Context: an optimization exercise on an open-source flow, tuned for small area. The choices shown serve that exercise and are no tape-out recipe.
In this exercise RTL edits were held to simulation tests only and were not proved equivalent to the original.
The series may have gaps, and a smaller design here may also do less where the tests do not look.

$ cat design.v
`resetall
`timescale 1ns/1ps
module rom_addr_generate(clk,
                         rst,
                         enable,
                         addr2,
                         addr3,
                         addr4,
                         addr5,
								 addr6);
  input clk,rst;
  input enable;
  output[3:0] addr2;
  output[5:0] addr3;
  output[7:0] addr4;
  output[9:0] addr5;
  output[11:0] addr6;
  reg[11:0] ad_reg2,ad_reg3,ad_reg4,ad_reg5,ad_reg6;
  always @ (posedge clk or negedge rst)
  begin
    if (!rst) begin
      ad_reg2<=-11;    
      ad_reg3<=-21;   
      ad_reg4<=-31;   
      ad_reg5<=-41;   
		ad_reg6<=-51;   
    end
    else if(enable == 1'b1)
    begin
	  begin
      ad_reg2<=ad_reg2+1;
      ad_reg3<=ad_reg3+1;
      ad_reg4<=ad_reg4+1;
      ad_reg5<=ad_reg5+1;
		ad_reg6<=ad_reg6+1;
	  end
    end
  end
  assign addr2 = {ad_reg2[11:10],ad_reg2[1:0]};
  assign addr3 = {ad_reg3[11:8],ad_reg3[1:0]};
  assign addr4={ad_reg4[11:6],ad_reg4[1:0]};
  assign addr5={ad_reg5[11:4],ad_reg5[1:0]};
  assign addr6=ad_reg6;
endmodule
`resetall
`timescale 1ns/1ps
module ROM5_omega (ROM_data, ROM_addr,clk,rst,enable);
  parameter WORDLENGTH=18,ADDRLENGTH=10;
  output [WORDLENGTH-1:0] ROM_data;
  input 	[ADDRLENGTH-1:0] ROM_addr;
  input  clk;
  input  rst;
  input  enable;
  reg    [WORDLENGTH-1:0] ROM_data;
  always @ (posedge clk or negedge rst)
  begin
    if (!rst)
      ROM_data <= 18'b101010000101001001;
    else if (enable == 1'b1)
    case(ROM_addr)
        10'b0000000000:ROM_data<=18'b011111111000000000;
        10'b0000000001:ROM_data<=18'b011111111000000000;
        10'b0000000010:ROM_data<=18'b011111111000000000;
        10'b0000000011:ROM_data<=18'b011111111000000000;
        10'b0000000100:ROM_data<=18'b011111111000000000;
        10'b0000000101:ROM_data<=18'b011101011110011111;
        10'b0000000110:ROM_data<=18'b010110100101001100;
        10'b0000000111:ROM_data<=18'b001100001100010101;
        10'b0000001000:ROM_data<=18'b011111111000000000;
        10'b0000001001:ROM_data<=18'b010110100101001100;
        10'b0000001010:ROM_data<=18'b000000000100000001;
        10'b0000001011:ROM_data<=18'b101001100101001100;
        10'b0000001100:ROM_data<=18'b011111111000000000;
        10'b0000001101:ROM_data<=18'b001100001100010101;
        10'b0000001110:ROM_data<=18'b101001100101001100;
        10'b0000001111:ROM_data<=18'b100010101001100001;
        10'b0000010000:ROM_data<=18'b011111111000000000;
        10'b0000010001:ROM_data<=18'b011111101111101000;
        10'b0000010010:ROM_data<=18'b011111010111001111;
        10'b0000010011:ROM_data<=18'b011110100110110110;
        10'b0000010100:ROM_data<=18'b011111111000000000;
        10'b0000010101:ROM_data<=18'b011100000110001000;
        10'b0000010110:ROM_data<=18'b010001101100101100;
        10'b0000010111:ROM_data<=18'b000011000100000011;
        10'b0000011000:ROM_data<=18'b011111111000000000;
        10'b0000011001:ROM_data<=18'b010100001100111011;
        10'b0000011010:ROM_data<=18'b111001111100000110;
        10'b0000011011:ROM_data<=18'b100100000110001000;
        10'b0000011100:ROM_data<=18'b011111111000000000;
        10'b0000011101:ROM_data<=18'b001001010100001100;
        10'b0000011110:ROM_data<=18'b100101100101110011;
        10'b0000011111:ROM_data<=18'b100111011010100001;
        10'b0000100000:ROM_data<=18'b011111111000000000;
        10'b0000100001:ROM_data<=18'b011111010111001111;
        10'b0000100010:ROM_data<=18'b011101011110011111;
        10'b0000100011:ROM_data<=18'b011010100101110011;
        10'b0000100100:ROM_data<=18'b011111111000000000;
        10'b0000100101:ROM_data<=18'b011010100101110011;
        10'b0000100110:ROM_data<=18'b001100001100010101;
        10'b0000100111:ROM_data<=18'b111001111100000110;
        10'b0000101000:ROM_data<=18'b011111111000000000;
        10'b0000101001:ROM_data<=18'b010001101100101100;
        10'b0000101010:ROM_data<=18'b110011111100010101;
        10'b0000101011:ROM_data<=18'b100000110111001111;
        10'b0000101100:ROM_data<=18'b011111111000000000;
        10'b0000101101:ROM_data<=18'b000110001100000110;
        10'b0000101110:ROM_data<=18'b100010101110011111;
        10'b0000101111:ROM_data<=18'b101110011011010100;
        10'b0000110000:ROM_data<=18'b011111111000000000;
        10'b0000110001:ROM_data<=18'b011110100110110110;
        10'b0000110010:ROM_data<=18'b011010100101110011;
        10'b0000110011:ROM_data<=18'b010100001100111011;
        10'b0000110100:ROM_data<=18'b011111111000000000;
        10'b0000110101:ROM_data<=18'b011000101101011111;
        10'b0000110110:ROM_data<=18'b000110001100000110;
        10'b0000110111:ROM_data<=18'b110001000100100000;
        10'b0000111000:ROM_data<=18'b011111111000000000;
        10'b0000111001:ROM_data<=18'b001111000100100000;
        10'b0000111010:ROM_data<=18'b101110011100101100;
        10'b0000111011:ROM_data<=18'b100000011000011000;
        10'b0000111100:ROM_data<=18'b011111111000000000;
        10'b0000111101:ROM_data<=18'b000011000100000011;
        10'b0000111110:ROM_data<=18'b100000110111001111;
        10'b0000111111:ROM_data<=18'b110110110011110100;
        10'b0001000000:ROM_data<=18'b011111111000000000;
        10'b0001000001:ROM_data<=18'b011111110111111010;
        10'b0001000010:ROM_data<=18'b011111110111110100;
        10'b0001000011:ROM_data<=18'b011111110111101110;
        10'b0001000100:ROM_data<=18'b011111111000000000;
        10'b0001000101:ROM_data<=18'b011101001110011001;
        10'b0001000110:ROM_data<=18'b010101011101000100;
        10'b0001000111:ROM_data<=18'b001001111100001110;
        10'b0001001000:ROM_data<=18'b011111111000000000;
        10'b0001001001:ROM_data<=18'b010101111101001000;
        10'b0001001010:ROM_data<=18'b111110100100000010;
        10'b0001001011:ROM_data<=18'b100111111101011010;
        10'b0001001100:ROM_data<=18'b011111111000000000;
        10'b0001001101:ROM_data<=18'b001011011100010011;
        10'b0001001110:ROM_data<=18'b101000100101010101;
        10'b0001001111:ROM_data<=18'b100011101001110010;
        10'b0001010000:ROM_data<=18'b011111111000000000;
        10'b0001010001:ROM_data<=18'b011111101111100001;
        10'b0001010010:ROM_data<=18'b011110111111000011;
        10'b0001010011:ROM_data<=18'b011101101110100101;
        10'b0001010100:ROM_data<=18'b011111111000000000;
        10'b0001010101:ROM_data<=18'b011011101110000011;
        10'b0001010110:ROM_data<=18'b010000011100100110;
        10'b0001010111:ROM_data<=18'b000000110100000010;
        10'b0001011000:ROM_data<=18'b011111111000000000;
        10'b0001011001:ROM_data<=18'b010011100100110111;
        10'b0001011010:ROM_data<=18'b111000011100001001;
        10'b0001011011:ROM_data<=18'b100010111110011001;
        10'b0001011100:ROM_data<=18'b011111111000000000;
        10'b0001011101:ROM_data<=18'b001000100100001011;
        10'b0001011110:ROM_data<=18'b100100110101111101;
        10'b0001011111:ROM_data<=18'b101001000010101111;
        10'b0001100000:ROM_data<=18'b011111111000000000;
        10'b0001100001:ROM_data<=18'b011111000111001001;
        10'b0001100010:ROM_data<=18'b011100110110010011;
        10'b0001100011:ROM_data<=18'b011001001101100100;
        10'b0001100100:ROM_data<=18'b011111111000000000;
        10'b0001100101:ROM_data<=18'b011010000101101110;
        10'b0001100110:ROM_data<=18'b001010101100010000;
        10'b0001100111:ROM_data<=18'b110111100100001011;
        10'b0001101000:ROM_data<=18'b011111111000000000;
        10'b0001101001:ROM_data<=18'b010001000100101001;
        10'b0001101010:ROM_data<=18'b110010011100011010;
        10'b0001101011:ROM_data<=18'b100000011111100001;
        10'b0001101100:ROM_data<=18'b011111111000000000;
        10'b0001101101:ROM_data<=18'b000101011100000101;
        10'b0001101110:ROM_data<=18'b100010000110101011;
        10'b0001101111:ROM_data<=18'b110000011011011101;
        10'b0001110000:ROM_data<=18'b011111111000000000;
        10'b0001110001:ROM_data<=18'b011110010110110001;
        10'b0001110010:ROM_data<=18'b011001100101101001;
        10'b0001110011:ROM_data<=18'b010010010100110000;
        10'b0001110100:ROM_data<=18'b011111111000000000;
        10'b0001110101:ROM_data<=18'b011000001101011010;
        10'b0001110110:ROM_data<=18'b000100101100000100;
        10'b0001110111:ROM_data<=18'b101111000100101001;
        10'b0001111000:ROM_data<=18'b011111111000000000;
        10'b0001111001:ROM_data<=18'b001110010100011101;
        10'b0001111010:ROM_data<=18'b101101001100110100;
        10'b0001111011:ROM_data<=18'b100000101000101011;
        10'b0001111100:ROM_data<=18'b011111111000000000;
        10'b0001111101:ROM_data<=18'b000010010100000010;
        10'b0001111110:ROM_data<=18'b100000100111011011;
        10'b0001111111:ROM_data<=18'b111001001011111000;
        10'b0010000000:ROM_data<=18'b011111111000000000;
        10'b0010000001:ROM_data<=18'b011111110111110100;
        10'b0010000010:ROM_data<=18'b011111101111101000;
        10'b0010000011:ROM_data<=18'b011111100111011011;
        10'b0010000100:ROM_data<=18'b011111111000000000;
        10'b0010000101:ROM_data<=18'b011100110110010011;
        10'b0010000110:ROM_data<=18'b010100001100111011;
        10'b0010000111:ROM_data<=18'b000111101100001001;
        10'b0010001000:ROM_data<=18'b011111111000000000;
        10'b0010001001:ROM_data<=18'b010101011101000100;
        10'b0010001010:ROM_data<=18'b111101000100000011;
        10'b0010001011:ROM_data<=18'b100110100101101001;
        10'b0010001100:ROM_data<=18'b011111111000000000;
        10'b0010001101:ROM_data<=18'b001010101100010000;
        10'b0010001110:ROM_data<=18'b100111011101011111;
        10'b0010001111:ROM_data<=18'b100100110010000011;
        10'b0010010000:ROM_data<=18'b011111111000000000;
        10'b0010010001:ROM_data<=18'b011111100111011011;
        10'b0010010010:ROM_data<=18'b011110100110110110;
        10'b0010010011:ROM_data<=18'b011100110110010011;
        10'b0010010100:ROM_data<=18'b011111111000000000;
        10'b0010010101:ROM_data<=18'b011011010101111101;
        10'b0010010110:ROM_data<=18'b001111000100100000;
        10'b0010010111:ROM_data<=18'b111110100100000010;
        10'b0010011000:ROM_data<=18'b011111111000000000;
        10'b0010011001:ROM_data<=18'b010010111100110100;
        10'b0010011010:ROM_data<=18'b110110110100001100;
        10'b0010011011:ROM_data<=18'b100010000110101011;
        10'b0010011100:ROM_data<=18'b011111111000000000;
        10'b0010011101:ROM_data<=18'b000111101100001001;
        10'b0010011110:ROM_data<=18'b100100000110001000;
        10'b0010011111:ROM_data<=18'b101010101010111100;
        10'b0010100000:ROM_data<=18'b011111111000000000;
        10'b0010100001:ROM_data<=18'b011110111111000011;
        10'b0010100010:ROM_data<=18'b011100000110001000;
        10'b0010100011:ROM_data<=18'b010111100101010101;
        10'b0010100100:ROM_data<=18'b011111111000000000;
        10'b0010100101:ROM_data<=18'b011001100101101001;
        10'b0010100110:ROM_data<=18'b001001010100001100;
        10'b0010100111:ROM_data<=18'b110101011100010000;
        10'b0010101000:ROM_data<=18'b011111111000000000;
        10'b0010101001:ROM_data<=18'b010000011100100110;
        10'b0010101010:ROM_data<=18'b110001000100100000;
        10'b0010101011:ROM_data<=18'b100000010111110100;
        10'b0010101100:ROM_data<=18'b011111111000000000;
        10'b0010101101:ROM_data<=18'b000100101100000100;
        10'b0010101110:ROM_data<=18'b100001100110110110;
        10'b0010101111:ROM_data<=18'b110010011011100110;
        10'b0010110000:ROM_data<=18'b011111111000000000;
        10'b0010110001:ROM_data<=18'b011110000110101011;
        10'b0010110010:ROM_data<=18'b011000101101011111;
        10'b0010110011:ROM_data<=18'b010000011100100110;
        10'b0010110100:ROM_data<=18'b011111111000000000;
        10'b0010110101:ROM_data<=18'b010111100101010101;
        10'b0010110110:ROM_data<=18'b000011000100000011;
        10'b0010110111:ROM_data<=18'b101101001100110100;
        10'b0010111000:ROM_data<=18'b011111111000000000;
        10'b0010111001:ROM_data<=18'b001101101100011010;
        10'b0010111010:ROM_data<=18'b101011111100111011;
        10'b0010111011:ROM_data<=18'b100001001000111101;
        10'b0010111100:ROM_data<=18'b011111111000000000;
        10'b0010111101:ROM_data<=18'b000001100100000010;
        10'b0010111110:ROM_data<=18'b100000011111101000;
        10'b0010111111:ROM_data<=18'b111011011011111100;
        10'b0011000000:ROM_data<=18'b011111111000000000;
        10'b0011000001:ROM_data<=18'b011111110111101110;
        10'b0011000010:ROM_data<=18'b011111100111011011;
        10'b0011000011:ROM_data<=18'b011111000111001001;
        10'b0011000100:ROM_data<=18'b011111111000000000;
        10'b0011000101:ROM_data<=18'b011100011110001110;
        10'b0011000110:ROM_data<=18'b010010111100110100;
        10'b0011000111:ROM_data<=18'b000101011100000101;
        10'b0011001000:ROM_data<=18'b011111111000000000;
        10'b0011001001:ROM_data<=18'b010100110100111111;
        10'b0011001010:ROM_data<=18'b111011011100000100;
        10'b0011001011:ROM_data<=18'b100101001101111000;
        10'b0011001100:ROM_data<=18'b011111111000000000;
        10'b0011001101:ROM_data<=18'b001001111100001110;
        10'b0011001110:ROM_data<=18'b100110100101101001;
        10'b0011001111:ROM_data<=18'b100110000010010010;
        10'b0011010000:ROM_data<=18'b011111111000000000;
        10'b0011010001:ROM_data<=18'b011111011111010101;
        10'b0011010010:ROM_data<=18'b011110000110101011;
        10'b0011010011:ROM_data<=18'b011011101110000011;
        10'b0011010100:ROM_data<=18'b011111111000000000;
        10'b0011010101:ROM_data<=18'b011010111101111000;
        10'b0011010110:ROM_data<=18'b001101101100011010;
        10'b0011010111:ROM_data<=18'b111100001100000011;
        10'b0011011000:ROM_data<=18'b011111111000000000;
        10'b0011011001:ROM_data<=18'b010010010100110000;
        10'b0011011010:ROM_data<=18'b110101011100010000;
        10'b0011011011:ROM_data<=18'b100001011110111100;
        10'b0011011100:ROM_data<=18'b011111111000000000;
        10'b0011011101:ROM_data<=18'b000110111100001000;
        10'b0011011110:ROM_data<=18'b100011010110010011;
        10'b0011011111:ROM_data<=18'b101100100011001001;
        10'b0011100000:ROM_data<=18'b011111111000000000;
        10'b0011100001:ROM_data<=18'b011110101110111100;
        10'b0011100010:ROM_data<=18'b011011010101111101;
        10'b0011100011:ROM_data<=18'b010101111101001000;
        10'b0011100100:ROM_data<=18'b011111111000000000;
        10'b0011100101:ROM_data<=18'b011001001101100100;
        10'b0011100110:ROM_data<=18'b000111101100001001;
        10'b0011100111:ROM_data<=18'b110011001100010111;
        10'b0011101000:ROM_data<=18'b011111111000000000;
        10'b0011101001:ROM_data<=18'b001111101100100011;
        10'b0011101010:ROM_data<=18'b101111101100100110;
        10'b0011101011:ROM_data<=18'b100000010000000110;
        10'b0011101100:ROM_data<=18'b011111111000000000;
        10'b0011101101:ROM_data<=18'b000011111100000011;
        10'b0011101110:ROM_data<=18'b100001001111000011;
        10'b0011101111:ROM_data<=18'b110100101011101101;
        10'b0011110000:ROM_data<=18'b011111111000000000;
        10'b0011110001:ROM_data<=18'b011101101110100101;
        10'b0011110010:ROM_data<=18'b010111100101010101;
        10'b0011110011:ROM_data<=18'b001110010100011101;
        10'b0011110100:ROM_data<=18'b011111111000000000;
        10'b0011110101:ROM_data<=18'b010111000101010001;
        10'b0011110110:ROM_data<=18'b000001100100000010;
        10'b0011110111:ROM_data<=18'b101011010100111111;
        10'b0011111000:ROM_data<=18'b011111111000000000;
        10'b0011111001:ROM_data<=18'b001100111100010111;
        10'b0011111010:ROM_data<=18'b101010101101000100;
        10'b0011111011:ROM_data<=18'b100001110001001111;
        10'b0011111100:ROM_data<=18'b011111111000000000;
        10'b0011111101:ROM_data<=18'b000000110100000010;
        10'b0011111110:ROM_data<=18'b100000010111110100;
        10'b0011111111:ROM_data<=18'b111101110011111110;
        10'b0100000000:ROM_data<=18'b011111111000000000;
        10'b0100000001:ROM_data<=18'b011111110111111111;
        10'b0100000010:ROM_data<=18'b011111110111111101;
        10'b0100000011:ROM_data<=18'b011111110111111100;
        10'b0100000100:ROM_data<=18'b011111111000000000;
        10'b0100000101:ROM_data<=18'b011101010110011101;
        10'b0100000110:ROM_data<=18'b010110010101001010;
        10'b0100000111:ROM_data<=18'b001011101100010011;
        10'b0100001000:ROM_data<=18'b011111111000000000;
        10'b0100001001:ROM_data<=18'b010110011101001011;
        10'b0100001010:ROM_data<=18'b111111101100000010;
        10'b0100001011:ROM_data<=18'b101001001101010000;
        10'b0100001100:ROM_data<=18'b011111111000000000;
        10'b0100001101:ROM_data<=18'b001100000100010100;
        10'b0100001110:ROM_data<=18'b101001010101001110;
        10'b0100001111:ROM_data<=18'b100010111001100101;
        10'b0100010000:ROM_data<=18'b011111111000000000;
        10'b0100010001:ROM_data<=18'b011111101111100110;
        10'b0100010010:ROM_data<=18'b011111001111001100;
        10'b0100010011:ROM_data<=18'b011110010110110010;
        10'b0100010100:ROM_data<=18'b011111111000000000;
        10'b0100010101:ROM_data<=18'b011100000110000111;
        10'b0100010110:ROM_data<=18'b010001011100101011;
        10'b0100010111:ROM_data<=18'b000010100100000010;
        10'b0100011000:ROM_data<=18'b011111111000000000;
        10'b0100011001:ROM_data<=18'b010100000100111010;
        10'b0100011010:ROM_data<=18'b111001100100000111;
        10'b0100011011:ROM_data<=18'b100011101110001100;
        10'b0100011100:ROM_data<=18'b011111111000000000;
        10'b0100011101:ROM_data<=18'b001001000100001100;
        10'b0100011110:ROM_data<=18'b100101011101110101;
        10'b0100011111:ROM_data<=18'b100111110010100101;
        10'b0100100000:ROM_data<=18'b011111111000000000;
        10'b0100100001:ROM_data<=18'b011111001111001101;
        10'b0100100010:ROM_data<=18'b011101010110011100;
        10'b0100100011:ROM_data<=18'b011010001101101111;
        10'b0100100100:ROM_data<=18'b011111111000000000;
        10'b0100100101:ROM_data<=18'b011010011101110010;
        10'b0100100110:ROM_data<=18'b001011110100010100;
        10'b0100100111:ROM_data<=18'b111001010100000111;
        10'b0100101000:ROM_data<=18'b011111111000000000;
        10'b0100101001:ROM_data<=18'b010001100100101100;
        10'b0100101010:ROM_data<=18'b110011100100010110;
        10'b0100101011:ROM_data<=18'b100000110111010011;
        10'b0100101100:ROM_data<=18'b011111111000000000;
        10'b0100101101:ROM_data<=18'b000110000100000110;
        10'b0100101110:ROM_data<=18'b100010100110100010;
        10'b0100101111:ROM_data<=18'b101110111011010110;
        10'b0100110000:ROM_data<=18'b011111111000000000;
        10'b0100110001:ROM_data<=18'b011110011110110101;
        10'b0100110010:ROM_data<=18'b011010010101110000;
        10'b0100110011:ROM_data<=18'b010011110100111000;
        10'b0100110100:ROM_data<=18'b011111111000000000;
        10'b0100110101:ROM_data<=18'b011000100101011110;
        10'b0100110110:ROM_data<=18'b000101110100000110;
        10'b0100110111:ROM_data<=18'b110000100100100010;
        10'b0100111000:ROM_data<=18'b011111111000000000;
        10'b0100111001:ROM_data<=18'b001110110100011111;
        10'b0100111010:ROM_data<=18'b101110000100101110;
        10'b0100111011:ROM_data<=18'b100000011000011101;
        10'b0100111100:ROM_data<=18'b011111111000000000;
        10'b0100111101:ROM_data<=18'b000010111100000011;
        10'b0100111110:ROM_data<=18'b100000110111010010;
        10'b0100111111:ROM_data<=18'b110111011011110101;
        10'b0101000000:ROM_data<=18'b011111111000000000;
        10'b0101000001:ROM_data<=18'b011111110111111001;
        10'b0101000010:ROM_data<=18'b011111110111110001;
        10'b0101000011:ROM_data<=18'b011111101111101001;
        10'b0101000100:ROM_data<=18'b011111111000000000;
        10'b0101000101:ROM_data<=18'b011101000110011000;
        10'b0101000110:ROM_data<=18'b010101000101000001;
        10'b0101000111:ROM_data<=18'b001001011100001101;
        10'b0101001000:ROM_data<=18'b011111111000000000;
        10'b0101001001:ROM_data<=18'b010101110101000111;
        10'b0101001010:ROM_data<=18'b111110001100000010;
        10'b0101001011:ROM_data<=18'b100111100101011110;
        10'b0101001100:ROM_data<=18'b011111111000000000;
        10'b0101001101:ROM_data<=18'b001011010100010010;
        10'b0101001110:ROM_data<=18'b101000001101011000;
        10'b0101001111:ROM_data<=18'b100011111001110110;
        10'b0101010000:ROM_data<=18'b011111111000000000;
        10'b0101010001:ROM_data<=18'b011111100111100000;
        10'b0101010010:ROM_data<=18'b011110110111000000;
        10'b0101010011:ROM_data<=18'b011101100110100000;
        10'b0101010100:ROM_data<=18'b011111111000000000;
        10'b0101010101:ROM_data<=18'b011011101110000001;
        10'b0101010110:ROM_data<=18'b010000000100100100;
        10'b0101010111:ROM_data<=18'b000000001100000010;
        10'b0101011000:ROM_data<=18'b011111111000000000;
        10'b0101011001:ROM_data<=18'b010011011100110111;
        10'b0101011010:ROM_data<=18'b111000000100001010;
        10'b0101011011:ROM_data<=18'b100010110110011101;
        10'b0101011100:ROM_data<=18'b011111111000000000;
        10'b0101011101:ROM_data<=18'b001000010100001010;
        10'b0101011110:ROM_data<=18'b100100100110000000;
        10'b0101011111:ROM_data<=18'b101001011010110011;
        10'b0101100000:ROM_data<=18'b011111111000000000;
        10'b0101100001:ROM_data<=18'b011111000111000111;
        10'b0101100010:ROM_data<=18'b011100101110010001;
        10'b0101100011:ROM_data<=18'b011000110101100000;
        10'b0101100100:ROM_data<=18'b011111111000000000;
        10'b0101100101:ROM_data<=18'b011001111101101100;
        10'b0101100110:ROM_data<=18'b001010010100001111;
        10'b0101100111:ROM_data<=18'b110111000100001100;
        10'b0101101000:ROM_data<=18'b011111111000000000;
        10'b0101101001:ROM_data<=18'b010000111100101000;
        10'b0101101010:ROM_data<=18'b110010001100011011;
        10'b0101101011:ROM_data<=18'b100000011111100110;
        10'b0101101100:ROM_data<=18'b011111111000000000;
        10'b0101101101:ROM_data<=18'b000101010100000101;
        10'b0101101110:ROM_data<=18'b100001111110101110;
        10'b0101101111:ROM_data<=18'b110000111011100000;
        10'b0101110000:ROM_data<=18'b011111111000000000;
        10'b0101110001:ROM_data<=18'b011110001110101111;
        10'b0101110010:ROM_data<=18'b011001010101100110;
        10'b0101110011:ROM_data<=18'b010001110100101101;
        10'b0101110100:ROM_data<=18'b011111111000000000;
        10'b0101110101:ROM_data<=18'b011000000101011001;
        10'b0101110110:ROM_data<=18'b000100010100000100;
        10'b0101110111:ROM_data<=18'b101110100100101100;
        10'b0101111000:ROM_data<=18'b011111111000000000;
        10'b0101111001:ROM_data<=18'b001110001100011100;
        10'b0101111010:ROM_data<=18'b101100110100110110;
        10'b0101111011:ROM_data<=18'b100000110000110000;
        10'b0101111100:ROM_data<=18'b011111111000000000;
        10'b0101111101:ROM_data<=18'b000010001100000010;
        10'b0101111110:ROM_data<=18'b100000100111011110;
        10'b0101111111:ROM_data<=18'b111001101011111001;
        10'b0110000000:ROM_data<=18'b011111111000000000;
        10'b0110000001:ROM_data<=18'b011111110111110010;
        10'b0110000010:ROM_data<=18'b011111101111100100;
        10'b0110000011:ROM_data<=18'b011111011111010110;
        10'b0110000100:ROM_data<=18'b011111111000000000;
        10'b0110000101:ROM_data<=18'b011100101110010010;
        10'b0110000110:ROM_data<=18'b010011111100111001;
        10'b0110000111:ROM_data<=18'b000111001100001000;
        10'b0110001000:ROM_data<=18'b011111111000000000;
        10'b0110001001:ROM_data<=18'b010101010101000011;
        10'b0110001010:ROM_data<=18'b111100100100000011;
        10'b0110001011:ROM_data<=18'b100110001101101100;
        10'b0110001100:ROM_data<=18'b011111111000000000;
        10'b0110001101:ROM_data<=18'b001010100100010000;
        10'b0110001110:ROM_data<=18'b100111001101100001;
        10'b0110001111:ROM_data<=18'b100101000010000111;
        10'b0110010000:ROM_data<=18'b011111111000000000;
        10'b0110010001:ROM_data<=18'b011111100111011010;
        10'b0110010010:ROM_data<=18'b011110011110110011;
        10'b0110010011:ROM_data<=18'b011100100110001111;
        10'b0110010100:ROM_data<=18'b011111111000000000;
        10'b0110010101:ROM_data<=18'b011011001101111100;
        10'b0110010110:ROM_data<=18'b001110101100011110;
        10'b0110010111:ROM_data<=18'b111101111100000010;
        10'b0110011000:ROM_data<=18'b011111111000000000;
        10'b0110011001:ROM_data<=18'b010010110100110011;
        10'b0110011010:ROM_data<=18'b110110011100001101;
        10'b0110011011:ROM_data<=18'b100001111110101111;
        10'b0110011100:ROM_data<=18'b011111111000000000;
        10'b0110011101:ROM_data<=18'b000111100100001001;
        10'b0110011110:ROM_data<=18'b100011110110001011;
        10'b0110011111:ROM_data<=18'b101011001011000000;
        10'b0110100000:ROM_data<=18'b011111111000000000;
        10'b0110100001:ROM_data<=18'b011110110111000001;
        10'b0110100010:ROM_data<=18'b011011111110000110;
        10'b0110100011:ROM_data<=18'b010111001101010010;
        10'b0110100100:ROM_data<=18'b011111111000000000;
        10'b0110100101:ROM_data<=18'b011001011101100111;
        10'b0110100110:ROM_data<=18'b001000111100001100;
        10'b0110100111:ROM_data<=18'b110100110100010010;
        10'b0110101000:ROM_data<=18'b011111111000000000;
        10'b0110101001:ROM_data<=18'b010000001100100101;
        10'b0110101010:ROM_data<=18'b110000110100100001;
        10'b0110101011:ROM_data<=18'b100000010111111001;
        10'b0110101100:ROM_data<=18'b011111111000000000;
        10'b0110101101:ROM_data<=18'b000100011100000100;
        10'b0110101110:ROM_data<=18'b100001100110111001;
        10'b0110101111:ROM_data<=18'b110011000011101000;
        10'b0110110000:ROM_data<=18'b011111111000000000;
        10'b0110110001:ROM_data<=18'b011101111110101001;
        10'b0110110010:ROM_data<=18'b011000011101011100;
        10'b0110110011:ROM_data<=18'b001111111100100011;
        10'b0110110100:ROM_data<=18'b011111111000000000;
        10'b0110110101:ROM_data<=18'b010111011101010100;
        10'b0110110110:ROM_data<=18'b000010101100000010;
        10'b0110110111:ROM_data<=18'b101100101100110111;
        10'b0110111000:ROM_data<=18'b011111111000000000;
        10'b0110111001:ROM_data<=18'b001101011100011001;
        10'b0110111010:ROM_data<=18'b101011100100111101;
        10'b0110111011:ROM_data<=18'b100001010001000010;
        10'b0110111100:ROM_data<=18'b011111111000000000;
        10'b0110111101:ROM_data<=18'b000001010100000010;
        10'b0110111110:ROM_data<=18'b100000010111101011;
        10'b0110111111:ROM_data<=18'b111100000011111100;
        10'b0111000000:ROM_data<=18'b011111111000000000;
        10'b0111000001:ROM_data<=18'b011111110111101100;
        10'b0111000010:ROM_data<=18'b011111011111011000;
        10'b0111000011:ROM_data<=18'b011110111111000100;
        10'b0111000100:ROM_data<=18'b011111111000000000;
        10'b0111000101:ROM_data<=18'b011100011110001100;
        10'b0111000110:ROM_data<=18'b010010101100110010;
        10'b0111000111:ROM_data<=18'b000100110100000100;
        10'b0111001000:ROM_data<=18'b011111111000000000;
        10'b0111001001:ROM_data<=18'b010100101100111110;
        10'b0111001010:ROM_data<=18'b111011000100000101;
        10'b0111001011:ROM_data<=18'b100100111101111100;
        10'b0111001100:ROM_data<=18'b011111111000000000;
        10'b0111001101:ROM_data<=18'b001001110100001110;
        10'b0111001110:ROM_data<=18'b100110010101101011;
        10'b0111001111:ROM_data<=18'b100110011010010110;
        10'b0111010000:ROM_data<=18'b011111111000000000;
        10'b0111010001:ROM_data<=18'b011111010111010011;
        10'b0111010010:ROM_data<=18'b011101111110101000;
        10'b0111010011:ROM_data<=18'b011011011101111111;
        10'b0111010100:ROM_data<=18'b011111111000000000;
        10'b0111010101:ROM_data<=18'b011010110101110111;
        10'b0111010110:ROM_data<=18'b001101010100011001;
        10'b0111010111:ROM_data<=18'b111011101100000100;
        10'b0111011000:ROM_data<=18'b011111111000000000;
        10'b0111011001:ROM_data<=18'b010010001100101111;
        10'b0111011010:ROM_data<=18'b110101000100010001;
        10'b0111011011:ROM_data<=18'b100001010111000001;
        10'b0111011100:ROM_data<=18'b011111111000000000;
        10'b0111011101:ROM_data<=18'b000110110100000111;
        10'b0111011110:ROM_data<=18'b100011001110010110;
        10'b0111011111:ROM_data<=18'b101100111011001011;
        10'b0111100000:ROM_data<=18'b011111111000000000;
        10'b0111100001:ROM_data<=18'b011110101110111011;
        10'b0111100010:ROM_data<=18'b011011001101111011;
        10'b0111100011:ROM_data<=18'b010101100101000101;
        10'b0111100100:ROM_data<=18'b011111111000000000;
        10'b0111100101:ROM_data<=18'b011001000101100010;
        10'b0111100110:ROM_data<=18'b000111010100001000;
        10'b0111100111:ROM_data<=18'b110010101100011001;
        10'b0111101000:ROM_data<=18'b011111111000000000;
        10'b0111101001:ROM_data<=18'b001111100100100010;
        10'b0111101010:ROM_data<=18'b101111011100100111;
        10'b0111101011:ROM_data<=18'b100000010000001010;
        10'b0111101100:ROM_data<=18'b011111111000000000;
        10'b0111101101:ROM_data<=18'b000011101100000011;
        10'b0111101110:ROM_data<=18'b100001000111000110;
        10'b0111101111:ROM_data<=18'b110101001011101111;
        10'b0111110000:ROM_data<=18'b011111111000000000;
        10'b0111110001:ROM_data<=18'b011101101110100011;
        10'b0111110010:ROM_data<=18'b010111010101010011;
        10'b0111110011:ROM_data<=18'b001101110100011011;
        10'b0111110100:ROM_data<=18'b011111111000000000;
        10'b0111110101:ROM_data<=18'b010110111101010000;
        10'b0111110110:ROM_data<=18'b000001001100000010;
        10'b0111110111:ROM_data<=18'b101010110101000011;
        10'b0111111000:ROM_data<=18'b011111111000000000;
        10'b0111111001:ROM_data<=18'b001100101100010111;
        10'b0111111010:ROM_data<=18'b101010011101000110;
        10'b0111111011:ROM_data<=18'b100010000001010100;
        10'b0111111100:ROM_data<=18'b011111111000000000;
        10'b0111111101:ROM_data<=18'b000000100100000010;
        10'b0111111110:ROM_data<=18'b100000010111110111;
        10'b0111111111:ROM_data<=18'b111110010011111110;
        10'b1000000000:ROM_data<=18'b011111111000000000;
        10'b1000000001:ROM_data<=18'b011111110111111101;
        10'b1000000010:ROM_data<=18'b011111110111111010;
        10'b1000000011:ROM_data<=18'b011111110111110111;
        10'b1000000100:ROM_data<=18'b011111111000000000;
        10'b1000000101:ROM_data<=18'b011101010110011100;
        10'b1000000110:ROM_data<=18'b010101111101001000;
        10'b1000000111:ROM_data<=18'b001011000100010001;
        10'b1000001000:ROM_data<=18'b011111111000000000;
        10'b1000001001:ROM_data<=18'b010110010101001010;
        10'b1000001010:ROM_data<=18'b111111010100000010;
        10'b1000001011:ROM_data<=18'b101000110101010011;
        10'b1000001100:ROM_data<=18'b011111111000000000;
        10'b1000001101:ROM_data<=18'b001011110100010100;
        10'b1000001110:ROM_data<=18'b101001000101010001;
        10'b1000001111:ROM_data<=18'b100011001001101010;
        10'b1000010000:ROM_data<=18'b011111111000000000;
        10'b1000010001:ROM_data<=18'b011111101111100100;
        10'b1000010010:ROM_data<=18'b011111000111001001;
        10'b1000010011:ROM_data<=18'b011110001110101110;
        10'b1000010100:ROM_data<=18'b011111111000000000;
        10'b1000010101:ROM_data<=18'b011011111110000110;
        10'b1000010110:ROM_data<=18'b010001000100101001;
        10'b1000010111:ROM_data<=18'b000001111100000010;
        10'b1000011000:ROM_data<=18'b011111111000000000;
        10'b1000011001:ROM_data<=18'b010011111100111001;
        10'b1000011010:ROM_data<=18'b111001001100001000;
        10'b1000011011:ROM_data<=18'b100011011110010001;
        10'b1000011100:ROM_data<=18'b011111111000000000;
        10'b1000011101:ROM_data<=18'b001000111100001100;
        10'b1000011110:ROM_data<=18'b100101001101111000;
        10'b1000011111:ROM_data<=18'b101000001010101000;
        10'b1000100000:ROM_data<=18'b011111111000000000;
        10'b1000100001:ROM_data<=18'b011111001111001100;
        10'b1000100010:ROM_data<=18'b011101001110011001;
        10'b1000100011:ROM_data<=18'b011001110101101011;
        10'b1000100100:ROM_data<=18'b011111111000000000;
        10'b1000100101:ROM_data<=18'b011010010101110000;
        10'b1000100110:ROM_data<=18'b001011011100010011;
        10'b1000100111:ROM_data<=18'b111000110100001000;
        10'b1000101000:ROM_data<=18'b011111111000000000;
        10'b1000101001:ROM_data<=18'b010001011100101011;
        10'b1000101010:ROM_data<=18'b110011001100010111;
        10'b1000101011:ROM_data<=18'b100000101111011000;
        10'b1000101100:ROM_data<=18'b011111111000000000;
        10'b1000101101:ROM_data<=18'b000101110100000110;
        10'b1000101110:ROM_data<=18'b100010011110100101;
        10'b1000101111:ROM_data<=18'b101111011011011001;
        10'b1000110000:ROM_data<=18'b011111111000000000;
        10'b1000110001:ROM_data<=18'b011110011110110011;
        10'b1000110010:ROM_data<=18'b011010000101101110;
        10'b1000110011:ROM_data<=18'b010011010100110110;
        10'b1000110100:ROM_data<=18'b011111111000000000;
        10'b1000110101:ROM_data<=18'b011000011101011100;
        10'b1000110110:ROM_data<=18'b000101011100000101;
        10'b1000110111:ROM_data<=18'b110000000100100100;
        10'b1000111000:ROM_data<=18'b011111111000000000;
        10'b1000111001:ROM_data<=18'b001110101100011110;
        10'b1000111010:ROM_data<=18'b101101110100110000;
        10'b1000111011:ROM_data<=18'b100000100000100010;
        10'b1000111100:ROM_data<=18'b011111111000000000;
        10'b1000111101:ROM_data<=18'b000010101100000010;
        10'b1000111110:ROM_data<=18'b100000101111010101;
        10'b1000111111:ROM_data<=18'b111000000011110110;
        10'b1001000000:ROM_data<=18'b011111111000000000;
        10'b1001000001:ROM_data<=18'b011111110111110111;
        10'b1001000010:ROM_data<=18'b011111110111101110;
        10'b1001000011:ROM_data<=18'b011111101111100100;
        10'b1001000100:ROM_data<=18'b011111111000000000;
        10'b1001000101:ROM_data<=18'b011100111110010110;
        10'b1001000110:ROM_data<=18'b010100110100111111;
        10'b1001000111:ROM_data<=18'b001000111100001100;
        10'b1001001000:ROM_data<=18'b011111111000000000;
        10'b1001001001:ROM_data<=18'b010101101101000110;
        10'b1001001010:ROM_data<=18'b111101110100000010;
        10'b1001001011:ROM_data<=18'b100111001101100001;
        10'b1001001100:ROM_data<=18'b011111111000000000;
        10'b1001001101:ROM_data<=18'b001011000100010001;
        10'b1001001110:ROM_data<=18'b100111111101011010;
        10'b1001001111:ROM_data<=18'b100100001001111010;
        10'b1001010000:ROM_data<=18'b011111111000000000;
        10'b1001010001:ROM_data<=18'b011111100111011110;
        10'b1001010010:ROM_data<=18'b011110101110111100;
        10'b1001010011:ROM_data<=18'b011101010110011100;
        10'b1001010100:ROM_data<=18'b011111111000000000;
        10'b1001010101:ROM_data<=18'b011011100110000000;
        10'b1001010110:ROM_data<=18'b001111101100100011;
        10'b1001010111:ROM_data<=18'b111111101100000010;
        10'b1001011000:ROM_data<=18'b011111111000000000;
        10'b1001011001:ROM_data<=18'b010011010100110110;
        10'b1001011010:ROM_data<=18'b110111100100001011;
        10'b1001011011:ROM_data<=18'b100010100110100010;
        10'b1001011100:ROM_data<=18'b011111111000000000;
        10'b1001011101:ROM_data<=18'b001000000100001010;
        10'b1001011110:ROM_data<=18'b100100011110000011;
        10'b1001011111:ROM_data<=18'b101001110010110110;
        10'b1001100000:ROM_data<=18'b011111111000000000;
        10'b1001100001:ROM_data<=18'b011111000111000110;
        10'b1001100010:ROM_data<=18'b011100011110001110;
        10'b1001100011:ROM_data<=18'b011000011101011100;
        10'b1001100100:ROM_data<=18'b011111111000000000;
        10'b1001100101:ROM_data<=18'b011001110101101011;
        10'b1001100110:ROM_data<=18'b001001111100001110;
        10'b1001100111:ROM_data<=18'b110110011100001101;
        10'b1001101000:ROM_data<=18'b011111111000000000;
        10'b1001101001:ROM_data<=18'b010000101100100111;
        10'b1001101010:ROM_data<=18'b110001110100011101;
        10'b1001101011:ROM_data<=18'b100000010111101011;
        10'b1001101100:ROM_data<=18'b011111111000000000;
        10'b1001101101:ROM_data<=18'b000101000100000101;
        10'b1001101110:ROM_data<=18'b100001110110110001;
        10'b1001101111:ROM_data<=18'b110001011011100010;
        10'b1001110000:ROM_data<=18'b011111111000000000;
        10'b1001110001:ROM_data<=18'b011110001110101110;
        10'b1001110010:ROM_data<=18'b011001001101100100;
        10'b1001110011:ROM_data<=18'b010001011100101011;
        10'b1001110100:ROM_data<=18'b011111111000000000;
        10'b1001110101:ROM_data<=18'b010111111101011000;
        10'b1001110110:ROM_data<=18'b000011111100000011;
        10'b1001110111:ROM_data<=18'b101110000100101110;
        10'b1001111000:ROM_data<=18'b011111111000000000;
        10'b1001111001:ROM_data<=18'b001101111100011011;
        10'b1001111010:ROM_data<=18'b101100100100110111;
        10'b1001111011:ROM_data<=18'b100000111000110100;
        10'b1001111100:ROM_data<=18'b011111111000000000;
        10'b1001111101:ROM_data<=18'b000001111100000010;
        10'b1001111110:ROM_data<=18'b100000011111100001;
        10'b1001111111:ROM_data<=18'b111010010011111010;
        10'b1010000000:ROM_data<=18'b011111111000000000;
        10'b1010000001:ROM_data<=18'b011111110111110001;
        10'b1010000010:ROM_data<=18'b011111101111100001;
        10'b1010000011:ROM_data<=18'b011111010111010010;
        10'b1010000100:ROM_data<=18'b011111111000000000;
        10'b1010000101:ROM_data<=18'b011100101110010001;
        10'b1010000110:ROM_data<=18'b010011100100110111;
        10'b1010000111:ROM_data<=18'b000110100100000111;
        10'b1010001000:ROM_data<=18'b011111111000000000;
        10'b1010001001:ROM_data<=18'b010101000101000001;
        10'b1010001010:ROM_data<=18'b111100001100000011;
        10'b1010001011:ROM_data<=18'b100101110101110000;
        10'b1010001100:ROM_data<=18'b011111111000000000;
        10'b1010001101:ROM_data<=18'b001010010100001111;
        10'b1010001110:ROM_data<=18'b100110111101100100;
        10'b1010001111:ROM_data<=18'b100101011010001011;
        10'b1010010000:ROM_data<=18'b011111111000000000;
        10'b1010010001:ROM_data<=18'b011111011111011000;
        10'b1010010010:ROM_data<=18'b011110010110110001;
        10'b1010010011:ROM_data<=18'b011100010110001011;
        10'b1010010100:ROM_data<=18'b011111111000000000;
        10'b1010010101:ROM_data<=18'b011011001101111011;
        10'b1010010110:ROM_data<=18'b001110010100011101;
        10'b1010010111:ROM_data<=18'b111101011100000010;
        10'b1010011000:ROM_data<=18'b011111111000000000;
        10'b1010011001:ROM_data<=18'b010010101100110010;
        10'b1010011010:ROM_data<=18'b110110001100001110;
        10'b1010011011:ROM_data<=18'b100001101110110011;
        10'b1010011100:ROM_data<=18'b011111111000000000;
        10'b1010011101:ROM_data<=18'b000111010100001000;
        10'b1010011110:ROM_data<=18'b100011101110001110;
        10'b1010011111:ROM_data<=18'b101011100011000011;
        10'b1010100000:ROM_data<=18'b011111111000000000;
        10'b1010100001:ROM_data<=18'b011110110111000000;
        10'b1010100010:ROM_data<=18'b011011101110000011;
        10'b1010100011:ROM_data<=18'b010110110101001110;
        10'b1010100100:ROM_data<=18'b011111111000000000;
        10'b1010100101:ROM_data<=18'b011001010101100110;
        10'b1010100110:ROM_data<=18'b001000100100001011;
        10'b1010100111:ROM_data<=18'b110100010100010100;
        10'b1010101000:ROM_data<=18'b011111111000000000;
        10'b1010101001:ROM_data<=18'b010000000100100100;
        10'b1010101010:ROM_data<=18'b110000011100100011;
        10'b1010101011:ROM_data<=18'b100000010111111101;
        10'b1010101100:ROM_data<=18'b011111111000000000;
        10'b1010101101:ROM_data<=18'b000100010100000100;
        10'b1010101110:ROM_data<=18'b100001011110111100;
        10'b1010101111:ROM_data<=18'b110011100011101010;
        10'b1010110000:ROM_data<=18'b011111111000000000;
        10'b1010110001:ROM_data<=18'b011101111110101000;
        10'b1010110010:ROM_data<=18'b011000001101011010;
        10'b1010110011:ROM_data<=18'b001111010100100001;
        10'b1010110100:ROM_data<=18'b011111111000000000;
        10'b1010110101:ROM_data<=18'b010111010101010011;
        10'b1010110110:ROM_data<=18'b000010010100000010;
        10'b1010110111:ROM_data<=18'b101100001100111001;
        10'b1010111000:ROM_data<=18'b011111111000000000;
        10'b1010111001:ROM_data<=18'b001101010100011001;
        10'b1010111010:ROM_data<=18'b101011010100111111;
        10'b1010111011:ROM_data<=18'b100001100001000111;
        10'b1010111100:ROM_data<=18'b011111111000000000;
        10'b1010111101:ROM_data<=18'b000001001100000010;
        10'b1010111110:ROM_data<=18'b100000010111101110;
        10'b1010111111:ROM_data<=18'b111100100011111101;
        10'b1011000000:ROM_data<=18'b011111111000000000;
        10'b1011000001:ROM_data<=18'b011111110111101011;
        10'b1011000010:ROM_data<=18'b011111011111010101;
        10'b1011000011:ROM_data<=18'b011110110111000000;
        10'b1011000100:ROM_data<=18'b011111111000000000;
        10'b1011000101:ROM_data<=18'b011100010110001011;
        10'b1011000110:ROM_data<=18'b010010010100110000;
        10'b1011000111:ROM_data<=18'b000100010100000100;
        10'b1011001000:ROM_data<=18'b011111111000000000;
        10'b1011001001:ROM_data<=18'b010100100100111101;
        10'b1011001010:ROM_data<=18'b111010101100000101;
        10'b1011001011:ROM_data<=18'b100100100110000000;
        10'b1011001100:ROM_data<=18'b011111111000000000;
        10'b1011001101:ROM_data<=18'b001001101100001101;
        10'b1011001110:ROM_data<=18'b100110000101101110;
        10'b1011001111:ROM_data<=18'b100110110010011010;
        10'b1011010000:ROM_data<=18'b011111111000000000;
        10'b1011010001:ROM_data<=18'b011111010111010010;
        10'b1011010010:ROM_data<=18'b011101101110100101;
        10'b1011010011:ROM_data<=18'b011011001101111011;
        10'b1011010100:ROM_data<=18'b011111111000000000;
        10'b1011010101:ROM_data<=18'b011010101101110101;
        10'b1011010110:ROM_data<=18'b001100111100010111;
        10'b1011010111:ROM_data<=18'b111011000100000101;
        10'b1011011000:ROM_data<=18'b011111111000000000;
        10'b1011011001:ROM_data<=18'b010010000100101110;
        10'b1011011010:ROM_data<=18'b110100101100010011;
        10'b1011011011:ROM_data<=18'b100001000111000110;
        10'b1011011100:ROM_data<=18'b011111111000000000;
        10'b1011011101:ROM_data<=18'b000110100100000111;
        10'b1011011110:ROM_data<=18'b100010111110011001;
        10'b1011011111:ROM_data<=18'b101101011011001110;
        10'b1011100000:ROM_data<=18'b011111111000000000;
        10'b1011100001:ROM_data<=18'b011110100110111001;
        10'b1011100010:ROM_data<=18'b011010111101111000;
        10'b1011100011:ROM_data<=18'b010101000101000001;
        10'b1011100100:ROM_data<=18'b011111111000000000;
        10'b1011100101:ROM_data<=18'b011000111101100001;
        10'b1011100110:ROM_data<=18'b000110111100001000;
        10'b1011100111:ROM_data<=18'b110010001100011011;
        10'b1011101000:ROM_data<=18'b011111111000000000;
        10'b1011101001:ROM_data<=18'b001111010100100001;
        10'b1011101010:ROM_data<=18'b101111000100101001;
        10'b1011101011:ROM_data<=18'b100000010000001111;
        10'b1011101100:ROM_data<=18'b011111111000000000;
        10'b1011101101:ROM_data<=18'b000011100100000011;
        10'b1011101110:ROM_data<=18'b100001000111001001;
        10'b1011101111:ROM_data<=18'b110101110011110001;
        10'b1011110000:ROM_data<=18'b011111111000000000;
        10'b1011110001:ROM_data<=18'b011101100110100010;
        10'b1011110010:ROM_data<=18'b010111000101010001;
        10'b1011110011:ROM_data<=18'b001101010100011001;
        10'b1011110100:ROM_data<=18'b011111111000000000;
        10'b1011110101:ROM_data<=18'b010110110101001110;
        10'b1011110110:ROM_data<=18'b000000110100000010;
        10'b1011110111:ROM_data<=18'b101010011101000110;
        10'b1011111000:ROM_data<=18'b011111111000000000;
        10'b1011111001:ROM_data<=18'b001100100100010110;
        10'b1011111010:ROM_data<=18'b101010001101001000;
        10'b1011111011:ROM_data<=18'b100010001001011000;
        10'b1011111100:ROM_data<=18'b011111111000000000;
        10'b1011111101:ROM_data<=18'b000000011100000010;
        10'b1011111110:ROM_data<=18'b100000010111111010;
        10'b1011111111:ROM_data<=18'b111110111011111110;
        10'b1100000000:ROM_data<=18'b011111111000000000;
        10'b1100000001:ROM_data<=18'b011111110111111100;
        10'b1100000010:ROM_data<=18'b011111110111110111;
        10'b1100000011:ROM_data<=18'b011111110111110010;
        10'b1100000100:ROM_data<=18'b011111111000000000;
        10'b1100000101:ROM_data<=18'b011101001110011011;
        10'b1100000110:ROM_data<=18'b010101101101000110;
        10'b1100000111:ROM_data<=18'b001010100100010000;
        10'b1100001000:ROM_data<=18'b011111111000000000;
        10'b1100001001:ROM_data<=18'b010110000101001001;
        10'b1100001010:ROM_data<=18'b111110111100000010;
        10'b1100001011:ROM_data<=18'b101000011101010110;
        10'b1100001100:ROM_data<=18'b011111111000000000;
        10'b1100001101:ROM_data<=18'b001011101100010011;
        10'b1100001110:ROM_data<=18'b101000110101010011;
        10'b1100001111:ROM_data<=18'b100011011001101110;
        10'b1100010000:ROM_data<=18'b011111111000000000;
        10'b1100010001:ROM_data<=18'b011111101111100011;
        10'b1100010010:ROM_data<=18'b011111000111000110;
        10'b1100010011:ROM_data<=18'b011101111110101001;
        10'b1100010100:ROM_data<=18'b011111111000000000;
        10'b1100010101:ROM_data<=18'b011011110110000100;
        10'b1100010110:ROM_data<=18'b010000101100100111;
        10'b1100010111:ROM_data<=18'b000001010100000010;
        10'b1100011000:ROM_data<=18'b011111111000000000;
        10'b1100011001:ROM_data<=18'b010011110100111000;
        10'b1100011010:ROM_data<=18'b111000110100001000;
        10'b1100011011:ROM_data<=18'b100011001110010101;
        10'b1100011100:ROM_data<=18'b011111111000000000;
        10'b1100011101:ROM_data<=18'b001000101100001011;
        10'b1100011110:ROM_data<=18'b100100111101111011;
        10'b1100011111:ROM_data<=18'b101000101010101100;
        10'b1100100000:ROM_data<=18'b011111111000000000;
        10'b1100100001:ROM_data<=18'b011111001111001010;
        10'b1100100010:ROM_data<=18'b011100111110010110;
        10'b1100100011:ROM_data<=18'b011001011101100111;
        10'b1100100100:ROM_data<=18'b011111111000000000;
        10'b1100100101:ROM_data<=18'b011010001101101111;
        10'b1100100110:ROM_data<=18'b001011000100010001;
        10'b1100100111:ROM_data<=18'b111000001100001010;
        10'b1100101000:ROM_data<=18'b011111111000000000;
        10'b1100101001:ROM_data<=18'b010001001100101010;
        10'b1100101010:ROM_data<=18'b110010110100011001;
        10'b1100101011:ROM_data<=18'b100000100111011101;
        10'b1100101100:ROM_data<=18'b011111111000000000;
        10'b1100101101:ROM_data<=18'b000101101100000110;
        10'b1100101110:ROM_data<=18'b100010001110101000;
        10'b1100101111:ROM_data<=18'b101111111011011011;
        10'b1100110000:ROM_data<=18'b011111111000000000;
        10'b1100110001:ROM_data<=18'b011110010110110010;
        10'b1100110010:ROM_data<=18'b011001110101101011;
        10'b1100110011:ROM_data<=18'b010010110100110011;
        10'b1100110100:ROM_data<=18'b011111111000000000;
        10'b1100110101:ROM_data<=18'b011000010101011011;
        10'b1100110110:ROM_data<=18'b000101000100000101;
        10'b1100110111:ROM_data<=18'b101111100100100111;
        10'b1100111000:ROM_data<=18'b011111111000000000;
        10'b1100111001:ROM_data<=18'b001110100100011101;
        10'b1100111010:ROM_data<=18'b101101011100110010;
        10'b1100111011:ROM_data<=18'b100000100000100110;
        10'b1100111100:ROM_data<=18'b011111111000000000;
        10'b1100111101:ROM_data<=18'b000010100100000010;
        10'b1100111110:ROM_data<=18'b100000101111011000;
        10'b1100111111:ROM_data<=18'b111000100011110111;
        10'b1101000000:ROM_data<=18'b011111111000000000;
        10'b1101000001:ROM_data<=18'b011111110111110110;
        10'b1101000010:ROM_data<=18'b011111110111101011;
        10'b1101000011:ROM_data<=18'b011111100111100000;
        10'b1101000100:ROM_data<=18'b011111111000000000;
        10'b1101000101:ROM_data<=18'b011100111110010101;
        10'b1101000110:ROM_data<=18'b010100100100111101;
        10'b1101000111:ROM_data<=18'b001000010100001010;
        10'b1101001000:ROM_data<=18'b011111111000000000;
        10'b1101001001:ROM_data<=18'b010101100101000101;
        10'b1101001010:ROM_data<=18'b111101011100000010;
        10'b1101001011:ROM_data<=18'b100110111101100101;
        10'b1101001100:ROM_data<=18'b011111111000000000;
        10'b1101001101:ROM_data<=18'b001010111100010001;
        10'b1101001110:ROM_data<=18'b100111101101011100;
        10'b1101001111:ROM_data<=18'b100100011001111111;
        10'b1101010000:ROM_data<=18'b011111111000000000;
        10'b1101010001:ROM_data<=18'b011111100111011101;
        10'b1101010010:ROM_data<=18'b011110100110111001;
        10'b1101010011:ROM_data<=18'b011101000110011000;
        10'b1101010100:ROM_data<=18'b011111111000000000;
        10'b1101010101:ROM_data<=18'b011011011101111111;
        10'b1101010110:ROM_data<=18'b001111010100100001;
        10'b1101010111:ROM_data<=18'b111111001100000010;
        10'b1101011000:ROM_data<=18'b011111111000000000;
        10'b1101011001:ROM_data<=18'b010011001100110101;
        10'b1101011010:ROM_data<=18'b110111001100001100;
        10'b1101011011:ROM_data<=18'b100010010110100110;
        10'b1101011100:ROM_data<=18'b011111111000000000;
        10'b1101011101:ROM_data<=18'b000111111100001010;
        10'b1101011110:ROM_data<=18'b100100001110000110;
        10'b1101011111:ROM_data<=18'b101010010010111001;
        10'b1101100000:ROM_data<=18'b011111111000000000;
        10'b1101100001:ROM_data<=18'b011110111111000100;
        10'b1101100010:ROM_data<=18'b011100010110001011;
        10'b1101100011:ROM_data<=18'b011000000101011001;
        10'b1101100100:ROM_data<=18'b011111111000000000;
        10'b1101100101:ROM_data<=18'b011001101101101010;
        10'b1101100110:ROM_data<=18'b001001101100001101;
        10'b1101100111:ROM_data<=18'b110101111100001111;
        10'b1101101000:ROM_data<=18'b011111111000000000;
        10'b1101101001:ROM_data<=18'b010000100100100111;
        10'b1101101010:ROM_data<=18'b110001011100011110;
        10'b1101101011:ROM_data<=18'b100000010111101111;
        10'b1101101100:ROM_data<=18'b011111111000000000;
        10'b1101101101:ROM_data<=18'b000100110100000100;
        10'b1101101110:ROM_data<=18'b100001101110110011;
        10'b1101101111:ROM_data<=18'b110001111011100100;
        10'b1101110000:ROM_data<=18'b011111111000000000;
        10'b1101110001:ROM_data<=18'b011110000110101100;
        10'b1101110010:ROM_data<=18'b011000111101100001;
        10'b1101110011:ROM_data<=18'b010000111100101000;
        10'b1101110100:ROM_data<=18'b011111111000000000;
        10'b1101110101:ROM_data<=18'b010111101101010110;
        10'b1101110110:ROM_data<=18'b000011100100000011;
        10'b1101110111:ROM_data<=18'b101101100100110001;
        10'b1101111000:ROM_data<=18'b011111111000000000;
        10'b1101111001:ROM_data<=18'b001101110100011011;
        10'b1101111010:ROM_data<=18'b101100001100111001;
        10'b1101111011:ROM_data<=18'b100001000000111001;
        10'b1101111100:ROM_data<=18'b011111111000000000;
        10'b1101111101:ROM_data<=18'b000001110100000010;
        10'b1101111110:ROM_data<=18'b100000011111100100;
        10'b1101111111:ROM_data<=18'b111010110011111011;
        10'b1110000000:ROM_data<=18'b011111111000000000;
        10'b1110000001:ROM_data<=18'b011111110111101111;
        10'b1110000010:ROM_data<=18'b011111100111011110;
        10'b1110000011:ROM_data<=18'b011111001111001101;
        10'b1110000100:ROM_data<=18'b011111111000000000;
        10'b1110000101:ROM_data<=18'b011100100110001111;
        10'b1110000110:ROM_data<=18'b010011010100110110;
        10'b1110000111:ROM_data<=18'b000110000100000110;
        10'b1110001000:ROM_data<=18'b011111111000000000;
        10'b1110001001:ROM_data<=18'b010100111101000000;
        10'b1110001010:ROM_data<=18'b111011110100000100;
        10'b1110001011:ROM_data<=18'b100101100101110100;
        10'b1110001100:ROM_data<=18'b011111111000000000;
        10'b1110001101:ROM_data<=18'b001010001100001111;
        10'b1110001110:ROM_data<=18'b100110110101100110;
        10'b1110001111:ROM_data<=18'b100101101010001110;
        10'b1110010000:ROM_data<=18'b011111111000000000;
        10'b1110010001:ROM_data<=18'b011111011111010110;
        10'b1110010010:ROM_data<=18'b011110001110101110;
        10'b1110010011:ROM_data<=18'b011100000110000111;
        10'b1110010100:ROM_data<=18'b011111111000000000;
        10'b1110010101:ROM_data<=18'b011011000101111001;
        10'b1110010110:ROM_data<=18'b001101111100011011;
        10'b1110010111:ROM_data<=18'b111100110100000011;
        10'b1110011000:ROM_data<=18'b011111111000000000;
        10'b1110011001:ROM_data<=18'b010010100100110001;
        10'b1110011010:ROM_data<=18'b110101110100001111;
        10'b1110011011:ROM_data<=18'b100001100110111000;
        10'b1110011100:ROM_data<=18'b011111111000000000;
        10'b1110011101:ROM_data<=18'b000111001100001000;
        10'b1110011110:ROM_data<=18'b100011011110010001;
        10'b1110011111:ROM_data<=18'b101100000011000110;
        10'b1110100000:ROM_data<=18'b011111111000000000;
        10'b1110100001:ROM_data<=18'b011110110110111110;
        10'b1110100010:ROM_data<=18'b011011100110000000;
        10'b1110100011:ROM_data<=18'b010110011101001011;
        10'b1110100100:ROM_data<=18'b011111111000000000;
        10'b1110100101:ROM_data<=18'b011001001101100101;
        10'b1110100110:ROM_data<=18'b001000000100001010;
        10'b1110100111:ROM_data<=18'b110011101100010110;
        10'b1110101000:ROM_data<=18'b011111111000000000;
        10'b1110101001:ROM_data<=18'b001111111100100011;
        10'b1110101010:ROM_data<=18'b110000000100100100;
        10'b1110101011:ROM_data<=18'b100000010000000001;
        10'b1110101100:ROM_data<=18'b011111111000000000;
        10'b1110101101:ROM_data<=18'b000100000100000100;
        10'b1110101110:ROM_data<=18'b100001010111000000;
        10'b1110101111:ROM_data<=18'b110100000011101100;
        10'b1110110000:ROM_data<=18'b011111111000000000;
        10'b1110110001:ROM_data<=18'b011101110110100110;
        10'b1110110010:ROM_data<=18'b010111111101011000;
        10'b1110110011:ROM_data<=18'b001110110100011111;
        10'b1110110100:ROM_data<=18'b011111111000000000;
        10'b1110110101:ROM_data<=18'b010111001101010010;
        10'b1110110110:ROM_data<=18'b000001111100000010;
        10'b1110110111:ROM_data<=18'b101011110100111100;
        10'b1110111000:ROM_data<=18'b011111111000000000;
        10'b1110111001:ROM_data<=18'b001101000100011000;
        10'b1110111010:ROM_data<=18'b101011000101000001;
        10'b1110111011:ROM_data<=18'b100001101001001011;
        10'b1110111100:ROM_data<=18'b011111111000000000;
        10'b1110111101:ROM_data<=18'b000000111100000010;
        10'b1110111110:ROM_data<=18'b100000010111110001;
        10'b1110111111:ROM_data<=18'b111101001011111101;
        10'b1111000000:ROM_data<=18'b011111111000000000;
        10'b1111000001:ROM_data<=18'b011111101111101001;
        10'b1111000010:ROM_data<=18'b011111010111010010;
        10'b1111000011:ROM_data<=18'b011110101110111011;
        10'b1111000100:ROM_data<=18'b011111111000000000;
        10'b1111000101:ROM_data<=18'b011100001110001010;
        10'b1111000110:ROM_data<=18'b010010000100101110;
        10'b1111000111:ROM_data<=18'b000011101100000011;
        10'b1111001000:ROM_data<=18'b011111111000000000;
        10'b1111001001:ROM_data<=18'b010100010100111100;
        10'b1111001010:ROM_data<=18'b111010010100000110;
        10'b1111001011:ROM_data<=18'b100100010110000100;
        10'b1111001100:ROM_data<=18'b011111111000000000;
        10'b1111001101:ROM_data<=18'b001001011100001101;
        10'b1111001110:ROM_data<=18'b100101110101110000;
        10'b1111001111:ROM_data<=18'b100111000010011110;
        10'b1111010000:ROM_data<=18'b011111111000000000;
        10'b1111010001:ROM_data<=18'b011111010111010000;
        10'b1111010010:ROM_data<=18'b011101100110100010;
        10'b1111010011:ROM_data<=18'b011010110101110111;
        10'b1111010100:ROM_data<=18'b011111111000000000;
        10'b1111010101:ROM_data<=18'b011010100101110100;
        10'b1111010110:ROM_data<=18'b001100100100010110;
        10'b1111010111:ROM_data<=18'b111010011100000110;
        10'b1111011000:ROM_data<=18'b011111111000000000;
        10'b1111011001:ROM_data<=18'b010001110100101101;
        10'b1111011010:ROM_data<=18'b110100010100010100;
        10'b1111011011:ROM_data<=18'b100000111111001010;
        10'b1111011100:ROM_data<=18'b011111111000000000;
        10'b1111011101:ROM_data<=18'b000110011100000111;
        10'b1111011110:ROM_data<=18'b100010110110011100;
        10'b1111011111:ROM_data<=18'b101101111011010001;
        10'b1111100000:ROM_data<=18'b011111111000000000;
        10'b1111100001:ROM_data<=18'b011110100110111000;
        10'b1111100010:ROM_data<=18'b011010101101110101;
        10'b1111100011:ROM_data<=18'b010100101100111110;
        10'b1111100100:ROM_data<=18'b011111111000000000;
        10'b1111100101:ROM_data<=18'b011000110101100000;
        10'b1111100110:ROM_data<=18'b000110100100000111;
        10'b1111100111:ROM_data<=18'b110001100100011101;
        10'b1111101000:ROM_data<=18'b011111111000000000;
        10'b1111101001:ROM_data<=18'b001111001100100000;
        10'b1111101010:ROM_data<=18'b101110101100101011;
        10'b1111101011:ROM_data<=18'b100000010000010100;
        10'b1111101100:ROM_data<=18'b011111111000000000;
        10'b1111101101:ROM_data<=18'b000011010100000011;
        10'b1111101110:ROM_data<=18'b100000111111001100;
        10'b1111101111:ROM_data<=18'b110110010011110010;
        10'b1111110000:ROM_data<=18'b011111111000000000;
        10'b1111110001:ROM_data<=18'b011101100110100000;
        10'b1111110010:ROM_data<=18'b010110110101001110;
        10'b1111110011:ROM_data<=18'b001100101100010111;
        10'b1111110100:ROM_data<=18'b011111111000000000;
        10'b1111110101:ROM_data<=18'b010110101101001101;
        10'b1111110110:ROM_data<=18'b000000011100000010;
        10'b1111110111:ROM_data<=18'b101010000101001001;
        10'b1111111000:ROM_data<=18'b011111111000000000;
        10'b1111111001:ROM_data<=18'b001100011100010110;
        10'b1111111010:ROM_data<=18'b101001110101001010;
        10'b1111111011:ROM_data<=18'b100010011001011101;
        10'b1111111100:ROM_data<=18'b011111111000000000;
        10'b1111111101:ROM_data<=18'b000000001100000010;
        10'b1111111110:ROM_data<=18'b100000010111111101;
        10'b1111111111:ROM_data<=18'b111111100011111110;
    endcase
  end
endmodule
`resetall
`timescale 1ns/1ps
module s4p1_5(clk,
            rst,
            enable,
            counter,
            data_in,
            data_out0,
            data_out1,
            data_out2,
            data_out3);
  parameter WORDLENGTH=16;
  input clk,rst;
  input [1:0]counter;
  input enable;
  input [WORDLENGTH-1:0] data_in;
  output[WORDLENGTH-1:0] data_out0,
                         data_out1,
                         data_out2,
                         data_out3;
  reg   [WORDLENGTH-1:0] data_out0,
                         data_out1,
                         data_out2,
                         data_out3;
  reg   [WORDLENGTH-1:0] data0,
                         data1,
                         data2,
                         data3;
  always @ (posedge clk or negedge rst)
  begin
    if (!rst) 
	 begin
     data0<=0;
     data1<=0;
     data2<=0;
     data3<=0;
    end
    else if (enable == 1'b1) 
	 begin
      data0<=data_in;   
		data1<=data0;
      data2<=data1;
      data3<=data2;
    end
	end
 always @ (posedge clk or negedge rst)
begin
  if (!rst) begin
    data_out0<=0;
    data_out1<=0;
    data_out2<=0;
    data_out3<=0;
  end
  else if(enable == 1'b1 && counter==3) 
  begin
    data_out0<=data0;
    data_out1<=data1;
    data_out2<=data2;
    data_out3<=data3;
  end
end
endmodule
`resetall
`timescale 1ns/1ps
module b4_unit_david (
                      clk,
							 rst,
							 ena,
							 enable,
                      ar,ai,
                      br,bi,
                      cr,ci,
                      dr,di,
                      w1pr,w1pi,
                      w2pr,w2pi,
                      w3pr,w3pi,
                      er,ei,
                      fr,fi,
                      gr,gi,
                      hr,hi);
  parameter 
  WORDLENGTH_IO = 16,
  WORDLENGTH_WP = 9; 
  input clk;
  input rst;
  input enable;
  input ena;
  input [WORDLENGTH_IO-1:0] 
  ar,ai,
  br,bi,
  cr,ci,
  dr,di;
  input [WORDLENGTH_WP-1:0]
  w1pr,w1pi,
  w2pr,w2pi,                       
  w3pr,w3pi; 
  output [WORDLENGTH_IO-1:0]   
  er,ei,
  fr,fi,
  gr,gi,            
  hr,hi;
  reg [WORDLENGTH_IO+WORDLENGTH_WP-1:0] 
  arw0pr,aiw0pi,
  brw1pr,biw1pi,
  crw2pr,ciw2pi,
  drw3pr,diw3pi,
  brw1pi,biw1pr,
  crw2pi,ciw2pr,
  drw3pi,diw3pr;
  wire [WORDLENGTH_IO-1:0] 
  ar1,ai1,
  br1,bi1,
  cr1,ci1,
  dr1,di1;
  wire [WORDLENGTH_WP-1:0]
  w0pr, w0pi,
  w1pr1,w1pi1,
  w2pr1,w2pi1,                       
  w3pr1,w3pi1;
  reg [WORDLENGTH_IO+WORDLENGTH_WP-1:0]   
  mer,mei,
  mfr,mfi,
  mgr,mgi,            
  mhr,mhi;
  reg [WORDLENGTH_IO+WORDLENGTH_WP-1:0]   
  mer1,mei1,
  mfr1,mfi1,
  mgr1,mgi1,            
  mhr1,mhi1;
  reg [WORDLENGTH_IO+WORDLENGTH_WP-1:0]   
  mer2,mei2,
  mfr2,mfi2,
  mgr2,mgi2,            
  mhr2,mhi2;
  reg [WORDLENGTH_IO+WORDLENGTH_WP-1:0]   
  mer3,mei3,
  mfr3,mfi3,
  mgr3,mgi3,            
  mhr3,mhi3;
 always @(posedge clk or negedge rst)
  begin
   if(!rst)
    begin
	   arw0pr <= 0;aiw0pi <= 0;
	   brw1pr <= 0;biw1pi <= 0;
      crw2pr <= 0;ciw2pi <= 0;
      drw3pr <= 0;diw3pi <= 0;
	   brw1pi <= 0;biw1pr <= 0;
      crw2pi <= 0;ciw2pr <= 0;
      drw3pi <= 0;diw3pr <= 0;
	 end
	else if(enable==1)
	 begin
	   arw0pr <= $signed(ar)*256;
		aiw0pi <= $signed(ai)*256;
	   brw1pr <= $signed(br)*$signed(w1pr);
		biw1pi <= $signed(bi)*$signed(w1pi);
      crw2pr <= $signed(cr)*$signed(w2pr);
		ciw2pi <= $signed(ci)*$signed(w2pi);
      drw3pr <= $signed(dr)*$signed(w3pr);
		diw3pi <= $signed(di)*$signed(w3pi);
	   brw1pi <= $signed(br)*$signed(w1pi);
		biw1pr <= $signed(bi)*$signed(w1pr);
      crw2pi <= $signed(cr)*$signed(w2pi);
		ciw2pr <= $signed(ci)*$signed(w2pr);
      drw3pi <= $signed(dr)*$signed(w3pi);
		diw3pr <= $signed(di)*$signed(w3pr);
	end
end
always @(posedge clk or negedge rst)
begin
  if(!rst)
  begin
   	  mer1 <= 0; mer2 <= 0;
		  mei1 <= 0; mei2 <= 0;
        mfr1 <= 0; mfr2 <= 0;
		  mfi1 <= 0; mfi2 <= 0;
        mgr1 <= 0; mgr2 <= 0;
        mgi1 <= 0; mgi2 <= 0;
		  mhr1 <= 0; mhr2 <= 0;
        mhi1 <= 0; mhi2 <= 0;	  
        mer3 <= 0; mei3 <= 0;
        mfr3 <= 0; mfi3 <= 0;
        mgr3 <= 0; mgi3 <= 0;
        mhr3 <= 0; mhi3 <= 0;
  end
  else if(enable==1)
  begin
       mer1 <= $signed(arw0pr)+$signed(brw1pr);
		 mer3 <= -$signed(biw1pi)+$signed(crw2pr);
		 mer2 <= -$signed(ciw2pi)+$signed(drw3pr)-$signed(diw3pi);
       mei1 <= $signed(aiw0pi)+$signed(brw1pi);
		 mei3 <= $signed(biw1pr)+$signed(crw2pi);
		 mei2 <= $signed(ciw2pr)+$signed(drw3pi)+$signed(diw3pr);
	    mfr1 <= $signed(arw0pr)+$signed(brw1pi);
		 mfr3 <= $signed(biw1pr)-$signed(crw2pr);
		 mfr2 <= $signed(ciw2pi)-$signed(drw3pi)-$signed(diw3pr);  
       mfi1 <= $signed(aiw0pi)-$signed(brw1pr);
		 mfi3 <= $signed(biw1pi)-$signed(crw2pi);
		 mfi2 <= -$signed(ciw2pr)+$signed(drw3pr)-$signed(diw3pi);
		 mgr1 <= $signed(arw0pr)-$signed(brw1pr);
		 mgr3 <= $signed(biw1pi)+$signed(crw2pr);
		 mgr2 <= -$signed(ciw2pi)-$signed(drw3pr)+$signed(diw3pi);
    	 mgi1 <= $signed(aiw0pi)-$signed(brw1pi);
		 mgi3 <= -$signed(biw1pr)+$signed(crw2pi);
		 mgi2 <= $signed(ciw2pr)-$signed(drw3pi)-$signed(diw3pr);
		 mhr1 <= $signed(arw0pr)-$signed(brw1pi);
		 mhr3 <= -$signed(biw1pr)-$signed(crw2pr);
		 mhr2 <= $signed(ciw2pi)+$signed(drw3pi)+$signed(diw3pr);  
		 mhi1 <= $signed(aiw0pi)+$signed(brw1pr);
		 mhi3 <= -$signed(biw1pi)-$signed(crw2pi);
		 mhi2 <= -$signed(ciw2pr)-$signed(drw3pr)+$signed(diw3pi);
  end
end
 always @(posedge clk or negedge rst)
 begin
   if(!rst)
	begin
	   mer <= 0; mei <= 0;
	   mfr <= 0; mfi <= 0;
	   mgr <= 0; mgi <= 0;
	   mhr <= 0; mhi <= 0; 
	end
	else if(enable == 1)
	 begin
	    mer <= $signed(mer1)+$signed(mer2)+$signed(mer3);
	    mei <= $signed(mei1)+$signed(mei2)+$signed(mei3);
	    mfr <= $signed(mfr1)+$signed(mfr2)+$signed(mfr3);
	    mfi <= $signed(mfi1)+$signed(mfi2)+$signed(mfi3);
	    mgr <= $signed(mgr1)+$signed(mgr2)+$signed(mgr3);
	    mgi <= $signed(mgi1)+$signed(mgi2)+$signed(mgi3);
	    mhr <= $signed(mhr1)+$signed(mhr2)+$signed(mhr3);
	    mhi <= $signed(mhi1)+$signed(mhi2)+$signed(mhi3); 
	 end
 end
  	 assign er = (mer[WORDLENGTH_WP-1])?{1'b0,(mer>>WORDLENGTH_WP)+1}:{1'b0,(mer>>WORDLENGTH_WP)};
    assign ei = (mei[WORDLENGTH_WP-1])?{1'b0,(mei>>WORDLENGTH_WP)+1}:{1'b0,(mei>>WORDLENGTH_WP)};
	 assign fr = (mfr[WORDLENGTH_WP-1])?{1'b0,(mfr>>WORDLENGTH_WP)+1}:{1'b0,(mfr>>WORDLENGTH_WP)};
	 assign fi = (mfi[WORDLENGTH_WP-1])?{1'b0,(mfi>>WORDLENGTH_WP)+1}:{1'b0,(mfi>>WORDLENGTH_WP)};
	 assign gr = (mgr[WORDLENGTH_WP-1])?{1'b0,(mgr>>WORDLENGTH_WP)+1}:{1'b0,(mgr>>WORDLENGTH_WP)};
	 assign gi = (mgi[WORDLENGTH_WP-1])?{1'b0,(mgi>>WORDLENGTH_WP)+1}:{1'b0,(mgi>>WORDLENGTH_WP)};
	 assign hr = (mhr[WORDLENGTH_WP-1])?{1'b0,(mhr>>WORDLENGTH_WP)+1}:{1'b0,(mhr>>WORDLENGTH_WP)};
	 assign hi = (mhi[WORDLENGTH_WP-1])?{1'b0,(mhi>>WORDLENGTH_WP)+1}:{1'b0,(mhi>>WORDLENGTH_WP)}; 
endmodule
`resetall
`timescale 1ns/1ps
module pipe_line_b4_top_5(clk,
                        rst,
                        enable,
                        data_in,
                        omega_in,
                        data_out);
  parameter WORDLENGTH_IO = 16,
            WORDLENGTH_WP = 9;
  input clk,rst;
  input enable;
  input [(WORDLENGTH_IO<<1)-1:0] data_in;
  input [(WORDLENGTH_WP<<1)-1:0] omega_in;
  output[(WORDLENGTH_IO<<1)-1:0] data_out;
  reg [1:0] counter;
  reg [(WORDLENGTH_IO<<1)-1:0] data_out_1;
  reg [(WORDLENGTH_IO<<1)-1:0] data_out_2;
  reg [(WORDLENGTH_IO<<1)-1:0] data_out_3;
  reg [(WORDLENGTH_IO<<1)-1:0] data_out_4;
  always @ (posedge clk or negedge rst)
  begin
     if (!rst)
     begin
      counter <= 1;
    end
  else if(enable == 1'b1)
    begin
       counter <= counter+1;
    end
 end	 
  wire  [(WORDLENGTH_IO<<1)-1:0] data_out_00,
                                 data_out_01,
                                 data_out_02,
                                 data_out_03;
  wire  [(WORDLENGTH_WP<<1)-1:0] omega_out_00,
                                 omega_out_01,
                                 omega_out_02,
                                 omega_out_03;
  s4p1_5 #(WORDLENGTH_IO<<1) s4pd1(.clk(clk),
                                 .rst(rst),
                                 .enable(enable),
                                 .counter(counter),
                                 .data_in(data_in),
                                 .data_out0(data_out_00),
                                 .data_out1(data_out_01),
                                 .data_out2(data_out_02),
                                 .data_out3(data_out_03));
  s4p1_5 #(WORDLENGTH_WP<<1) s4pw1(.clk(clk),
                                 .rst(rst),
                                 .enable(enable),
											.counter(counter),
                                 .data_in(omega_in),
                                 .data_out0(omega_out_00),
                                 .data_out1(omega_out_01),
                                 .data_out2(omega_out_02),
                                 .data_out3(omega_out_03));
  wire [WORDLENGTH_IO-1:0] ar,ai,br,bi,cr,ci,dr,di;
  wire [WORDLENGTH_IO-1:0] er,ei,fr,fi,gr,gi,hr,hi;
  wire [WORDLENGTH_WP-1:0] w0r,w0i,w1r,w1i,w2r,w2i,w3r,w3i;
  assign ar=data_out_03[(WORDLENGTH_IO<<1)-1:WORDLENGTH_IO];
  assign br=data_out_02[(WORDLENGTH_IO<<1)-1:WORDLENGTH_IO];
  assign cr=data_out_01[(WORDLENGTH_IO<<1)-1:WORDLENGTH_IO];
  assign dr=data_out_00[(WORDLENGTH_IO<<1)-1:WORDLENGTH_IO];
  assign ai=data_out_03[WORDLENGTH_IO-1:0];
  assign bi=data_out_02[WORDLENGTH_IO-1:0];
  assign ci=data_out_01[WORDLENGTH_IO-1:0];
  assign di=data_out_00[WORDLENGTH_IO-1:0];
  assign w0r=omega_out_03[(WORDLENGTH_WP<<1)-1:WORDLENGTH_WP];
  assign w1r=omega_out_02[(WORDLENGTH_WP<<1)-1:WORDLENGTH_WP];
  assign w2r=omega_out_01[(WORDLENGTH_WP<<1)-1:WORDLENGTH_WP];
  assign w3r=omega_out_00[(WORDLENGTH_WP<<1)-1:WORDLENGTH_WP];
  assign w0i=omega_out_03[WORDLENGTH_WP-1:0];
  assign w1i=omega_out_02[WORDLENGTH_WP-1:0];
  assign w2i=omega_out_01[WORDLENGTH_WP-1:0];
  assign w3i=omega_out_00[WORDLENGTH_WP-1:0];
  b4_unit_david b4_u(.clk(clk),.ena(1'b0),
                     .rst(rst),.enable(enable),
                     .ar(ar),.ai(ai),
                     .br(br),.bi(bi),
                     .cr(cr),.ci(ci),
                     .dr(dr),.di(di),
                     .w1pr(w1r),.w1pi(w1i),
                     .w2pr(w2r),.w2pi(w2i),
                     .w3pr(w3r),.w3pi(w3i),
                     .er(er),.ei(ei),
                     .fr(fr),.fi(fi),
                     .gr(gr),.gi(gi),
                     .hr(hr),.hi(hi));
always @(posedge clk or negedge rst)
begin
   if(!rst)
	begin
      data_out_1 <= 0;
      data_out_2 <= 0;
      data_out_3 <= 0;
      data_out_4 <= 0;
	end
   else if(enable == 1)
    begin
	   if(counter==0) 
		   begin
		     data_out_1 <= {er,ei};
	        data_out_2 <= {fr,fi};
	        data_out_3 <= {gr,gi};
	        data_out_4 <= {hr,hi};
			 end
    end	 
end
assign data_out=(counter==0)?{er,ei}:
                  ((counter==1)?{data_out_2}:
                  ((counter==2)?{data_out_3}:{data_out_4}));
endmodule
`resetall
`timescale 1ns/1ps
module fft_r4_stage5(clk,
                     rst,
                     enable,
                     data_in,
                     data_out);
  input clk;
  input rst;
  input enable;
  input  [31:0] data_in;
  output [31:0] data_out;
  wire [3:0]  addr2;
  wire [5:0]  addr3;
  wire [7:0]  addr4;
  wire [9:0]  addr5;
  wire [11:0] addr6;
  wire [17:0] omega5;
  rom_addr_generate rom_ad_gen(.clk(clk),
                               .rst(rst),
                               .enable(enable),
                               .addr2(addr2),
                               .addr3(addr3),
                               .addr4(addr4),
                               .addr5(addr5),
                               .addr6(addr6));
  ROM5_omega rm5(.ROM_data(omega5),
                 .ROM_addr(addr5),
                 .clk(clk),
                 .rst(rst),
                 .enable(enable));
  pipe_line_b4_top_5 #(16,9) L5_PPL_FFT(.clk(clk),
                                        .rst(rst),
                                        .enable(enable),
                                        .data_in(data_in),
                                        .omega_in(omega5),
                                        .data_out(data_out));
endmodule
$ cat run.sh
#!/bin/bash
# synth_recipe.tcl (not shown) runs the flow's synth.tcl, then flattens the netlist and writes it again
# the make line also repeats each setting of config.mk as NAME=value (left out here)
make -C /OpenROAD-flow-scripts/flow DESIGN_CONFIG=/design/flow/config.mk WORK_HOME=/design/flow/orfs CLKGATE_MAP_FILE= SYNTH_SCRIPT=/design/flow/synth_recipe.tcl finish
$ cat config.mk
export PLATFORM = sky130hd
export DESIGN_NAME = fft_r4_stage5
export DESIGN_NICKNAME = fft_r4_stage5
export VERILOG_FILES = /design/flow/design.v
export SDC_FILE = /design/flow/constraint.sdc
export NUM_CORES = 4
export LEC_CHECK = 0
export CAP_MARGIN = 20
export CORE_MARGIN = 2
export CORE_UTILIZATION = 40
export SLEW_MARGIN = 20
export SYNTH_MEMORY_MAX_BITS = 32768
$ cat constraint.sdc
create_clock -name core_clock -period 7.0 [get_ports {clk}]
set_input_delay 1.4000 -clock core_clock [delete_from_list [all_inputs] [get_ports {clk}]]
set_output_delay 1.4000 -clock core_clock [all_outputs]
set_load 0.01 [all_outputs]
**Run 1: routed metal, one colour a layer**

Scale: 1 px per um. Two of the layers only.
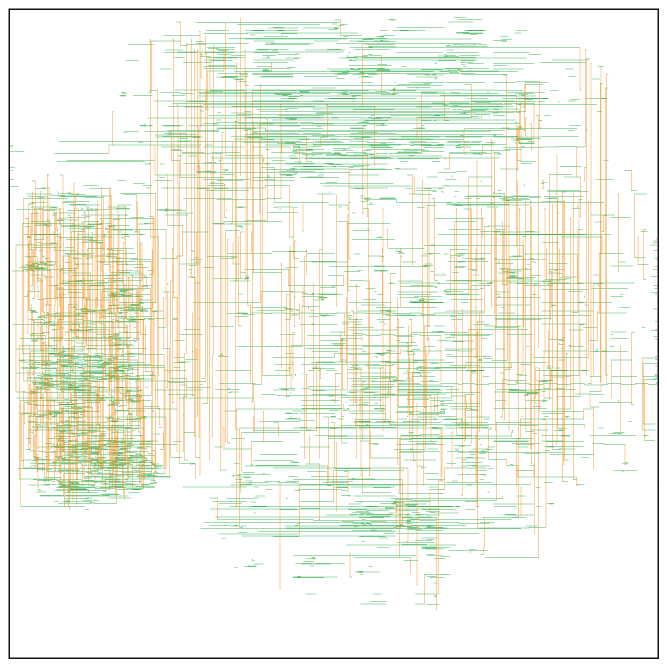
[green] met3 | wire length: 61.3 mm
[orange] met4 | wire length: 49.9 mm

**Run 1: cells coloured by class**

Scale: 1 px per um. Fill, decap, tap and diode cells in grey.
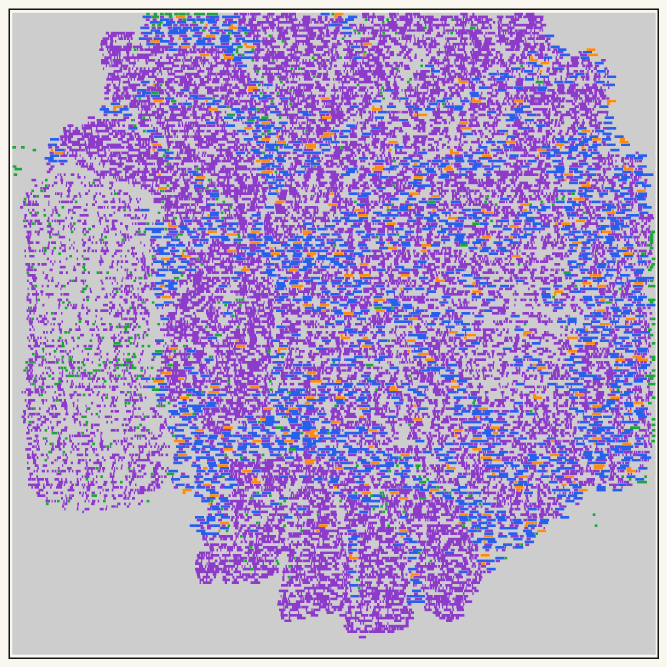
[blue] flip-flops | cells: 1522 | share of their area: 22%
[purple] all other logic | cells: 14957 | share of their area: 72%
[green] other buffers and delay cells | cells: 539 | share of their area: 2.6%
[orange] clock drivers and dummy loads | cells: 349 | share of their area: 3.8%
Core Region: 0.4128 mm^2
Post-Layout Inst Area: 0.1805 mm^2
post-route core utilization: 43.72%

**Run 1: routed clock nets over the placement**

Scale: 1 px per um.
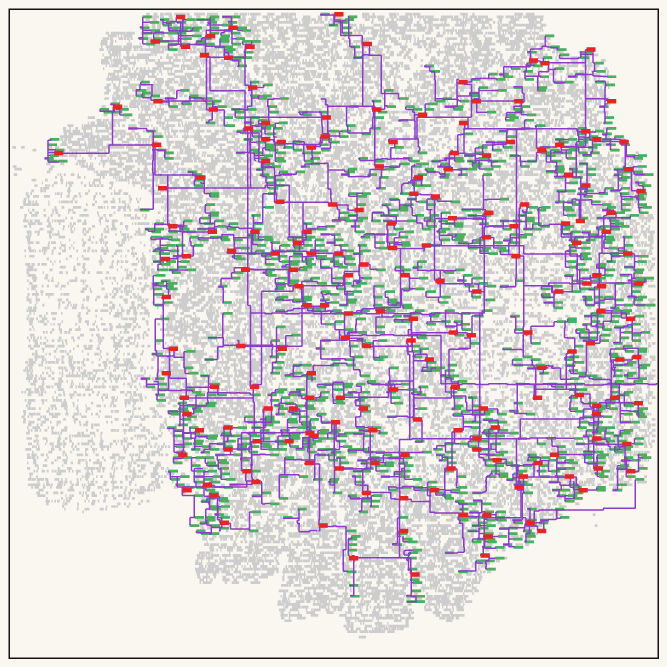
[purple] clock wires | length: 25.4 mm
[red] cells driving clock nets | count: 189
[green] flip-flops | count: 1522
routed clock nets: 190

==> impl_results.md, run 1 <==
* Buffers inserted by post-CTS timing repair at 0
* DRT met1 WL at 269.5 mm
* Number of cells after detailed placement at 22490
* Summed negative setup slack over all endpoints at 0 ps
* Layout multi-input combinational cell count at 13410
* WL/cell at 29.14 um
* Clock root buffer: sky130_fd_sc_hd__clkbuf_16
* Class of the most critical setup path: flip-flop to flip-flop
* Reg-to-reg setup timing slack at 420 ps
* Type of destination of the critical path: flip-flop
* Port Buffer Count at 66
* Crit path depth at 21
* Length of routed met2 wiring at 285.4 mm
* Final cell count without fillers at 22870
* Dpl ws at 479.0 ps
* Post-DP Area at 0.1738 mm^2
* Worst endpoint required time at 7770 ps
* Final setup margin at 422.9 ps
* Async set-reset flop share out of synthesis at 100.0%
* CTS tree: yes
* Met1 usage in global routing at 40.65%
* Time the final worst path needs with I/O delays and setup at 6577 ps
* Antenna diodes at 30
* Number of tap instances at 5474
* Non-clk buf share at 2.532%
* Fraction of layout cells with a size suffix above 1 at 11.03%
* Worst setup path end: L5_PPL_FFT.b4_u.ciw2pr[23]$_DFFE_PN0P_
* Cell type group with the largest total delay on the critical path: adder cells
* Antenna violations before repair at 83
* Hold-fix buffer count after cts at 0
* Met3 wire length at 61.28 mm
* Most frequent cells in the layout: 1818 x sky130_fd_sc_hd__fa_1, 1589 x sky130_fd_sc_hd__nand2_1, 1531 x sky130_fd_sc_hd__inv_1
* Routed via count divided by cell count at 5.823
* Clock buffer depth at 4
* Max Cap Violations at 0
* Post-cts repair resize count at 0
* Synthesized instance count at 17370
* Timing-limited maximum frequency at 0.1520 GHz
* Cell type with the highest aggregate area in the netlist: sky130_fd_sc_hd__dfrtp_1
* Final clock period utilization by the worst path at 93.96%
* Critical register-to-register path endpoint: L5_PPL_FFT.b4_u.ciw2pr[23]$_DFFE_PN0P_
* Delay of the slowest critical-path stage at 910 ps
* Layout inverter count without the clock tree at 1545
* Flip-flop and latch count after synthesis at 1522
* Synthesized area per cell at 9.537 um^2
* Number of nets with antenna violations after routing at 0
* Top cell types by occurrence after synthesis: 1818 x sky130_fd_sc_hd__fa_1, 1593 x sky130_fd_sc_hd__nand2_1, 1534 x sky130_fd_sc_hd__inv_1
* CLK BUF at 235
* Clock network area share at 3.653%
* Fraction of area in multi-input gates at 65.63%
* Combined flip-flop and latch cell area at 0.03814 mm^2
* Clk sink count at 1522
* Global routing met2 resource utilization at 47.18%
* Class of the worst hold path: input pin to asynchronous set/reset pin
* Setup crit start: L5_PPL_FFT.s4pw1.data_out1[10]$_DFFE_PN0P_
* Result of the run: timing/DRC/antenna clean
* Boundary pin count at 67
* Number of max-slew violations in the final report at 0
* Final number of hold-violating endpoints at 0
* Total Routed Length at 666.4 mm
* WP data arrival at 7350 ps
* Reg-to-reg critical path startpoint: L5_PPL_FFT.s4pw1.data_out1[10]$_DFFE_PN0P_
* Area of the die at 0.4192 mm^2
* Post-synthesis net count at 20570
* Most repeated cell in the gate-level netlist after synthesis: sky130_fd_sc_hd__fa_1
* EDFF count, synth at 0
* Netlist area before placement at 0.1656 mm^2
* Sequential portion of the cell area at 21.13%
* HPWL Detailed at 536.9 mm
* Number of DRC markers after the initial detailed-route iteration at 14100
* Cell breakdown of the critical path: nand2_1 -> fa_1 -> inv_1 -> fa_1 -> ha_1 -> inv_1 -> fa_1 -> inv_1 -> ha_1 -> ha_1 -> fa_1 -> a21o_1 -> a21o_1 -> a2111oi_0 -> o21ai_0 -> nand2_1 -> o211ai_1 -> a31o_2 -> a31oi_1 -> xnor2_1 -> mux2_2
* Cell with the biggest individual delay on the critical path: sky130_fd_sc_hd__dfrtp_1
* Largest cells by area after synthesis: sky130_fd_sc_hd__dfrtp_1 23%, sky130_fd_sc_hd__fa_1 22%, sky130_fd_sc_hd__ha_1 10%
* Row count at 236
* Number of non-clock buffers at 539
* # fillers at 40150
* Post-layout net count at 20410
* Highest metal layer used by the detailed router: met5
* Syn-to-layout area delta at 8.966%
* Sequential cells at 1522
* Maximum number of pins on one net before global-route repair at 171
* Area of combinational cells with multiple inputs at 0.1184 mm^2
* Met3 global-route usage at 7.793%
* Number of buffers created by CTS at 189
* Worst path most repeated cell: sky130_fd_sc_hd__fa_1
* Vertical extent of the die at 647.5 um
* All-Layer GR Usage at 31.41%
* Largest class: multi-input combinational cells
* Worst R2R Path Depth at 21
* Worst setup skew after layout at 128.4 ps
* Type of element launching the critical path: flip-flop
* Clock edge transition at the registers on the reported setup and hold paths at 70 ps
* # setup viols final at 0
* Wire length of the first global-routing pass at 952.6 mm
* Via total after detailed routing at 133200
* GR Overflow Total at 0
* Worst slew margin at 14.29%
* RSZ-0062 raised after global routing: no
* Initial cell density of the core at 40.12%
-- run 1: logic make-up (layout without fill, tap and decap cells) --
| family | Yosys count | after routing | synth area share, % |
|---|---|---|---|
| multiplexers | 1040 | 1040 | 7.077 |
| AO/OA/AOI/OAI | 3366 | 3366 | 12.77 |
| buffers and inverters | 2432 | 2433 | 5.552 |
| AND/OR/NAND/NOR | 4730 | 4730 | 13.55 |
| adder cells (fa/ha/maj) | 3165 | 3165 | 32.15 |
| flip-flops | 1522 | 1522 | 23.01 |
| XOR/XNOR | 1111 | 1111 | 5.884 |
| other | 0 | 30 | 0 |
-- run 1: per-stage QoR --
| stage | util (%) | hold slack, ps |
|---|---|---|
| final | 43.72 | 334.7 |
| after global routing | 43.70 | 394.3 |
| after CTS | 43.69 | 398.1 |
| after detailed placement | 42.10 | 462.0 |
| after global placement | 42.09 | 453.1 |
| after floorplan | - | 437.9 |
**Run 1: path with the least slack**

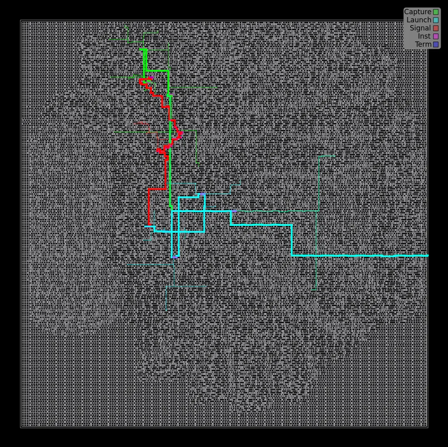

==> run 2: too many edits to list; what changed since run 1 <==
design.v: 1482 -> 1508 lines; modules unchanged: 0
  rom_addr_generate: edited, 42 -> 47 lines
  ROM5_omega: edited, 1041 -> 266 lines
  s4p1_5: edited, 60 -> 18 lines
  b4_unit_david: edited, 180 -> 37 lines
  bkadd: new, 28 lines
  pipe_line_b4_top_5: edited, 111 -> 36 lines
  cmul: new, 1045 lines
  fft_r4_stage5: edited, 36 -> 19 lines
==> module bkadd as of run 2 <==
module bkadd(a, b, cin, s);
  parameter N = 25;
  input [N-1:0] a, b;
  input cin;
  output [N-1:0] s;
  parameter L = 5;                  
  wire [N-1:0] g [0:L];
  wire [N-1:0] p [0:L];
  wire [N-1:0] p0 = a ^ b;
  assign g[0] = (a & b) | {{(N-1){1'b0}}, p0[0] & cin};
  assign p[0] = p0;
  genvar l, i;
  generate
    for (l = 0; l < L; l = l + 1) begin : lv
      for (i = 0; i < N; i = i + 1) begin : bt
        if ((i >> l) & 1) begin : cmb
          localparam integer J = ((i >> l) << l) - 1;
          assign g[l+1][i] = g[l][i] | (p[l][i] & g[l][J]);
          assign p[l+1][i] = p[l][i] & p[l][J];
        end else begin : pass
          assign g[l+1][i] = g[l][i];
          assign p[l+1][i] = p[l][i];
        end
      end
    end
  endgenerate
  assign s = p0 ^ {g[L][N-2:0], cin};
endmodule
==> module fft_r4_stage5 as of run 2 <==
module fft_r4_stage5(clk, rst, enable, data_in, data_out);
  input clk;
  input rst;
  input enable;
  input  [31:0] data_in;
  output [31:0] data_out;
  wire [1:0] slot;
  wire valid;
  wire [9:0] wr;
  wire [8:0] wi;
  wire [31:0] x;
  rom_addr_generate tw(.clk(clk), .rst(rst), .enable(enable),
                       .slot(slot), .valid(valid), .wr(wr), .wi(wi));
  s4p1_5 #(32) dly(.clk(clk), .rst(rst), .enable(enable),
                   .data_in(data_in), .data_out(x));
  pipe_line_b4_top_5 dp(.clk(clk), .rst(rst), .enable(enable), .slot(slot),
                        .valid(valid), .x(x), .wr(wr), .wi(wi),
                        .data_out(data_out));
endmodule
==> module ROM5_omega as of run 2 <==
module ROM5_omega(j, c, s);
  input  [7:0] j;
  output reg [7:0] c;
  output reg [7:0] s;
  always @(*) begin
    case (j)
      8'd0: begin c = 8'd255; s = 8'd0; end
      8'd1: begin c = 8'd254; s = 8'd1; end
      8'd2: begin c = 8'd254; s = 8'd3; end
      8'd3: begin c = 8'd254; s = 8'd4; end
      8'd4: begin c = 8'd254; s = 8'd6; end
      8'd5: begin c = 8'd254; s = 8'd7; end
      8'd6: begin c = 8'd254; s = 8'd9; end
      8'd7: begin c = 8'd254; s = 8'd10; end
      8'd8: begin c = 8'd254; s = 8'd12; end
      8'd9: begin c = 8'd254; s = 8'd14; end
      8'd10: begin c = 8'd254; s = 8'd15; end
      8'd11: begin c = 8'd254; s = 8'd17; end
      8'd12: begin c = 8'd254; s = 8'd18; end
      8'd13: begin c = 8'd254; s = 8'd20; end
      8'd14: begin c = 8'd254; s = 8'd21; end
      8'd15: begin c = 8'd253; s = 8'd23; end
      8'd16: begin c = 8'd253; s = 8'd24; end
      8'd17: begin c = 8'd253; s = 8'd26; end
      8'd18: begin c = 8'd253; s = 8'd28; end
      8'd19: begin c = 8'd253; s = 8'd29; end
      8'd20: begin c = 8'd253; s = 8'd31; end
      8'd21: begin c = 8'd252; s = 8'd32; end
      8'd22: begin c = 8'd252; s = 8'd34; end
      8'd23: begin c = 8'd252; s = 8'd35; end
      8'd24: begin c = 8'd252; s = 8'd37; end
      8'd25: begin c = 8'd252; s = 8'd38; end
      8'd26: begin c = 8'd251; s = 8'd40; end
      8'd27: begin c = 8'd251; s = 8'd42; end
      8'd28: begin c = 8'd251; s = 8'd43; end
      8'd29: begin c = 8'd250; s = 8'd45; end
      8'd30: begin c = 8'd250; s = 8'd46; end
      8'd31: begin c = 8'd250; s = 8'd48; end
      8'd32: begin c = 8'd250; s = 8'd49; end
      8'd33: begin c = 8'd249; s = 8'd51; end
      8'd34: begin c = 8'd249; s = 8'd52; end
      8'd35: begin c = 8'd249; s = 8'd54; end
      8'd36: begin c = 8'd248; s = 8'd55; end
      8'd37: begin c = 8'd248; s = 8'd57; end
      8'd38: begin c = 8'd248; s = 8'd58; end
      8'd39: begin c = 8'd247; s = 8'd60; end
      8'd40: begin c = 8'd247; s = 8'd61; end
      8'd41: begin c = 8'd246; s = 8'd63; end
      8'd42: begin c = 8'd246; s = 8'd64; end
      8'd43: begin c = 8'd246; s = 8'd66; end
      8'd44: begin c = 8'd245; s = 8'd68; end
      8'd45: begin c = 8'd245; s = 8'd69; end
      8'd46: begin c = 8'd244; s = 8'd71; end
      8'd47: begin c = 8'd244; s = 8'd72; end
      8'd48: begin c = 8'd244; s = 8'd74; end
      8'd49: begin c = 8'd243; s = 8'd75; end
      8'd50: begin c = 8'd243; s = 8'd77; end
      8'd51: begin c = 8'd242; s = 8'd78; end
      8'd52: begin c = 8'd242; s = 8'd79; end
      8'd53: begin c = 8'd241; s = 8'd81; end
      8'd54: begin c = 8'd241; s = 8'd82; end
      8'd55: begin c = 8'd240; s = 8'd84; end
      8'd56: begin c = 8'd240; s = 8'd85; end
      8'd57: begin c = 8'd239; s = 8'd87; end
      8'd58: begin c = 8'd239; s = 8'd88; end
      8'd59: begin c = 8'd238; s = 8'd90; end
      8'd60: begin c = 8'd237; s = 8'd91; end
      8'd61: begin c = 8'd237; s = 8'd93; end
      8'd62: begin c = 8'd236; s = 8'd94; end
      8'd63: begin c = 8'd236; s = 8'd96; end
      8'd64: begin c = 8'd235; s = 8'd97; end
      8'd65: begin c = 8'd234; s = 8'd99; end
      8'd66: begin c = 8'd234; s = 8'd100; end
      8'd67: begin c = 8'd233; s = 8'd101; end
      8'd68: begin c = 8'd233; s = 8'd103; end
      8'd69: begin c = 8'd232; s = 8'd104; end
      8'd70: begin c = 8'd231; s = 8'd106; end
      8'd71: begin c = 8'd231; s = 8'd107; end
      8'd72: begin c = 8'd230; s = 8'd109; end
      8'd73: begin c = 8'd229; s = 8'd110; end
      8'd74: begin c = 8'd229; s = 8'd111; end
      8'd75: begin c = 8'd228; s = 8'd113; end
      8'd76: begin c = 8'd227; s = 8'd114; end
      8'd77: begin c = 8'd227; s = 8'd116; end
      8'd78: begin c = 8'd226; s = 8'd117; end
      8'd79: begin c = 8'd225; s = 8'd118; end
      8'd80: begin c = 8'd224; s = 8'd120; end
      8'd81: begin c = 8'd224; s = 8'd121; end
      8'd82: begin c = 8'd223; s = 8'd122; end
      8'd83: begin c = 8'd222; s = 8'd124; end
      8'd84: begin c = 8'd221; s = 8'd125; end
      8'd85: begin c = 8'd221; s = 8'd127; end
      8'd86: begin c = 8'd220; s = 8'd128; end
      8'd87: begin c = 8'd219; s = 8'd129; end
      8'd88: begin c = 8'd218; s = 8'd131; end
      8'd89: begin c = 8'd217; s = 8'd132; end
      8'd90: begin c = 8'd217; s = 8'd133; end
      8'd91: begin c = 8'd216; s = 8'd135; end
      8'd92: begin c = 8'd215; s = 8'd136; end
      8'd93: begin c = 8'd214; s = 8'd137; end
      8'd94: begin c = 8'd213; s = 8'd139; end
      8'd95: begin c = 8'd212; s = 8'd140; end
      8'd96: begin c = 8'd212; s = 8'd141; end
      8'd97: begin c = 8'd211; s = 8'd142; end
      8'd98: begin c = 8'd210; s = 8'd144; end
      8'd99: begin c = 8'd209; s = 8'd145; end
      8'd100: begin c = 8'd208; s = 8'd146; end
      8'd101: begin c = 8'd207; s = 8'd148; end
      8'd102: begin c = 8'd206; s = 8'd149; end
      8'd103: begin c = 8'd205; s = 8'd150; end
      8'd104: begin c = 8'd204; s = 8'd151; end
      8'd105: begin c = 8'd203; s = 8'd153; end
      8'd106: begin c = 8'd202; s = 8'd154; end
      8'd107: begin c = 8'd201; s = 8'd155; end
      8'd108: begin c = 8'd201; s = 8'd156; end
      8'd109: begin c = 8'd200; s = 8'd158; end
      8'd110: begin c = 8'd199; s = 8'd159; end
      8'd111: begin c = 8'd198; s = 8'd160; end
      8'd112: begin c = 8'd197; s = 8'd161; end
      8'd113: begin c = 8'd196; s = 8'd162; end
      8'd114: begin c = 8'd195; s = 8'd164; end
      8'd115: begin c = 8'd194; s = 8'd165; end
      8'd116: begin c = 8'd193; s = 8'd166; end
      8'd117: begin c = 8'd192; s = 8'd167; end
      8'd118: begin c = 8'd191; s = 8'd168; end
      8'd119: begin c = 8'd189; s = 8'd170; end
      8'd120: begin c = 8'd188; s = 8'd171; end
      8'd121: begin c = 8'd187; s = 8'd172; end
      8'd122: begin c = 8'd186; s = 8'd173; end
      8'd123: begin c = 8'd185; s = 8'd174; end
      8'd124: begin c = 8'd184; s = 8'd175; end
      8'd125: begin c = 8'd183; s = 8'd176; end
      8'd126: begin c = 8'd182; s = 8'd178; end
      8'd127: begin c = 8'd181; s = 8'd179; end
      8'd128: begin c = 8'd180; s = 8'd180; end
      8'd129: begin c = 8'd179; s = 8'd181; end
      8'd130: begin c = 8'd178; s = 8'd182; end
      8'd131: begin c = 8'd176; s = 8'd183; end
      8'd132: begin c = 8'd175; s = 8'd184; end
      8'd133: begin c = 8'd174; s = 8'd185; end
      8'd134: begin c = 8'd173; s = 8'd186; end
      8'd135: begin c = 8'd172; s = 8'd187; end
      8'd136: begin c = 8'd171; s = 8'd188; end
      8'd137: begin c = 8'd170; s = 8'd189; end
      8'd138: begin c = 8'd168; s = 8'd191; end
      8'd139: begin c = 8'd167; s = 8'd192; end
      8'd140: begin c = 8'd166; s = 8'd193; end
      8'd141: begin c = 8'd165; s = 8'd194; end
      8'd142: begin c = 8'd164; s = 8'd195; end
      8'd143: begin c = 8'd162; s = 8'd196; end
      8'd144: begin c = 8'd161; s = 8'd197; end
      8'd145: begin c = 8'd160; s = 8'd198; end
      8'd146: begin c = 8'd159; s = 8'd199; end
      8'd147: begin c = 8'd158; s = 8'd200; end
      8'd148: begin c = 8'd156; s = 8'd201; end
      8'd149: begin c = 8'd155; s = 8'd201; end
      8'd150: begin c = 8'd154; s = 8'd202; end
      8'd151: begin c = 8'd153; s = 8'd203; end
      8'd152: begin c = 8'd151; s = 8'd204; end
      8'd153: begin c = 8'd150; s = 8'd205; end
      8'd154: begin c = 8'd149; s = 8'd206; end
      8'd155: begin c = 8'd148; s = 8'd207; end
      8'd156: begin c = 8'd146; s = 8'd208; end
      8'd157: begin c = 8'd145; s = 8'd209; end
      8'd158: begin c = 8'd144; s = 8'd210; end
      8'd159: begin c = 8'd142; s = 8'd211; end
      8'd160: begin c = 8'd141; s = 8'd212; end
      8'd161: begin c = 8'd140; s = 8'd212; end
      8'd162: begin c = 8'd139; s = 8'd213; end
      8'd163: begin c = 8'd137; s = 8'd214; end
      8'd164: begin c = 8'd136; s = 8'd215; end
      8'd165: begin c = 8'd135; s = 8'd216; end
      8'd166: begin c = 8'd133; s = 8'd217; end
      8'd167: begin c = 8'd132; s = 8'd217; end
      8'd168: begin c = 8'd131; s = 8'd218; end
      8'd169: begin c = 8'd129; s = 8'd219; end
      8'd170: begin c = 8'd128; s = 8'd220; end
      8'd171: begin c = 8'd127; s = 8'd221; end
      8'd172: begin c = 8'd125; s = 8'd221; end
      8'd173: begin c = 8'd124; s = 8'd222; end
      8'd174: begin c = 8'd122; s = 8'd223; end
      8'd175: begin c = 8'd121; s = 8'd224; end
      8'd176: begin c = 8'd120; s = 8'd224; end
      8'd177: begin c = 8'd118; s = 8'd225; end
      8'd178: begin c = 8'd117; s = 8'd226; end
      8'd179: begin c = 8'd116; s = 8'd227; end
      8'd180: begin c = 8'd114; s = 8'd227; end
      8'd181: begin c = 8'd113; s = 8'd228; end
      8'd182: begin c = 8'd111; s = 8'd229; end
      8'd183: begin c = 8'd110; s = 8'd229; end
      8'd184: begin c = 8'd109; s = 8'd230; end
      8'd185: begin c = 8'd107; s = 8'd231; end
      8'd186: begin c = 8'd106; s = 8'd231; end
      8'd187: begin c = 8'd104; s = 8'd232; end
      8'd188: begin c = 8'd103; s = 8'd233; end
      8'd189: begin c = 8'd101; s = 8'd233; end
      8'd190: begin c = 8'd100; s = 8'd234; end
      8'd191: begin c = 8'd99; s = 8'd234; end
      8'd192: begin c = 8'd97; s = 8'd235; end
      8'd193: begin c = 8'd96; s = 8'd236; end
      8'd194: begin c = 8'd94; s = 8'd236; end
      8'd195: begin c = 8'd93; s = 8'd237; end
      8'd196: begin c = 8'd91; s = 8'd237; end
      8'd197: begin c = 8'd90; s = 8'd238; end
      8'd198: begin c = 8'd88; s = 8'd239; end
      8'd199: begin c = 8'd87; s = 8'd239; end
      8'd200: begin c = 8'd85; s = 8'd240; end
      8'd201: begin c = 8'd84; s = 8'd240; end
      8'd202: begin c = 8'd82; s = 8'd241; end
      8'd203: begin c = 8'd81; s = 8'd241; end
      8'd204: begin c = 8'd79; s = 8'd242; end
      8'd205: begin c = 8'd78; s = 8'd242; end
      8'd206: begin c = 8'd77; s = 8'd243; end
      8'd207: begin c = 8'd75; s = 8'd243; end
      8'd208: begin c = 8'd74; s = 8'd244; end
      8'd209: begin c = 8'd72; s = 8'd244; end
      8'd210: begin c = 8'd71; s = 8'd244; end
      8'd211: begin c = 8'd69; s = 8'd245; end
      8'd212: begin c = 8'd68; s = 8'd245; end
      8'd213: begin c = 8'd66; s = 8'd246; end
      8'd214: begin c = 8'd64; s = 8'd246; end
      8'd215: begin c = 8'd63; s = 8'd246; end
      8'd216: begin c = 8'd61; s = 8'd247; end
      8'd217: begin c = 8'd60; s = 8'd247; end
      8'd218: begin c = 8'd58; s = 8'd248; end
      8'd219: begin c = 8'd57; s = 8'd248; end
      8'd220: begin c = 8'd55; s = 8'd248; end
      8'd221: begin c = 8'd54; s = 8'd249; end
      8'd222: begin c = 8'd52; s = 8'd249; end
      8'd223: begin c = 8'd51; s = 8'd249; end
      8'd224: begin c = 8'd49; s = 8'd250; end
      8'd225: begin c = 8'd48; s = 8'd250; end
      8'd226: begin c = 8'd46; s = 8'd250; end
      8'd227: begin c = 8'd45; s = 8'd250; end
      8'd228: begin c = 8'd43; s = 8'd251; end
      8'd229: begin c = 8'd42; s = 8'd251; end
      8'd230: begin c = 8'd40; s = 8'd251; end
      8'd231: begin c = 8'd38; s = 8'd252; end
      8'd232: begin c = 8'd37; s = 8'd252; end
      8'd233: begin c = 8'd35; s = 8'd252; end
      8'd234: begin c = 8'd34; s = 8'd252; end
      8'd235: begin c = 8'd32; s = 8'd252; end
      8'd236: begin c = 8'd31; s = 8'd253; end
      8'd237: begin c = 8'd29; s = 8'd253; end
      8'd238: begin c = 8'd28; s = 8'd253; end
      8'd239: begin c = 8'd26; s = 8'd253; end
      8'd240: begin c = 8'd24; s = 8'd253; end
      8'd241: begin c = 8'd23; s = 8'd253; end
      8'd242: begin c = 8'd21; s = 8'd254; end
      8'd243: begin c = 8'd20; s = 8'd254; end
      8'd244: begin c = 8'd18; s = 8'd254; end
      8'd245: begin c = 8'd17; s = 8'd254; end
      8'd246: begin c = 8'd15; s = 8'd254; end
      8'd247: begin c = 8'd14; s = 8'd254; end
      8'd248: begin c = 8'd12; s = 8'd254; end
      8'd249: begin c = 8'd10; s = 8'd254; end
      8'd250: begin c = 8'd9; s = 8'd254; end
      8'd251: begin c = 8'd7; s = 8'd254; end
      8'd252: begin c = 8'd6; s = 8'd254; end
      8'd253: begin c = 8'd4; s = 8'd254; end
      8'd254: begin c = 8'd3; s = 8'd254; end
      8'd255: begin c = 8'd1; s = 8'd254; end
      default: begin c = 8'd0; s = 8'd0; end
    endcase
  end
endmodule
==> module s4p1_5 as of run 2 <==
module s4p1_5(clk, rst, enable, data_in, data_out);
  parameter WORDLENGTH = 32;
  input clk, rst, enable;
  input  [WORDLENGTH-1:0] data_in;
  output [WORDLENGTH-1:0] data_out;
  reg [WORDLENGTH-1:0] d0, d1, d2;
  assign data_out = d2;
  always @(posedge clk or negedge rst) begin
    if (!rst) begin
      d0 <= 0; d1 <= 0;
    end else if (enable) begin
      d0 <= data_in; d1 <= d0;
    end
  end
  always @(posedge clk) begin
    if (enable) d2 <= d1;
  end
endmodule
==> module b4_unit_david as of run 2 <==
module b4_unit_david(clk, enable, slot, pr, pi, zr, zi);
  input clk, enable;
  input [1:0] slot;
  input [24:0] pr, pi;
  output [24:0] zr, zi;
  reg [24:0] m1r, m1i, m2r, m2i, nr, ni;
  wire cd = slot[1];                        
  wire sd = (slot == 2'd3);
  wire sbd = slot[0];                       
  wire [24:0] ar, ai, sr, si;
  bkadd #(25) a1(.a(m2r), .b(pr), .cin(1'b0), .s(ar));
  bkadd #(25) a2(.a(m2i), .b(pi), .cin(1'b0), .s(ai));
  bkadd #(25) s1(.a(m2r), .b(~pr), .cin(1'b1), .s(sr));
  bkadd #(25) s2(.a(m2i), .b(~pi), .cin(1'b1), .s(si));
  wire [24:0] ur = cd ? ar : m2r;
  wire [24:0] ui = cd ? ai : m2i;
  wire [24:0] vr = sd ? ur : ui;
  wire [24:0] vi = sd ? ui : ur;
  wire [24:0] xr, xi, yr, yi;
  bkadd #(25) a3(.a(nr), .b(vr), .cin(1'b0), .s(xr));
  bkadd #(25) s3(.a(nr), .b(~vr), .cin(1'b1), .s(yr));
  bkadd #(25) a4(.a(ni), .b(vi), .cin(1'b0), .s(xi));
  bkadd #(25) s4(.a(ni), .b(~vi), .cin(1'b1), .s(yi));
  assign zr = sbd ? xr : nr;
  assign zi = sbd ? (sd ? xi : yi) : ni;
  wire [15:0] nhr = sbd ? yr[24:9] : ur[24:9];
  wire [15:0] nhi = sbd ? (sd ? yi[24:9] : xi[24:9]) : ui[24:9];
  always @(posedge clk) begin
    if (enable) begin
      m1r <= cd ? sr : pr;
      m1i <= cd ? si : pi;
      m2r <= m1r; m2i <= m1i;
      nr <= {nhr, ur[8:0]};
      ni <= {nhi, ui[8:0]};
    end
  end
endmodule
**Run 2: path with the least slack**

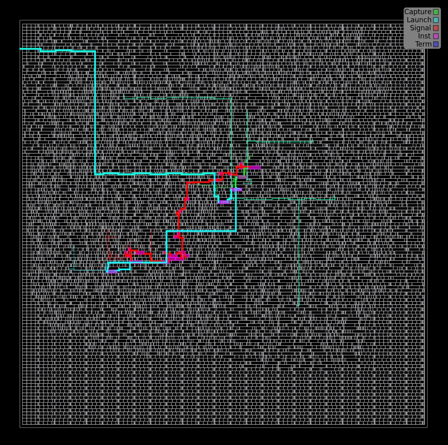
post-route core utilization: 43.78%
time the final worst path needs with I/O delays and setup: 6663 ps

==> run 2 against run 1 <==
Flip-flop and latch count is 1129 lower; critical path type unchanged; critical path depth is 1 higher; critical endpoint is now dp.ppi[24]$_DFFE_PP_; global-route usage is 8.0 points lower; highest routed layer unchanged; still clean; non-clock buffer count decreased by 251; cell area down 71%; routed wire length fell by 78%.
==> impl_results.md, run 2 <==
* Vias in the first global route at 39360 (was 131800)
* Final hold slack at 384.4 ps (was 334.7 ps)
* Worst endpoint required time at 7340 ps (was 7770 ps)
* Flip-flop and latch count after synthesis at 393 (was 1522)
* CTS tree: yes (unchanged)
* Met1 usage in global routing at 32.22% (was 40.65%)
* Reg-to-reg critical path startpoint: tw.wi[1]$_SDFFCE_PN0P_ (was L5_PPL_FFT.s4pw1.data_out1[10]$_DFFE_PN0P_)
* Final cell count without fillers at 7390 (was 22870)
* Routed via count divided by cell count at 5.722 (was 5.823)
* WL/cell at 19.92 um (was 29.14 um)
* Gpl congestion at 0.9138 (was 1.032)
* Busiest grt layer: met2 (unchanged)
* Post-synthesis net count at 6582 (was 20570)
* Type of destination of the critical path: flip-flop (unchanged)
* Dominant combinational cell family by area after synthesis: adder cells (unchanged)
* Length of routed met2 wiring at 65.08 mm (was 285.4 mm)
* Slew at the pin closest to its max-slew limit at 1191 ps (was 1276 ps)
* Number of cells after detailed placement at 7305 (was 22490)
* Critical register-to-register path endpoint: dp.ppi[24]$_DFFE_PP_ (was L5_PPL_FFT.b4_u.ciw2pr[23]$_DFFE_PN0P_)
* Area of the die at 0.1235 mm^2 (was 0.4192 mm^2)
* Hold path cells at 0
* WP data arrival at 7010 ps (was 7350 ps)
* Cell breakdown of the critical path: inv_2 -> or3_1 -> o21ai_0 -> a21oi_1 -> fa_1 -> fa_1 -> fa_1 -> inv_1 -> fa_1 -> inv_1 -> fa_1 -> ha_1 -> a21o_1 -> a2111o_1 -> a31oi_1 -> o21ai_0 -> o211ai_1 -> a21boi_0 -> o21a_1 -> o21a_1 -> o31ai_1 -> xnor2_1 (was nand2_1 -> fa_1 -> inv_1 -> fa_1 -> ha_1 -> inv_1 -> fa_1 -> inv_1 -> ha_1 -> ha_1 -> fa_1 -> a21o_1 -> a21o_1 -> a2111oi_0 -> o21ai_0 -> nand2_1 -> o211ai_1 -> a31o_2 -> a31oi_1 -> xnor2_1 -> mux2_2)
* Highest metal layer used by the detailed router: met5 (unchanged)
* Number of max-slew violations in the final report at 0 (unchanged)
* Dpl ws at 245.8 ps (was 479.0 ps)
* Final clock period utilization by the worst path at 95.19% (was 93.96%)
* Startpoint of the worst hold path: dp.bf.m1i[17]$_DFFE_PP_
* RSZ-0062 raised after global routing: no (unchanged)
* Number of iterations in the first detailed-routing pass at 6 (unchanged)
* Worst skew pair latency at 630 ps (was 960 ps)
* Timing-limited maximum frequency at 0.1501 GHz (was 0.1520 GHz)
* Area share of the largest cell type after synthesis at 17.60% (was 22.72%)
* Worst R2R Path Depth at 22 (was 21)
* Post-synthesis compound-gate area fraction at 22.03% (was 12.77%)
* Antenna violations before repair at 4 (was 83)
* HPWL Detailed at 109.1 mm (was 536.9 mm)
* Wire length of the first global-routing pass at 228.8 mm (was 952.6 mm)
* Largest cells by area after synthesis: sky130_fd_sc_hd__edfxtp_1 18%, sky130_fd_sc_hd__fa_1 12%, sky130_fd_sc_hd__ha_1 8.0% (was sky130_fd_sc_hd__dfrtp_1 23%, sky130_fd_sc_hd__fa_1 22%, sky130_fd_sc_hd__ha_1 10%)
* Syn-to-layout area delta at 8.623% (was 8.966%)
* Synthesized area per cell at 8.113 um^2 (was 9.537 um^2)
* Most repeated cell in the gate-level netlist after synthesis: sky130_fd_sc_hd__nand2_1 (was sky130_fd_sc_hd__fa_1)
* Worst setup skew after layout at 36.11 ps (was 128.4 ps)
* Setup crit start: tw.wi[1]$_SDFFCE_PN0P_ (was L5_PPL_FFT.s4pw1.data_out1[10]$_DFFE_PN0P_)
* Netlist area before placement at 0.04829 mm^2 (was 0.1656 mm^2)
* DRT met1 WL at 65.50 mm (was 269.5 mm)
* Clk sink count at 393 (was 1522)
* Post-Layout Inst Area at 0.05246 mm^2 (was 0.1805 mm^2)
* Reg-to-reg setup timing slack at 340 ps (was 420 ps)
* Post-route DRC at 0 (unchanged)
* Final number of hold-violating endpoints at 0 (unchanged)
* Met3 wire length at 9.738 mm (was 61.28 mm)
* Type of element launching the critical path: flip-flop (unchanged)
* Cell with the biggest individual delay on the critical path: sky130_fd_sc_hd__edfxtp_1 (was sky130_fd_sc_hd__dfrtp_1)
* GR Overflow Total at 0 (unchanged)
* Top cell types by occurrence after synthesis: 690 x sky130_fd_sc_hd__nand2_1, 565 x sky130_fd_sc_hd__o21ai_0, 548 x sky130_fd_sc_hd__nor2_1 (was 1818 x sky130_fd_sc_hd__fa_1, 1593 x sky130_fd_sc_hd__nand2_1, 1534 x sky130_fd_sc_hd__inv_1)
* Port Buffer Count at 66 (unchanged)
* Simple-Gate Fraction of Synth Area at 14.54% (was 13.55%)
* Area share of fa/ha/maj cells after synthesis at 22.48% (was 32.15%)
* Main flop type after synthesis: sky130_fd_sc_hd__edfxtp_1 (was sky130_fd_sc_hd__dfrtp_1)
* Fraction of layout cells with a size suffix above 1 at 8.411% (was 11.03%)
* Cell type group with the largest total delay on the critical path: adder cells (unchanged)
* Cell type with the highest aggregate area in the netlist: sky130_fd_sc_hd__edfxtp_1 (was sky130_fd_sc_hd__dfrtp_1)
* Worst path most repeated cell: sky130_fd_sc_hd__fa_1 (unchanged)
* Met3 global-route usage at 3.281% (was 7.793%)
* Clock edge transition at the registers on the reported setup and hold paths at 60 ps (was 70 ps)
* Clock buffer depth at 3 (was 4)
* EDFF count, synth at 283 (was 0)
* Total Routed Length at 147.2 mm (was 666.4 mm)
* Number of DRC markers after the initial detailed-route iteration at 3798 (was 14100)
* Largest fanout on the critical path at 13 (was 20)
* Max Cap Violations at 0 (unchanged)
* Buffers inserted by post-CTS timing repair at 0 (unchanged)
* Post-DP Area at 0.05089 mm^2 (was 0.1738 mm^2)
* Antenna diodes at 0 (was 30)
* # setup viols final at 0 (unchanged)
* # fillers at 11840 (was 40150)
* Number of H-tree branching levels at 2 (was 4)
* Xor/xnor cell area share of the yosys netlist at 4.182% (was 5.884%)
* Worst slew margin at 20.15% (was 14.29%)
* Number of nets with antenna violations after routing at 0 (unchanged)
* Summed negative setup slack over all endpoints at 0 ps (unchanged)
* Boundary pin count at 67 (unchanged)
* Buffering stage count on the worst path with inverters included at 3 (unchanged)
* Most frequent cells in the layout: 690 x sky130_fd_sc_hd__nand2_1, 564 x sky130_fd_sc_hd__o21ai_0, 546 x sky130_fd_sc_hd__nor2_1 (was 1818 x sky130_fd_sc_hd__fa_1, 1589 x sky130_fd_sc_hd__nand2_1, 1531 x sky130_fd_sc_hd__inv_1)
* Class of the worst hold path: flip-flop to flip-flop (was input pin to asynchronous set/reset pin)
* Delay of the slowest critical-path stage at 550 ps (was 910 ps)
* Via total after detailed routing at 42290 (was 133200)
* Final setup margin at 336.7 ps (was 422.9 ps)
* Clock root buffer: sky130_fd_sc_hd__clkbuf_16 (unchanged)
* Result of the run: timing/DRC/antenna clean (unchanged)
* Sequential element share of the synthesized area at 23.32% (was 23.01%)
* Class of the most critical setup path: flip-flop to flip-flop (unchanged)
* Row count at 127 (was 236)
* Post-synth cell types at 99 (was 89)
* All-Layer GR Usage at 23.44% (was 31.41%)
* Async set-reset flop share out of synthesis at 27.99% (was 100.0%)
* Number of buffers created by CTS at 46 (was 189)
* Initial cell density of the core at 40.31% (was 40.12%)
* Commonest non-fill, non-tap cell in the layout: sky130_fd_sc_hd__nand2_1 (was sky130_fd_sc_hd__fa_1)
* Global routing met2 resource utilization at 36.84% (was 47.18%)
* Synthesized instance count at 5952 (was 17370)
* Count of yosys warnings during synthesis at 6 (unchanged)
* Maximum number of pins on one net before global-route repair at 170 (was 171)
* Endpoint with the worst hold slack: dp.bf.m2i[17]$_DFFE_PP_
* Post-layout net count at 6371 (was 20410)
* Mux contribution to synthesized area at 5.361% (was 7.077%)
**Run 2: floorplan with the power grid**

Scale: 1.5 px per um. Pins as bars on the die edge. Tap cells in grey.
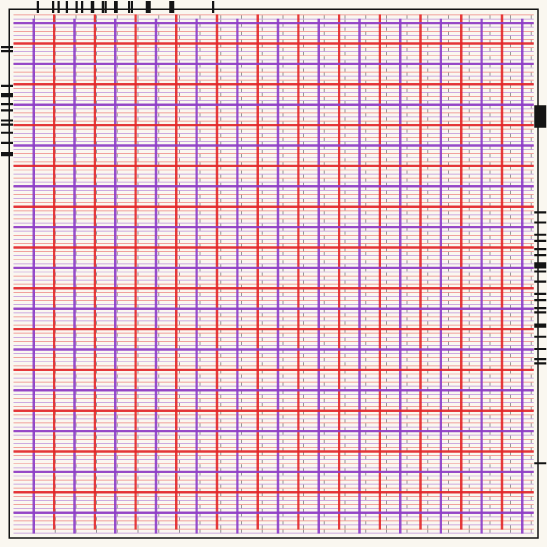
[purple] VSS
[red] VDD
met1 rails: 128
signal pins: 67
rows: 127
met5 straps: 25
vertical extent of the die: 351.5 um
Core Region: 0.1198 mm^2
horizontal die dimension: 351.5 um

[run 2: worst register-to-register path, delay by kind of cell, from the launching register on]
family | cells | cell delay, ps
DFF | 1 | 550
buffers and inverters | 3 | 370
AOI/OAI and AO/OA | 11 | 2430
and+or+nand+nor | 1 | 390
adders and majority gates | 6 | 2600
xor gates and xnor gates | 1 | 100
[run 2: final cells by class]
class,count,area [um^2],share of cell area [%]
Tap cell,1612,2017,3.845
Multi-Input combinational cell,4554,33200,63.30
Clock inverter,22,241.5,0.4604
Clock buffer,63,1309,2.495
Inverter,458,1719,3.277
Timing Repair Buffer,288,2696,5.140
Sequential cell,393,11270,21.48
[run 2: repair_timing]
item / 4_1_cts / 5_1_grt
endpoints found under the setup margin: 0 / 2
resized for setup: 0 / 4
hold buffers: 0 / 0
[run 2: how the worst max path moves through the flow]
stage	end	slack, ps	cells past startpoint
global placement	dp.ppr[22]$_DFFE_PP_	290	23
CTS	dp.ppr[22]$_DFFE_PP_	220	23
detailed placement	dp.ppr[22]$_DFFE_PP_	250	23
finish	dp.ppi[24]$_DFFE_PP_	340	22
floorplan	dp.ppi[24]$_DFFE_PP_	40	24
global route	dp.bf.nr[24]$_DFFE_PP_	2	25
**Run 2: cells coloured by class**

Scale: 1 px per um. Fill, decap, tap and diode cells in grey.
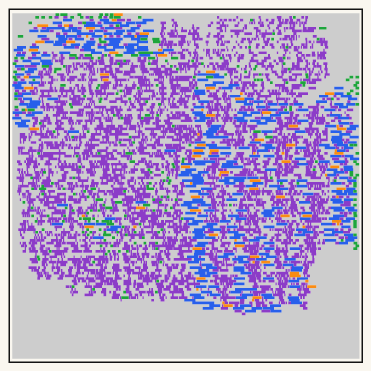

## Run 3: what changed since run 2
--- a/config.mk
+++ b/config.mk
@@ -6,4 +6,5 @@
 export NUM_CORES = 4
 export LEC_CHECK = 0
+export ABC_AREA = 1
 export CAP_MARGIN = 20
 export CORE_MARGIN = 2
**Run 3: cells coloured by class**

Scale: 1 px per um. Fill, decap, tap and diode cells in grey.
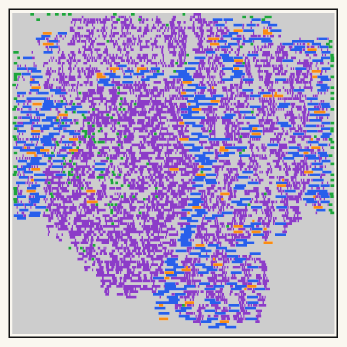
[green] other buffers and delay cells | cells: 184 | share of their area: 3.6%
[purple] all other logic | cells: 4639 | share of their area: 67%
[blue] flip-flops | cells: 393 | share of their area: 26%
[orange] clock drivers and dummy loads | cells: 88 | share of their area: 3.7%

==> run 3 against run 2 <==
Setup slack improved by 71 ps; clock skew decreased by 18 ps; worst hold slack improved by 22 ps; fmax increased by 1.1%.
==> impl_results.md, run 3 <==
* Worst path most repeated cell: sky130_fd_sc_hd__inv_1 (was sky130_fd_sc_hd__fa_1)
* Layout inverter count without the clock tree at 822 (was 458)
* Cell breakdown of the critical path: nand2_1 -> inv_1 -> nor2_1 -> inv_1 -> buf_4 -> o22ai_1 -> xor2_1 -> fa_1 -> fa_1 -> inv_1 -> fa_1 -> inv_1 -> fa_1 -> ha_1 -> inv_1 -> nor3_1 -> nand2_1 -> o21ai_0 -> buf_4 -> nand4_1 -> o211ai_1 -> a31oi_1 -> xnor2_1 (was inv_2 -> or3_1 -> o21ai_0 -> a21oi_1 -> fa_1 -> fa_1 -> fa_1 -> inv_1 -> fa_1 -> inv_1 -> fa_1 -> ha_1 -> a21o_1 -> a2111o_1 -> a31oi_1 -> o21ai_0 -> o211ai_1 -> a21boi_0 -> o21a_1 -> o21a_1 -> o31ai_1 -> xnor2_1)
* Timing-limited maximum frequency at 0.1517 GHz (was 0.1501 GHz)
* Sequential portion of the cell area at 24.77% (was 21.48%)
* Worst setup path end: dp.ppi[23]$_DFFE_PP_ (was dp.ppi[24]$_DFFE_PP_)
* WP data arrival at 6970 ps (was 7010 ps)
* Buffers inserted by post-CTS timing repair at 0 (unchanged)
* Most repeated cell in the gate-level netlist after synthesis: sky130_fd_sc_hd__nand2_1 (unchanged)
* CTS tree: yes (unchanged)
* Max Cap Violations at 0 (unchanged)
* Largest cells by area after synthesis: sky130_fd_sc_hd__edfxtp_1 20%, sky130_fd_sc_hd__fa_1 14%, sky130_fd_sc_hd__nand2_1 10% (was sky130_fd_sc_hd__edfxtp_1 18%, sky130_fd_sc_hd__fa_1 12%, sky130_fd_sc_hd__ha_1 8.0%)
* Global routing met2 resource utilization at 35.28% (was 36.84%)
* Synthesized instance count at 5288 (was 5952)
* Post-layout net count at 5896 (was 6371)
* Class of the worst hold path: flip-flop to flip-flop (unchanged)
* # fillers at 10440 (was 11840)
* Synthesized area per cell at 7.872 um^2 (was 8.113 um^2)
* Sequential element share of the synthesized area at 27.05% (was 23.32%)
* Number of tap instances at 1380 (was 1612)
* Number of buffers created by CTS at 48 (was 46)
* Wire length of the first global-routing pass at 190.1 mm (was 228.8 mm)
* Layout multi-input combinational cell count at 3817 (was 4554)
* Sequential cells at 393 (unchanged)
* Type of destination of the critical path: flip-flop (unchanged)
* Clock root buffer: sky130_fd_sc_hd__clkbuf_16 (unchanged)
* Hold-fix buffer count after cts at 0 (unchanged)
* Final hold slack at 406.8 ps (was 384.4 ps)
* Largest class: multi-input combinational cells (unchanged)
* Async set-reset flop share out of synthesis at 27.99% (unchanged)
* Dpl ws at 465.8 ps (was 245.8 ps)
* Post-synth cell types at 60 (was 99)
* Area share of the largest cell type after synthesis at 20.41% (was 17.60%)
* Cell type group with the largest total delay on the critical path: adder cells (unchanged)
* Final clock period utilization by the worst path at 94.18% (was 95.19%)
* Main flop type after synthesis: sky130_fd_sc_hd__edfxtp_1 (unchanged)
* Clock edge transition at the registers on the reported setup and hold paths at 60 ps (about the same)
* CLK BUF at 68 (was 63)
* Type of element launching the critical path: flip-flop (unchanged)
* Syn-to-layout area delta at 9.279% (was 8.623%)
* Number of iterations in the first detailed-routing pass at 6 (unchanged)
* Antenna diodes at 0 (unchanged)
* Busiest grt layer: met2 (unchanged)
* Largest fanout on the critical path at 10 (was 13)
* Routed via count divided by cell count at 5.271 (was 5.722)
* Top cell types by occurrence after synthesis: 1139 x sky130_fd_sc_hd__nand2_1, 764 x sky130_fd_sc_hd__inv_1, 351 x sky130_fd_sc_hd__xor2_1 (was 690 x sky130_fd_sc_hd__nand2_1, 565 x sky130_fd_sc_hd__o21ai_0, 548 x sky130_fd_sc_hd__nor2_1)
* Total Routed Length at 121.1 mm (was 147.2 mm)
* Met1 usage in global routing at 30.68% (was 32.22%)
* Number of nets with antenna violations after routing at 0 (unchanged)
* Clock network area share at 3.551% (was 2.955%)
* Length of routed met2 wiring at 53.05 mm (was 65.08 mm)
* Result of the run: timing/DRC/antenna clean (unchanged)
* DRT met1 WL at 53.44 mm (was 65.50 mm)
* Setup crit start: tw.wr[5]$_SDFFCE_PN0P_ (was tw.wi[1]$_SDFFCE_PN0P_)
* Worst endpoint required time at 7380 ps (was 7340 ps)
* Buffering stage count on the worst path with inverters included at 7 (was 3)
* Worst skew pair latency at 640 ps (was 630 ps)
* # setup viols final at 0 (unchanged)
* Area of the die at 0.1067 mm^2 (was 0.1235 mm^2)
* Combined flip-flop and latch cell area at 0.01127 mm^2 (about the same)
* Post-route DRC at 0 (unchanged)
* Reg-to-reg critical path startpoint: tw.wr[5]$_SDFFCE_PN0P_ (was tw.wi[1]$_SDFFCE_PN0P_)
* Horizontal die dimension at 326.6 um (was 351.5 um)
* Most frequent cells in the layout: 1139 x sky130_fd_sc_hd__nand2_1, 763 x sky130_fd_sc_hd__inv_1, 351 x sky130_fd_sc_hd__xor2_1 (was 690 x sky130_fd_sc_hd__nand2_1, 564 x sky130_fd_sc_hd__o21ai_0, 546 x sky130_fd_sc_hd__nor2_1)
* Gpl congestion at 0.9606 (was 0.9138)
* Time the final worst path needs with I/O delays and setup at 6592 ps (was 6663 ps)
**Run 3: path with the least slack**

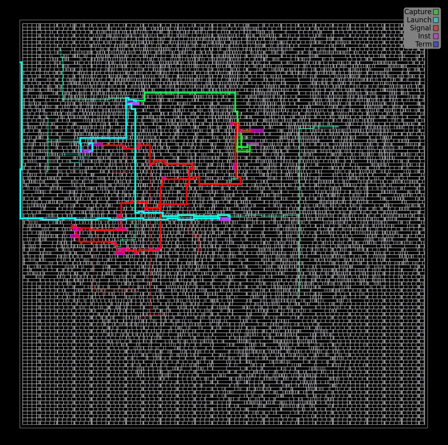
post-route core utilization: 44.02%
final cell count without fillers: 6684
final setup margin: 407.7 ps
summed negative setup slack over all endpoints: 0 ps

## run 3: worst min path at each step
| stage | from | end | cells after the start |
|---|---|---|---|
| final | dp.bf.m1r[20]$_DFFE_PP_ | dp.bf.m2r[20]$_DFFE_PP_ | 0 |
| after global routing | dp.bf.m1r[19]$_DFFE_PP_ | dp.bf.m2r[19]$_DFFE_PP_ | 0 |
| after CTS | dp.bf.m1r[19]$_DFFE_PP_ | dp.bf.m2r[19]$_DFFE_PP_ | 0 |
| after detailed placement | dp.bf.m1i[16]$_DFFE_PP_ | dp.bf.m2i[16]$_DFFE_PP_ | 0 |
| after global placement | dp.bf.m1r[19]$_DFFE_PP_ | dp.bf.m2r[19]$_DFFE_PP_ | 0 |
| after floorplan | dp.bf.m1i[0]$_DFFE_PP_ | dp.bf.m2i[0]$_DFFE_PP_ | 0 |
## run 3: kinds of logic after synthesis
logic type / synth area share [%]
xor+xnor: 7.950
mux: 0.02705
fa+ha+maj: 23.02
simple gates: 18.62
flops: 27.05
compound gates: 13.26
buf+inv: 10.07
**Run 3: routed metal, one colour a layer**

Scale: 1.5 px per um. Two of the layers only.
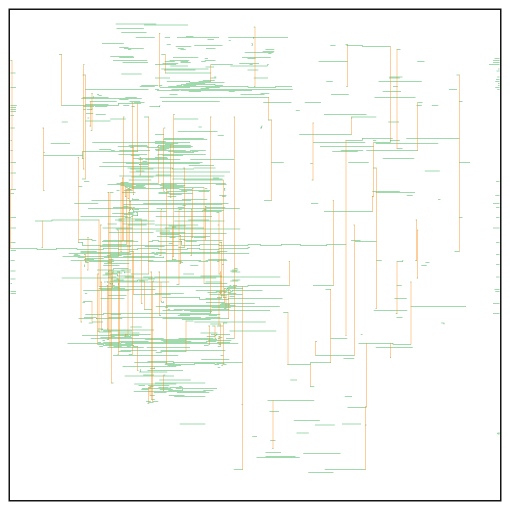

## Run 4: what changed since run 3
--- a/design.v
+++ b/design.v
@@ -1,11 +1,13 @@
 `resetall
 `timescale 1ns/1ps
-module rom_addr_generate(clk, rst, enable, slot, valid, wr, wi);
+module rom_addr_generate(clk, rst, enable, slot, valid, mr, nr, mi, ni);
   input clk, rst;
   input enable;
   output [1:0] slot;             
   output valid;
-  output reg signed [9:0] wr;
-  output reg signed [8:0] wi;
+  output reg [8:0] mr;
+  output reg nr;
+  output reg [7:0] mi;
+  output reg ni;
   reg [11:0] c;
   reg fresh, vld;
@@ -17,17 +19,12 @@
   wire [9:0] r = {2'b00, m[1:0], m[3:2], m[5:4], m[7:6]};
   wire [9:0] e = (k[0] ? r : 10'd0) + (k[1] ? {r[8:0], 1'b0} : 10'd0);
+  wire hi = e[7] & (e[6:0] != 7'd0);
+  wire [7:0] jo = hi ? 8'd0 - e[7:0] : e[7:0];
   wire [7:0] tc, ts;
-  ROM5_omega tab(.j(e[7:0]), .c(tc), .s(ts));
-  reg signed [9:0] nwr;
-  reg signed [8:0] nwi;
-  always @(*) begin
-    case (e[9:8])
-      2'd0: begin nwr = {2'b00, tc};  nwi = -$signed({1'b0, ts}); end
-      2'd1: begin nwr = -$signed({2'b00, ts}); nwi = -$signed({1'b0, tc}); end
-      2'd2: begin nwr = -$signed({2'b00, tc}); nwi = {1'b0, ts}; end
-      default: begin nwr = {2'b00, ts}; nwi = {1'b0, tc}; end
-    endcase
-    if (k == 2'd0) begin nwr = 10'sd256; nwi = 9'sd0; end
-  end
+  ROM5_omega tab(.j(jo), .c(tc), .s(ts));
+  wire [7:0] qc = hi ? ts : tc;            
+  wire [7:0] qs = hi ? tc : ts;            
+  wire q1 = (e[9:8] == 2'd1);
+  wire kz = (k == 2'd0);
   always @(posedge clk or negedge rst) begin
     if (!rst) begin
@@ -43,6 +40,8 @@
   always @(posedge clk) begin
     if (enable) begin
-      wr <= nwr;
-      wi <= nwi;
+      mr <= kz ? 9'd256 : {1'b0, q1 ? qs : qc};
+      nr <= ~kz & (e[9:8] != 2'd0);
+      mi <= kz ? 8'd0 : (q1 ? qc : qs);
+      ni <= e[9:8] != 2'd2;
     end
   end
@@ -185,131 +184,4 @@
       8'd127: begin c = 8'd181; s = 8'd179; end
       8'd128: begin c = 8'd180; s = 8'd180; end
-      8'd129: begin c = 8'd179; s = 8'd181; end
-      8'd130: begin c = 8'd178; s = 8'd182; end
-      8'd131: begin c = 8'd176; s = 8'd183; end
-      8'd132: begin c = 8'd175; s = 8'd184; end
-      8'd133: begin c = 8'd174; s = 8'd185; end
-      8'd134: begin c = 8'd173; s = 8'd186; end
-      8'd135: begin c = 8'd172; s = 8'd187; end
-      8'd136: begin c = 8'd171; s = 8'd188; end
-      8'd137: begin c = 8'd170; s = 8'd189; end
-      8'd138: begin c = 8'd168; s = 8'd191; end
-      8'd139: begin c = 8'd167; s = 8'd192; end
-      8'd140: begin c = 8'd166; s = 8'd193; end
-      8'd141: begin c = 8'd165; s = 8'd194; end
-      8'd142: begin c = 8'd164; s = 8'd195; end
-      8'd143: begin c = 8'd162; s = 8'd196; end
-      8'd144: begin c = 8'd161; s = 8'd197; end
-      8'd145: begin c = 8'd160; s = 8'd198; end
-      8'd146: begin c = 8'd159; s = 8'd199; end
-      8'd147: begin c = 8'd158; s = 8'd200; end
-      8'd148: begin c = 8'd156; s = 8'd201; end
-      8'd149: begin c = 8'd155; s = 8'd201; end
-      8'd150: begin c = 8'd154; s = 8'd202; end
-      8'd151: begin c = 8'd153; s = 8'd203; end
-      8'd152: begin c = 8'd151; s = 8'd204; end
-      8'd153: begin c = 8'd150; s = 8'd205; end
-      8'd154: begin c = 8'd149; s = 8'd206; end
-      8'd155: begin c = 8'd148; s = 8'd207; end
-      8'd156: begin c = 8'd146; s = 8'd208; end
-      8'd157: begin c = 8'd145; s = 8'd209; end
-      8'd158: begin c = 8'd144; s = 8'd210; end
-      8'd159: begin c = 8'd142; s = 8'd211; end
-      8'd160: begin c = 8'd141; s = 8'd212; end
-      8'd161: begin c = 8'd140; s = 8'd212; end
-      8'd162: begin c = 8'd139; s = 8'd213; end
-      8'd163: begin c = 8'd137; s = 8'd214; end
-      8'd164: begin c = 8'd136; s = 8'd215; end
-      8'd165: begin c = 8'd135; s = 8'd216; end
-      8'd166: begin c = 8'd133; s = 8'd217; end
-      8'd167: begin c = 8'd132; s = 8'd217; end
-      8'd168: begin c = 8'd131; s = 8'd218; end
-      8'd169: begin c = 8'd129; s = 8'd219; end
-      8'd170: begin c = 8'd128; s = 8'd220; end
-      8'd171: begin c = 8'd127; s = 8'd221; end
-      8'd172: begin c = 8'd125; s = 8'd221; end
-      8'd173: begin c = 8'd124; s = 8'd222; end
-      8'd174: begin c = 8'd122; s = 8'd223; end
-      8'd175: begin c = 8'd121; s = 8'd224; end
-      8'd176: begin c = 8'd120; s = 8'd224; end
-      8'd177: begin c = 8'd118; s = 8'd225; end
-      8'd178: begin c = 8'd117; s = 8'd226; end
-      8'd179: begin c = 8'd116; s = 8'd227; end
-      8'd180: begin c = 8'd114; s = 8'd227; end
-      8'd181: begin c = 8'd113; s = 8'd228; end
-      8'd182: begin c = 8'd111; s = 8'd229; end
-      8'd183: begin c = 8'd110; s = 8'd229; end
-      8'd184: begin c = 8'd109; s = 8'd230; end
-      8'd185: begin c = 8'd107; s = 8'd231; end
-      8'd186: begin c = 8'd106; s = 8'd231; end
-      8'd187: begin c = 8'd104; s = 8'd232; end
-      8'd188: begin c = 8'd103; s = 8'd233; end
-      8'd189: begin c = 8'd101; s = 8'd233; end
-      8'd190: begin c = 8'd100; s = 8'd234; end
-      8'd191: begin c = 8'd99; s = 8'd234; end
-      8'd192: begin c = 8'd97; s = 8'd235; end
-      8'd193: begin c = 8'd96; s = 8'd236; end
-      8'd194: begin c = 8'd94; s = 8'd236; end
-      8'd195: begin c = 8'd93; s = 8'd237; end
-      8'd196: begin c = 8'd91; s = 8'd237; end
-      8'd197: begin c = 8'd90; s = 8'd238; end
-      8'd198: begin c = 8'd88; s = 8'd239; end
-      8'd199: begin c = 8'd87; s = 8'd239; end
-      8'd200: begin c = 8'd85; s = 8'd240; end
-      8'd201: begin c = 8'd84; s = 8'd240; end
-      8'd202: begin c = 8'd82; s = 8'd241; end
-      8'd203: begin c = 8'd81; s = 8'd241; end
-      8'd204: begin c = 8'd79; s = 8'd242; end
-      8'd205: begin c = 8'd78; s = 8'd242; end
-      8'd206: begin c = 8'd77; s = 8'd243; end
-      8'd207: begin c = 8'd75; s = 8'd243; end
-      8'd208: begin c = 8'd74; s = 8'd244; end
-      8'd209: begin c = 8'd72; s = 8'd244; end
-      8'd210: begin c = 8'd71; s = 8'd244; end
-      8'd211: begin c = 8'd69; s = 8'd245; end
-      8'd212: begin c = 8'd68; s = 8'd245; end
-      8'd213: begin c = 8'd66; s = 8'd246; end
-      8'd214: begin c = 8'd64; s = 8'd246; end
-      8'd215: begin c = 8'd63; s = 8'd246; end
-      8'd216: begin c = 8'd61; s = 8'd247; end
-      8'd217: begin c = 8'd60; s = 8'd247; end
-      8'd218: begin c = 8'd58; s = 8'd248; end
-      8'd219: begin c = 8'd57; s = 8'd248; end
-      8'd220: begin c = 8'd55; s = 8'd248; end
-      8'd221: begin c = 8'd54; s = 8'd249; end
-      8'd222: begin c = 8'd52; s = 8'd249; end
-      8'd223: begin c = 8'd51; s = 8'd249; end
-      8'd224: begin c = 8'd49; s = 8'd250; end
-      8'd225: begin c = 8'd48; s = 8'd250; end
-      8'd226: begin c = 8'd46; s = 8'd250; end
-      8'd227: begin c = 8'd45; s = 8'd250; end
-      8'd228: begin c = 8'd43; s = 8'd251; end
-      8'd229: begin c = 8'd42; s = 8'd251; end
-      8'd230: begin c = 8'd40; s = 8'd251; end
-      8'd231: begin c = 8'd38; s = 8'd252; end
-      8'd232: begin c = 8'd37; s = 8'd252; end
-      8'd233: begin c = 8'd35; s = 8'd252; end
-      8'd234: begin c = 8'd34; s = 8'd252; end
-      8'd235: begin c = 8'd32; s = 8'd252; end
-      8'd236: begin c = 8'd31; s = 8'd253; end
-      8'd237: begin c = 8'd29; s = 8'd253; end
-      8'd238: begin c = 8'd28; s = 8'd253; end
-      8'd239: begin c = 8'd26; s = 8'd253; end
-      8'd240: begin c = 8'd24; s = 8'd253; end
-      8'd241: begin c = 8'd23; s = 8'd253; end
-      8'd242: begin c = 8'd21; s = 8'd254; end
-      8'd243: begin c = 8'd20; s = 8'd254; end
-      8'd244: begin c = 8'd18; s = 8'd254; end
-      8'd245: begin c = 8'd17; s = 8'd254; end
-      8'd246: begin c = 8'd15; s = 8'd254; end
-      8'd247: begin c = 8'd14; s = 8'd254; end
-      8'd248: begin c = 8'd12; s = 8'd254; end
-      8'd249: begin c = 8'd10; s = 8'd254; end
-      8'd250: begin c = 8'd9; s = 8'd254; end
-      8'd251: begin c = 8'd7; s = 8'd254; end
-      8'd252: begin c = 8'd6; s = 8'd254; end
-      8'd253: begin c = 8'd4; s = 8'd254; end
-      8'd254: begin c = 8'd3; s = 8'd254; end
-      8'd255: begin c = 8'd1; s = 8'd254; end
       default: begin c = 8'd0; s = 8'd0; end
     endcase
@@ -377,42 +249,93 @@
 module bkadd(a, b, cin, s);
   parameter N = 25;
-  input [N-1:0] a, b;
+  parameter L = 5;
+  input [24:0] a, b;
   input cin;
-  output [N-1:0] s;
-  parameter L = 5;                  
-  wire [N-1:0] g [0:L];
-  wire [N-1:0] p [0:L];
-  wire [N-1:0] p0 = a ^ b;
-  assign g[0] = (a & b) | {{(N-1){1'b0}}, p0[0] & cin};
-  assign p[0] = p0;
-  genvar l, i;
-  generate
-    for (l = 0; l < L; l = l + 1) begin : lv
-      for (i = 0; i < N; i = i + 1) begin : bt
-        if ((i >> l) & 1) begin : cmb
-          localparam integer J = ((i >> l) << l) - 1;
-          assign g[l+1][i] = g[l][i] | (p[l][i] & g[l][J]);
-          assign p[l+1][i] = p[l][i] & p[l][J];
-        end else begin : pass
-          assign g[l+1][i] = g[l][i];
-          assign p[l+1][i] = p[l][i];
-        end
-      end
-    end
-  endgenerate
-  assign s = p0 ^ {g[L][N-2:0], cin};
+  output [24:0] s;
+  wire [24:0] p0 = a ^ b;
+  wire [24:0] g0 = a & b;
+  wire gc0 = g0[0] | (p0[0] & cin);
+  wire gg0 = g0[1] | (p0[1] & gc0); wire pp0 = p0[1] & p0[0];
+  wire gg1 = g0[3] | (p0[3] & g0[2]); wire pp1 = p0[3] & p0[2];
+  wire gg2 = g0[5] | (p0[5] & g0[4]); wire pp2 = p0[5] & p0[4];
+  wire gg3 = g0[7] | (p0[7] & g0[6]); wire pp3 = p0[7] & p0[6];
+  wire gg4 = g0[9] | (p0[9] & g0[8]); wire pp4 = p0[9] & p0[8];
+  wire gg5 = g0[11] | (p0[11] & g0[10]); wire pp5 = p0[11] & p0[10];
+  wire gg6 = g0[13] | (p0[13] & g0[12]); wire pp6 = p0[13] & p0[12];
+  wire gg7 = g0[15] | (p0[15] & g0[14]); wire pp7 = p0[15] & p0[14];
+  wire gg8 = g0[17] | (p0[17] & g0[16]); wire pp8 = p0[17] & p0[16];
+  wire gg9 = g0[19] | (p0[19] & g0[18]); wire pp9 = p0[19] & p0[18];
+  wire gg10 = g0[21] | (p0[21] & g0[20]); wire pp10 = p0[21] & p0[20];
+  wire gg11 = g0[23] | (p0[23] & g0[22]); wire pp11 = p0[23] & p0[22];
+  wire gg12 = gg1 | (pp1 & gg0); wire pp12 = pp1 & pp0;
+  wire gg13 = gg3 | (pp3 & gg2); wire pp13 = pp3 & pp2;
+  wire gg14 = gg5 | (pp5 & gg4); wire pp14 = pp5 & pp4;
+  wire gg15 = gg7 | (pp7 & gg6); wire pp15 = pp7 & pp6;
+  wire gg16 = gg9 | (pp9 & gg8); wire pp16 = pp9 & pp8;
+  wire gg17 = gg11 | (pp11 & gg10); wire pp17 = pp11 & pp10;
+  wire gg18 = gg13 | (pp13 & gg12); wire pp18 = pp13 & pp12;
+  wire gg19 = gg15 | (pp15 & gg14); wire pp19 = pp15 & pp14;
+  wire gg20 = gg17 | (pp17 & gg16); wire pp20 = pp17 & pp16;
+  wire gg21 = gg19 | (pp19 & gg18); wire pp21 = pp19 & pp18;
+  wire gg22 = gg20 | (pp20 & gg21); wire pp22 = pp20 & pp21;
+  wire gg23 = gg14 | (pp14 & gg18); wire pp23 = pp14 & pp18;
+  wire gg24 = gg16 | (pp16 & gg21); wire pp24 = pp16 & pp21;
+  wire gg25 = gg2 | (pp2 & gg12); wire pp25 = pp2 & pp12;
+  wire gg26 = gg4 | (pp4 & gg18); wire pp26 = pp4 & pp18;
+  wire gg27 = gg6 | (pp6 & gg23); wire pp27 = pp6 & pp23;
+  wire gg28 = gg8 | (pp8 & gg21); wire pp28 = pp8 & pp21;
+  wire gg29 = gg10 | (pp10 & gg24); wire pp29 = pp10 & pp24;
+  wire gg30 = g0[2] | (p0[2] & gg0); wire pp30 = p0[2] & pp0;
+  wire gg31 = g0[4] | (p0[4] & gg12); wire pp31 = p0[4] & pp12;
+  wire gg32 = g0[6] | (p0[6] & gg25); wire pp32 = p0[6] & pp25;
+  wire gg33 = g0[8] | (p0[8] & gg18); wire pp33 = p0[8] & pp18;
+  wire gg34 = g0[10] | (p0[10] & gg26); wire pp34 = p0[10] & pp26;
+  wire gg35 = g0[12] | (p0[12] & gg23); wire pp35 = p0[12] & pp23;
+  wire gg36 = g0[14] | (p0[14] & gg27); wire pp36 = p0[14] & pp27;
+  wire gg37 = g0[16] | (p0[16] & gg21); wire pp37 = p0[16] & pp21;
+  wire gg38 = g0[18] | (p0[18] & gg28); wire pp38 = p0[18] & pp28;
+  wire gg39 = g0[20] | (p0[20] & gg24); wire pp39 = p0[20] & pp24;
+  wire gg40 = g0[22] | (p0[22] & gg29); wire pp40 = p0[22] & pp29;
+  wire gg41 = g0[24] | (p0[24] & gg22); wire pp41 = p0[24] & pp22;
+  assign s[0] = p0[0] ^ cin;
+  assign s[1] = p0[1] ^ gc0;
+  assign s[2] = p0[2] ^ gg0;
+  assign s[3] = p0[3] ^ gg30;
+  assign s[4] = p0[4] ^ gg12;
+  assign s[5] = p0[5] ^ gg31;
+  assign s[6] = p0[6] ^ gg25;
+  assign s[7] = p0[7] ^ gg32;
+  assign s[8] = p0[8] ^ gg18;
+  assign s[9] = p0[9] ^ gg33;
+  assign s[10] = p0[10] ^ gg26;
+  assign s[11] = p0[11] ^ gg34;
+  assign s[12] = p0[12] ^ gg23;
+  assign s[13] = p0[13] ^ gg35;
+  assign s[14] = p0[14] ^ gg27;
+  assign s[15] = p0[15] ^ gg36;
+  assign s[16] = p0[16] ^ gg21;
+  assign s[17] = p0[17] ^ gg37;
+  assign s[18] = p0[18] ^ gg28;
+  assign s[19] = p0[19] ^ gg38;
+  assign s[20] = p0[20] ^ gg24;
+  assign s[21] = p0[21] ^ gg39;
+  assign s[22] = p0[22] ^ gg29;
+  assign s[23] = p0[23] ^ gg40;
+  assign s[24] = p0[24] ^ gg22;
 endmodule
 `resetall
 `timescale 1ns/1ps
-module pipe_line_b4_top_5(clk, rst, enable, slot, valid, x, wr, wi, data_out);
+module pipe_line_b4_top_5(clk, rst, enable, slot, valid, x, mr, nr, mi, ni, data_out);
   input clk, rst, enable;
   input [1:0] slot;              
   input valid;
   input [31:0] x;
-  input [9:0] wr;
-  input [8:0] wi;
+  input [8:0] mr;               
+  input nr;
+  input [7:0] mi;
+  input ni;
   output [31:0] data_out;
   wire [24:0] pr, pi;
-  cmul mul(.xr(x[31:16]), .xi(x[15:0]), .wr(wr), .wi(wi),
+  cmul mul(.xr(x[31:16]), .xi(x[15:0]), .mr(mr), .nr(nr), .mi(mi), .ni(ni),
            .bias(slot == 2'd1), .pr(pr), .pi(pi));
   reg [24:0] ppr, ppi;
@@ -441,13 +364,15 @@
   end
 endmodule
-module cmul(xr, xi, wr, wi, bias, pr, pi);
+module cmul(xr, xi, mr, nr, mi, ni, bias, pr, pi);
   input [15:0] xr, xi;
-  input [9:0] wr;
-  input [8:0] wi;
+  input [8:0] mr;
+  input nr;
+  input [7:0] mi;
+  input ni;
   input bias;
   output [24:0] pr, pi;
-  wire r_0 = wr[0] ^ 1'b0;
-  wire r_1 = (wr[1] & ~wr[0] & ~1'b0) | (~wr[1] & wr[0] & 1'b0);
-  wire r_2 = wr[1];
+  wire r_0 = mr[0] ^ 1'b0;
+  wire r_1 = (mr[1] & ~mr[0] & ~1'b0) | (~mr[1] & mr[0] & 1'b0);
+  wire r_2 = mr[1] ^ nr;
   wire r_3 = ((r_0 & xr[0]) | (r_1 & 1'b0)) ^ r_2;
   wire r_4 = ((r_0 & xr[1]) | (r_1 & xr[0])) ^ r_2;
@@ -468,7 +393,7 @@
   wire r_19 = ((r_0 & xr[15]) | (r_1 & xr[15])) ^ r_2;
   wire r_20 = ~r_19;
-  wire r_21 = wr[2] ^ wr[1];
-  wire r_22 = (wr[3] & ~wr[2] & ~wr[1]) | (~wr[3] & wr[2] & wr[1]);
-  wire r_23 = wr[3];
+  wire r_21 = mr[2] ^ mr[1];
+  wire r_22 = (mr[3] & ~mr[2] & ~mr[1]) | (~mr[3] & mr[2] & mr[1]);
+  wire r_23 = mr[3] ^ nr;
   wire r_24 = ((r_21 & xr[0]) | (r_22 & 1'b0)) ^ r_23;
   wire r_25 = ((r_21 & xr[1]) | (r_22 & xr[0])) ^ r_23;
@@ -489,7 +414,7 @@
   wire r_40 = ((r_21 & xr[15]) | (r_22 & xr[15])) ^ r_23;
   wire r_41 = ~r_40;
-  wire r_42 = wr[4] ^ wr[3];
-  wire r_43 = (wr[5] & ~wr[4] & ~wr[3]) | (~wr[5] & wr[4] & wr[3]);
-  wire r_44 = wr[5];
+  wire r_42 = mr[4] ^ mr[3];
+  wire r_43 = (mr[5] & ~mr[4] & ~mr[3]) | (~mr[5] & mr[4] & mr[3]);
+  wire r_44 = mr[5] ^ nr;
   wire r_45 = ((r_42 & xr[0]) | (r_43 & 1'b0)) ^ r_44;
   wire r_46 = ((r_42 & xr[1]) | (r_43 & xr[0])) ^ r_44;
@@ -510,7 +435,7 @@
   wire r_61 = ((r_42 & xr[15]) | (r_43 & xr[15])) ^ r_44;
   wire r_62 = ~r_61;
-  wire r_63 = wr[6] ^ wr[5];
-  wire r_64 = (wr[7] & ~wr[6] & ~wr[5]) | (~wr[7] & wr[6] & wr[5]);
-  wire r_65 = wr[7];
+  wire r_63 = mr[6] ^ mr[5];
+  wire r_64 = (mr[7] & ~mr[6] & ~mr[5]) | (~mr[7] & mr[6] & mr[5]);
+  wire r_65 = mr[7] ^ nr;
   wire r_66 = ((r_63 & xr[0]) | (r_64 & 1'b0)) ^ r_65;
   wire r_67 = ((r_63 & xr[1]) | (r_64 & xr[0])) ^ r_65;
@@ -531,7 +456,7 @@
   wire r_82 = ((r_63 & xr[15]) | (r_64 & xr[15])) ^ r_65;
   wire r_83 = ~r_82;
-  wire r_84 = wr[8] ^ wr[7];
-  wire r_85 = (wr[9] & ~wr[8] & ~wr[7]) | (~wr[9] & wr[8] & wr[7]);
-  wire r_86 = wr[9];
+  wire r_84 = mr[8] ^ mr[7];
+  wire r_85 = (1'b0 & ~mr[8] & ~mr[7]) | (~1'b0 & mr[8] & mr[7]);
+  wire r_86 = 1'b0 ^ nr;
   wire r_87 = ((r_84 & xr[0]) | (r_85 & 1'b0)) ^ r_86;
   wire r_88 = ((r_84 & xr[1]) | (r_85 & xr[0])) ^ r_86;
@@ -552,7 +477,7 @@
   wire r_103 = ((r_84 & xr[15]) | (r_85 & xr[15])) ^ r_86;
   wire r_104 = ~r_103;
-  wire r_105 = wi[0] ^ 1'b0;
-  wire r_106 = (wi[1] & ~wi[0] & ~1'b0) | (~wi[1] & wi[0] & 1'b0);
-  wire r_107 = ~wi[1];
+  wire r_105 = mi[0] ^ 1'b0;
+  wire r_106 = (mi[1] & ~mi[0] & ~1'b0) | (~mi[1] & mi[0] & 1'b0);
+  wire r_107 = ~(mi[1] ^ ni);
   wire r_108 = ((r_105 & xi[0]) | (r_106 & 1'b0)) ^ r_107;
   wire r_109 = ((r_105 & xi[1]) | (r_106 & xi[0])) ^ r_107;
@@ -573,7 +498,7 @@
   wire r_124 = ((r_105 & xi[15]) | (r_106 & xi[15])) ^ r_107;
   wire r_125 = ~r_124;
-  wire r_126 = wi[2] ^ wi[1];
-  wire r_127 = (wi[3] & ~wi[2] & ~wi[1]) | (~wi[3] & wi[2] & wi[1]);
-  wire r_128 = ~wi[3];
+  wire r_126 = mi[2] ^ mi[1];
+  wire r_127 = (mi[3] & ~mi[2] & ~mi[1]) | (~mi[3] & mi[2] & mi[1]);
+  wire r_128 = ~(mi[3] ^ ni);
   wire r_129 = ((r_126 & xi[0]) | (r_127 & 1'b0)) ^ r_128;
   wire r_130 = ((r_126 & xi[1]) | (r_127 & xi[0])) ^ r_128;
@@ -594,7 +519,7 @@
   wire r_145 = ((r_126 & xi[15]) | (r_127 & xi[15])) ^ r_128;
   wire r_146 = ~r_145;
-  wire r_147 = wi[4] ^ wi[3];
-  wire r_148 = (wi[5] & ~wi[4] & ~wi[3]) | (~wi[5] & wi[4] & wi[3]);
-  wire r_149 = ~wi[5];
+  wire r_147 = mi[4] ^ mi[3];
+  wire r_148 = (mi[5] & ~mi[4] & ~mi[3]) | (~mi[5] & mi[4] & mi[3]);
+  wire r_149 = ~(mi[5] ^ ni);
   wire r_150 = ((r_147 & xi[0]) | (r_148 & 1'b0)) ^ r_149;
   wire r_151 = ((r_147 & xi[1]) | (r_148 & xi[0])) ^ r_149;
@@ -615,7 +540,7 @@
   wire r_166 = ((r_147 & xi[15]) | (r_148 & xi[15])) ^ r_149;
   wire r_167 = ~r_166;
-  wire r_168 = wi[6] ^ wi[5];
-  wire r_169 = (wi[7] & ~wi[6] & ~wi[5]) | (~wi[7] & wi[6] & wi[5]);
-  wire r_170 = ~wi[7];
+  wire r_168 = mi[6] ^ mi[5];
+  wire r_169 = (mi[7] & ~mi[6] & ~mi[5]) | (~mi[7] & mi[6] & mi[5]);
+  wire r_170 = ~(mi[7] ^ ni);
   wire r_171 = ((r_168 & xi[0]) | (r_169 & 1'b0)) ^ r_170;
   wire r_172 = ((r_168 & xi[1]) | (r_169 & xi[0])) ^ r_170;
@@ -636,7 +561,7 @@
   wire r_187 = ((r_168 & xi[15]) | (r_169 & xi[15])) ^ r_170;
   wire r_188 = ~r_187;
-  wire r_189 = wi[8] ^ wi[7];
-  wire r_190 = (wi[8] & ~wi[8] & ~wi[7]) | (~wi[8] & wi[8] & wi[7]);
-  wire r_191 = ~wi[8];
+  wire r_189 = 1'b0 ^ mi[7];
+  wire r_190 = (1'b0 & ~1'b0 & ~mi[7]) | (~1'b0 & 1'b0 & mi[7]);
+  wire r_191 = ~(1'b0 ^ ni);
   wire r_192 = ((r_189 & xi[0]) | (r_190 & 1'b0)) ^ r_191;
   wire r_193 = ((r_189 & xi[1]) | (r_190 & xi[0])) ^ r_191;
@@ -966,7 +891,7 @@
   wire r_517 = (r_465 & r_466) | (r_465 & 1'b1) | (r_466 & 1'b1);
   bkadd #(25) fpr(.a({r_515,r_513,r_511,r_509,r_507,r_505,r_503,r_501,r_499,r_497,r_495,r_493,r_491,r_489,r_487,r_485,r_483,r_481,r_479,r_477,r_475,r_473,r_471,r_469,r_468}), .b({r_516,r_514,r_512,r_510,r_508,r_506,r_504,r_502,r_500,r_498,r_496,r_494,r_492,r_490,r_488,r_486,r_484,r_482,r_480,r_478,r_476,r_474,r_472,r_470,r_107}), .cin(1'b0), .s(pr));
-  wire i_0 = wi[0] ^ 1'b0;
-  wire i_1 = (wi[1] & ~wi[0] & ~1'b0) | (~wi[1] & wi[0] & 1'b0);
-  wire i_2 = wi[1];
+  wire i_0 = mi[0] ^ 1'b0;
+  wire i_1 = (mi[1] & ~mi[0] & ~1'b0) | (~mi[1] & mi[0] & 1'b0);
+  wire i_2 = mi[1] ^ ni;
   wire i_3 = ((i_0 & xr[0]) | (i_1 & 1'b0)) ^ i_2;
   wire i_4 = ((i_0 & xr[1]) | (i_1 & xr[0])) ^ i_2;
@@ -987,7 +912,7 @@
   wire i_19 = ((i_0 & xr[15]) | (i_1 & xr[15])) ^ i_2;
   wire i_20 = ~i_19;
-  wire i_21 = wi[2] ^ wi[1];
-  wire i_22 = (wi[3] & ~wi[2] & ~wi[1]) | (~wi[3] & wi[2] & wi[1]);
-  wire i_23 = wi[3];
+  wire i_21 = mi[2] ^ mi[1];
+  wire i_22 = (mi[3] & ~mi[2] & ~mi[1]) | (~mi[3] & mi[2] & mi[1]);
+  wire i_23 = mi[3] ^ ni;
   wire i_24 = ((i_21 & xr[0]) | (i_22 & 1'b0)) ^ i_23;
   wire i_25 = ((i_21 & xr[1]) | (i_22 & xr[0])) ^ i_23;
@@ -1008,7 +933,7 @@
   wire i_40 = ((i_21 & xr[15]) | (i_22 & xr[15])) ^ i_23;
   wire i_41 = ~i_40;
-  wire i_42 = wi[4] ^ wi[3];
-  wire i_43 = (wi[5] & ~wi[4] & ~wi[3]) | (~wi[5] & wi[4] & wi[3]);
-  wire i_44 = wi[5];
+  wire i_42 = mi[4] ^ mi[3];
+  wire i_43 = (mi[5] & ~mi[4] & ~mi[3]) | (~mi[5] & mi[4] & mi[3]);
+  wire i_44 = mi[5] ^ ni;
   wire i_45 = ((i_42 & xr[0]) | (i_43 & 1'b0)) ^ i_44;
   wire i_46 = ((i_42 & xr[1]) | (i_43 & xr[0])) ^ i_44;
@@ -1029,7 +954,7 @@
   wire i_61 = ((i_42 & xr[15]) | (i_43 & xr[15])) ^ i_44;
   wire i_62 = ~i_61;
-  wire i_63 = wi[6] ^ wi[5];
-  wire i_64 = (wi[7] & ~wi[6] & ~wi[5]) | (~wi[7] & wi[6] & wi[5]);
-  wire i_65 = wi[7];
+  wire i_63 = mi[6] ^ mi[5];
+  wire i_64 = (mi[7] & ~mi[6] & ~mi[5]) | (~mi[7] & mi[6] & mi[5]);
+  wire i_65 = mi[7] ^ ni;
   wire i_66 = ((i_63 & xr[0]) | (i_64 & 1'b0)) ^ i_65;
   wire i_67 = ((i_63 & xr[1]) | (i_64 & xr[0])) ^ i_65;
@@ -1050,7 +975,7 @@
   wire i_82 = ((i_63 & xr[15]) | (i_64 & xr[15])) ^ i_65;
   wire i_83 = ~i_82;
-  wire i_84 = wi[8] ^ wi[7];
-  wire i_85 = (wi[8] & ~wi[8] & ~wi[7]) | (~wi[8] & wi[8] & wi[7]);
-  wire i_86 = wi[8];
+  wire i_84 = 1'b0 ^ mi[7];
+  wire i_85 = (1'b0 & ~1'b0 & ~mi[7]) | (~1'b0 & 1'b0 & mi[7]);
+  wire i_86 = 1'b0 ^ ni;
   wire i_87 = ((i_84 & xr[0]) | (i_85 & 1'b0)) ^ i_86;
   wire i_88 = ((i_84 & xr[1]) | (i_85 & xr[0])) ^ i_86;
@@ -1071,7 +996,7 @@
   wire i_103 = ((i_84 & xr[15]) | (i_85 & xr[15])) ^ i_86;
   wire i_104 = ~i_103;
-  wire i_105 = wr[0] ^ 1'b0;
-  wire i_106 = (wr[1] & ~wr[0] & ~1'b0) | (~wr[1] & wr[0] & 1'b0);
-  wire i_107 = wr[1];
+  wire i_105 = mr[0] ^ 1'b0;
+  wire i_106 = (mr[1] & ~mr[0] & ~1'b0) | (~mr[1] & mr[0] & 1'b0);
+  wire i_107 = mr[1] ^ nr;
   wire i_108 = ((i_105 & xi[0]) | (i_106 & 1'b0)) ^ i_107;
   wire i_109 = ((i_105 & xi[1]) | (i_106 & xi[0])) ^ i_107;
@@ -1092,7 +1017,7 @@
   wire i_124 = ((i_105 & xi[15]) | (i_106 & xi[15])) ^ i_107;
   wire i_125 = ~i_124;
-  wire i_126 = wr[2] ^ wr[1];
-  wire i_127 = (wr[3] & ~wr[2] & ~wr[1]) | (~wr[3] & wr[2] & wr[1]);
-  wire i_128 = wr[3];
+  wire i_126 = mr[2] ^ mr[1];
+  wire i_127 = (mr[3] & ~mr[2] & ~mr[1]) | (~mr[3] & mr[2] & mr[1]);
+  wire i_128 = mr[3] ^ nr;
   wire i_129 = ((i_126 & xi[0]) | (i_127 & 1'b0)) ^ i_128;
   wire i_130 = ((i_126 & xi[1]) | (i_127 & xi[0])) ^ i_128;
@@ -1113,7 +1038,7 @@
   wire i_145 = ((i_126 & xi[15]) | (i_127 & xi[15])) ^ i_128;
   wire i_146 = ~i_145;
-  wire i_147 = wr[4] ^ wr[3];
-  wire i_148 = (wr[5] & ~wr[4] & ~wr[3]) | (~wr[5] & wr[4] & wr[3]);
-  wire i_149 = wr[5];
+  wire i_147 = mr[4] ^ mr[3];
+  wire i_148 = (mr[5] & ~mr[4] & ~mr[3]) | (~mr[5] & mr[4] & mr[3]);
+  wire i_149 = mr[5] ^ nr;
   wire i_150 = ((i_147 & xi[0]) | (i_148 & 1'b0)) ^ i_149;
   wire i_151 = ((i_147 & xi[1]) | (i_148 & xi[0])) ^ i_149;
@@ -1134,7 +1059,7 @@
   wire i_166 = ((i_147 & xi[15]) | (i_148 & xi[15])) ^ i_149;
   wire i_167 = ~i_166;
-  wire i_168 = wr[6] ^ wr[5];
-  wire i_169 = (wr[7] & ~wr[6] & ~wr[5]) | (~wr[7] & wr[6] & wr[5]);
-  wire i_170 = wr[7];
+  wire i_168 = mr[6] ^ mr[5];
+  wire i_169 = (mr[7] & ~mr[6] & ~mr[5]) | (~mr[7] & mr[6] & mr[5]);
+  wire i_170 = mr[7] ^ nr;
   wire i_171 = ((i_168 & xi[0]) | (i_169 & 1'b0)) ^ i_170;
   wire i_172 = ((i_168 & xi[1]) | (i_169 & xi[0])) ^ i_170;
@@ -1155,7 +1080,7 @@
   wire i_187 = ((i_168 & xi[15]) | (i_169 & xi[15])) ^ i_170;
   wire i_188 = ~i_187;
-  wire i_189 = wr[8] ^ wr[7];
-  wire i_190 = (wr[9] & ~wr[8] & ~wr[7]) | (~wr[9] & wr[8] & wr[7]);
-  wire i_191 = wr[9];
+  wire i_189 = mr[8] ^ mr[7];
+  wire i_190 = (1'b0 & ~mr[8] & ~mr[7]) | (~1'b0 & mr[8] & mr[7]);
+  wire i_191 = 1'b0 ^ nr;
   wire i_192 = ((i_189 & xi[0]) | (i_190 & 1'b0)) ^ i_191;
   wire i_193 = ((i_189 & xi[1]) | (i_190 & xi[0])) ^ i_191;
@@ -1496,13 +1421,17 @@
   wire [1:0] slot;
   wire valid;
-  wire [9:0] wr;
-  wire [8:0] wi;
+  wire [8:0] mr;
+  wire nr;
+  wire [7:0] mi;
+  wire ni;
   wire [31:0] x;
   rom_addr_generate tw(.clk(clk), .rst(rst), .enable(enable),
-                       .slot(slot), .valid(valid), .wr(wr), .wi(wi));
+                       .slot(slot), .valid(valid),
+                       .mr(mr), .nr(nr), .mi(mi), .ni(ni));
   s4p1_5 #(32) dly(.clk(clk), .rst(rst), .enable(enable),
                    .data_in(data_in), .data_out(x));
   pipe_line_b4_top_5 dp(.clk(clk), .rst(rst), .enable(enable), .slot(slot),
-                        .valid(valid), .x(x), .wr(wr), .wi(wi),
+                        .valid(valid), .x(x),
+                        .mr(mr), .nr(nr), .mi(mi), .ni(ni),
                         .data_out(data_out));
 endmodule
**Run 4: routed metal, one colour a layer**

Scale: 1.5 px per um. Two of the layers only.
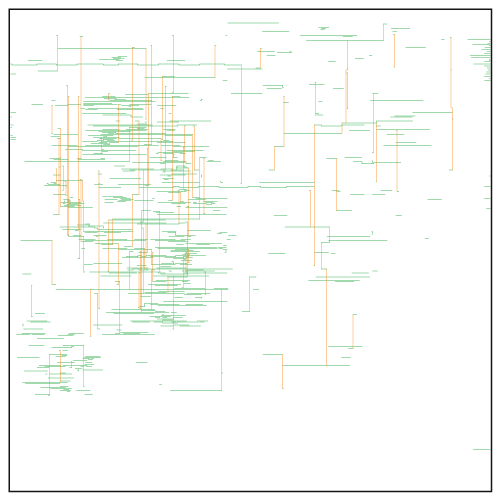
via total after detailed routing: 31240
WL/cell: 18.30 um

==> run 4 against run 3 <==
Setup slack worse by 4.8 ps; non-clock buffer count up 1; utilization about the same; final cell count down 11%; synthesized area down 3.7%; critical path type unchanged.
==> impl_results.md, run 4 <==
* Sequential cells at 393 (unchanged)
* Clk sink count at 393 (unchanged)
* Antenna violations before repair at 0 (was 2)
* DRT met1 WL at 48.78 mm (was 53.44 mm)
* Class of the most critical setup path: flip-flop to flip-flop (unchanged)
* Most repeated cell in the gate-level netlist after synthesis: sky130_fd_sc_hd__nand2_1 (unchanged)
* # fillers at 9676 (was 10440)
* Post-synthesis compound-gate area fraction at 12.94% (was 13.26%)
* Dominant combinational cell family by area after synthesis: adder cells (unchanged)
* RSZ-0062 raised after global routing: no (unchanged)
* Number of non-clock buffers at 185 (was 184)
* Post-route DRC at 0 (unchanged)
* Layout inverter count without the clock tree at 730 (was 822)
* GR Overflow Total at 0 (unchanged)
* Flip-flop and latch count after synthesis at 393 (unchanged)
* Final hold slack at 415.3 ps (was 406.8 ps)
* Netlist area before placement at 0.04007 mm^2 (was 0.04163 mm^2)
* Worst slew margin at 26.39% (was 33.53%)
* Number of max-slew violations in the final report at 0 (unchanged)
* Routed via count divided by cell count at 5.247 (was 5.271)
* Top cell types by occurrence after synthesis: 793 x sky130_fd_sc_hd__nand2_1, 698 x sky130_fd_sc_hd__inv_1, 372 x sky130_fd_sc_hd__xor2_1 (was 1139 x sky130_fd_sc_hd__nand2_1, 764 x sky130_fd_sc_hd__inv_1, 351 x sky130_fd_sc_hd__xor2_1)
* WP data arrival at 6960 ps (was 6970 ps)
* Commonest non-fill, non-tap cell in the layout: sky130_fd_sc_hd__nand2_1 (unchanged)
* Number of cells after detailed placement at 5868 (was 6596)
* CTS tree: yes (unchanged)
* Post-layout net count at 5298 (was 5896)
* Vias in the first global route at 31420 (was 33930)
* Simple-Gate Fraction of Synth Area at 13.20% (was 18.62%)
* Timing-limited maximum frequency at 0.1516 GHz (was 0.1517 GHz)
* Area share of the largest cell type after synthesis at 21.21% (was 20.41%)
* Post-synthesis net count at 5325 (was 5918)
* Most frequent cells in the layout: 793 x sky130_fd_sc_hd__nand2_1, 696 x sky130_fd_sc_hd__inv_1, 370 x sky130_fd_sc_hd__xor2_1 (was 1139 x sky130_fd_sc_hd__nand2_1, 763 x sky130_fd_sc_hd__inv_1, 351 x sky130_fd_sc_hd__xor2_1)
* Buffering stage count on the worst path with inverters included at 3 (was 7)
* Sequential element share of the synthesized area at 28.11% (was 27.05%)
* Worst skew pair latency at 630 ps (was 640 ps)
* Hold-fix buffer count after cts at 0 (unchanged)
* Final clock period utilization by the worst path at 94.24% (was 94.18%)
* Post-DP Area at 0.04233 mm^2 (was 0.04387 mm^2)
* Highest metal layer used by the detailed router: met4 (unchanged)
* Maximum number of pins on one net before global-route repair at 86 (was 100)
* Result of the run: timing/DRC/antenna clean (unchanged)
* Length of routed met2 wiring at 49.79 mm (was 53.05 mm)
* Number of iterations in the first detailed-routing pass at 5 (was 6)
* All-Layer GR Usage at 21.42% (was 22.53%)
* Type of destination of the critical path: flip-flop (unchanged)
* Initial cell density of the core at 40.19% (was 40.28%)
* Number of tap instances at 1298 (was 1380)
* Wire length of the first global-routing pass at 175.0 mm (was 190.1 mm)
* Combined flip-flop and latch cell area at 0.01127 mm^2 (unchanged)
* Global routing met2 resource utilization at 34.71% (was 35.28%)
* Clock network area share at 3.594% (was 3.551%)
* Synthesized area per cell at 8.627 um^2 (was 7.872 um^2)
* Clock buffer depth at 3 (unchanged)
* Main flop type after synthesis: sky130_fd_sc_hd__edfxtp_1 (unchanged)
* Worst setup skew after layout at 26.68 ps (was 18.54 ps)
* Delay of the slowest critical-path stage at 570 ps (was 500 ps)
* # setup viols final at 0 (unchanged)
* Dpl ws at 373.1 ps (was 465.8 ps)
* Number of nets with antenna violations after routing at 0 (unchanged)
* Non-clk buf share at 3.597% (was 3.468%)
* Gpl congestion at 0.9435 (was 0.9606)
* Class of the worst hold path: flip-flop to flip-flop (unchanged)
* Post-synth cell types at 53 (was 60)
* Final cell count without fillers at 5954 (was 6684)
* Antenna diodes at 0 (unchanged)
* Clock root buffer: sky130_fd_sc_hd__clkbuf_16 (unchanged)
* Mux contribution to synthesized area at 0.02498% (was 0.02705%)
* Area share of fa/ha/maj cells after synthesis at 26.72% (was 23.02%)
* Met3 global-route usage at 2.532% (was 4.658%)
* Worst path most repeated cell: sky130_fd_sc_hd__fa_1 (was sky130_fd_sc_hd__inv_1)
* Count of yosys warnings during synthesis at 5 (was 6)
* Number of buffers created by CTS at 46 (was 48)
* Clock edge transition at the registers on the reported setup and hold paths at 60 ps (about the same)
* Sequential portion of the cell area at 25.65% (was 24.77%)
* Cell with the biggest individual delay on the critical path: sky130_fd_sc_hd__fa_1 (unchanged)
* Number of DRC markers after the initial detailed-route iteration at 2851 (was 2947)
* Time the final worst path needs with I/O delays and setup at 6597 ps (was 6592 ps)
* Final setup margin at 402.9 ps (was 407.7 ps)
* Async set-reset flop share out of synthesis at 27.99% (unchanged)
* Met3 wire length at 6.984 mm (was 9.767 mm)
* Cell type with the highest aggregate area in the netlist: sky130_fd_sc_hd__edfxtp_1 (unchanged)
* Met1 usage in global routing at 29.90% (was 30.68%)
* Syn-to-layout area delta at 9.633% (was 9.279%)
* Area of combinational cells with multiple inputs at 0.02514 mm^2 (was 0.02621 mm^2)
* Fraction of layout cells with a size suffix above 1 at 6.336% (was 5.863%)
* Largest class: multi-input combinational cells (unchanged)
* Horizontal die dimension at 320.5 um (was 326.6 um)
* Xor/xnor cell area share of the yosys netlist at 9.545% (was 7.950%)
* Total Routed Length at 109.0 mm (was 121.1 mm)
* Synthesized instance count at 4645 (was 5288)
* Largest cells by area after synthesis: sky130_fd_sc_hd__edfxtp_1 21%, sky130_fd_sc_hd__fa_1 18%, sky130_fd_sc_hd__ha_1 9.2% (was sky130_fd_sc_hd__edfxtp_1 20%, sky130_fd_sc_hd__fa_1 14%, sky130_fd_sc_hd__nand2_1 10%)
* Fraction of area in multi-input gates at 57.22% (was 57.61%)
* HPWL Detailed at 81.09 mm (was 90.08 mm)
* Final number of hold-violating endpoints at 0 (unchanged)
* Layout multi-input combinational cell count at 3262 (was 3817)
* Slew at the pin closest to its max-slew limit at 1096 ps (was 997.0 ps)
* Busiest grt layer: met2 (unchanged)
* Area of the die at 0.1027 mm^2 (was 0.1067 mm^2)
* Number of H-tree branching levels at 2 (unchanged)
* Cell type group with the largest total delay on the critical path: adder cells (unchanged)
* Worst endpoint required time at 7370 ps (was 7380 ps)
* Type of element launching the critical path: flip-flop (unchanged)
* EDFF count, synth at 283 (unchanged)
* Boundary pin count at 67 (unchanged)
* Largest fanout on the critical path at 21 (was 10)
* Post-Layout Inst Area at 0.04393 mm^2 (was 0.04549 mm^2)
* Vertical extent of the die at 320.5 um (was 326.6 um)
* CLK BUF at 69 (was 68)
* Max Cap Violations at 0 (unchanged)
* Buffers inserted by post-CTS timing repair at 0 (unchanged)
* Summed negative setup slack over all endpoints at 0 ps (unchanged)
* Port Buffer Count at 66 (unchanged)
**Run 4: cells coloured by class**

Scale: 1 px per um. Fill, decap, tap and diode cells in grey.
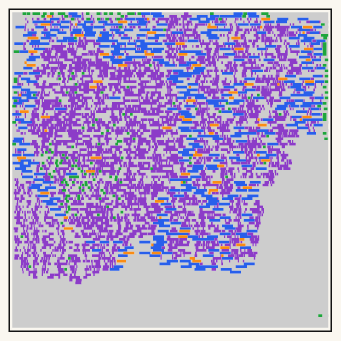
row count: 116
Core Region: 0.09971 mm^2
post-route core utilization: 44.06%

[run 4: what timing repair did]
action / 4_1_cts / 5_1_grt
hold endpoints to repair: 0 / 0
endpoints found under the setup margin: 0 / 9
resized for setup: 0 / 5
[run 4: path summary, 6_finish.rpt]
| check | from | end | slack, ps | depth (start not counted) |
|---|---|---|---|---|
| max | tw.mr[1]$_SDFFCE_PP0P_ | dp.ppr[23]$_DFFE_PP_ | 400 | 25 |
| min reg2reg | dp.bf.m1r[14]$_DFFE_PP_ | dp.bf.m2r[14]$_DFFE_PP_ | 420 | 0 |
| min in group asynchronous | rst | dp.dout[16]$_DFFE_PN0P_ | 800 | 1 |
| min | dp.bf.m1r[14]$_DFFE_PP_ | dp.bf.m2r[14]$_DFFE_PP_ | 420 | 0 |
| max in group asynchronous | rst | dly.d0[20]$_DFFE_PN0P_ | 4910 | 2 |
| max reg2reg | tw.mr[1]$_SDFFCE_PP0P_ | dp.ppr[23]$_DFFE_PP_ | 400 | 25 |
**Run 4: floorplan with the power grid**

Scale: 1.5 px per um. Pins as bars on the die edge. Tap cells in grey.
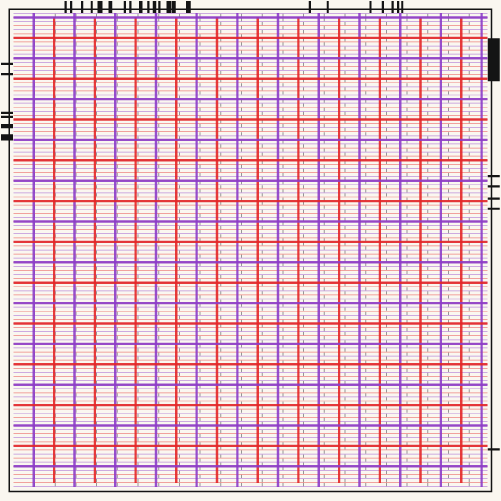

==> run 5: too many edits to list; what changed since run 4 <==
design.v: 1437 -> 1508 lines; modules unchanged: 3
  rom_addr_generate: edited, 46 -> 47 lines
  s4p1_5: edited, 18 -> 13 lines
  b4_unit_david: edited, 37 -> 37 lines
  bksub: new, 77 lines
  cmul: edited, 1047 -> 1045 lines
  fft_r4_stage5: edited, 23 -> 23 lines
==> module fft_r4_stage5 as of run 5 <==
module fft_r4_stage5(clk, rst, enable, data_in, data_out);
  input clk;
  input rst;
  input enable;
  input  [31:0] data_in;
  output [31:0] data_out;
  wire [1:0] slot;
  wire valid, fresh;
  wire [8:0] mr;
  wire nr;
  wire [7:0] mi;
  wire ni;
  wire [31:0] x;
  rom_addr_generate tw(.clk(clk), .rst(rst), .enable(enable),
                       .slot(slot), .valid(valid), .fresh(fresh),
                       .mr(mr), .nr(nr), .mi(mi), .ni(ni));
  s4p1_5 #(32) dly(.clk(clk), .enable(enable),
                   .data_in(data_in), .data_out(x));
  pipe_line_b4_top_5 dp(.clk(clk), .rst(rst), .enable(enable), .slot(slot),
                        .valid(valid), .x(fresh ? 32'd0 : x),
                        .mr(mr), .nr(nr), .mi(mi), .ni(ni),
                        .data_out(data_out));
endmodule
==> module rom_addr_generate as of run 5 <==
module rom_addr_generate(clk, rst, enable, slot, valid, fresh, mr, nr, mi, ni);
  input clk, rst;
  input enable;
  output [1:0] slot;             
  output valid;
  output reg fresh;              
  output reg [8:0] mr;
  output reg nr;
  output reg [7:0] mi;
  output reg ni;
  reg [11:0] c;
  reg vld;
  assign slot = c[1:0];
  assign valid = vld | (c[2:0] == 3'b010);
  wire special = fresh && (c[2:0] == 3'b110);
  wire [1:0] k = {c[1], c[0] | special};
  wire [7:0] m = c[11:4];
  wire [9:0] r = {2'b00, m[1:0], m[3:2], m[5:4], m[7:6]};
  wire [9:0] e = (k[0] ? r : 10'd0) + (k[1] ? {r[8:0], 1'b0} : 10'd0);
  wire hi = e[7] & (e[6:0] != 7'd0);
  wire [7:0] jo = hi ? 8'd0 - e[7:0] : e[7:0];
  wire [7:0] tc, ts;
  ROM5_omega tab(.j(jo), .c(tc), .s(ts));
  wire [7:0] qc = hi ? ts : tc;            
  wire [7:0] qs = hi ? tc : ts;            
  wire q1 = (e[9:8] == 2'd1);
  wire kz = (k == 2'd0);
  always @(posedge clk or negedge rst) begin
    if (!rst) begin
      c <= 12'd4052;             
      fresh <= 1'b1;
      vld <= 1'b0;
    end else if (enable) begin
      c <= c + 12'd1;
      if (c[2:0] == 3'b110) fresh <= 1'b0;
      if (c[2:0] == 3'b010) vld <= 1'b1;
    end
  end
  always @(posedge clk) begin
    if (enable) begin
      mr <= kz ? 9'd256 : {1'b0, q1 ? qs : qc};
      nr <= ~kz & (e[9:8] != 2'd0);
      mi <= kz ? 8'd0 : (q1 ? qc : qs);
      ni <= e[9:8] != 2'd2;
    end
  end
endmodule
==> module s4p1_5 as of run 5 <==
module s4p1_5(clk, enable, data_in, data_out);
  parameter WORDLENGTH = 32;
  input clk, enable;
  input  [WORDLENGTH-1:0] data_in;
  output [WORDLENGTH-1:0] data_out;
  reg [WORDLENGTH-1:0] d0, d1, d2;
  assign data_out = d2;
  always @(posedge clk) begin
    if (enable) begin
      d0 <= data_in; d1 <= d0; d2 <= d1;
    end
  end
endmodule
==> module bksub as of run 5 <==
module bksub(a, b, cin, s);
  parameter N = 25;
  parameter L = 5;
  input [24:0] a, b;
  input cin;
  output [24:0] s;
  wire [24:0] p0 = ~(a ^ b);
  wire [24:0] g0 = a & ~b;
  wire gc0 = g0[0] | (p0[0] & cin);
  wire gg0 = g0[1] | (p0[1] & gc0); wire pp0 = p0[1] & p0[0];
  wire gg1 = g0[3] | (p0[3] & g0[2]); wire pp1 = p0[3] & p0[2];
  wire gg2 = g0[5] | (p0[5] & g0[4]); wire pp2 = p0[5] & p0[4];
  wire gg3 = g0[7] | (p0[7] & g0[6]); wire pp3 = p0[7] & p0[6];
  wire gg4 = g0[9] | (p0[9] & g0[8]); wire pp4 = p0[9] & p0[8];
  wire gg5 = g0[11] | (p0[11] & g0[10]); wire pp5 = p0[11] & p0[10];
  wire gg6 = g0[13] | (p0[13] & g0[12]); wire pp6 = p0[13] & p0[12];
  wire gg7 = g0[15] | (p0[15] & g0[14]); wire pp7 = p0[15] & p0[14];
  wire gg8 = g0[17] | (p0[17] & g0[16]); wire pp8 = p0[17] & p0[16];
  wire gg9 = g0[19] | (p0[19] & g0[18]); wire pp9 = p0[19] & p0[18];
  wire gg10 = g0[21] | (p0[21] & g0[20]); wire pp10 = p0[21] & p0[20];
  wire gg11 = g0[23] | (p0[23] & g0[22]); wire pp11 = p0[23] & p0[22];
  wire gg12 = gg1 | (pp1 & gg0); wire pp12 = pp1 & pp0;
  wire gg13 = gg3 | (pp3 & gg2); wire pp13 = pp3 & pp2;
  wire gg14 = gg5 | (pp5 & gg4); wire pp14 = pp5 & pp4;
  wire gg15 = gg7 | (pp7 & gg6); wire pp15 = pp7 & pp6;
  wire gg16 = gg9 | (pp9 & gg8); wire pp16 = pp9 & pp8;
  wire gg17 = gg11 | (pp11 & gg10); wire pp17 = pp11 & pp10;
  wire gg18 = gg13 | (pp13 & gg12); wire pp18 = pp13 & pp12;
  wire gg19 = gg15 | (pp15 & gg14); wire pp19 = pp15 & pp14;
  wire gg20 = gg17 | (pp17 & gg16); wire pp20 = pp17 & pp16;
  wire gg21 = gg19 | (pp19 & gg18); wire pp21 = pp19 & pp18;
  wire gg22 = gg20 | (pp20 & gg21); wire pp22 = pp20 & pp21;
  wire gg23 = gg14 | (pp14 & gg18); wire pp23 = pp14 & pp18;
  wire gg24 = gg16 | (pp16 & gg21); wire pp24 = pp16 & pp21;
  wire gg25 = gg2 | (pp2 & gg12); wire pp25 = pp2 & pp12;
  wire gg26 = gg4 | (pp4 & gg18); wire pp26 = pp4 & pp18;
  wire gg27 = gg6 | (pp6 & gg23); wire pp27 = pp6 & pp23;
  wire gg28 = gg8 | (pp8 & gg21); wire pp28 = pp8 & pp21;
  wire gg29 = gg10 | (pp10 & gg24); wire pp29 = pp10 & pp24;
  wire gg30 = g0[2] | (p0[2] & gg0); wire pp30 = p0[2] & pp0;
  wire gg31 = g0[4] | (p0[4] & gg12); wire pp31 = p0[4] & pp12;
  wire gg32 = g0[6] | (p0[6] & gg25); wire pp32 = p0[6] & pp25;
  wire gg33 = g0[8] | (p0[8] & gg18); wire pp33 = p0[8] & pp18;
  wire gg34 = g0[10] | (p0[10] & gg26); wire pp34 = p0[10] & pp26;
  wire gg35 = g0[12] | (p0[12] & gg23); wire pp35 = p0[12] & pp23;
  wire gg36 = g0[14] | (p0[14] & gg27); wire pp36 = p0[14] & pp27;
  wire gg37 = g0[16] | (p0[16] & gg21); wire pp37 = p0[16] & pp21;
  wire gg38 = g0[18] | (p0[18] & gg28); wire pp38 = p0[18] & pp28;
  wire gg39 = g0[20] | (p0[20] & gg24); wire pp39 = p0[20] & pp24;
  wire gg40 = g0[22] | (p0[22] & gg29); wire pp40 = p0[22] & pp29;
  wire gg41 = g0[24] | (p0[24] & gg22); wire pp41 = p0[24] & pp22;
  assign s[0] = p0[0] ^ cin;
  assign s[1] = p0[1] ^ gc0;
  assign s[2] = p0[2] ^ gg0;
  assign s[3] = p0[3] ^ gg30;
  assign s[4] = p0[4] ^ gg12;
  assign s[5] = p0[5] ^ gg31;
  assign s[6] = p0[6] ^ gg25;
  assign s[7] = p0[7] ^ gg32;
  assign s[8] = p0[8] ^ gg18;
  assign s[9] = p0[9] ^ gg33;
  assign s[10] = p0[10] ^ gg26;
  assign s[11] = p0[11] ^ gg34;
  assign s[12] = p0[12] ^ gg23;
  assign s[13] = p0[13] ^ gg35;
  assign s[14] = p0[14] ^ gg27;
  assign s[15] = p0[15] ^ gg36;
  assign s[16] = p0[16] ^ gg21;
  assign s[17] = p0[17] ^ gg37;
  assign s[18] = p0[18] ^ gg28;
  assign s[19] = p0[19] ^ gg38;
  assign s[20] = p0[20] ^ gg24;
  assign s[21] = p0[21] ^ gg39;
  assign s[22] = p0[22] ^ gg29;
  assign s[23] = p0[23] ^ gg40;
  assign s[24] = p0[24] ^ gg22;
endmodule
==> module b4_unit_david as of run 5 <==
module b4_unit_david(clk, enable, slot, pr, pi, zr, zi);
  input clk, enable;
  input [1:0] slot;
  input [24:0] pr, pi;
  output [24:0] zr, zi;
  reg [24:0] m1r, m1i, m2r, m2i, nr, ni;
  wire cd = slot[1];                        
  wire sd = (slot == 2'd3);
  wire sbd = slot[0];                       
  wire [24:0] ar, ai, sr, si;
  bkadd #(25) a1(.a(m2r), .b(pr), .cin(1'b0), .s(ar));
  bkadd #(25) a2(.a(m2i), .b(pi), .cin(1'b0), .s(ai));
  bksub #(25) s1(.a(m2r), .b(pr), .cin(1'b1), .s(sr));
  bksub #(25) s2(.a(m2i), .b(pi), .cin(1'b1), .s(si));
  wire [24:0] ur = cd ? ar : m2r;
  wire [24:0] ui = cd ? ai : m2i;
  wire [24:0] vr = sd ? ur : ui;
  wire [24:0] wi = sd ? ui : ~ur;
  wire [24:0] xr, xi, yr, yi;
  bkadd #(25) a3(.a(nr), .b(vr), .cin(1'b0), .s(xr));
  bksub #(25) s3(.a(nr), .b(vr), .cin(1'b1), .s(yr));
  bkadd #(25) a4(.a(ni), .b(wi), .cin(~sd), .s(xi));
  bksub #(25) s4(.a(ni), .b(wi), .cin(sd), .s(yi));
  assign zr = sbd ? xr : nr;
  assign zi = sbd ? xi : ni;
  wire [15:0] nhr = sbd ? yr[24:9] : ur[24:9];
  wire [15:0] nhi = sbd ? yi[24:9] : ui[24:9];
  always @(posedge clk) begin
    if (enable) begin
      m1r <= cd ? sr : pr;
      m1i <= cd ? si : pi;
      m2r <= m1r; m2i <= m1i;
      nr <= {nhr, ur[8:0]};
      ni <= {nhi, ui[8:0]};
    end
  end
endmodule
--- a/config.mk
+++ b/config.mk
@@ -10,4 +10,6 @@
 export CORE_MARGIN = 2
 export CORE_UTILIZATION = 40
+export CTS_BUF_LIST = sky130_fd_sc_hd__clkbuf_8
+export CTS_CLUSTER_SIZE = 12
 export SLEW_MARGIN = 20
 export SYNTH_MEMORY_MAX_BITS = 32768
**Run 5: floorplan with the power grid**

Scale: 1.5 px per um. Pins as bars on the die edge. Tap cells in grey.
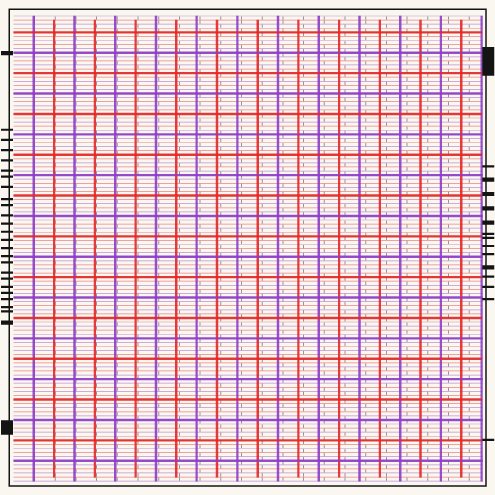
[red] VDD
[purple] VSS
met5 straps: 22
met4 straps: 23
rows: 114
signal pins: 67
horizontal die dimension: 316.8 um
Core Region: 0.09685 mm^2
vertical extent of the die: 316.8 um

==> run 5 against run 4 <==
Still clean on timing, DRC and antenna; clock-buffer cell count grew 16; synthesized cell count shrank 6.7%; critical path depth shrank 4; critical endpoint is now dp.ppi[23]$_DFFE_PP_.
==> impl_results.md, run 5 <==
* Combined flip-flop and latch cell area at 0.01159 mm^2 (was 0.01127 mm^2)
* Antenna violations before repair at 1 (was 0)
* CTS tree: yes (unchanged)
* Hold-fix buffer count after cts at 0 (unchanged)
* Simple-Gate Fraction of Synth Area at 12.34% (was 13.20%)
* Endpoint with the worst hold slack: dly.d2[30]$_DFFE_PP_ (was dp.bf.m2r[14]$_DFFE_PP_)
* Cell breakdown of the critical path: inv_2 -> buf_4 -> buf_4 -> nand2_1 -> buf_4 -> o22ai_1 -> xor2_1 -> fa_1 -> inv_1 -> fa_1 -> inv_1 -> fa_1 -> fa_1 -> fa_1 -> ha_1 -> a21oi_1 -> o21ai_0 -> a21oi_1 -> o21ai_0 -> fa_1 -> xor2_1
* Count of yosys warnings during synthesis at 5 (unchanged)
* Worst R2R Path Depth at 21 (was 25)
* Crit path depth at 21 (was 25)
* Timing-limited maximum frequency at 0.1513 GHz (was 0.1516 GHz)
* Area of the die at 0.1004 mm^2 (was 0.1027 mm^2)
* EDFF count, synth at 347 (was 283)
* Startpoint of the worst hold path: dly.d1[30]$_DFFE_PP_ (was dp.bf.m1r[14]$_DFFE_PP_)
* Netlist area before placement at 0.03914 mm^2 (was 0.04007 mm^2)
* Delay of the slowest critical-path stage at 600 ps (was 570 ps)
* Synthesized area per cell at 9.026 um^2 (was 8.627 um^2)
* Worst skew pair latency at 730 ps (was 630 ps)
* Xor/xnor cell area share of the yosys netlist at 9.792% (was 9.545%)
* Class of the most critical setup path: flip-flop to flip-flop (unchanged)
* Main flop type after synthesis: sky130_fd_sc_hd__edfxtp_1 (unchanged)
* Wire length of the first global-routing pass at 163.3 mm (was 175.0 mm)
* Critical register-to-register path endpoint: dp.ppi[23]$_DFFE_PP_ (was dp.ppr[23]$_DFFE_PP_)
* Gpl congestion at 0.9174 (was 0.9435)
* Result of the run: timing/DRC/antenna clean (unchanged)
* Fraction of layout cells with a size suffix above 1 at 7.803% (was 6.336%)
* Flip-flop and latch count after synthesis at 393 (unchanged)
* Clock root buffer: sky130_fd_sc_hd__clkbuf_8 (was sky130_fd_sc_hd__clkbuf_16)
* WP data arrival at 7070 ps (was 6960 ps)
* Buffers inserted by post-CTS timing repair at 0 (unchanged)
* Cell with the biggest individual delay on the critical path: sky130_fd_sc_hd__dfstp_2 (was sky130_fd_sc_hd__fa_1)
* Total Routed Length at 102.0 mm (was 109.0 mm)
* Final number of hold-violating endpoints at 0 (unchanged)
* Post-route DRC at 0 (unchanged)
* Row count at 114 (was 116)
* WL/cell at 17.86 um (was 18.30 um)
* Post-synthesis net count at 5014 (was 5325)
* Type of element launching the critical path: flip-flop (unchanged)
* Clk sink count at 393 (unchanged)
* Final clock period utilization by the worst path at 94.43% (was 94.24%)
* Summed negative setup slack over all endpoints at 0 ps (unchanged)
* Worst path most repeated cell: sky130_fd_sc_hd__fa_1 (unchanged)
* Synthesized instance count at 4336 (was 4645)
* Post-synth cell types at 63 (was 53)
* Hold path cells at 0 (unchanged)
* Async set-reset flop share out of synthesis at 11.70% (was 27.99%)
* Type of destination of the critical path: flip-flop (unchanged)
* Clock buffer depth at 3 (unchanged)
* Cell type with the highest aggregate area in the netlist: sky130_fd_sc_hd__edfxtp_1 (unchanged)
* Number of DRC markers after the initial detailed-route iteration at 1928 (was 2851)
* Worst endpoint required time at 7450 ps (was 7370 ps)
**Run 5: path with the least slack**

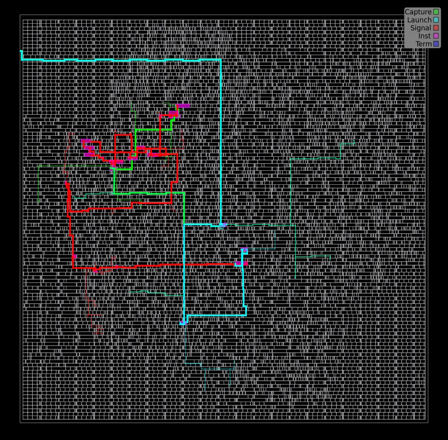
final cell count without fillers: 5712
post-route core utilization: 44.45%
final setup margin: 389.6 ps

[run 5: cell types whose count changed after synthesis, moves of 19 or more]
| cell | delta |
|---|---|
| sky130_fd_sc_hd__nand2_1 | -132 |
| sky130_fd_sc_hd__dfrtp_1 | -64 |
| sky130_fd_sc_hd__edfxtp_1 | +64 |
| sky130_fd_sc_hd__inv_1 | -50 |
| sky130_fd_sc_hd__o21ai_0 | -35 |
| sky130_fd_sc_hd__clkbuf_1 | -31 |
| sky130_fd_sc_hd__o22ai_1 | -28 |
| sky130_fd_sc_hd__nand3_1 | -19 |
[run 5: final cells by class]
cell class	instances	share of cell area, %
flip-flops and latches	393	26.92
clock inverters	48	0.8573
inverters	674	5.900
clock buffers	85	2.717
repair buffers	182	3.624
diodes	2	0.01162
well taps	1276	3.708
multi-input cells	3052	56.26
[run 5: metal layers]
metal,GRT usage [%],share of wire [%]
met5,0,0
met4,7.365,3.5
met3,3.724,6.3
met2,33.39,45
met1,27.76,45
[run 5: stage by stage]
stage          cell area (um^2)  utilization [%]
3_3_place_gp              41500            42.85
6_report                  43050            44.45
5_1_grt                   43050            44.45
3_5_place_dp              41500            42.85
2_1_floorplan             39140                -
4_1_cts                   43040            44.44
**Run 5: cells coloured by class**

Scale: 1 px per um. Fill, decap, tap and diode cells in grey.
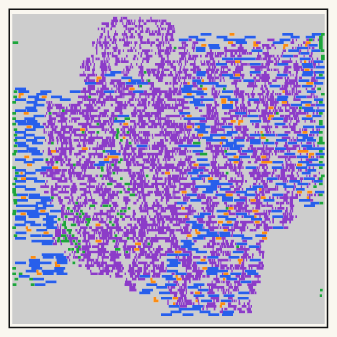

## Run 6: what changed since run 5
--- a/config.mk
+++ b/config.mk
@@ -10,6 +10,4 @@
 export CORE_MARGIN = 2
 export CORE_UTILIZATION = 40
-export CTS_BUF_LIST = sky130_fd_sc_hd__clkbuf_8
-export CTS_CLUSTER_SIZE = 12
 export SLEW_MARGIN = 20
 export SYNTH_MEMORY_MAX_BITS = 32768
**Run 6: cells coloured by class**

Scale: 1 px per um. Fill, decap, tap and diode cells in grey.
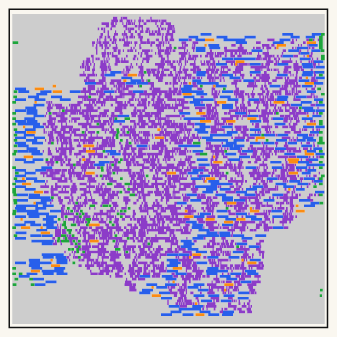
row count: 114
sequential portion of the cell area: 26.97%
post-route core utilization: 44.37%
Post-Layout Inst Area: 0.04297 mm^2

**Run 6: routed metal, one colour a layer**

Scale: 1.5 px per um. Two of the layers only.
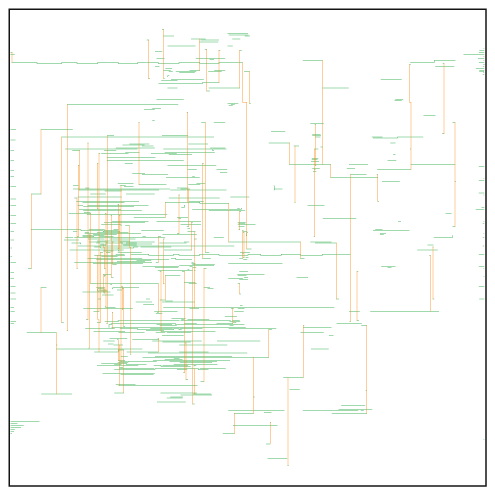
WL/cell: 18.01 um
All-Layer GR Usage: 20.55%

==> run 6 against run 5 <==
Setup slack worse by 9.2 ps; final cell count fell by 0.84%; sequential share of layout area increased by 0.051 points; worst hold slack improved by 8.5 ps; utilization shrank 0.084 points; critical path depth rose by 8; largest cell class unchanged; highest routed layer unchanged.
==> impl_results.md, run 6 <==
* Worst slew margin at 35.22% (was 38.50%)
* Simple-Gate Fraction of Synth Area at 12.34% (unchanged)
* Antenna violations before repair at 0 (was 1)
* Cell type group with the largest total delay on the critical path: adder cells (unchanged)
* Result of the run: timing/DRC/antenna clean (unchanged)
* Cell type with the highest aggregate area in the netlist: sky130_fd_sc_hd__edfxtp_1 (unchanged)
* Async set-reset flop share out of synthesis at 11.70% (unchanged)
* Netlist area before placement at 0.03914 mm^2 (unchanged)
* Number of H-tree branching levels at 2 (was 3)
* Final clock period utilization by the worst path at 94.57% (was 94.43%)
* Number of DRC markers after the initial detailed-route iteration at 1964 (was 1928)
* Timing-limited maximum frequency at 0.1511 GHz (was 0.1513 GHz)
* GR Overflow Total at 0 (unchanged)
* Antenna diodes at 1 (was 2)
* Clk sink count at 393 (unchanged)
* Global routing met2 resource utilization at 33.39% (unchanged)
* Vias in the first global route at 29600 (was 29710)
* Clock buffer depth at 3 (unchanged)
* Area of the die at 0.1004 mm^2 (unchanged)
* Class of the worst hold path: flip-flop to flip-flop (unchanged)
* # setup viols final at 0 (unchanged)
* Sequential cells at 393 (unchanged)
* Final hold slack at 408.0 ps (was 399.5 ps)
* Synthesized instance count at 4336 (unchanged)
* Max Cap Violations at 0 (unchanged)
* Post-DP Area at 0.04150 mm^2 (unchanged)
* Clock edge transition at the registers on the reported setup and hold paths at 60 ps (about the same)
* Buffering stage count on the worst path with inverters included at 8 (was 6)
* Number of tap instances at 1276 (unchanged)
* Buffers inserted by post-CTS timing repair at 0 (unchanged)
* Gpl congestion at 0.9174 (unchanged)
* Type of destination of the critical path: flip-flop (unchanged)
* Largest class: multi-input combinational cells (unchanged)
* Number of buffers created by CTS at 46 (was 75)
* Commonest non-fill, non-tap cell in the layout: sky130_fd_sc_hd__nand2_1 (was sky130_fd_sc_hd__inv_1)
* Post-synth cell types at 63 (unchanged)
* # fillers at 9332 (was 9326)
* Most frequent cells in the layout: 661 x sky130_fd_sc_hd__nand2_1, 647 x sky130_fd_sc_hd__inv_1, 358 x sky130_fd_sc_hd__xor2_1 (was 662 x sky130_fd_sc_hd__inv_1, 661 x sky130_fd_sc_hd__nand2_1, 358 x sky130_fd_sc_hd__xor2_1)
* Main flop type after synthesis: sky130_fd_sc_hd__edfxtp_1 (unchanged)
* Total Routed Length at 102.0 mm (about the same)
* CTS tree: yes (unchanged)
* Delay of the slowest critical-path stage at 620 ps (was 600 ps)
* Area share of fa/ha/maj cells after synthesis at 27.29% (unchanged)
* Horizontal die dimension at 316.8 um (unchanged)
* Worst endpoint required time at 7380 ps (was 7450 ps)
* EDFF count, synth at 347 (unchanged)
* Post-layout net count at 5027 (was 5056)
* Dpl ws at 300.2 ps (unchanged)
* Count of yosys warnings during synthesis at 5 (unchanged)
* Port Buffer Count at 66 (unchanged)
* Post-synthesis net count at 5014 (unchanged)
* Wire length of the first global-routing pass at 163.2 mm (was 163.3 mm)
* Final cell count without fillers at 5664 (was 5712)
* Combined flip-flop and latch cell area at 0.01159 mm^2 (unchanged)
* Post-cts repair resize count at 0 (unchanged)
* Syn-to-layout area delta at 9.792% (was 10.00%)
* Largest fanout on the critical path at 14 (unchanged)
* Routed via count divided by cell count at 5.204 (was 5.160)
* HPWL Detailed at 76.14 mm (unchanged)
* Initial cell density of the core at 40.41% (unchanged)
* Flip-flop and latch count after synthesis at 393 (unchanged)
* Number of cells after detailed placement at 5577 (unchanged)
* Number of non-clock buffers at 182 (unchanged)
* Busiest grt layer: met2 (unchanged)
* Via total after detailed routing at 29480 (was 29470)
* RSZ-0062 raised after global routing: no (unchanged)
* Summed negative setup slack over all endpoints at 0 ps (unchanged)
* Clock root buffer: sky130_fd_sc_hd__clkbuf_16 (was sky130_fd_sc_hd__clkbuf_8)
* Worst skew pair latency at 640 ps (was 730 ps)
* Layout multi-input combinational cell count at 3052 (unchanged)
* Fraction of layout cells with a size suffix above 1 at 6.770% (was 7.803%)
* Post-synthesis compound-gate area fraction at 12.12% (unchanged)
* Final number of hold-violating endpoints at 0 (unchanged)
* Boundary pin count at 67 (unchanged)
* Number of max-slew violations in the final report at 0 (unchanged)
* Top cell types by occurrence after synthesis: 661 x sky130_fd_sc_hd__nand2_1, 648 x sky130_fd_sc_hd__inv_1, 360 x sky130_fd_sc_hd__xor2_1 (unchanged)
* Area of combinational cells with multiple inputs at 0.02422 mm^2 (unchanged)
* Post-route DRC at 0 (unchanged)
* Most repeated cell in the gate-level netlist after synthesis: sky130_fd_sc_hd__nand2_1 (unchanged)
* Type of element launching the critical path: flip-flop (unchanged)
* Time the final worst path needs with I/O delays and setup at 6620 ps (was 6610 ps)
* Class of the most critical setup path: flip-flop to flip-flop (unchanged)
* Area share of the largest cell type after synthesis at 26.62% (unchanged)
* Sequential element share of the synthesized area at 29.59% (unchanged)
* Dominant combinational cell family by area after synthesis: adder cells (unchanged)
* Synthesized area per cell at 9.026 um^2 (unchanged)
* Met1 usage in global routing at 27.72% (was 27.76%)
* Core Region at 0.09685 mm^2 (unchanged)
* Hold-fix buffer count after cts at 0 (unchanged)
* CLK BUF at 58 (was 85)
* Met3 global-route usage at 3.326% (was 3.724%)
* WP data arrival at 6990 ps (was 7070 ps)
* Slew at the pin closest to its max-slew limit at 971.7 ps (was 922.5 ps)
* Layout inverter count without the clock tree at 674 (unchanged)
* Fraction of area in multi-input gates at 56.37% (was 56.26%)
* Worst setup skew after layout at 36.57 ps (was 52.51 ps)
* Maximum number of pins on one net before global-route repair at 152 (unchanged)
* Mux contribution to synthesized area at 0.1279% (unchanged)
* Xor/xnor cell area share of the yosys netlist at 9.792% (unchanged)
* Vertical extent of the die at 316.8 um (unchanged)
* Number of iterations in the first detailed-routing pass at 5 (unchanged)
* Number of nets with antenna violations after routing at 0 (unchanged)
* Non-clk buf share at 3.631% (was 3.624%)
* Cell with the biggest individual delay on the critical path: sky130_fd_sc_hd__dfstp_2 (unchanged)
* Largest cells by area after synthesis: sky130_fd_sc_hd__edfxtp_1 27%, sky130_fd_sc_hd__fa_1 18%, sky130_fd_sc_hd__ha_1 9.3% (unchanged)
* Final setup margin at 380.4 ps (was 389.6 ps)
* Worst path most repeated cell: sky130_fd_sc_hd__inv_1 (was sky130_fd_sc_hd__fa_1)
* Clock network area share at 3.398% (was 3.575%)
==> run 6: metal layers <==
layer	part of all wire, %	up-vias
li1	-	14180
met2	45	952
met1	44	14130
met5	0	-
met3	6.6	211
met4	3.7	0
==> run 6: path summary, 6_finish.rpt <==
path                       slack, ps  cells past startpoint                     end              startpoint
max reg2reg                      380                     29    dp.ppi[23]$_DFFE_PP_    tw.fresh$_DFFE_PN1P_
min reg2reg                      410                      0  dp.bf.m2i[9]$_DFFE_PP_  dp.bf.m1i[9]$_DFFE_PP_
max                              380                     29    dp.ppi[23]$_DFFE_PP_    tw.fresh$_DFFE_PN1P_
max in group asynchronous       5550                      2     tw.c[1]$_DFFE_PN0P_                     rst
min                              410                      0  dp.bf.m2i[9]$_DFFE_PP_  dp.bf.m1i[9]$_DFFE_PP_
min in group asynchronous        900                      2  dp.dout[0]$_DFFE_PN0P_                     rst
**Run 6: routed clock nets over the placement**

Scale: 1.5 px per um.
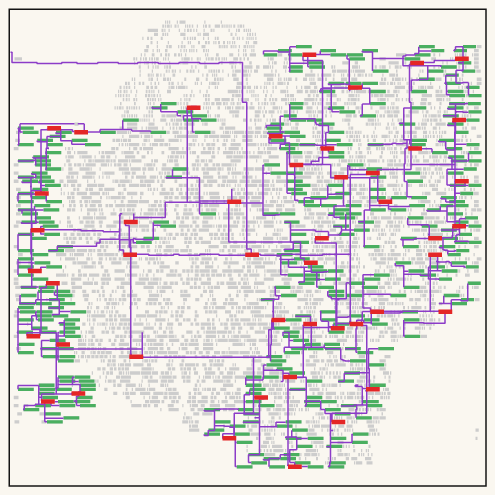

## Run 7: what changed since run 6
--- a/config.mk
+++ b/config.mk
@@ -10,4 +10,7 @@
 export CORE_MARGIN = 2
 export CORE_UTILIZATION = 40
+export CTS_BUF_LIST = sky130_fd_sc_hd__clkbuf_16
+export CTS_CLUSTER_DIAMETER = 60
+export CTS_CLUSTER_SIZE = 24
 export SLEW_MARGIN = 20
 export SYNTH_MEMORY_MAX_BITS = 32768
**Run 7: routed clock nets over the placement**

Scale: 1.5 px per um.
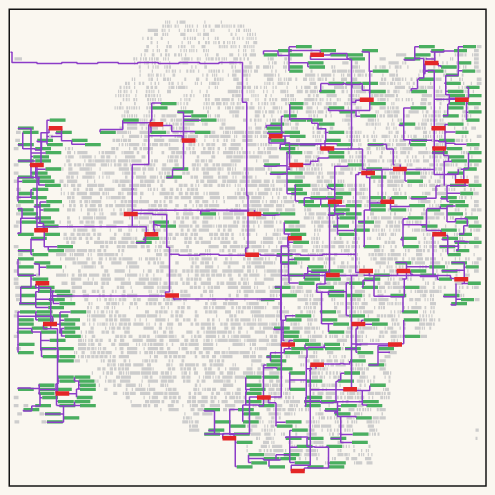
[green] flip-flops | count: 393
[purple] clock wires | length: 5910 um
[red] cells driving clock nets | count: 41
routed clock nets: 42
flops lie: widely spread
worst skew pair latency: 620 ps
worst setup skew after layout: 40.10 ps

==> run 7 against run 6 <==
Setup slack got worse by 31 ps; synthesized area did not move; final cell count fell by 0.21%; clock skew rose by 3.5 ps; sequential share of layout area barely moved; first-iteration DRC count fell by 4.7%; worst hold slack improved by 7.2 ps; global-route usage fell by 0.10 points; fmax fell by 0.46%; critical endpoint unchanged; largest cell class unchanged.
==> impl_results.md, run 7 <==
* Result of the run: timing/DRC/antenna clean (unchanged)
* Type of destination of the critical path: flip-flop (unchanged)
* Via total after detailed routing at 29370 (was 29480)
* Critical register-to-register path endpoint: dp.ppi[23]$_DFFE_PP_ (unchanged)
* Number of iterations in the first detailed-routing pass at 6 (was 5)
* WL/cell at 17.95 um (was 18.01 um)
* Number of DRC markers after the initial detailed-route iteration at 1871 (was 1964)
* Core Region at 0.09685 mm^2 (unchanged)
* Clock edge transition at the registers on the reported setup and hold paths at 80 ps (was 60 ps)
* Worst slew margin at 37.93% (was 35.22%)
* Final cell count without fillers at 5652 (was 5664)
* Synthesized instance count at 4336 (unchanged)
* Antenna violations before repair at 0 (unchanged)
* Number of nets with antenna violations after routing at 0 (unchanged)
* Routed via count divided by cell count at 5.197 (was 5.204)
* Horizontal die dimension at 316.8 um (unchanged)
* Area of the die at 0.1004 mm^2 (unchanged)
* Worst endpoint required time at 7340 ps (was 7380 ps)
* Sequential element share of the synthesized area at 29.59% (unchanged)
* Commonest non-fill, non-tap cell in the layout: sky130_fd_sc_hd__nand2_1 (unchanged)
* Cell with the biggest individual delay on the critical path: sky130_fd_sc_hd__dfstp_2 (unchanged)
* Wire length of the first global-routing pass at 162.6 mm (was 163.2 mm)
* GR Overflow Total at 0 (unchanged)
* Post-route DRC at 0 (unchanged)
* Largest cells by area after synthesis: sky130_fd_sc_hd__edfxtp_1 27%, sky130_fd_sc_hd__fa_1 18%, sky130_fd_sc_hd__ha_1 9.3% (unchanged)
* Post-DP Area at 0.04150 mm^2 (unchanged)
* Hold-fix buffer count after cts at 0 (unchanged)
* Summed negative setup slack over all endpoints at 0 ps (unchanged)
* Final number of hold-violating endpoints at 0 (unchanged)
* Count of yosys warnings during synthesis at 5 (unchanged)
* Delay of the slowest critical-path stage at 620 ps (about the same)
* Vertical extent of the die at 316.8 um (unchanged)
* Boundary pin count at 67 (unchanged)
* Number of max-slew violations in the final report at 0 (unchanged)
* Flip-flop and latch count after synthesis at 393 (unchanged)
* Hold path cells at 0 (unchanged)
* # setup viols final at 0 (unchanged)
* Row count at 114 (unchanged)
* EDFF count, synth at 347 (unchanged)
* Slew at the pin closest to its max-slew limit at 931.0 ps (was 971.7 ps)
* Most repeated cell in the gate-level netlist after synthesis: sky130_fd_sc_hd__nand2_1 (unchanged)
* Synthesized area per cell at 9.026 um^2 (unchanged)
* Post-synth cell types at 63 (unchanged)
* Netlist area before placement at 0.03914 mm^2 (unchanged)
* Reg-to-reg setup timing slack at 350 ps (was 380 ps)
* Final clock period utilization by the worst path at 95.01% (was 94.57%)
* RSZ-0062 raised after global routing: no (unchanged)
* Fraction of layout cells with a size suffix above 1 at 7.061% (was 6.770%)
* CTS tree: yes (unchanged)
* Cell type with the highest aggregate area in the netlist: sky130_fd_sc_hd__edfxtp_1 (unchanged)
* Reg-to-reg critical path startpoint: tw.fresh$_DFFE_PN1P_ (unchanged)
* Max Cap Violations at 0 (unchanged)
* Clock root buffer: sky130_fd_sc_hd__clkbuf_16 (unchanged)
* Worst R2R Path Depth at 29 (unchanged)
* Largest fanout on the critical path at 14 (unchanged)
* Number of H-tree branching levels at 2 (unchanged)
* Syn-to-layout area delta at 9.875% (was 9.792%)
* Cell type group with the largest total delay on the critical path: adder cells (unchanged)
* HPWL Detailed at 76.14 mm (unchanged)
* Dpl ws at 300.2 ps (unchanged)
* Worst path most repeated cell: sky130_fd_sc_hd__inv_1 (unchanged)
* Antenna diodes at 0 (was 1)
* Final setup margin at 349.6 ps (was 380.4 ps)
* Maximum number of pins on one net before global-route repair at 152 (unchanged)
* WP data arrival at 6990 ps (about the same)
* Total Routed Length at 101.5 mm (was 102.0 mm)
* Async set-reset flop share out of synthesis at 11.70% (unchanged)
* Post-cts repair resize count at 0 (unchanged)
* Endpoint with the worst hold slack: dp.bf.m2i[3]$_DFFE_PP_ (was dp.bf.m2i[9]$_DFFE_PP_)
* Class of the most critical setup path: flip-flop to flip-flop (unchanged)
* Number of buffers created by CTS at 41 (was 46)
* Top cell types by occurrence after synthesis: 661 x sky130_fd_sc_hd__nand2_1, 648 x sky130_fd_sc_hd__inv_1, 360 x sky130_fd_sc_hd__xor2_1 (unchanged)
* Most frequent cells in the layout: 661 x sky130_fd_sc_hd__nand2_1, 647 x sky130_fd_sc_hd__inv_1, 358 x sky130_fd_sc_hd__xor2_1 (unchanged)
* All-Layer GR Usage at 20.45% (was 20.55%)
**Run 7: cells coloured by class**

Scale: 1 px per um. Fill, decap, tap and diode cells in grey.
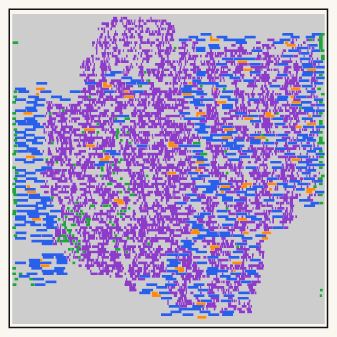
[blue] flip-flops | cells: 393 | share of their area: 28%
[green] other buffers and delay cells | cells: 182 | share of their area: 3.8%
[orange] clock drivers and dummy loads | cells: 75 | share of their area: 3.6%
[purple] all other logic | cells: 3726 | share of their area: 65%
sequential portion of the cell area: 26.95%
post-route core utilization: 44.40%
Post-Layout Inst Area: 0.04300 mm^2

run 7: area by class of cell:
type                       count  area (um^2)  area share [%]
timing repair buffer         182         1564           3.637
clock inverter                31        382.9          0.8903
multi-input combinational   3052        24230           56.34
sequential                   393        11590           26.95
inverter                     674         2540           5.906
tap                         1276         1597           3.713
clock buffer                  44         1101           2.560
run 7: through the flow:
stage,util [%],hold slack (ps)
finish,44.40,415.2
global route,44.40,422.5
CTS,44.38,419.5
detailed placement,42.85,404.5
global placement,42.85,400.4
floorplan,-,400.3
run 7: metal layers:
metal | share of wire [%] | GRT usage [%] | wire (um) | vias up
li1 | - | - | - | 14190
met4 | 3.8 | 7.258 | 3816 | 0
met5 | 0 | 0 | 0 | -
met1 | 45 | 27.63 | 45380 | 14110
met2 | 45 | 33.25 | 46020 | 868
met3 | 6.2 | 3.300 | 6270 | 201
run 7: kinds of logic after synthesis:
family	count (synthesis)	synth area share, %
xor+xnor	435	9.792
simple gates	1139	12.34
flops	393	29.59
buf+inv	891	8.743
compound gates	830	12.12
mux	5	0.1279
fa+ha+maj	643	27.29
**Run 7: path with the least slack**

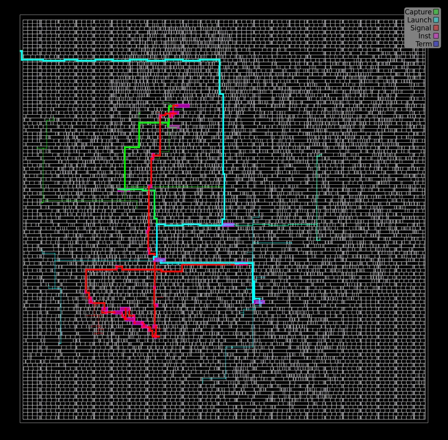

## Run 8: what changed since run 7
==> flow/run.sh (new file) <==
#!/bin/bash
# The standard layout, with two changes:
#  - the final ABC mapping of the standard synthesis uses flow/abc_area2.script
#    (dc2 / dch -f / map -a, then dc2 / dch -f / amap) instead of abc_area.script;
#    registers, their names and cell types are those of the standard synthesis;
#  - the ports are buffered with sky130_fd_sc_hd__buf_1.
set -euo pipefail
HERE=$(pwd)
cat > my_synth.tcl <<TCL
proc abc {args} {
  set i [lsearch -exact \$args -script]
  if {\$i >= 0} { lset args [expr {\$i + 1}] $HERE/flow/abc_area2.script }
  yosys abc {*}\$args
}
source $HERE/synth_recipe.tcl
TCL
bash standard.sh SYNTH_SCRIPT=$HERE/my_synth.tcl \
  "BUFFER_PORTS_ARGS=-buffer_cell sky130_fd_sc_hd__buf_1" finish > standard.log 2>&1
==> flow/abc_area2.script (new file) <==
strash
dc2
dch -f
map -a
strash
dc2
dch -f
amap
topo
stime -c
buffer -c
upsize -c
dnsize -c
==> standard.sh (new file) <==
#!/bin/bash
# synth_recipe.tcl (not shown) runs the flow's synth.tcl, then flattens the netlist and writes it again
# the make line also repeats each setting of config.mk as NAME=value (left out here)
make -C /OpenROAD-flow-scripts/flow DESIGN_CONFIG=/design/flow/config.mk WORK_HOME=/design/flow/orfs CLKGATE_MAP_FILE= SYNTH_SCRIPT=/design/flow/synth_recipe.tcl "${@:-finish}"
--- a/config.mk
+++ b/config.mk
@@ -10,7 +10,4 @@
 export CORE_MARGIN = 2
 export CORE_UTILIZATION = 40
-export CTS_BUF_LIST = sky130_fd_sc_hd__clkbuf_16
-export CTS_CLUSTER_DIAMETER = 60
-export CTS_CLUSTER_SIZE = 24
 export SLEW_MARGIN = 20
 export SYNTH_MEMORY_MAX_BITS = 32768
removed: run.sh
**Run 8: path with the least slack**

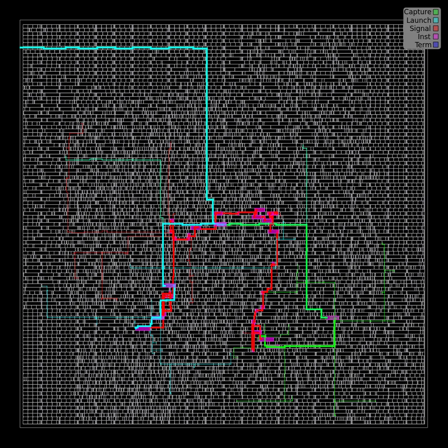
post-route core utilization: 46.54%
final setup margin: 293.9 ps
time the final worst path needs with I/O delays and setup: 6706 ps

==> run 8 against run 7 <==
Highest routed layer is now met5; fmax decreased by 0.83%; global-route usage increased by 1.7 points; first-iteration DRC count is 18% higher; still clean on timing, DRC and antenna; utilization increased by 2.1 points; worst hold slack got worse by 20 ps; via count increased by 2.1%; clock-buffer cell count increased by 20; non-clock buffer count up 165; cell area is 0.79% lower.
==> impl_results.md, run 8 <==
* Fraction of layout cells with a size suffix above 1 at 13.57% (was 7.061%)
* Via total after detailed routing at 30000 (was 29370)
* Type of destination of the critical path: flip-flop (unchanged)
* Number of nets with antenna violations after routing at 0 (unchanged)
* Horizontal die dimension at 308.1 um (was 316.8 um)
* Cell type group with the largest total delay on the critical path: adder cells (unchanged)
* Hold-fix buffer count after cts at 0 (unchanged)
* Final clock period utilization by the worst path at 95.80% (was 95.01%)
* Buffering stage count on the worst path with inverters included at 9 (was 8)
* GR Overflow Total at 0 (unchanged)
* Cell type with the highest aggregate area in the netlist: sky130_fd_sc_hd__edfxtp_1 (unchanged)
* Number of DRC markers after the initial detailed-route iteration at 2213 (was 1871)
* Clock root buffer: sky130_fd_sc_hd__clkbuf_16 (unchanged)
* Dominant combinational cell family by area after synthesis: adder cells (unchanged)
* Timing-limited maximum frequency at 0.1491 GHz (was 0.1504 GHz)
* Gpl congestion at 0.9659 (was 0.9174)
* Max Cap Violations at 0 (unchanged)
* Most frequent cells in the layout: 569 x sky130_fd_sc_hd__inv_1, 447 x sky130_fd_sc_hd__nand2_1, 437 x sky130_fd_sc_hd__nor2_1 (was 661 x sky130_fd_sc_hd__nand2_1, 647 x sky130_fd_sc_hd__inv_1, 358 x sky130_fd_sc_hd__xor2_1)
* Type of element launching the critical path: flip-flop (unchanged)
* Netlist area before placement at 0.03700 mm^2 (was 0.03914 mm^2)
* Routed via count divided by cell count at 5.405 (was 5.197)
* All-Layer GR Usage at 22.16% (was 20.45%)
* Cell with the biggest individual delay on the critical path: sky130_fd_sc_hd__fa_1 (was sky130_fd_sc_hd__dfstp_2)
* Antenna violations before repair at 1 (was 0)
* Delay of the slowest critical-path stage at 510 ps (was 620 ps)
* Endpoint with the worst hold slack: dly.d2[0]$_DFFE_PP_ (was dp.bf.m2i[3]$_DFFE_PP_)
* Dpl ws at -59.84 ps (was 300.2 ps)
* Synthesized area per cell at 8.898 um^2 (was 9.026 um^2)
* Clock edge transition at the registers on the reported setup and hold paths at 60 ps (was 80 ps)
* Port Buffer Count at 66 (unchanged)
* WP data arrival at 7090 ps (was 6990 ps)
* Number of buffers created by CTS at 48 (was 41)
* Xor/xnor cell area share of the yosys netlist at 0.07102% (was 9.792%)
* Simple-Gate Fraction of Synth Area at 10.64% (was 12.34%)
* Slew at the pin closest to its max-slew limit at 1035 ps (was 931.0 ps)
* Post-cts repair resize count at 4 (was 0)
* Area share of the largest cell type after synthesis at 28.16% (was 26.62%)
* Largest fanout on the critical path at 14 (unchanged)
* # setup viols final at 0 (unchanged)
* Number of max-slew violations in the final report at 0 (unchanged)
* Post-synthesis net count at 4836 (was 5014)
* Vertical extent of the die at 308.1 um (was 316.8 um)
* Class of the worst hold path: flip-flop to flip-flop (unchanged)
* Area of the die at 0.09494 mm^2 (was 0.1004 mm^2)
* Clk sink count at 393 (unchanged)
* Async set-reset flop share out of synthesis at 11.70% (unchanged)
* Setup crit start: tw.mi[3]$_SDFFCE_PP0P_ (was tw.fresh$_DFFE_PN1P_)
* Largest cells by area after synthesis: sky130_fd_sc_hd__edfxtp_1 28%, sky130_fd_sc_hd__fa_1 19%, sky130_fd_sc_hd__ha_1 9.9% (was sky130_fd_sc_hd__edfxtp_1 27%, sky130_fd_sc_hd__fa_1 18%, sky130_fd_sc_hd__ha_1 9.3%)
* Reg-to-reg critical path startpoint: tw.mi[3]$_SDFFCE_PP0P_ (was tw.fresh$_DFFE_PN1P_)
* Worst endpoint required time at 7390 ps (was 7340 ps)
* Worst path most repeated cell: sky130_fd_sc_hd__fa_1 (was sky130_fd_sc_hd__inv_1)
* Most repeated cell in the gate-level netlist after synthesis: sky130_fd_sc_hd__inv_1 (was sky130_fd_sc_hd__nand2_1)
* Critical register-to-register path endpoint: dp.ppi[23]$_DFFE_PP_ (unchanged)
* Worst R2R Path Depth at 30 (was 29)
* Mux contribution to synthesized area at 0% (was 0.1279%)
* HPWL Detailed at 79.77 mm (was 76.14 mm)
* Worst skew pair latency at 640 ps (was 620 ps)
* RSZ-0062 raised after global routing: yes (was no)
* Flip-flop and latch count after synthesis at 393 (unchanged)
* Top cell types by occurrence after synthesis: 593 x sky130_fd_sc_hd__inv_1, 454 x sky130_fd_sc_hd__nor2_1, 450 x sky130_fd_sc_hd__nand2_1 (was 661 x sky130_fd_sc_hd__nand2_1, 648 x sky130_fd_sc_hd__inv_1, 360 x sky130_fd_sc_hd__xor2_1)
* Wire length of the first global-routing pass at 165.1 mm (was 162.6 mm)
* Worst setup skew after layout at 37.35 ps (was 40.10 ps)
* Final number of hold-violating endpoints at 0 (unchanged)
* WL/cell at 19.12 um (was 17.95 um)
* Post-synthesis compound-gate area fraction at 20.62% (was 12.12%)
* Number of H-tree branching levels at 2 (unchanged)
* Antenna diodes at 0 (unchanged)
* Startpoint of the worst hold path: dly.d1[0]$_DFFE_PP_ (was dp.bf.m1i[3]$_DFFE_PP_)
* Class of the most critical setup path: flip-flop to flip-flop (unchanged)
* Worst setup path end: dp.ppi[23]$_DFFE_PP_ (unchanged)
* Sequential element share of the synthesized area at 31.31% (was 29.59%)
* Maximum number of pins on one net before global-route repair at 136 (was 152)
* Post-layout net count at 5003 (was 5022)
* Commonest non-fill, non-tap cell in the layout: sky130_fd_sc_hd__inv_1 (was sky130_fd_sc_hd__nand2_1)
* Total Routed Length at 106.1 mm (was 101.5 mm)
* Post-route DRC at 0 (unchanged)
* Synthesized instance count at 4158 (was 4336)
* Reg-to-reg setup timing slack at 290 ps (was 350 ps)
* Clock buffer depth at 3 (unchanged)
* EDFF count, synth at 347 (unchanged)
* Boundary pin count at 67 (unchanged)
* Initial cell density of the core at 40.36% (was 40.41%)
* Crit path depth at 30 (was 29)
* Worst slew margin at 31.01% (was 37.93%)
* Syn-to-layout area delta at 15.32% (was 9.875%)
* Count of yosys warnings during synthesis at 5 (unchanged)
* Buffers inserted by post-CTS timing repair at 0 (unchanged)
* Result of the run: timing/DRC/antenna clean (unchanged)
* Vias in the first global route at 29160 (was 29520)
* Hold path cells at 0 (unchanged)
* Main flop type after synthesis: sky130_fd_sc_hd__edfxtp_1 (unchanged)
**Run 8: cells coloured by class**

Scale: 1 px per um. Fill, decap, tap and diode cells in grey.
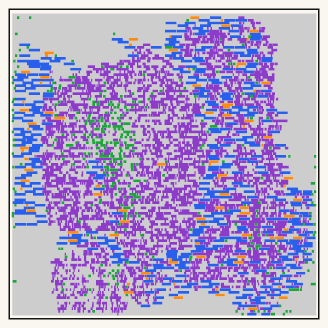
sequential portion of the cell area: 27.16%
Core Region: 0.09166 mm^2
row count: 111
Post-Layout Inst Area: 0.04266 mm^2

run 8: area by class of cell:
type                            count  area [um^2]
Clock inverter                     25        242.7
Sequential cell                   393        11590
Clock buffer                       64         1354
Tap cell                         1186         1484
Timing Repair Buffer              347         2580
Multi-Input combinational cell   2932        23140
Fill cell                        8683        49000
Inverter                          603         2280
run 8: metal layers:
metal / routed length (um) / share of wire (%) / track usage, % / up-vias
li1: - / - / - / 14650
met1: 47140 / 44 / 30.57 / 14230
met2: 48650 / 46 / 35.54 / 924
met3: 6816 / 6.4 / 3.443 / 193
met4: 3520 / 3.3 / 7.476 / 2
met5: 13 / 0.012 / 0 / -
run 8: per-stage QoR:
step / TNS (ps) / instance area (um^2) / hold slack [ps] / instances
3_3_place_gp: 0 / 39950 / 400.2 / 5422
3_5_place_dp: -115.5 / 39950 / 404.5 / 5422
4_1_cts: 0 / 41560 / 405.2 / 5511
2_1_floorplan: 0 / 37000 / 400.3 / 4158
6_report: 0 / 42660 / 395.0 / 5550
5_1_grt: -2527 / 42660 / 412.0 / 5550
**Run 8: floorplan with the power grid**

Scale: 1.5 px per um. Pins as bars on the die edge. Tap cells in grey.
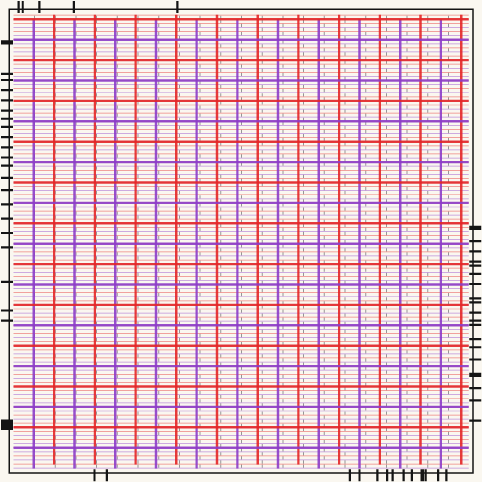

## Run 9: what changed since run 8
--- a/flow/run.sh
+++ b/flow/run.sh
@@ -2,5 +2,5 @@
 # The standard layout, with two changes:
 #  - the final ABC mapping of the standard synthesis uses flow/abc_area2.script
-#    (dc2 / dch -f / map -a, then dc2 / dch -f / amap) instead of abc_area.script;
+#    (two rounds of dc2 / dch -f / area-oriented map) instead of abc_area.script;
 #    registers, their names and cell types are those of the standard synthesis;
 #  - the ports are buffered with sky130_fd_sc_hd__buf_1.
==> flow/abc_area2.script (replaced) <==
strash
dc2
dch -f
map -a
strash
dc2
dch -f
map -a
topo
stime -c
buffer -c
upsize -c
dnsize -c
**Run 9: floorplan with the power grid**

Scale: 1.5 px per um. Pins as bars on the die edge. Tap cells in grey.
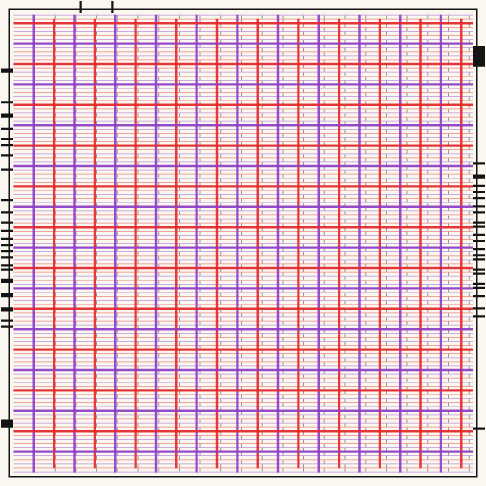
[red] VDD
[purple] VSS
met5 straps: 22
tap cells: 1254
met4 straps: 22

**Run 9: routed clock nets over the placement**

Scale: 1.5 px per um.
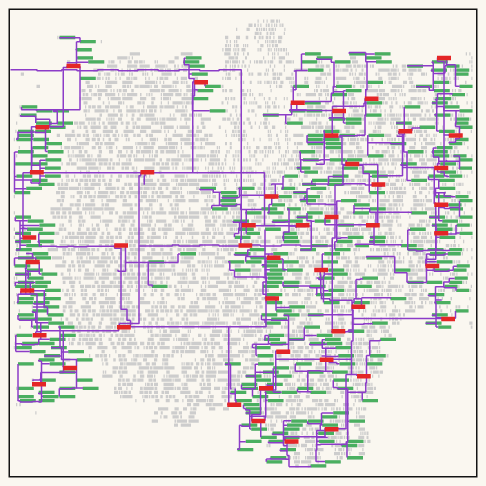
[purple] clock wires | length: 6340 um
[green] flip-flops | count: 393
[red] cells driving clock nets | count: 46
routed clock nets: 47
flops lie: widely spread

==> run 9 against run 8 <==
Still clean on timing, DRC and antenna; critical path depth fell by 1; first-iteration DRC count is 2.1% lower; highest routed layer is now met4; setup slack got worse by 53 ps; critical path type unchanged; cell area hardly changed; worst hold slack lost 2.9 ps; register-to-register slack worse by 50 ps.
==> impl_results.md, run 9 <==
* Boundary pin count at 67 (unchanged)
* Synthesized instance count at 4013 (was 4158)
* Synthesized area per cell at 9.378 um^2 (was 8.898 um^2)
* Post-cts repair resize count at 9 (was 4)
* Sequential element share of the synthesized area at 30.78% (was 31.31%)
* Antenna diodes at 0 (unchanged)
* Timing-limited maximum frequency at 0.1479 GHz (was 0.1491 GHz)
* WP data arrival at 7120 ps (was 7090 ps)
* Cell type with the highest aggregate area in the netlist: sky130_fd_sc_hd__edfxtp_1 (unchanged)
* Number of max-slew violations in the final report at 0 (unchanged)
* Count of yosys warnings during synthesis at 5 (unchanged)
* Type of element launching the critical path: flip-flop (unchanged)
* Mux contribution to synthesized area at 0.02660% (was 0%)
* Async set-reset flop share out of synthesis at 11.70% (unchanged)
* Total Routed Length at 97.72 mm (was 106.1 mm)
* Area share of the largest cell type after synthesis at 27.69% (was 28.16%)
* Simple-Gate Fraction of Synth Area at 8.411% (was 10.64%)
* Post-DP Area at 0.04037 mm^2 (was 0.03995 mm^2)
* Vertical extent of the die at 310.7 um (was 308.1 um)
* Dpl ws at -88.10 ps (was -59.84 ps)
* Clk sink count at 393 (unchanged)
* Most frequent cells in the layout: 619 x sky130_fd_sc_hd__inv_1, 463 x sky130_fd_sc_hd__nand2_1, 347 x sky130_fd_sc_hd__edfxtp_1 (was 569 x sky130_fd_sc_hd__inv_1, 447 x sky130_fd_sc_hd__nand2_1, 437 x sky130_fd_sc_hd__nor2_1)
* Routed via count divided by cell count at 5.127 (was 5.405)
* Number of cells after detailed placement at 5336 (was 5422)
* Wire length of the first global-routing pass at 155.7 mm (was 165.1 mm)
* Clock buffer depth at 3 (unchanged)
* Final clock period utilization by the worst path at 96.56% (was 95.80%)
* Largest fanout on the critical path at 7 (was 14)
* Worst setup skew after layout at 26.65 ps (was 37.35 ps)
* Type of destination of the critical path: flip-flop (unchanged)
* RSZ-0062 raised after global routing: yes (unchanged)
* Area of the die at 0.09655 mm^2 (was 0.09494 mm^2)
* EDFF count, synth at 347 (unchanged)
* Final cell count without fillers at 5466 (was 5550)
* Met3 wire length at 7.170 mm (was 6.816 mm)
* Worst slew margin at 30.91% (was 31.01%)
* Clock root buffer: sky130_fd_sc_hd__clkbuf_16 (unchanged)
* DRT met1 WL at 43.41 mm (was 47.14 mm)
* Post-synthesis compound-gate area fraction at 13.60% (was 20.62%)
* # setup viols final at 0 (unchanged)
* Top cell types by occurrence after synthesis: 628 x sky130_fd_sc_hd__inv_1, 473 x sky130_fd_sc_hd__nand2_1, 351 x sky130_fd_sc_hd__fa_1 (was 593 x sky130_fd_sc_hd__inv_1, 454 x sky130_fd_sc_hd__nor2_1, 450 x sky130_fd_sc_hd__nand2_1)
* Flip-flop and latch count after synthesis at 393 (unchanged)
* Main flop type after synthesis: sky130_fd_sc_hd__edfxtp_1 (unchanged)
* Cell type group with the largest total delay on the critical path: adder cells (unchanged)
* Area share of fa/ha/maj cells after synthesis at 28.38% (was 28.87%)
* CTS tree: yes (unchanged)
* Length of routed met2 wiring at 44.40 mm (was 48.65 mm)
* Number of buffers created by CTS at 46 (was 48)
* Result of the run: timing/DRC/antenna clean (unchanged)
* Syn-to-layout area delta at 13.38% (was 15.32%)
* Horizontal die dimension at 310.7 um (was 308.1 um)
* Via total after detailed routing at 28020 (was 30000)
* Number of H-tree branching levels at 2 (unchanged)
* WL/cell at 17.88 um (was 19.12 um)
* Time the final worst path needs with I/O delays and setup at 6759 ps (was 6706 ps)
* Antenna violations before repair at 0 (was 1)
* Dominant combinational cell family by area after synthesis: adder cells (unchanged)
* Post-layout net count at 4852 (was 5003)
* Hold-fix buffer count after cts at 0 (unchanged)
* All-Layer GR Usage at 20.14% (was 22.16%)
* Number of iterations in the first detailed-routing pass at 5 (unchanged)
* Row count at 112 (was 111)
* # fillers at 9057 (was 8683)
* Worst endpoint required time at 7360 ps (was 7390 ps)
* Post-route core utilization at 45.72% (was 46.54%)
* Class of the worst hold path: flip-flop to flip-flop (unchanged)
* HPWL Detailed at 73.01 mm (was 79.77 mm)
* Max Cap Violations at 0 (unchanged)
* Core Region at 0.09333 mm^2 (was 0.09166 mm^2)
* Vias in the first global route at 27980 (was 29160)
* Post-route DRC at 0 (unchanged)
* Highest metal layer used by the detailed router: met4 (was met5)
* Final number of hold-violating endpoints at 0 (unchanged)
* Post-Layout Inst Area at 0.04267 mm^2 (was 0.04266 mm^2)
* Post-synthesis net count at 4691 (was 4836)
* Summed negative setup slack over all endpoints at 0 ps (unchanged)
* Worst path most repeated cell: sky130_fd_sc_hd__fa_1 (unchanged)
* Final setup margin at 240.5 ps (was 293.9 ps)
* Delay of the slowest critical-path stage at 630 ps (was 510 ps)
* Post-synth cell types at 50 (was 59)
* Worst skew pair latency at 640 ps (about the same)
* Clock edge transition at the registers on the reported setup and hold paths at 70 ps (was 60 ps)
* Maximum number of pins on one net before global-route repair at 158 (was 136)
* Cell with the biggest individual delay on the critical path: sky130_fd_sc_hd__fa_1 (unchanged)
* Fraction of layout cells with a size suffix above 1 at 11.37% (was 13.57%)
* Buffers inserted by post-CTS timing repair at 1 (was 0)
* Final hold slack at 392.1 ps (was 395.0 ps)
* Number of DRC markers after the initial detailed-route iteration at 2166 (was 2213)
* Slew at the pin closest to its max-slew limit at 1036 ps (was 1035 ps)
* Area of combinational cells with multiple inputs at 0.02324 mm^2 (was 0.02314 mm^2)
* Buffering stage count on the worst path with inverters included at 9 (unchanged)
* Port Buffer Count at 66 (unchanged)
* Number of nets with antenna violations after routing at 0 (unchanged)
* Xor/xnor cell area share of the yosys netlist at 10.21% (was 0.07102%)
* Largest cells by area after synthesis: sky130_fd_sc_hd__edfxtp_1 28%, sky130_fd_sc_hd__fa_1 19%, sky130_fd_sc_hd__ha_1 9.7% (was sky130_fd_sc_hd__edfxtp_1 28%, sky130_fd_sc_hd__fa_1 19%, sky130_fd_sc_hd__ha_1 9.9%)
* Commonest non-fill, non-tap cell in the layout: sky130_fd_sc_hd__inv_1 (unchanged)
* Initial cell density of the core at 40.32% (was 40.36%)
* Class of the most critical setup path: flip-flop to flip-flop (unchanged)
* Combined flip-flop and latch cell area at 0.01159 mm^2 (unchanged)
* Netlist area before placement at 0.03763 mm^2 (was 0.03700 mm^2)
* Gpl congestion at 0.9219 (was 0.9659)
* Most repeated cell in the gate-level netlist after synthesis: sky130_fd_sc_hd__inv_1 (unchanged)
* GR Overflow Total at 0 (unchanged)
==> run 9: final timing paths <==
kind                                             start                endpoint  slack [ps]  cells past startpoint
worst min-delay path              dly.d1[25]$_DFFE_PP_    dly.d2[25]$_DFFE_PP_         390                      0
max in group asynchronous                          rst     tw.c[1]$_DFFE_PN0P_        5640                      2
worst max register to register  tw.mi[3]$_SDFFCE_PP0P_    dp.ppi[23]$_DFFE_PP_         240                     29
worst max-delay path            tw.mi[3]$_SDFFCE_PP0P_    dp.ppi[23]$_DFFE_PP_         240                     29
min in group asynchronous                          rst  dp.dout[5]$_DFFE_PN0P_         870                      2
worst min register to register    dly.d1[25]$_DFFE_PP_    dly.d2[25]$_DFFE_PP_         390                      0
==> run 9: layer usage <==
layer / GRT usage [%] / up-vias
li1: - / 13460
met4: 5.742 / 0
met2: 32.53 / 958
met1: 28.03 / 13420
met3: 3.146 / 181
met5: 0 / -
==> run 9: layout make-up <==
cell class                      instances  share of cell area [%]
Multi-Input combinational cell       2776                   54.46
Sequential cell                       393                   27.16
Inverter                              645                   5.695
Timing Repair Buffer                  312                   5.378
Tap cell                             1254                   3.677
Clock buffer                           61                   3.073
Clock inverter                         25                  0.5572
**Run 9: cells coloured by class**

Scale: 1 px per um. Fill, decap, tap and diode cells in grey.
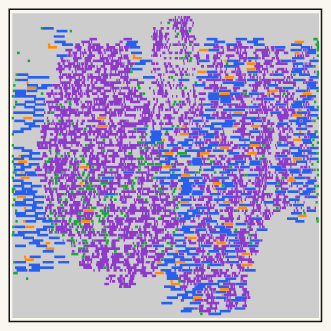

## Run 10: what changed since run 9
--- a/design.v
+++ b/design.v
@@ -1,10 +1,10 @@
 `resetall
 `timescale 1ns/1ps
-module rom_addr_generate(clk, rst, enable, slot, valid, fresh, mr, nr, mi, ni);
+module rom_addr_generate(clk, rst, enable, slot, valid, clr, mr, nr, mi, ni);
   input clk, rst;
   input enable;
   output [1:0] slot;             
   output valid;
-  output reg fresh;              
+  output clr;                    
   output reg [8:0] mr;
   output reg nr;
@@ -12,5 +12,6 @@
   output reg ni;
   reg [11:0] c;
-  reg vld;
+  reg fresh, vld;
+  assign clr = fresh & ~c[1];
   assign slot = c[1:0];
   assign valid = vld | (c[2:0] == 3'b010);
@@ -191,7 +192,7 @@
 `resetall
 `timescale 1ns/1ps
-module s4p1_5(clk, enable, data_in, data_out);
+module s4p1_5(clk, enable, clr, data_in, data_out);
   parameter WORDLENGTH = 32;
-  input clk, enable;
+  input clk, enable, clr;
   input  [WORDLENGTH-1:0] data_in;
   output [WORDLENGTH-1:0] data_out;
@@ -200,5 +201,5 @@
   always @(posedge clk) begin
     if (enable) begin
-      d0 <= data_in; d1 <= d0; d2 <= d1;
+      d0 <= data_in; d1 <= d0; d2 <= clr ? {WORDLENGTH{1'b0}} : d1;
     end
   end
@@ -1491,5 +1492,5 @@
   output [31:0] data_out;
   wire [1:0] slot;
-  wire valid, fresh;
+  wire valid, clr;
   wire [8:0] mr;
   wire nr;
@@ -1498,10 +1499,10 @@
   wire [31:0] x;
   rom_addr_generate tw(.clk(clk), .rst(rst), .enable(enable),
-                       .slot(slot), .valid(valid), .fresh(fresh),
+                       .slot(slot), .valid(valid), .clr(clr),
                        .mr(mr), .nr(nr), .mi(mi), .ni(ni));
-  s4p1_5 #(32) dly(.clk(clk), .enable(enable),
+  s4p1_5 #(32) dly(.clk(clk), .enable(enable), .clr(clr),
                    .data_in(data_in), .data_out(x));
   pipe_line_b4_top_5 dp(.clk(clk), .rst(rst), .enable(enable), .slot(slot),
-                        .valid(valid), .x(fresh ? 32'd0 : x),
+                        .valid(valid), .x(x),
                         .mr(mr), .nr(nr), .mi(mi), .ni(ni),
                         .data_out(data_out));
--- a/config.mk
+++ b/config.mk
@@ -9,5 +9,7 @@
 export CAP_MARGIN = 20
 export CORE_MARGIN = 2
-export CORE_UTILIZATION = 40
+export CORE_UTILIZATION = 50
+export GPL_TIMING_DRIVEN = 0
+export PLACE_DENSITY = 0.6
 export SLEW_MARGIN = 20
 export SYNTH_MEMORY_MAX_BITS = 32768
**Run 10: cells coloured by class**

Scale: 1.5 px per um. Fill, decap, tap and diode cells in grey.
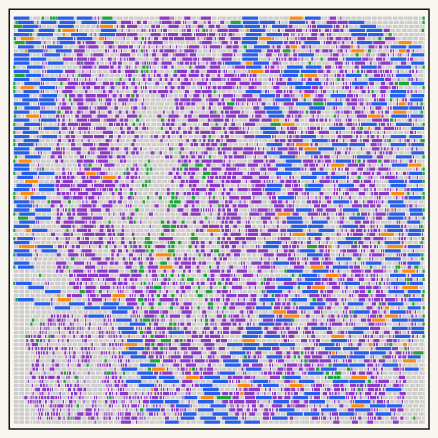
[purple] all other logic | cells: 3492 | share of their area: 63%
[blue] flip-flops | cells: 393 | share of their area: 28%
[orange] clock drivers and dummy loads | cells: 86 | share of their area: 3.9%
[green] other buffers and delay cells | cells: 338 | share of their area: 5.1%

**Run 10: routed metal, one colour a layer**

Scale: 1.5 px per um. Two of the layers only.
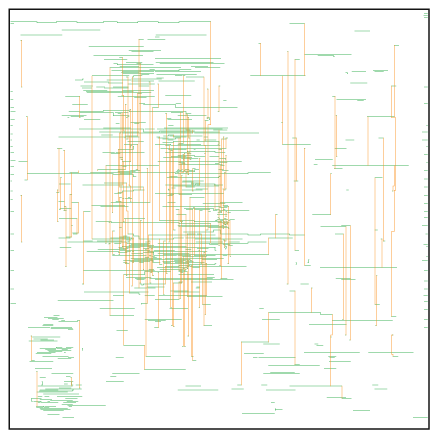
[green] met3 | wire length: 7610 um
[orange] met4 | wire length: 6620 um
WL/cell: 22.35 um
via total after detailed routing: 29230
All-Layer GR Usage: 30.59%
Total Routed Length: 118.0 mm

==> run 10 against run 9 <==
Register-to-register slack worse by 100 ps; fmax is 1.5% lower; clock skew is 13 ps higher; global-route usage is 10 points higher; final cell count is 3.4% lower; via count is 4.3% higher; synthesized area is 0.36% higher.
==> impl_results.md, run 10 <==
* Met3 wire length at 7.609 mm (was 7.170 mm)
* Netlist area before placement at 0.03777 mm^2 (was 0.03763 mm^2)
* Critical register-to-register path endpoint: dp.ppi[23]$_DFFE_PP_ (unchanged)
* Gpl congestion at 1.051 (was 0.9219)
* Dominant combinational cell family by area after synthesis: adder cells (unchanged)
* Boundary pin count at 67 (unchanged)
* Final clock period utilization by the worst path at 97.99% (was 96.56%)
* Dpl ws at -2430 ps (was -88.10 ps)
* Final setup margin at 140.5 ps (was 240.5 ps)
* GR Overflow Total at 0 (unchanged)
* Number of max-slew violations in the final report at 0 (unchanged)
* Count of yosys warnings during synthesis at 5 (unchanged)
* Buffering stage count on the worst path with inverters included at 4 (was 9)
* Clock buffer depth at 3 (unchanged)
* Vias in the first global route at 29930 (was 27980)
* Post-synth cell types at 49 (was 50)
* Time the final worst path needs with I/O delays and setup at 6860 ps (was 6759 ps)
* DRT met1 WL at 47.60 mm (was 43.41 mm)
* Clk sink count at 393 (unchanged)
* Core Region at 0.07457 mm^2 (was 0.09333 mm^2)
* Type of destination of the critical path: flip-flop (unchanged)
* Synthesized instance count at 4084 (was 4013)
* Wire length of the first global-routing pass at 179.1 mm (was 155.7 mm)
* # setup viols final at 0 (unchanged)
* Post-cts repair resize count at 198 (was 9)
* Area of the die at 0.07775 mm^2 (was 0.09655 mm^2)
* Most frequent cells in the layout: 663 x sky130_fd_sc_hd__inv_1, 456 x sky130_fd_sc_hd__nand2_1, 347 x sky130_fd_sc_hd__fa_1, 347 x sky130_fd_sc_hd__edfxtp_1, 308 x sky130_fd_sc_hd__xor2_1 (was 619 x sky130_fd_sc_hd__inv_1, 463 x sky130_fd_sc_hd__nand2_1, 347 x sky130_fd_sc_hd__edfxtp_1)
* Cell with the biggest individual delay on the critical path: sky130_fd_sc_hd__fa_1 (unchanged)
* Number of H-tree branching levels at 2 (unchanged)
* Post-synthesis net count at 4760 (was 4691)
* Final cell count without fillers at 5279 (was 5466)
* Post-DP Area at 0.03952 mm^2 (was 0.04037 mm^2)
* Clock root buffer: sky130_fd_sc_hd__clkbuf_16 (unchanged)
* Delay of the slowest critical-path stage at 580 ps (was 630 ps)
* Most repeated cell in the gate-level netlist after synthesis: sky130_fd_sc_hd__inv_1 (unchanged)
* Port Buffer Count at 66 (unchanged)
* Worst endpoint required time at 7350 ps (was 7360 ps)
* Worst slew margin at 27.06% (was 30.91%)
* CTS tree: yes (unchanged)
* Met3 global-route usage at 4.468% (was 3.146%)
* Antenna violations before repair at 3 (was 0)
* Async set-reset flop share out of synthesis at 11.70% (unchanged)
* Hold path cells at 0 (unchanged)
* Reg-to-reg critical path startpoint: dly.d2[6]$_SDFFCE_PP0P_ (was tw.mi[3]$_SDFFCE_PP0P_)
* Post-route DRC at 0 (unchanged)
* Number of nets with antenna violations after routing at 0 (unchanged)
* Cell type group with the largest total delay on the critical path: adder cells (unchanged)
* Simple-Gate Fraction of Synth Area at 8.567% (was 8.411%)
* Horizontal die dimension at 278.8 um (was 310.7 um)
* Xor/xnor cell area share of the yosys netlist at 10.01% (was 10.21%)
* Number of cells after detailed placement at 5133 (was 5336)
* Commonest non-fill, non-tap cell in the layout: sky130_fd_sc_hd__inv_1 (unchanged)
* EDFF count, synth at 347 (unchanged)
* Length of routed met2 wiring at 56.11 mm (was 44.40 mm)
* Area share of the largest cell type after synthesis at 27.59% (was 27.69%)
* Largest cells by area after synthesis: sky130_fd_sc_hd__edfxtp_1 28%, sky130_fd_sc_hd__fa_1 19%, sky130_fd_sc_hd__ha_1 9.6% (was sky130_fd_sc_hd__edfxtp_1 28%, sky130_fd_sc_hd__fa_1 19%, sky130_fd_sc_hd__ha_1 9.7%)
* Post-synthesis compound-gate area fraction at 13.45% (was 13.60%)
* Type of element launching the critical path: flip-flop (unchanged)
* Post-Layout Inst Area at 0.04272 mm^2 (was 0.04267 mm^2)
* RSZ-0062 raised after global routing: yes (unchanged)
* Result of the run: timing/DRC/antenna clean (unchanged)
* Routed via count divided by cell count at 5.537 (was 5.127)
* Worst setup skew after layout at 39.26 ps (was 26.65 ps)
* Fraction of layout cells with a size suffix above 1 at 10.28% (was 11.37%)
* Mux contribution to synthesized area at 0.05300% (was 0.02660%)
* Flip-flop and latch count after synthesis at 393 (unchanged)
* Post-layout net count at 4948 (was 4852)
* Endpoint with the worst hold slack: dp.bf.m2i[4]$_DFFE_PP_ (was dly.d2[25]$_DFFE_PP_)
* Largest fanout on the critical path at 10 (was 7)
* Initial cell density of the core at 50.65% (was 40.32%)
* Maximum number of pins on one net before global-route repair at 36 (was 158)
* Highest metal layer used by the detailed router: met5 (was met4)
* Max Cap Violations at 0 (unchanged)
* HPWL Detailed at 92.26 mm (was 73.01 mm)
* WP data arrival at 7210 ps (was 7120 ps)
* Main flop type after synthesis: sky130_fd_sc_hd__edfxtp_1 (unchanged)
* Cell type with the highest aggregate area in the netlist: sky130_fd_sc_hd__edfxtp_1 (unchanged)
* Vertical extent of the die at 278.8 um (was 310.7 um)
* Number of iterations in the first detailed-routing pass at 6 (was 5)
* Class of the most critical setup path: flip-flop to flip-flop (unchanged)
* Area share of fa/ha/maj cells after synthesis at 28.21% (was 28.38%)
* Final number of hold-violating endpoints at 0 (unchanged)
* Startpoint of the worst hold path: dp.bf.m1i[4]$_DFFE_PP_ (was dly.d1[25]$_DFFE_PP_)
* Number of buffers created by CTS at 47 (was 46)
* Clock edge transition at the registers on the reported setup and hold paths at 70 ps (about the same)
* Worst path most repeated cell: sky130_fd_sc_hd__fa_1 (unchanged)
* Worst R2R Path Depth at 26 (was 29)
* Class of the worst hold path: flip-flop to flip-flop (unchanged)
* Row count at 100 (was 112)
* Sequential element share of the synthesized area at 30.67% (was 30.78%)
* Timing-limited maximum frequency at 0.1458 GHz (was 0.1479 GHz)
* Slew at the pin closest to its max-slew limit at 1094 ps (was 1036 ps)
* Top cell types by occurrence after synthesis: 670 x sky130_fd_sc_hd__inv_1, 464 x sky130_fd_sc_hd__nand2_1, 351 x sky130_fd_sc_hd__fa_1 (was 628 x sky130_fd_sc_hd__inv_1, 473 x sky130_fd_sc_hd__nand2_1, 351 x sky130_fd_sc_hd__fa_1)
* Hold-fix buffer count after cts at 0 (unchanged)
* Buffers inserted by post-CTS timing repair at 11 (was 1)
* Final hold slack at 398.0 ps (was 392.1 ps)
* Reg-to-reg setup timing slack at 140 ps (was 240 ps)
* Met1 usage in global routing at 38.18% (was 28.03%)
* Busiest grt layer: met2 (unchanged)
* Worst skew pair latency at 620 ps (was 640 ps)
* Number of DRC markers after the initial detailed-route iteration at 2392 (was 2166)
* Syn-to-layout area delta at 13.10% (was 13.38%)
* Synthesized area per cell at 9.248 um^2 (was 9.378 um^2)
* Global routing met2 resource utilization at 51.97% (was 32.53%)
==> run 10: final cells by class <==
class	count	area, um^2
fillers	6767	31850
multi-input cells	2782	23480
flip-flops and latches	393	11590
inverters	710	2721
clock buffers	60	1306
well taps	969	1212
plain buffers	193	1085
repair buffers	145	1022
clock inverters	26	301.5
diodes	1	2.502
==> run 10: worst max path at each step <==
stage,to,startpoint,depth (start not counted),slack (ps)
floorplan,dp.ppr[23]$_DFFE_PP_,tw.nr$_DFFE_PP_,31,320
global route,dp.ppr[23]$_DFFE_PP_,tw.nr$_DFFE_PP_,32,-180
finish,dp.ppi[23]$_DFFE_PP_,dly.d2[6]$_SDFFCE_PP0P_,26,140
detailed placement,dp.ppi[22]$_DFFE_PP_,tw.c[1]$_DFFE_PN0P_,29,-2430
global placement,dp.hr[0]$_DFFE_PP_,enable,5,-10390
CTS,dp.ppi[22]$_DFFE_PP_,tw.mi[1]$_SDFFCE_PP0P_,32,-30
==> run 10: stage by stage <==
stage	TNS [ps]	util (%)
global route	-527.2	57.28
CTS	-35.47	55.86
detailed placement	-142820	53.00
floorplan	0	-
finish	0	57.28
global placement	-3199910	52.61
**Run 10: routed clock nets over the placement**

Scale: 1.5 px per um.
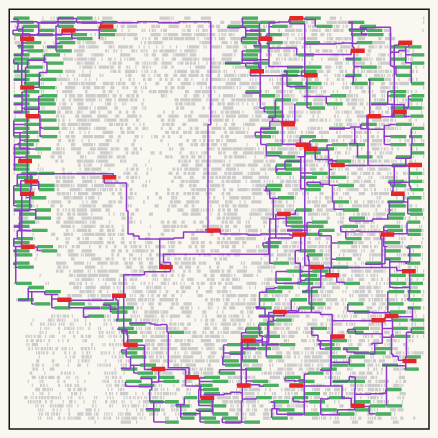

## Run 11: what changed since run 10
--- a/config.mk
+++ b/config.mk
@@ -9,7 +9,6 @@
 export CAP_MARGIN = 20
 export CORE_MARGIN = 2
-export CORE_UTILIZATION = 50
-export GPL_TIMING_DRIVEN = 0
-export PLACE_DENSITY = 0.6
+export CORE_UTILIZATION = 66
+export PLACE_DENSITY = 0.74
 export SLEW_MARGIN = 20
 export SYNTH_MEMORY_MAX_BITS = 32768
**Run 11: routed clock nets over the placement**

Scale: 2 px per um.
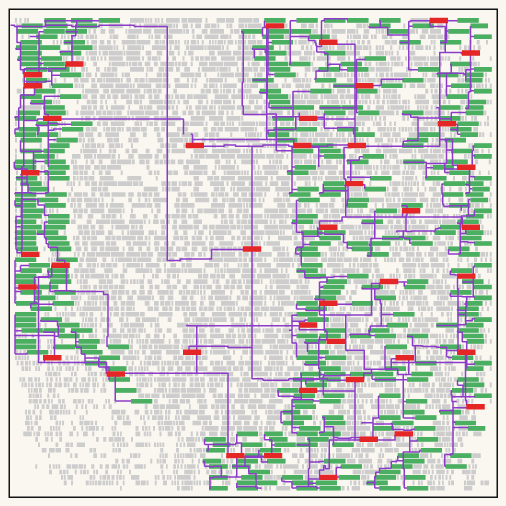
[red] cells driving clock nets | count: 42
[green] flip-flops | count: 393
[purple] clock wires | length: 5260 um
flops lie: widely spread

==> run 11 against run 10 <==
Setup slack better by 100 ps; clock skew down 21 ps; utilization up 16 points; worst hold slack better by 2.6 ps; non-clock buffer count down 104; synthesized cell count unchanged; cell area down 3.6%; flip-flop and latch count unchanged.
==> impl_results.md, run 11 <==
* Class of the most critical setup path: flip-flop to flip-flop (unchanged)
* CLK BUF at 58 (was 60)
* Final setup margin at 241.7 ps (was 140.5 ps)
* Worst skew pair latency at 580 ps (was 620 ps)
* Number of cells after detailed placement at 4857 (was 5133)
* Clock buffer depth at 3 (unchanged)
* Number of non-clock buffers at 234 (was 338)
* Clock network area share at 3.364% (was 3.764%)
* Cell with the biggest individual delay on the critical path: sky130_fd_sc_hd__xnor2_2 (was sky130_fd_sc_hd__fa_1)
* Largest class: multi-input combinational cells (unchanged)
* Flip-flop and latch count after synthesis at 393 (unchanged)
* Area share of fa/ha/maj cells after synthesis at 28.21% (unchanged)
* Boundary pin count at 67 (unchanged)
* Timing-limited maximum frequency at 0.1480 GHz (was 0.1458 GHz)
* Number of iterations in the first detailed-routing pass at 8 (was 6)
* Top cell types by occurrence after synthesis: 670 x sky130_fd_sc_hd__inv_1, 464 x sky130_fd_sc_hd__nand2_1, 351 x sky130_fd_sc_hd__fa_1 (unchanged)
* Class of the worst hold path: flip-flop to flip-flop (unchanged)
* Area of combinational cells with multiple inputs at 0.02302 mm^2 (was 0.02348 mm^2)
* Global routing met2 resource utilization at 49.61% (was 51.97%)
* Largest fanout on the critical path at 10 (unchanged)
* RSZ-0062 raised after global routing: yes (unchanged)
* Maximum number of pins on one net before global-route repair at 137 (was 36)
* Initial cell density of the core at 66.85% (was 50.65%)
* Main flop type after synthesis: sky130_fd_sc_hd__edfxtp_1 (unchanged)
* WP data arrival at 7070 ps (was 7210 ps)
* Sequential cells at 393 (unchanged)
* Post-route core utilization at 72.87% (was 57.28%)
* Number of DRC markers after the initial detailed-route iteration at 2796 (was 2392)
* Number of tap instances at 756 (was 969)
* Largest cells by area after synthesis: sky130_fd_sc_hd__edfxtp_1 28%, sky130_fd_sc_hd__fa_1 19%, sky130_fd_sc_hd__ha_1 9.6% (unchanged)
* Met3 global-route usage at 4.954% (was 4.468%)
* GR Overflow Total at 0 (unchanged)
* Netlist area before placement at 0.03777 mm^2 (unchanged)
* Simple-Gate Fraction of Synth Area at 8.567% (unchanged)
* Horizontal die dimension at 243.2 um (was 278.8 um)
* Syn-to-layout area delta at 8.997% (was 13.10%)
* Count of yosys warnings during synthesis at 5 (unchanged)
* Post-Layout Inst Area at 0.04117 mm^2 (was 0.04272 mm^2)
* Worst slew margin at 35.04% (was 27.06%)
* Hold path cells at 0 (unchanged)
* Final number of hold-violating endpoints at 0 (unchanged)
* Fraction of area in multi-input gates at 55.92% (was 54.96%)
* Final clock period utilization by the worst path at 96.55% (was 97.99%)
* Post-layout net count at 4839 (was 4948)
* Gpl congestion at 0.9969 (was 1.051)
* Number of H-tree branching levels at 2 (unchanged)
* Post-route DRC at 0 (unchanged)
* Clk sink count at 393 (unchanged)
* Final hold slack at 400.6 ps (was 398.0 ps)
* Clock root buffer: sky130_fd_sc_hd__clkbuf_16 (unchanged)
* Met1 usage in global routing at 43.00% (was 38.18%)
* Wire length of the first global-routing pass at 146.1 mm (was 179.1 mm)
* Buffering stage count on the worst path with inverters included at 5 (was 4)
* HPWL Detailed at 67.83 mm (was 92.26 mm)
* Type of element launching the critical path: flip-flop (unchanged)
* Row count at 87 (was 100)
* Final cell count without fillers at 4953 (was 5279)
* Vias in the first global route at 28250 (was 29930)
* CTS tree: yes (unchanged)
* # fillers at 4199 (was 6767)
* # setup viols final at 0 (unchanged)
* Dominant combinational cell family by area after synthesis: adder cells (unchanged)
* WL/cell at 18.14 um (was 22.35 um)
* Most frequent cells in the layout: 668 x sky130_fd_sc_hd__inv_1, 462 x sky130_fd_sc_hd__nand2_1, 350 x sky130_fd_sc_hd__fa_1 (was 663 x sky130_fd_sc_hd__inv_1, 456 x sky130_fd_sc_hd__nand2_1, 347 x sky130_fd_sc_hd__fa_1, 347 x sky130_fd_sc_hd__edfxtp_1, 308 x sky130_fd_sc_hd__xor2_1)
* Via total after detailed routing at 28260 (was 29230)
* Worst setup skew after layout at 17.79 ps (was 39.26 ps)
* Combined flip-flop and latch cell area at 0.01159 mm^2 (unchanged)
* Commonest non-fill, non-tap cell in the layout: sky130_fd_sc_hd__inv_1 (unchanged)
* Busiest grt layer: met2 (unchanged)
* Synthesized instance count at 4084 (unchanged)
* Async set-reset flop share out of synthesis at 11.70% (unchanged)
* Cell type with the highest aggregate area in the netlist: sky130_fd_sc_hd__edfxtp_1 (unchanged)
* Worst path most repeated cell: sky130_fd_sc_hd__fa_1 (unchanged)
* Area of the die at 0.05916 mm^2 (was 0.07775 mm^2)
* Port Buffer Count at 66 (unchanged)
* Summed negative setup slack over all endpoints at 0 ps (unchanged)
* Max Cap Violations at 0 (unchanged)
* Type of destination of the critical path: flip-flop (unchanged)
* Xor/xnor cell area share of the yosys netlist at 10.01% (unchanged)
* Routed via count divided by cell count at 5.705 (was 5.537)
* Clock edge transition at the registers on the reported setup and hold paths at 60 ps (was 70 ps)
* Layout inverter count without the clock tree at 710 (unchanged)
* Post-synth cell types at 49 (unchanged)
* Synthesized area per cell at 9.248 um^2 (unchanged)
* Delay of the slowest critical-path stage at 660 ps (was 580 ps)
* Antenna diodes at 0 (was 1)
* Worst endpoint required time at 7310 ps (was 7350 ps)
* Cell type group with the largest total delay on the critical path: adder cells (unchanged)
* Slew at the pin closest to its max-slew limit at 973.3 ps (was 1094 ps)
* EDFF count, synth at 347 (unchanged)
* Post-synthesis net count at 4760 (unchanged)
* Fraction of layout cells with a size suffix above 1 at 7.934% (was 10.28%)
* Most repeated cell in the gate-level netlist after synthesis: sky130_fd_sc_hd__inv_1 (unchanged)
* Layout multi-input combinational cell count at 2782 (unchanged)
* Number of max-slew violations in the final report at 0 (unchanged)
* Result of the run: timing/DRC/antenna clean (unchanged)
* Mux contribution to synthesized area at 0.05300% (unchanged)
* Post-synthesis compound-gate area fraction at 13.45% (unchanged)
* Number of buffers created by CTS at 42 (was 47)
* Reg-to-reg setup timing slack at 240 ps (was 140 ps)
* Sequential portion of the cell area at 28.15% (was 27.13%)
* All-Layer GR Usage at 30.77% (was 30.59%)
* Antenna violations before repair at 0 (was 3)
* Cell breakdown of the critical path: buf_4 -> xnor2_2 -> buf_4 -> xnor2_1 -> ha_1 -> fa_1 -> fa_1 -> fa_1 -> inv_1 -> fa_1 -> inv_1 -> ha_1 -> a21oi_1 -> nand2_2 -> a31oi_4 -> nor2_1 -> o21ai_1 -> nand2_1 -> a21oi_2 -> o21bai_1 -> a31oi_1 -> inv_1 -> fa_1 -> xor2_1
**Run 11: floorplan with the power grid**

Scale: 2 px per um. Pins as bars on the die edge. Tap cells in grey.
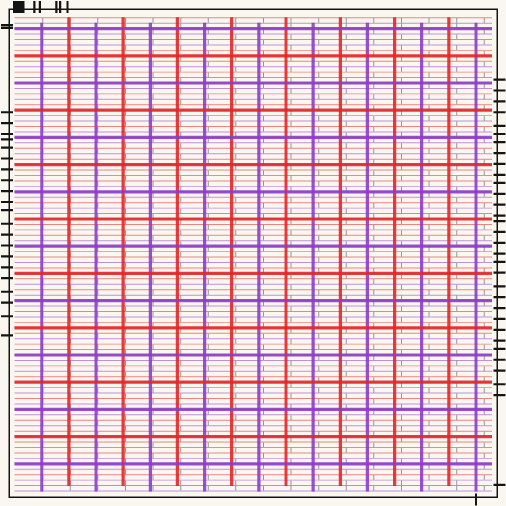
Core Region: 0.05650 mm^2

## run 11: cell counts after synthesis
Identical to the previous run, type by type.
## run 11: layer usage
metal | wire [um] | share of wire, % | vias to the layer above
met5 | 0 | 0 | -
met4 | 2680 | 3.0 | 0
met3 | 7345 | 8.2 | 215
met2 | 41290 | 46 | 1166
met1 | 38530 | 43 | 13430
li1 | - | - | 13450
## run 11: final timing paths
path                                         start                 endpoint
hold reg to reg            dp.bf.m1r[22]$_DFFE_PP_  dp.bf.m2r[22]$_DFFE_PP_
min in group asynchronous                      rst   dp.dout[0]$_DFFE_PN0P_
setup / recovery                   tw.nr$_DFFE_PP_     dp.ppr[23]$_DFFE_PP_
max in group asynchronous                      rst      tw.c[1]$_DFFE_PN0P_
setup reg to reg                   tw.nr$_DFFE_PP_     dp.ppr[23]$_DFFE_PP_
hold / removal             dp.bf.m1r[22]$_DFFE_PP_  dp.bf.m2r[22]$_DFFE_PP_
## run 11: repair_timing
action                                  in CTS  in global routing
endpoints found under the setup margin       0                 37
hold buffers                                 0                  0
buffers inserted                             0                 18
hold endpoints to repair                     0                  0
gates resized for setup                      0                 82
**Run 11: cells coloured by class**

Scale: 1.5 px per um. Fill, decap, tap and diode cells in grey.
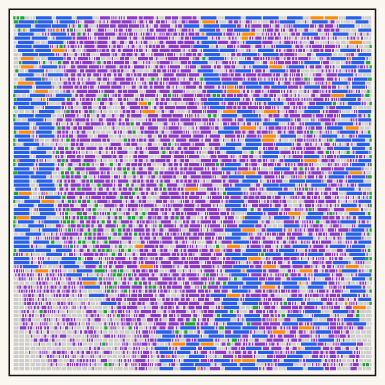

## Run 12: what changed since run 11
--- a/config.mk
+++ b/config.mk
@@ -9,6 +9,5 @@
 export CAP_MARGIN = 20
 export CORE_MARGIN = 2
-export CORE_UTILIZATION = 66
-export PLACE_DENSITY = 0.74
+export CORE_UTILIZATION = 40
 export SLEW_MARGIN = 20
 export SYNTH_MEMORY_MAX_BITS = 32768
**Run 12: cells coloured by class**

Scale: 1 px per um. Fill, decap, tap and diode cells in grey.
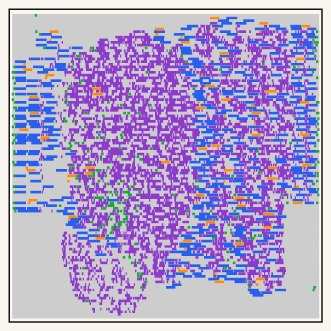
[blue] flip-flops | cells: 393 | share of their area: 29%
[purple] all other logic | cells: 3492 | share of their area: 64%
[green] other buffers and delay cells | cells: 228 | share of their area: 3.8%
[orange] clock drivers and dummy loads | cells: 82 | share of their area: 3.6%
Post-Layout Inst Area: 0.04187 mm^2
sequential portion of the cell area: 27.68%
Core Region: 0.09347 mm^2

==> run 12 against run 11 <==
Still clean on timing, DRC and antenna; clock-buffer cell count fell by 6; fmax rose by 3.2%; setup slack improved by 210 ps.
==> impl_results.md, run 12 <==
* Result of the run: timing/DRC/antenna clean (unchanged)
* Post-synthesis net count at 4760 (unchanged)
* Number of max-slew violations in the final report at 0 (unchanged)
* All-Layer GR Usage at 19.73% (was 30.77%)
* Sequential element share of the synthesized area at 30.67% (unchanged)
* Clk sink count at 393 (unchanged)
* Commonest non-fill, non-tap cell in the layout: sky130_fd_sc_hd__inv_1 (unchanged)
* Class of the most critical setup path: flip-flop to flip-flop (unchanged)
* Mux contribution to synthesized area at 0.05300% (unchanged)
* Port Buffer Count at 66 (unchanged)
* Most repeated cell in the gate-level netlist after synthesis: sky130_fd_sc_hd__inv_1 (unchanged)
* Area share of the largest cell type after synthesis at 27.59% (unchanged)
* Met1 usage in global routing at 27.17% (was 43.00%)
* CTS tree: yes (unchanged)
* Gpl congestion at 0.9174 (was 0.9969)
* Worst path most repeated cell: sky130_fd_sc_hd__fa_1 (unchanged)
* Worst slew margin at 36.27% (was 35.04%)
* Summed negative setup slack over all endpoints at 0 ps (unchanged)
* Post-DP Area at 0.04012 mm^2 (was 0.03946 mm^2)
* WL/cell at 17.32 um (was 18.14 um)
* Via total after detailed routing at 27420 (was 28260)
* Post-layout net count at 4837 (was 4839)
* Busiest grt layer: met2 (unchanged)
* Class of the worst hold path: flip-flop to flip-flop (unchanged)
* Largest cells by area after synthesis: sky130_fd_sc_hd__edfxtp_1 28%, sky130_fd_sc_hd__fa_1 19%, sky130_fd_sc_hd__ha_1 9.6% (unchanged)
* Xor/xnor cell area share of the yosys netlist at 10.01% (unchanged)
* Clock edge transition at the registers on the reported setup and hold paths at 60 ps (about the same)
* # fillers at 9060 (was 4199)
* Delay of the slowest critical-path stage at 520 ps (was 660 ps)
* Post-synth cell types at 49 (unchanged)
* Worst setup skew after layout at 29.84 ps (was 17.79 ps)
* Met3 global-route usage at 4.226% (was 4.954%)
* Max Cap Violations at 0 (unchanged)
* Syn-to-layout area delta at 10.85% (was 8.997%)
* Maximum number of pins on one net before global-route repair at 96 (was 137)
* # setup viols final at 0 (unchanged)
* Buffering stage count on the worst path with inverters included at 5 (unchanged)
* Vertical extent of the die at 311.3 um (was 243.2 um)
* Total Routed Length at 94.35 mm (was 89.84 mm)
* Global routing met2 resource utilization at 31.06% (was 49.61%)
* Buffers inserted by post-CTS timing repair at 0 (unchanged)
* Cell type with the highest aggregate area in the netlist: sky130_fd_sc_hd__edfxtp_1 (unchanged)
* Synthesized area per cell at 9.248 um^2 (unchanged)
* Async set-reset flop share out of synthesis at 11.70% (unchanged)
* Flip-flop and latch count after synthesis at 393 (unchanged)
* Count of yosys warnings during synthesis at 5 (unchanged)
* Fraction of layout cells with a size suffix above 1 at 8.105% (was 7.934%)
* Type of element launching the critical path: flip-flop (unchanged)
* Final clock period utilization by the worst path at 93.52% (was 96.55%)
* Met3 wire length at 6.276 mm (was 7.345 mm)
* Vias in the first global route at 28270 (was 28250)
* Area of the die at 0.09690 mm^2 (was 0.05916 mm^2)
* Top cell types by occurrence after synthesis: 670 x sky130_fd_sc_hd__inv_1, 464 x sky130_fd_sc_hd__nand2_1, 351 x sky130_fd_sc_hd__fa_1 (unchanged)
* Highest metal layer used by the detailed router: met5 (was met4)
* Horizontal die dimension at 311.3 um (was 243.2 um)
* HPWL Detailed at 70.82 mm (was 67.83 mm)
* Post-route DRC at 0 (unchanged)
* Final hold slack at 413.4 ps (was 400.6 ps)
* Routed via count divided by cell count at 5.032 (was 5.705)
* Antenna diodes at 0 (unchanged)
* Number of cells after detailed placement at 5361 (was 4857)
* Timing-limited maximum frequency at 0.1527 GHz (was 0.1480 GHz)
* Antenna violations before repair at 2 (was 0)
* Cell with the biggest individual delay on the critical path: sky130_fd_sc_hd__fa_1 (was sky130_fd_sc_hd__xnor2_2)
* Wire length of the first global-routing pass at 154.3 mm (was 146.1 mm)
* EDFF count, synth at 347 (unchanged)
* Row count at 112 (was 87)
* Final number of hold-violating endpoints at 0 (unchanged)
* Simple-Gate Fraction of Synth Area at 8.567% (unchanged)
* Cell type group with the largest total delay on the critical path: adder cells (unchanged)
* Worst skew pair latency at 630 ps (was 580 ps)
* Largest fanout on the critical path at 13 (was 10)
* Hold-fix buffer count after cts at 0 (unchanged)
* Number of nets with antenna violations after routing at 0 (unchanged)
* Synthesized instance count at 4084 (unchanged)
* GR Overflow Total at 0 (unchanged)
* Number of iterations in the first detailed-routing pass at 7 (was 8)
* Area share of fa/ha/maj cells after synthesis at 28.21% (unchanged)
* Post-synthesis compound-gate area fraction at 13.45% (unchanged)
* DRT met1 WL at 43.65 mm (was 38.53 mm)
* Type of destination of the critical path: flip-flop (unchanged)
* Most frequent cells in the layout: 666 x sky130_fd_sc_hd__inv_1, 462 x sky130_fd_sc_hd__nand2_1, 348 x sky130_fd_sc_hd__fa_1 (was 668 x sky130_fd_sc_hd__inv_1, 462 x sky130_fd_sc_hd__nand2_1, 350 x sky130_fd_sc_hd__fa_1)
* Number of DRC markers after the initial detailed-route iteration at 1986 (was 2796)
* Main flop type after synthesis: sky130_fd_sc_hd__edfxtp_1 (unchanged)
* RSZ-0062 raised after global routing: yes (unchanged)
* Number of H-tree branching levels at 2 (unchanged)
* WP data arrival at 6900 ps (was 7070 ps)
* Post-cts repair resize count at 0 (unchanged)
* Clock buffer depth at 3 (unchanged)
* Boundary pin count at 67 (unchanged)
* Worst endpoint required time at 7350 ps (was 7310 ps)
* Number of buffers created by CTS at 46 (was 42)
* Length of routed met2 wiring at 41.48 mm (was 41.29 mm)
* Slew at the pin closest to its max-slew limit at 955.9 ps (was 973.3 ps)
* Clock root buffer: sky130_fd_sc_hd__clkbuf_16 (unchanged)
* Netlist area before placement at 0.03777 mm^2 (unchanged)
* Dpl ws at 46.52 ps (was 79.10 ps)
* Initial cell density of the core at 40.41% (was 66.85%)
* Dominant combinational cell family by area after synthesis: adder cells (unchanged)
**Run 12: path with the least slack**

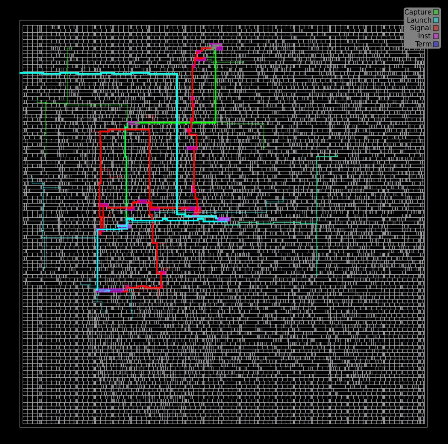
final setup margin: 453.3 ps
time the final worst path needs with I/O delays and setup: 6547 ps
final cell count without fillers: 5449
post-route core utilization: 44.79%

[run 12: layout make-up]
cell class / count / area [um^2] / share of cell area, %
Clock buffer: 52 / 1174 / 2.803
Multi-Input combinational cell: 2782 / 23080 / 55.13
Inverter: 710 / 2665 / 6.365
Tap cell: 1254 / 1569 / 3.748
Clock inverter: 30 / 259.0 / 0.6186
Timing Repair Buffer: 228 / 1531 / 3.658
Sequential cell: 393 / 11590 / 27.68
[run 12: worst paths after layout]
check | start | endpoint | slack (ps) | cells after the start
setup / recovery | tw.mr[3]$_SDFFCE_PP0P_ | dp.ppr[23]$_DFFE_PP_ | 450 | 28
hold / removal | dp.bf.m1r[10]$_DFFE_PP_ | dp.bf.m2r[10]$_DFFE_PP_ | 410 | 0
setup reg to reg | tw.mr[3]$_SDFFCE_PP0P_ | dp.ppr[23]$_DFFE_PP_ | 450 | 28
hold reg to reg | dp.bf.m1r[10]$_DFFE_PP_ | dp.bf.m2r[10]$_DFFE_PP_ | 410 | 0
max in group asynchronous | rst | tw.c[1]$_DFFE_PN0P_ | 5630 | 2
min in group asynchronous | rst | tw.c[3]$_DFFE_PN0P_ | 890 | 2

## port drivers added, routing unchanged
The results above use ideal ports. As a check the final layouts listed here were re-extracted and re-timed, cells and wires unchanged.
Step 1 sets driving cells, clkbuf_16 on the clock port and buf_2 on the other inputs (assumed; they add their load-dependent delay and slew).
Step 2 also shifts input and output timing later by t, the mid clock arrival at the registers, as if the neighbouring blocks saw the same clock.
Slacks: ideal / step 1 / step 2; pairs: ideal / step 1.
| run | shift t [ns] | slack for setup (ns) | worst setup path after step 2 | latest minus earliest clock arrival (ns) |
|---|---|---|---|---|
| run 1 | 0.994 | 0.423 / 0.423 / 0.423 | register to register | 0.129 / 0.129 |
| run 2 | 0.684 | 0.337 / 0.337 / 0.337 | register to register | 0.037 / 0.037 |
| run 3 | 0.702 | 0.408 / 0.408 / 0.408 | register to register | 0.019 / 0.019 |
| run 4 | 0.682 | 0.403 / 0.403 / 0.403 | register to register | 0.027 / 0.027 |
| run 5 | 0.770 | 0.390 / 0.390 / 0.390 | register to register | 0.053 / 0.052 |
| run 6 | 0.690 | 0.380 / 0.380 / 0.380 | register to register | 0.037 / 0.036 |
| run 7 | 0.670 | 0.350 / 0.350 / 0.350 | register to register | 0.042 / 0.042 |
| run 8 | 0.688 | 0.294 / 0.294 / 0.294 | register to register | 0.041 / 0.041 |
| run 9 | 0.696 | 0.241 / 0.241 / 0.241 | register to register | 0.026 / 0.027 |
| run 10 | 0.669 | 0.140 / 0.140 / 0.140 | register to register | 0.040 / 0.040 |
| run 11 | 0.639 | 0.242 / 0.242 / 0.242 | register to register | 0.018 / 0.018 |
| run 12 | 0.680 | 0.453 / 0.453 / 0.453 | register to register | 0.031 / 0.030 |
After both steps every run listed still meets setup and hold.
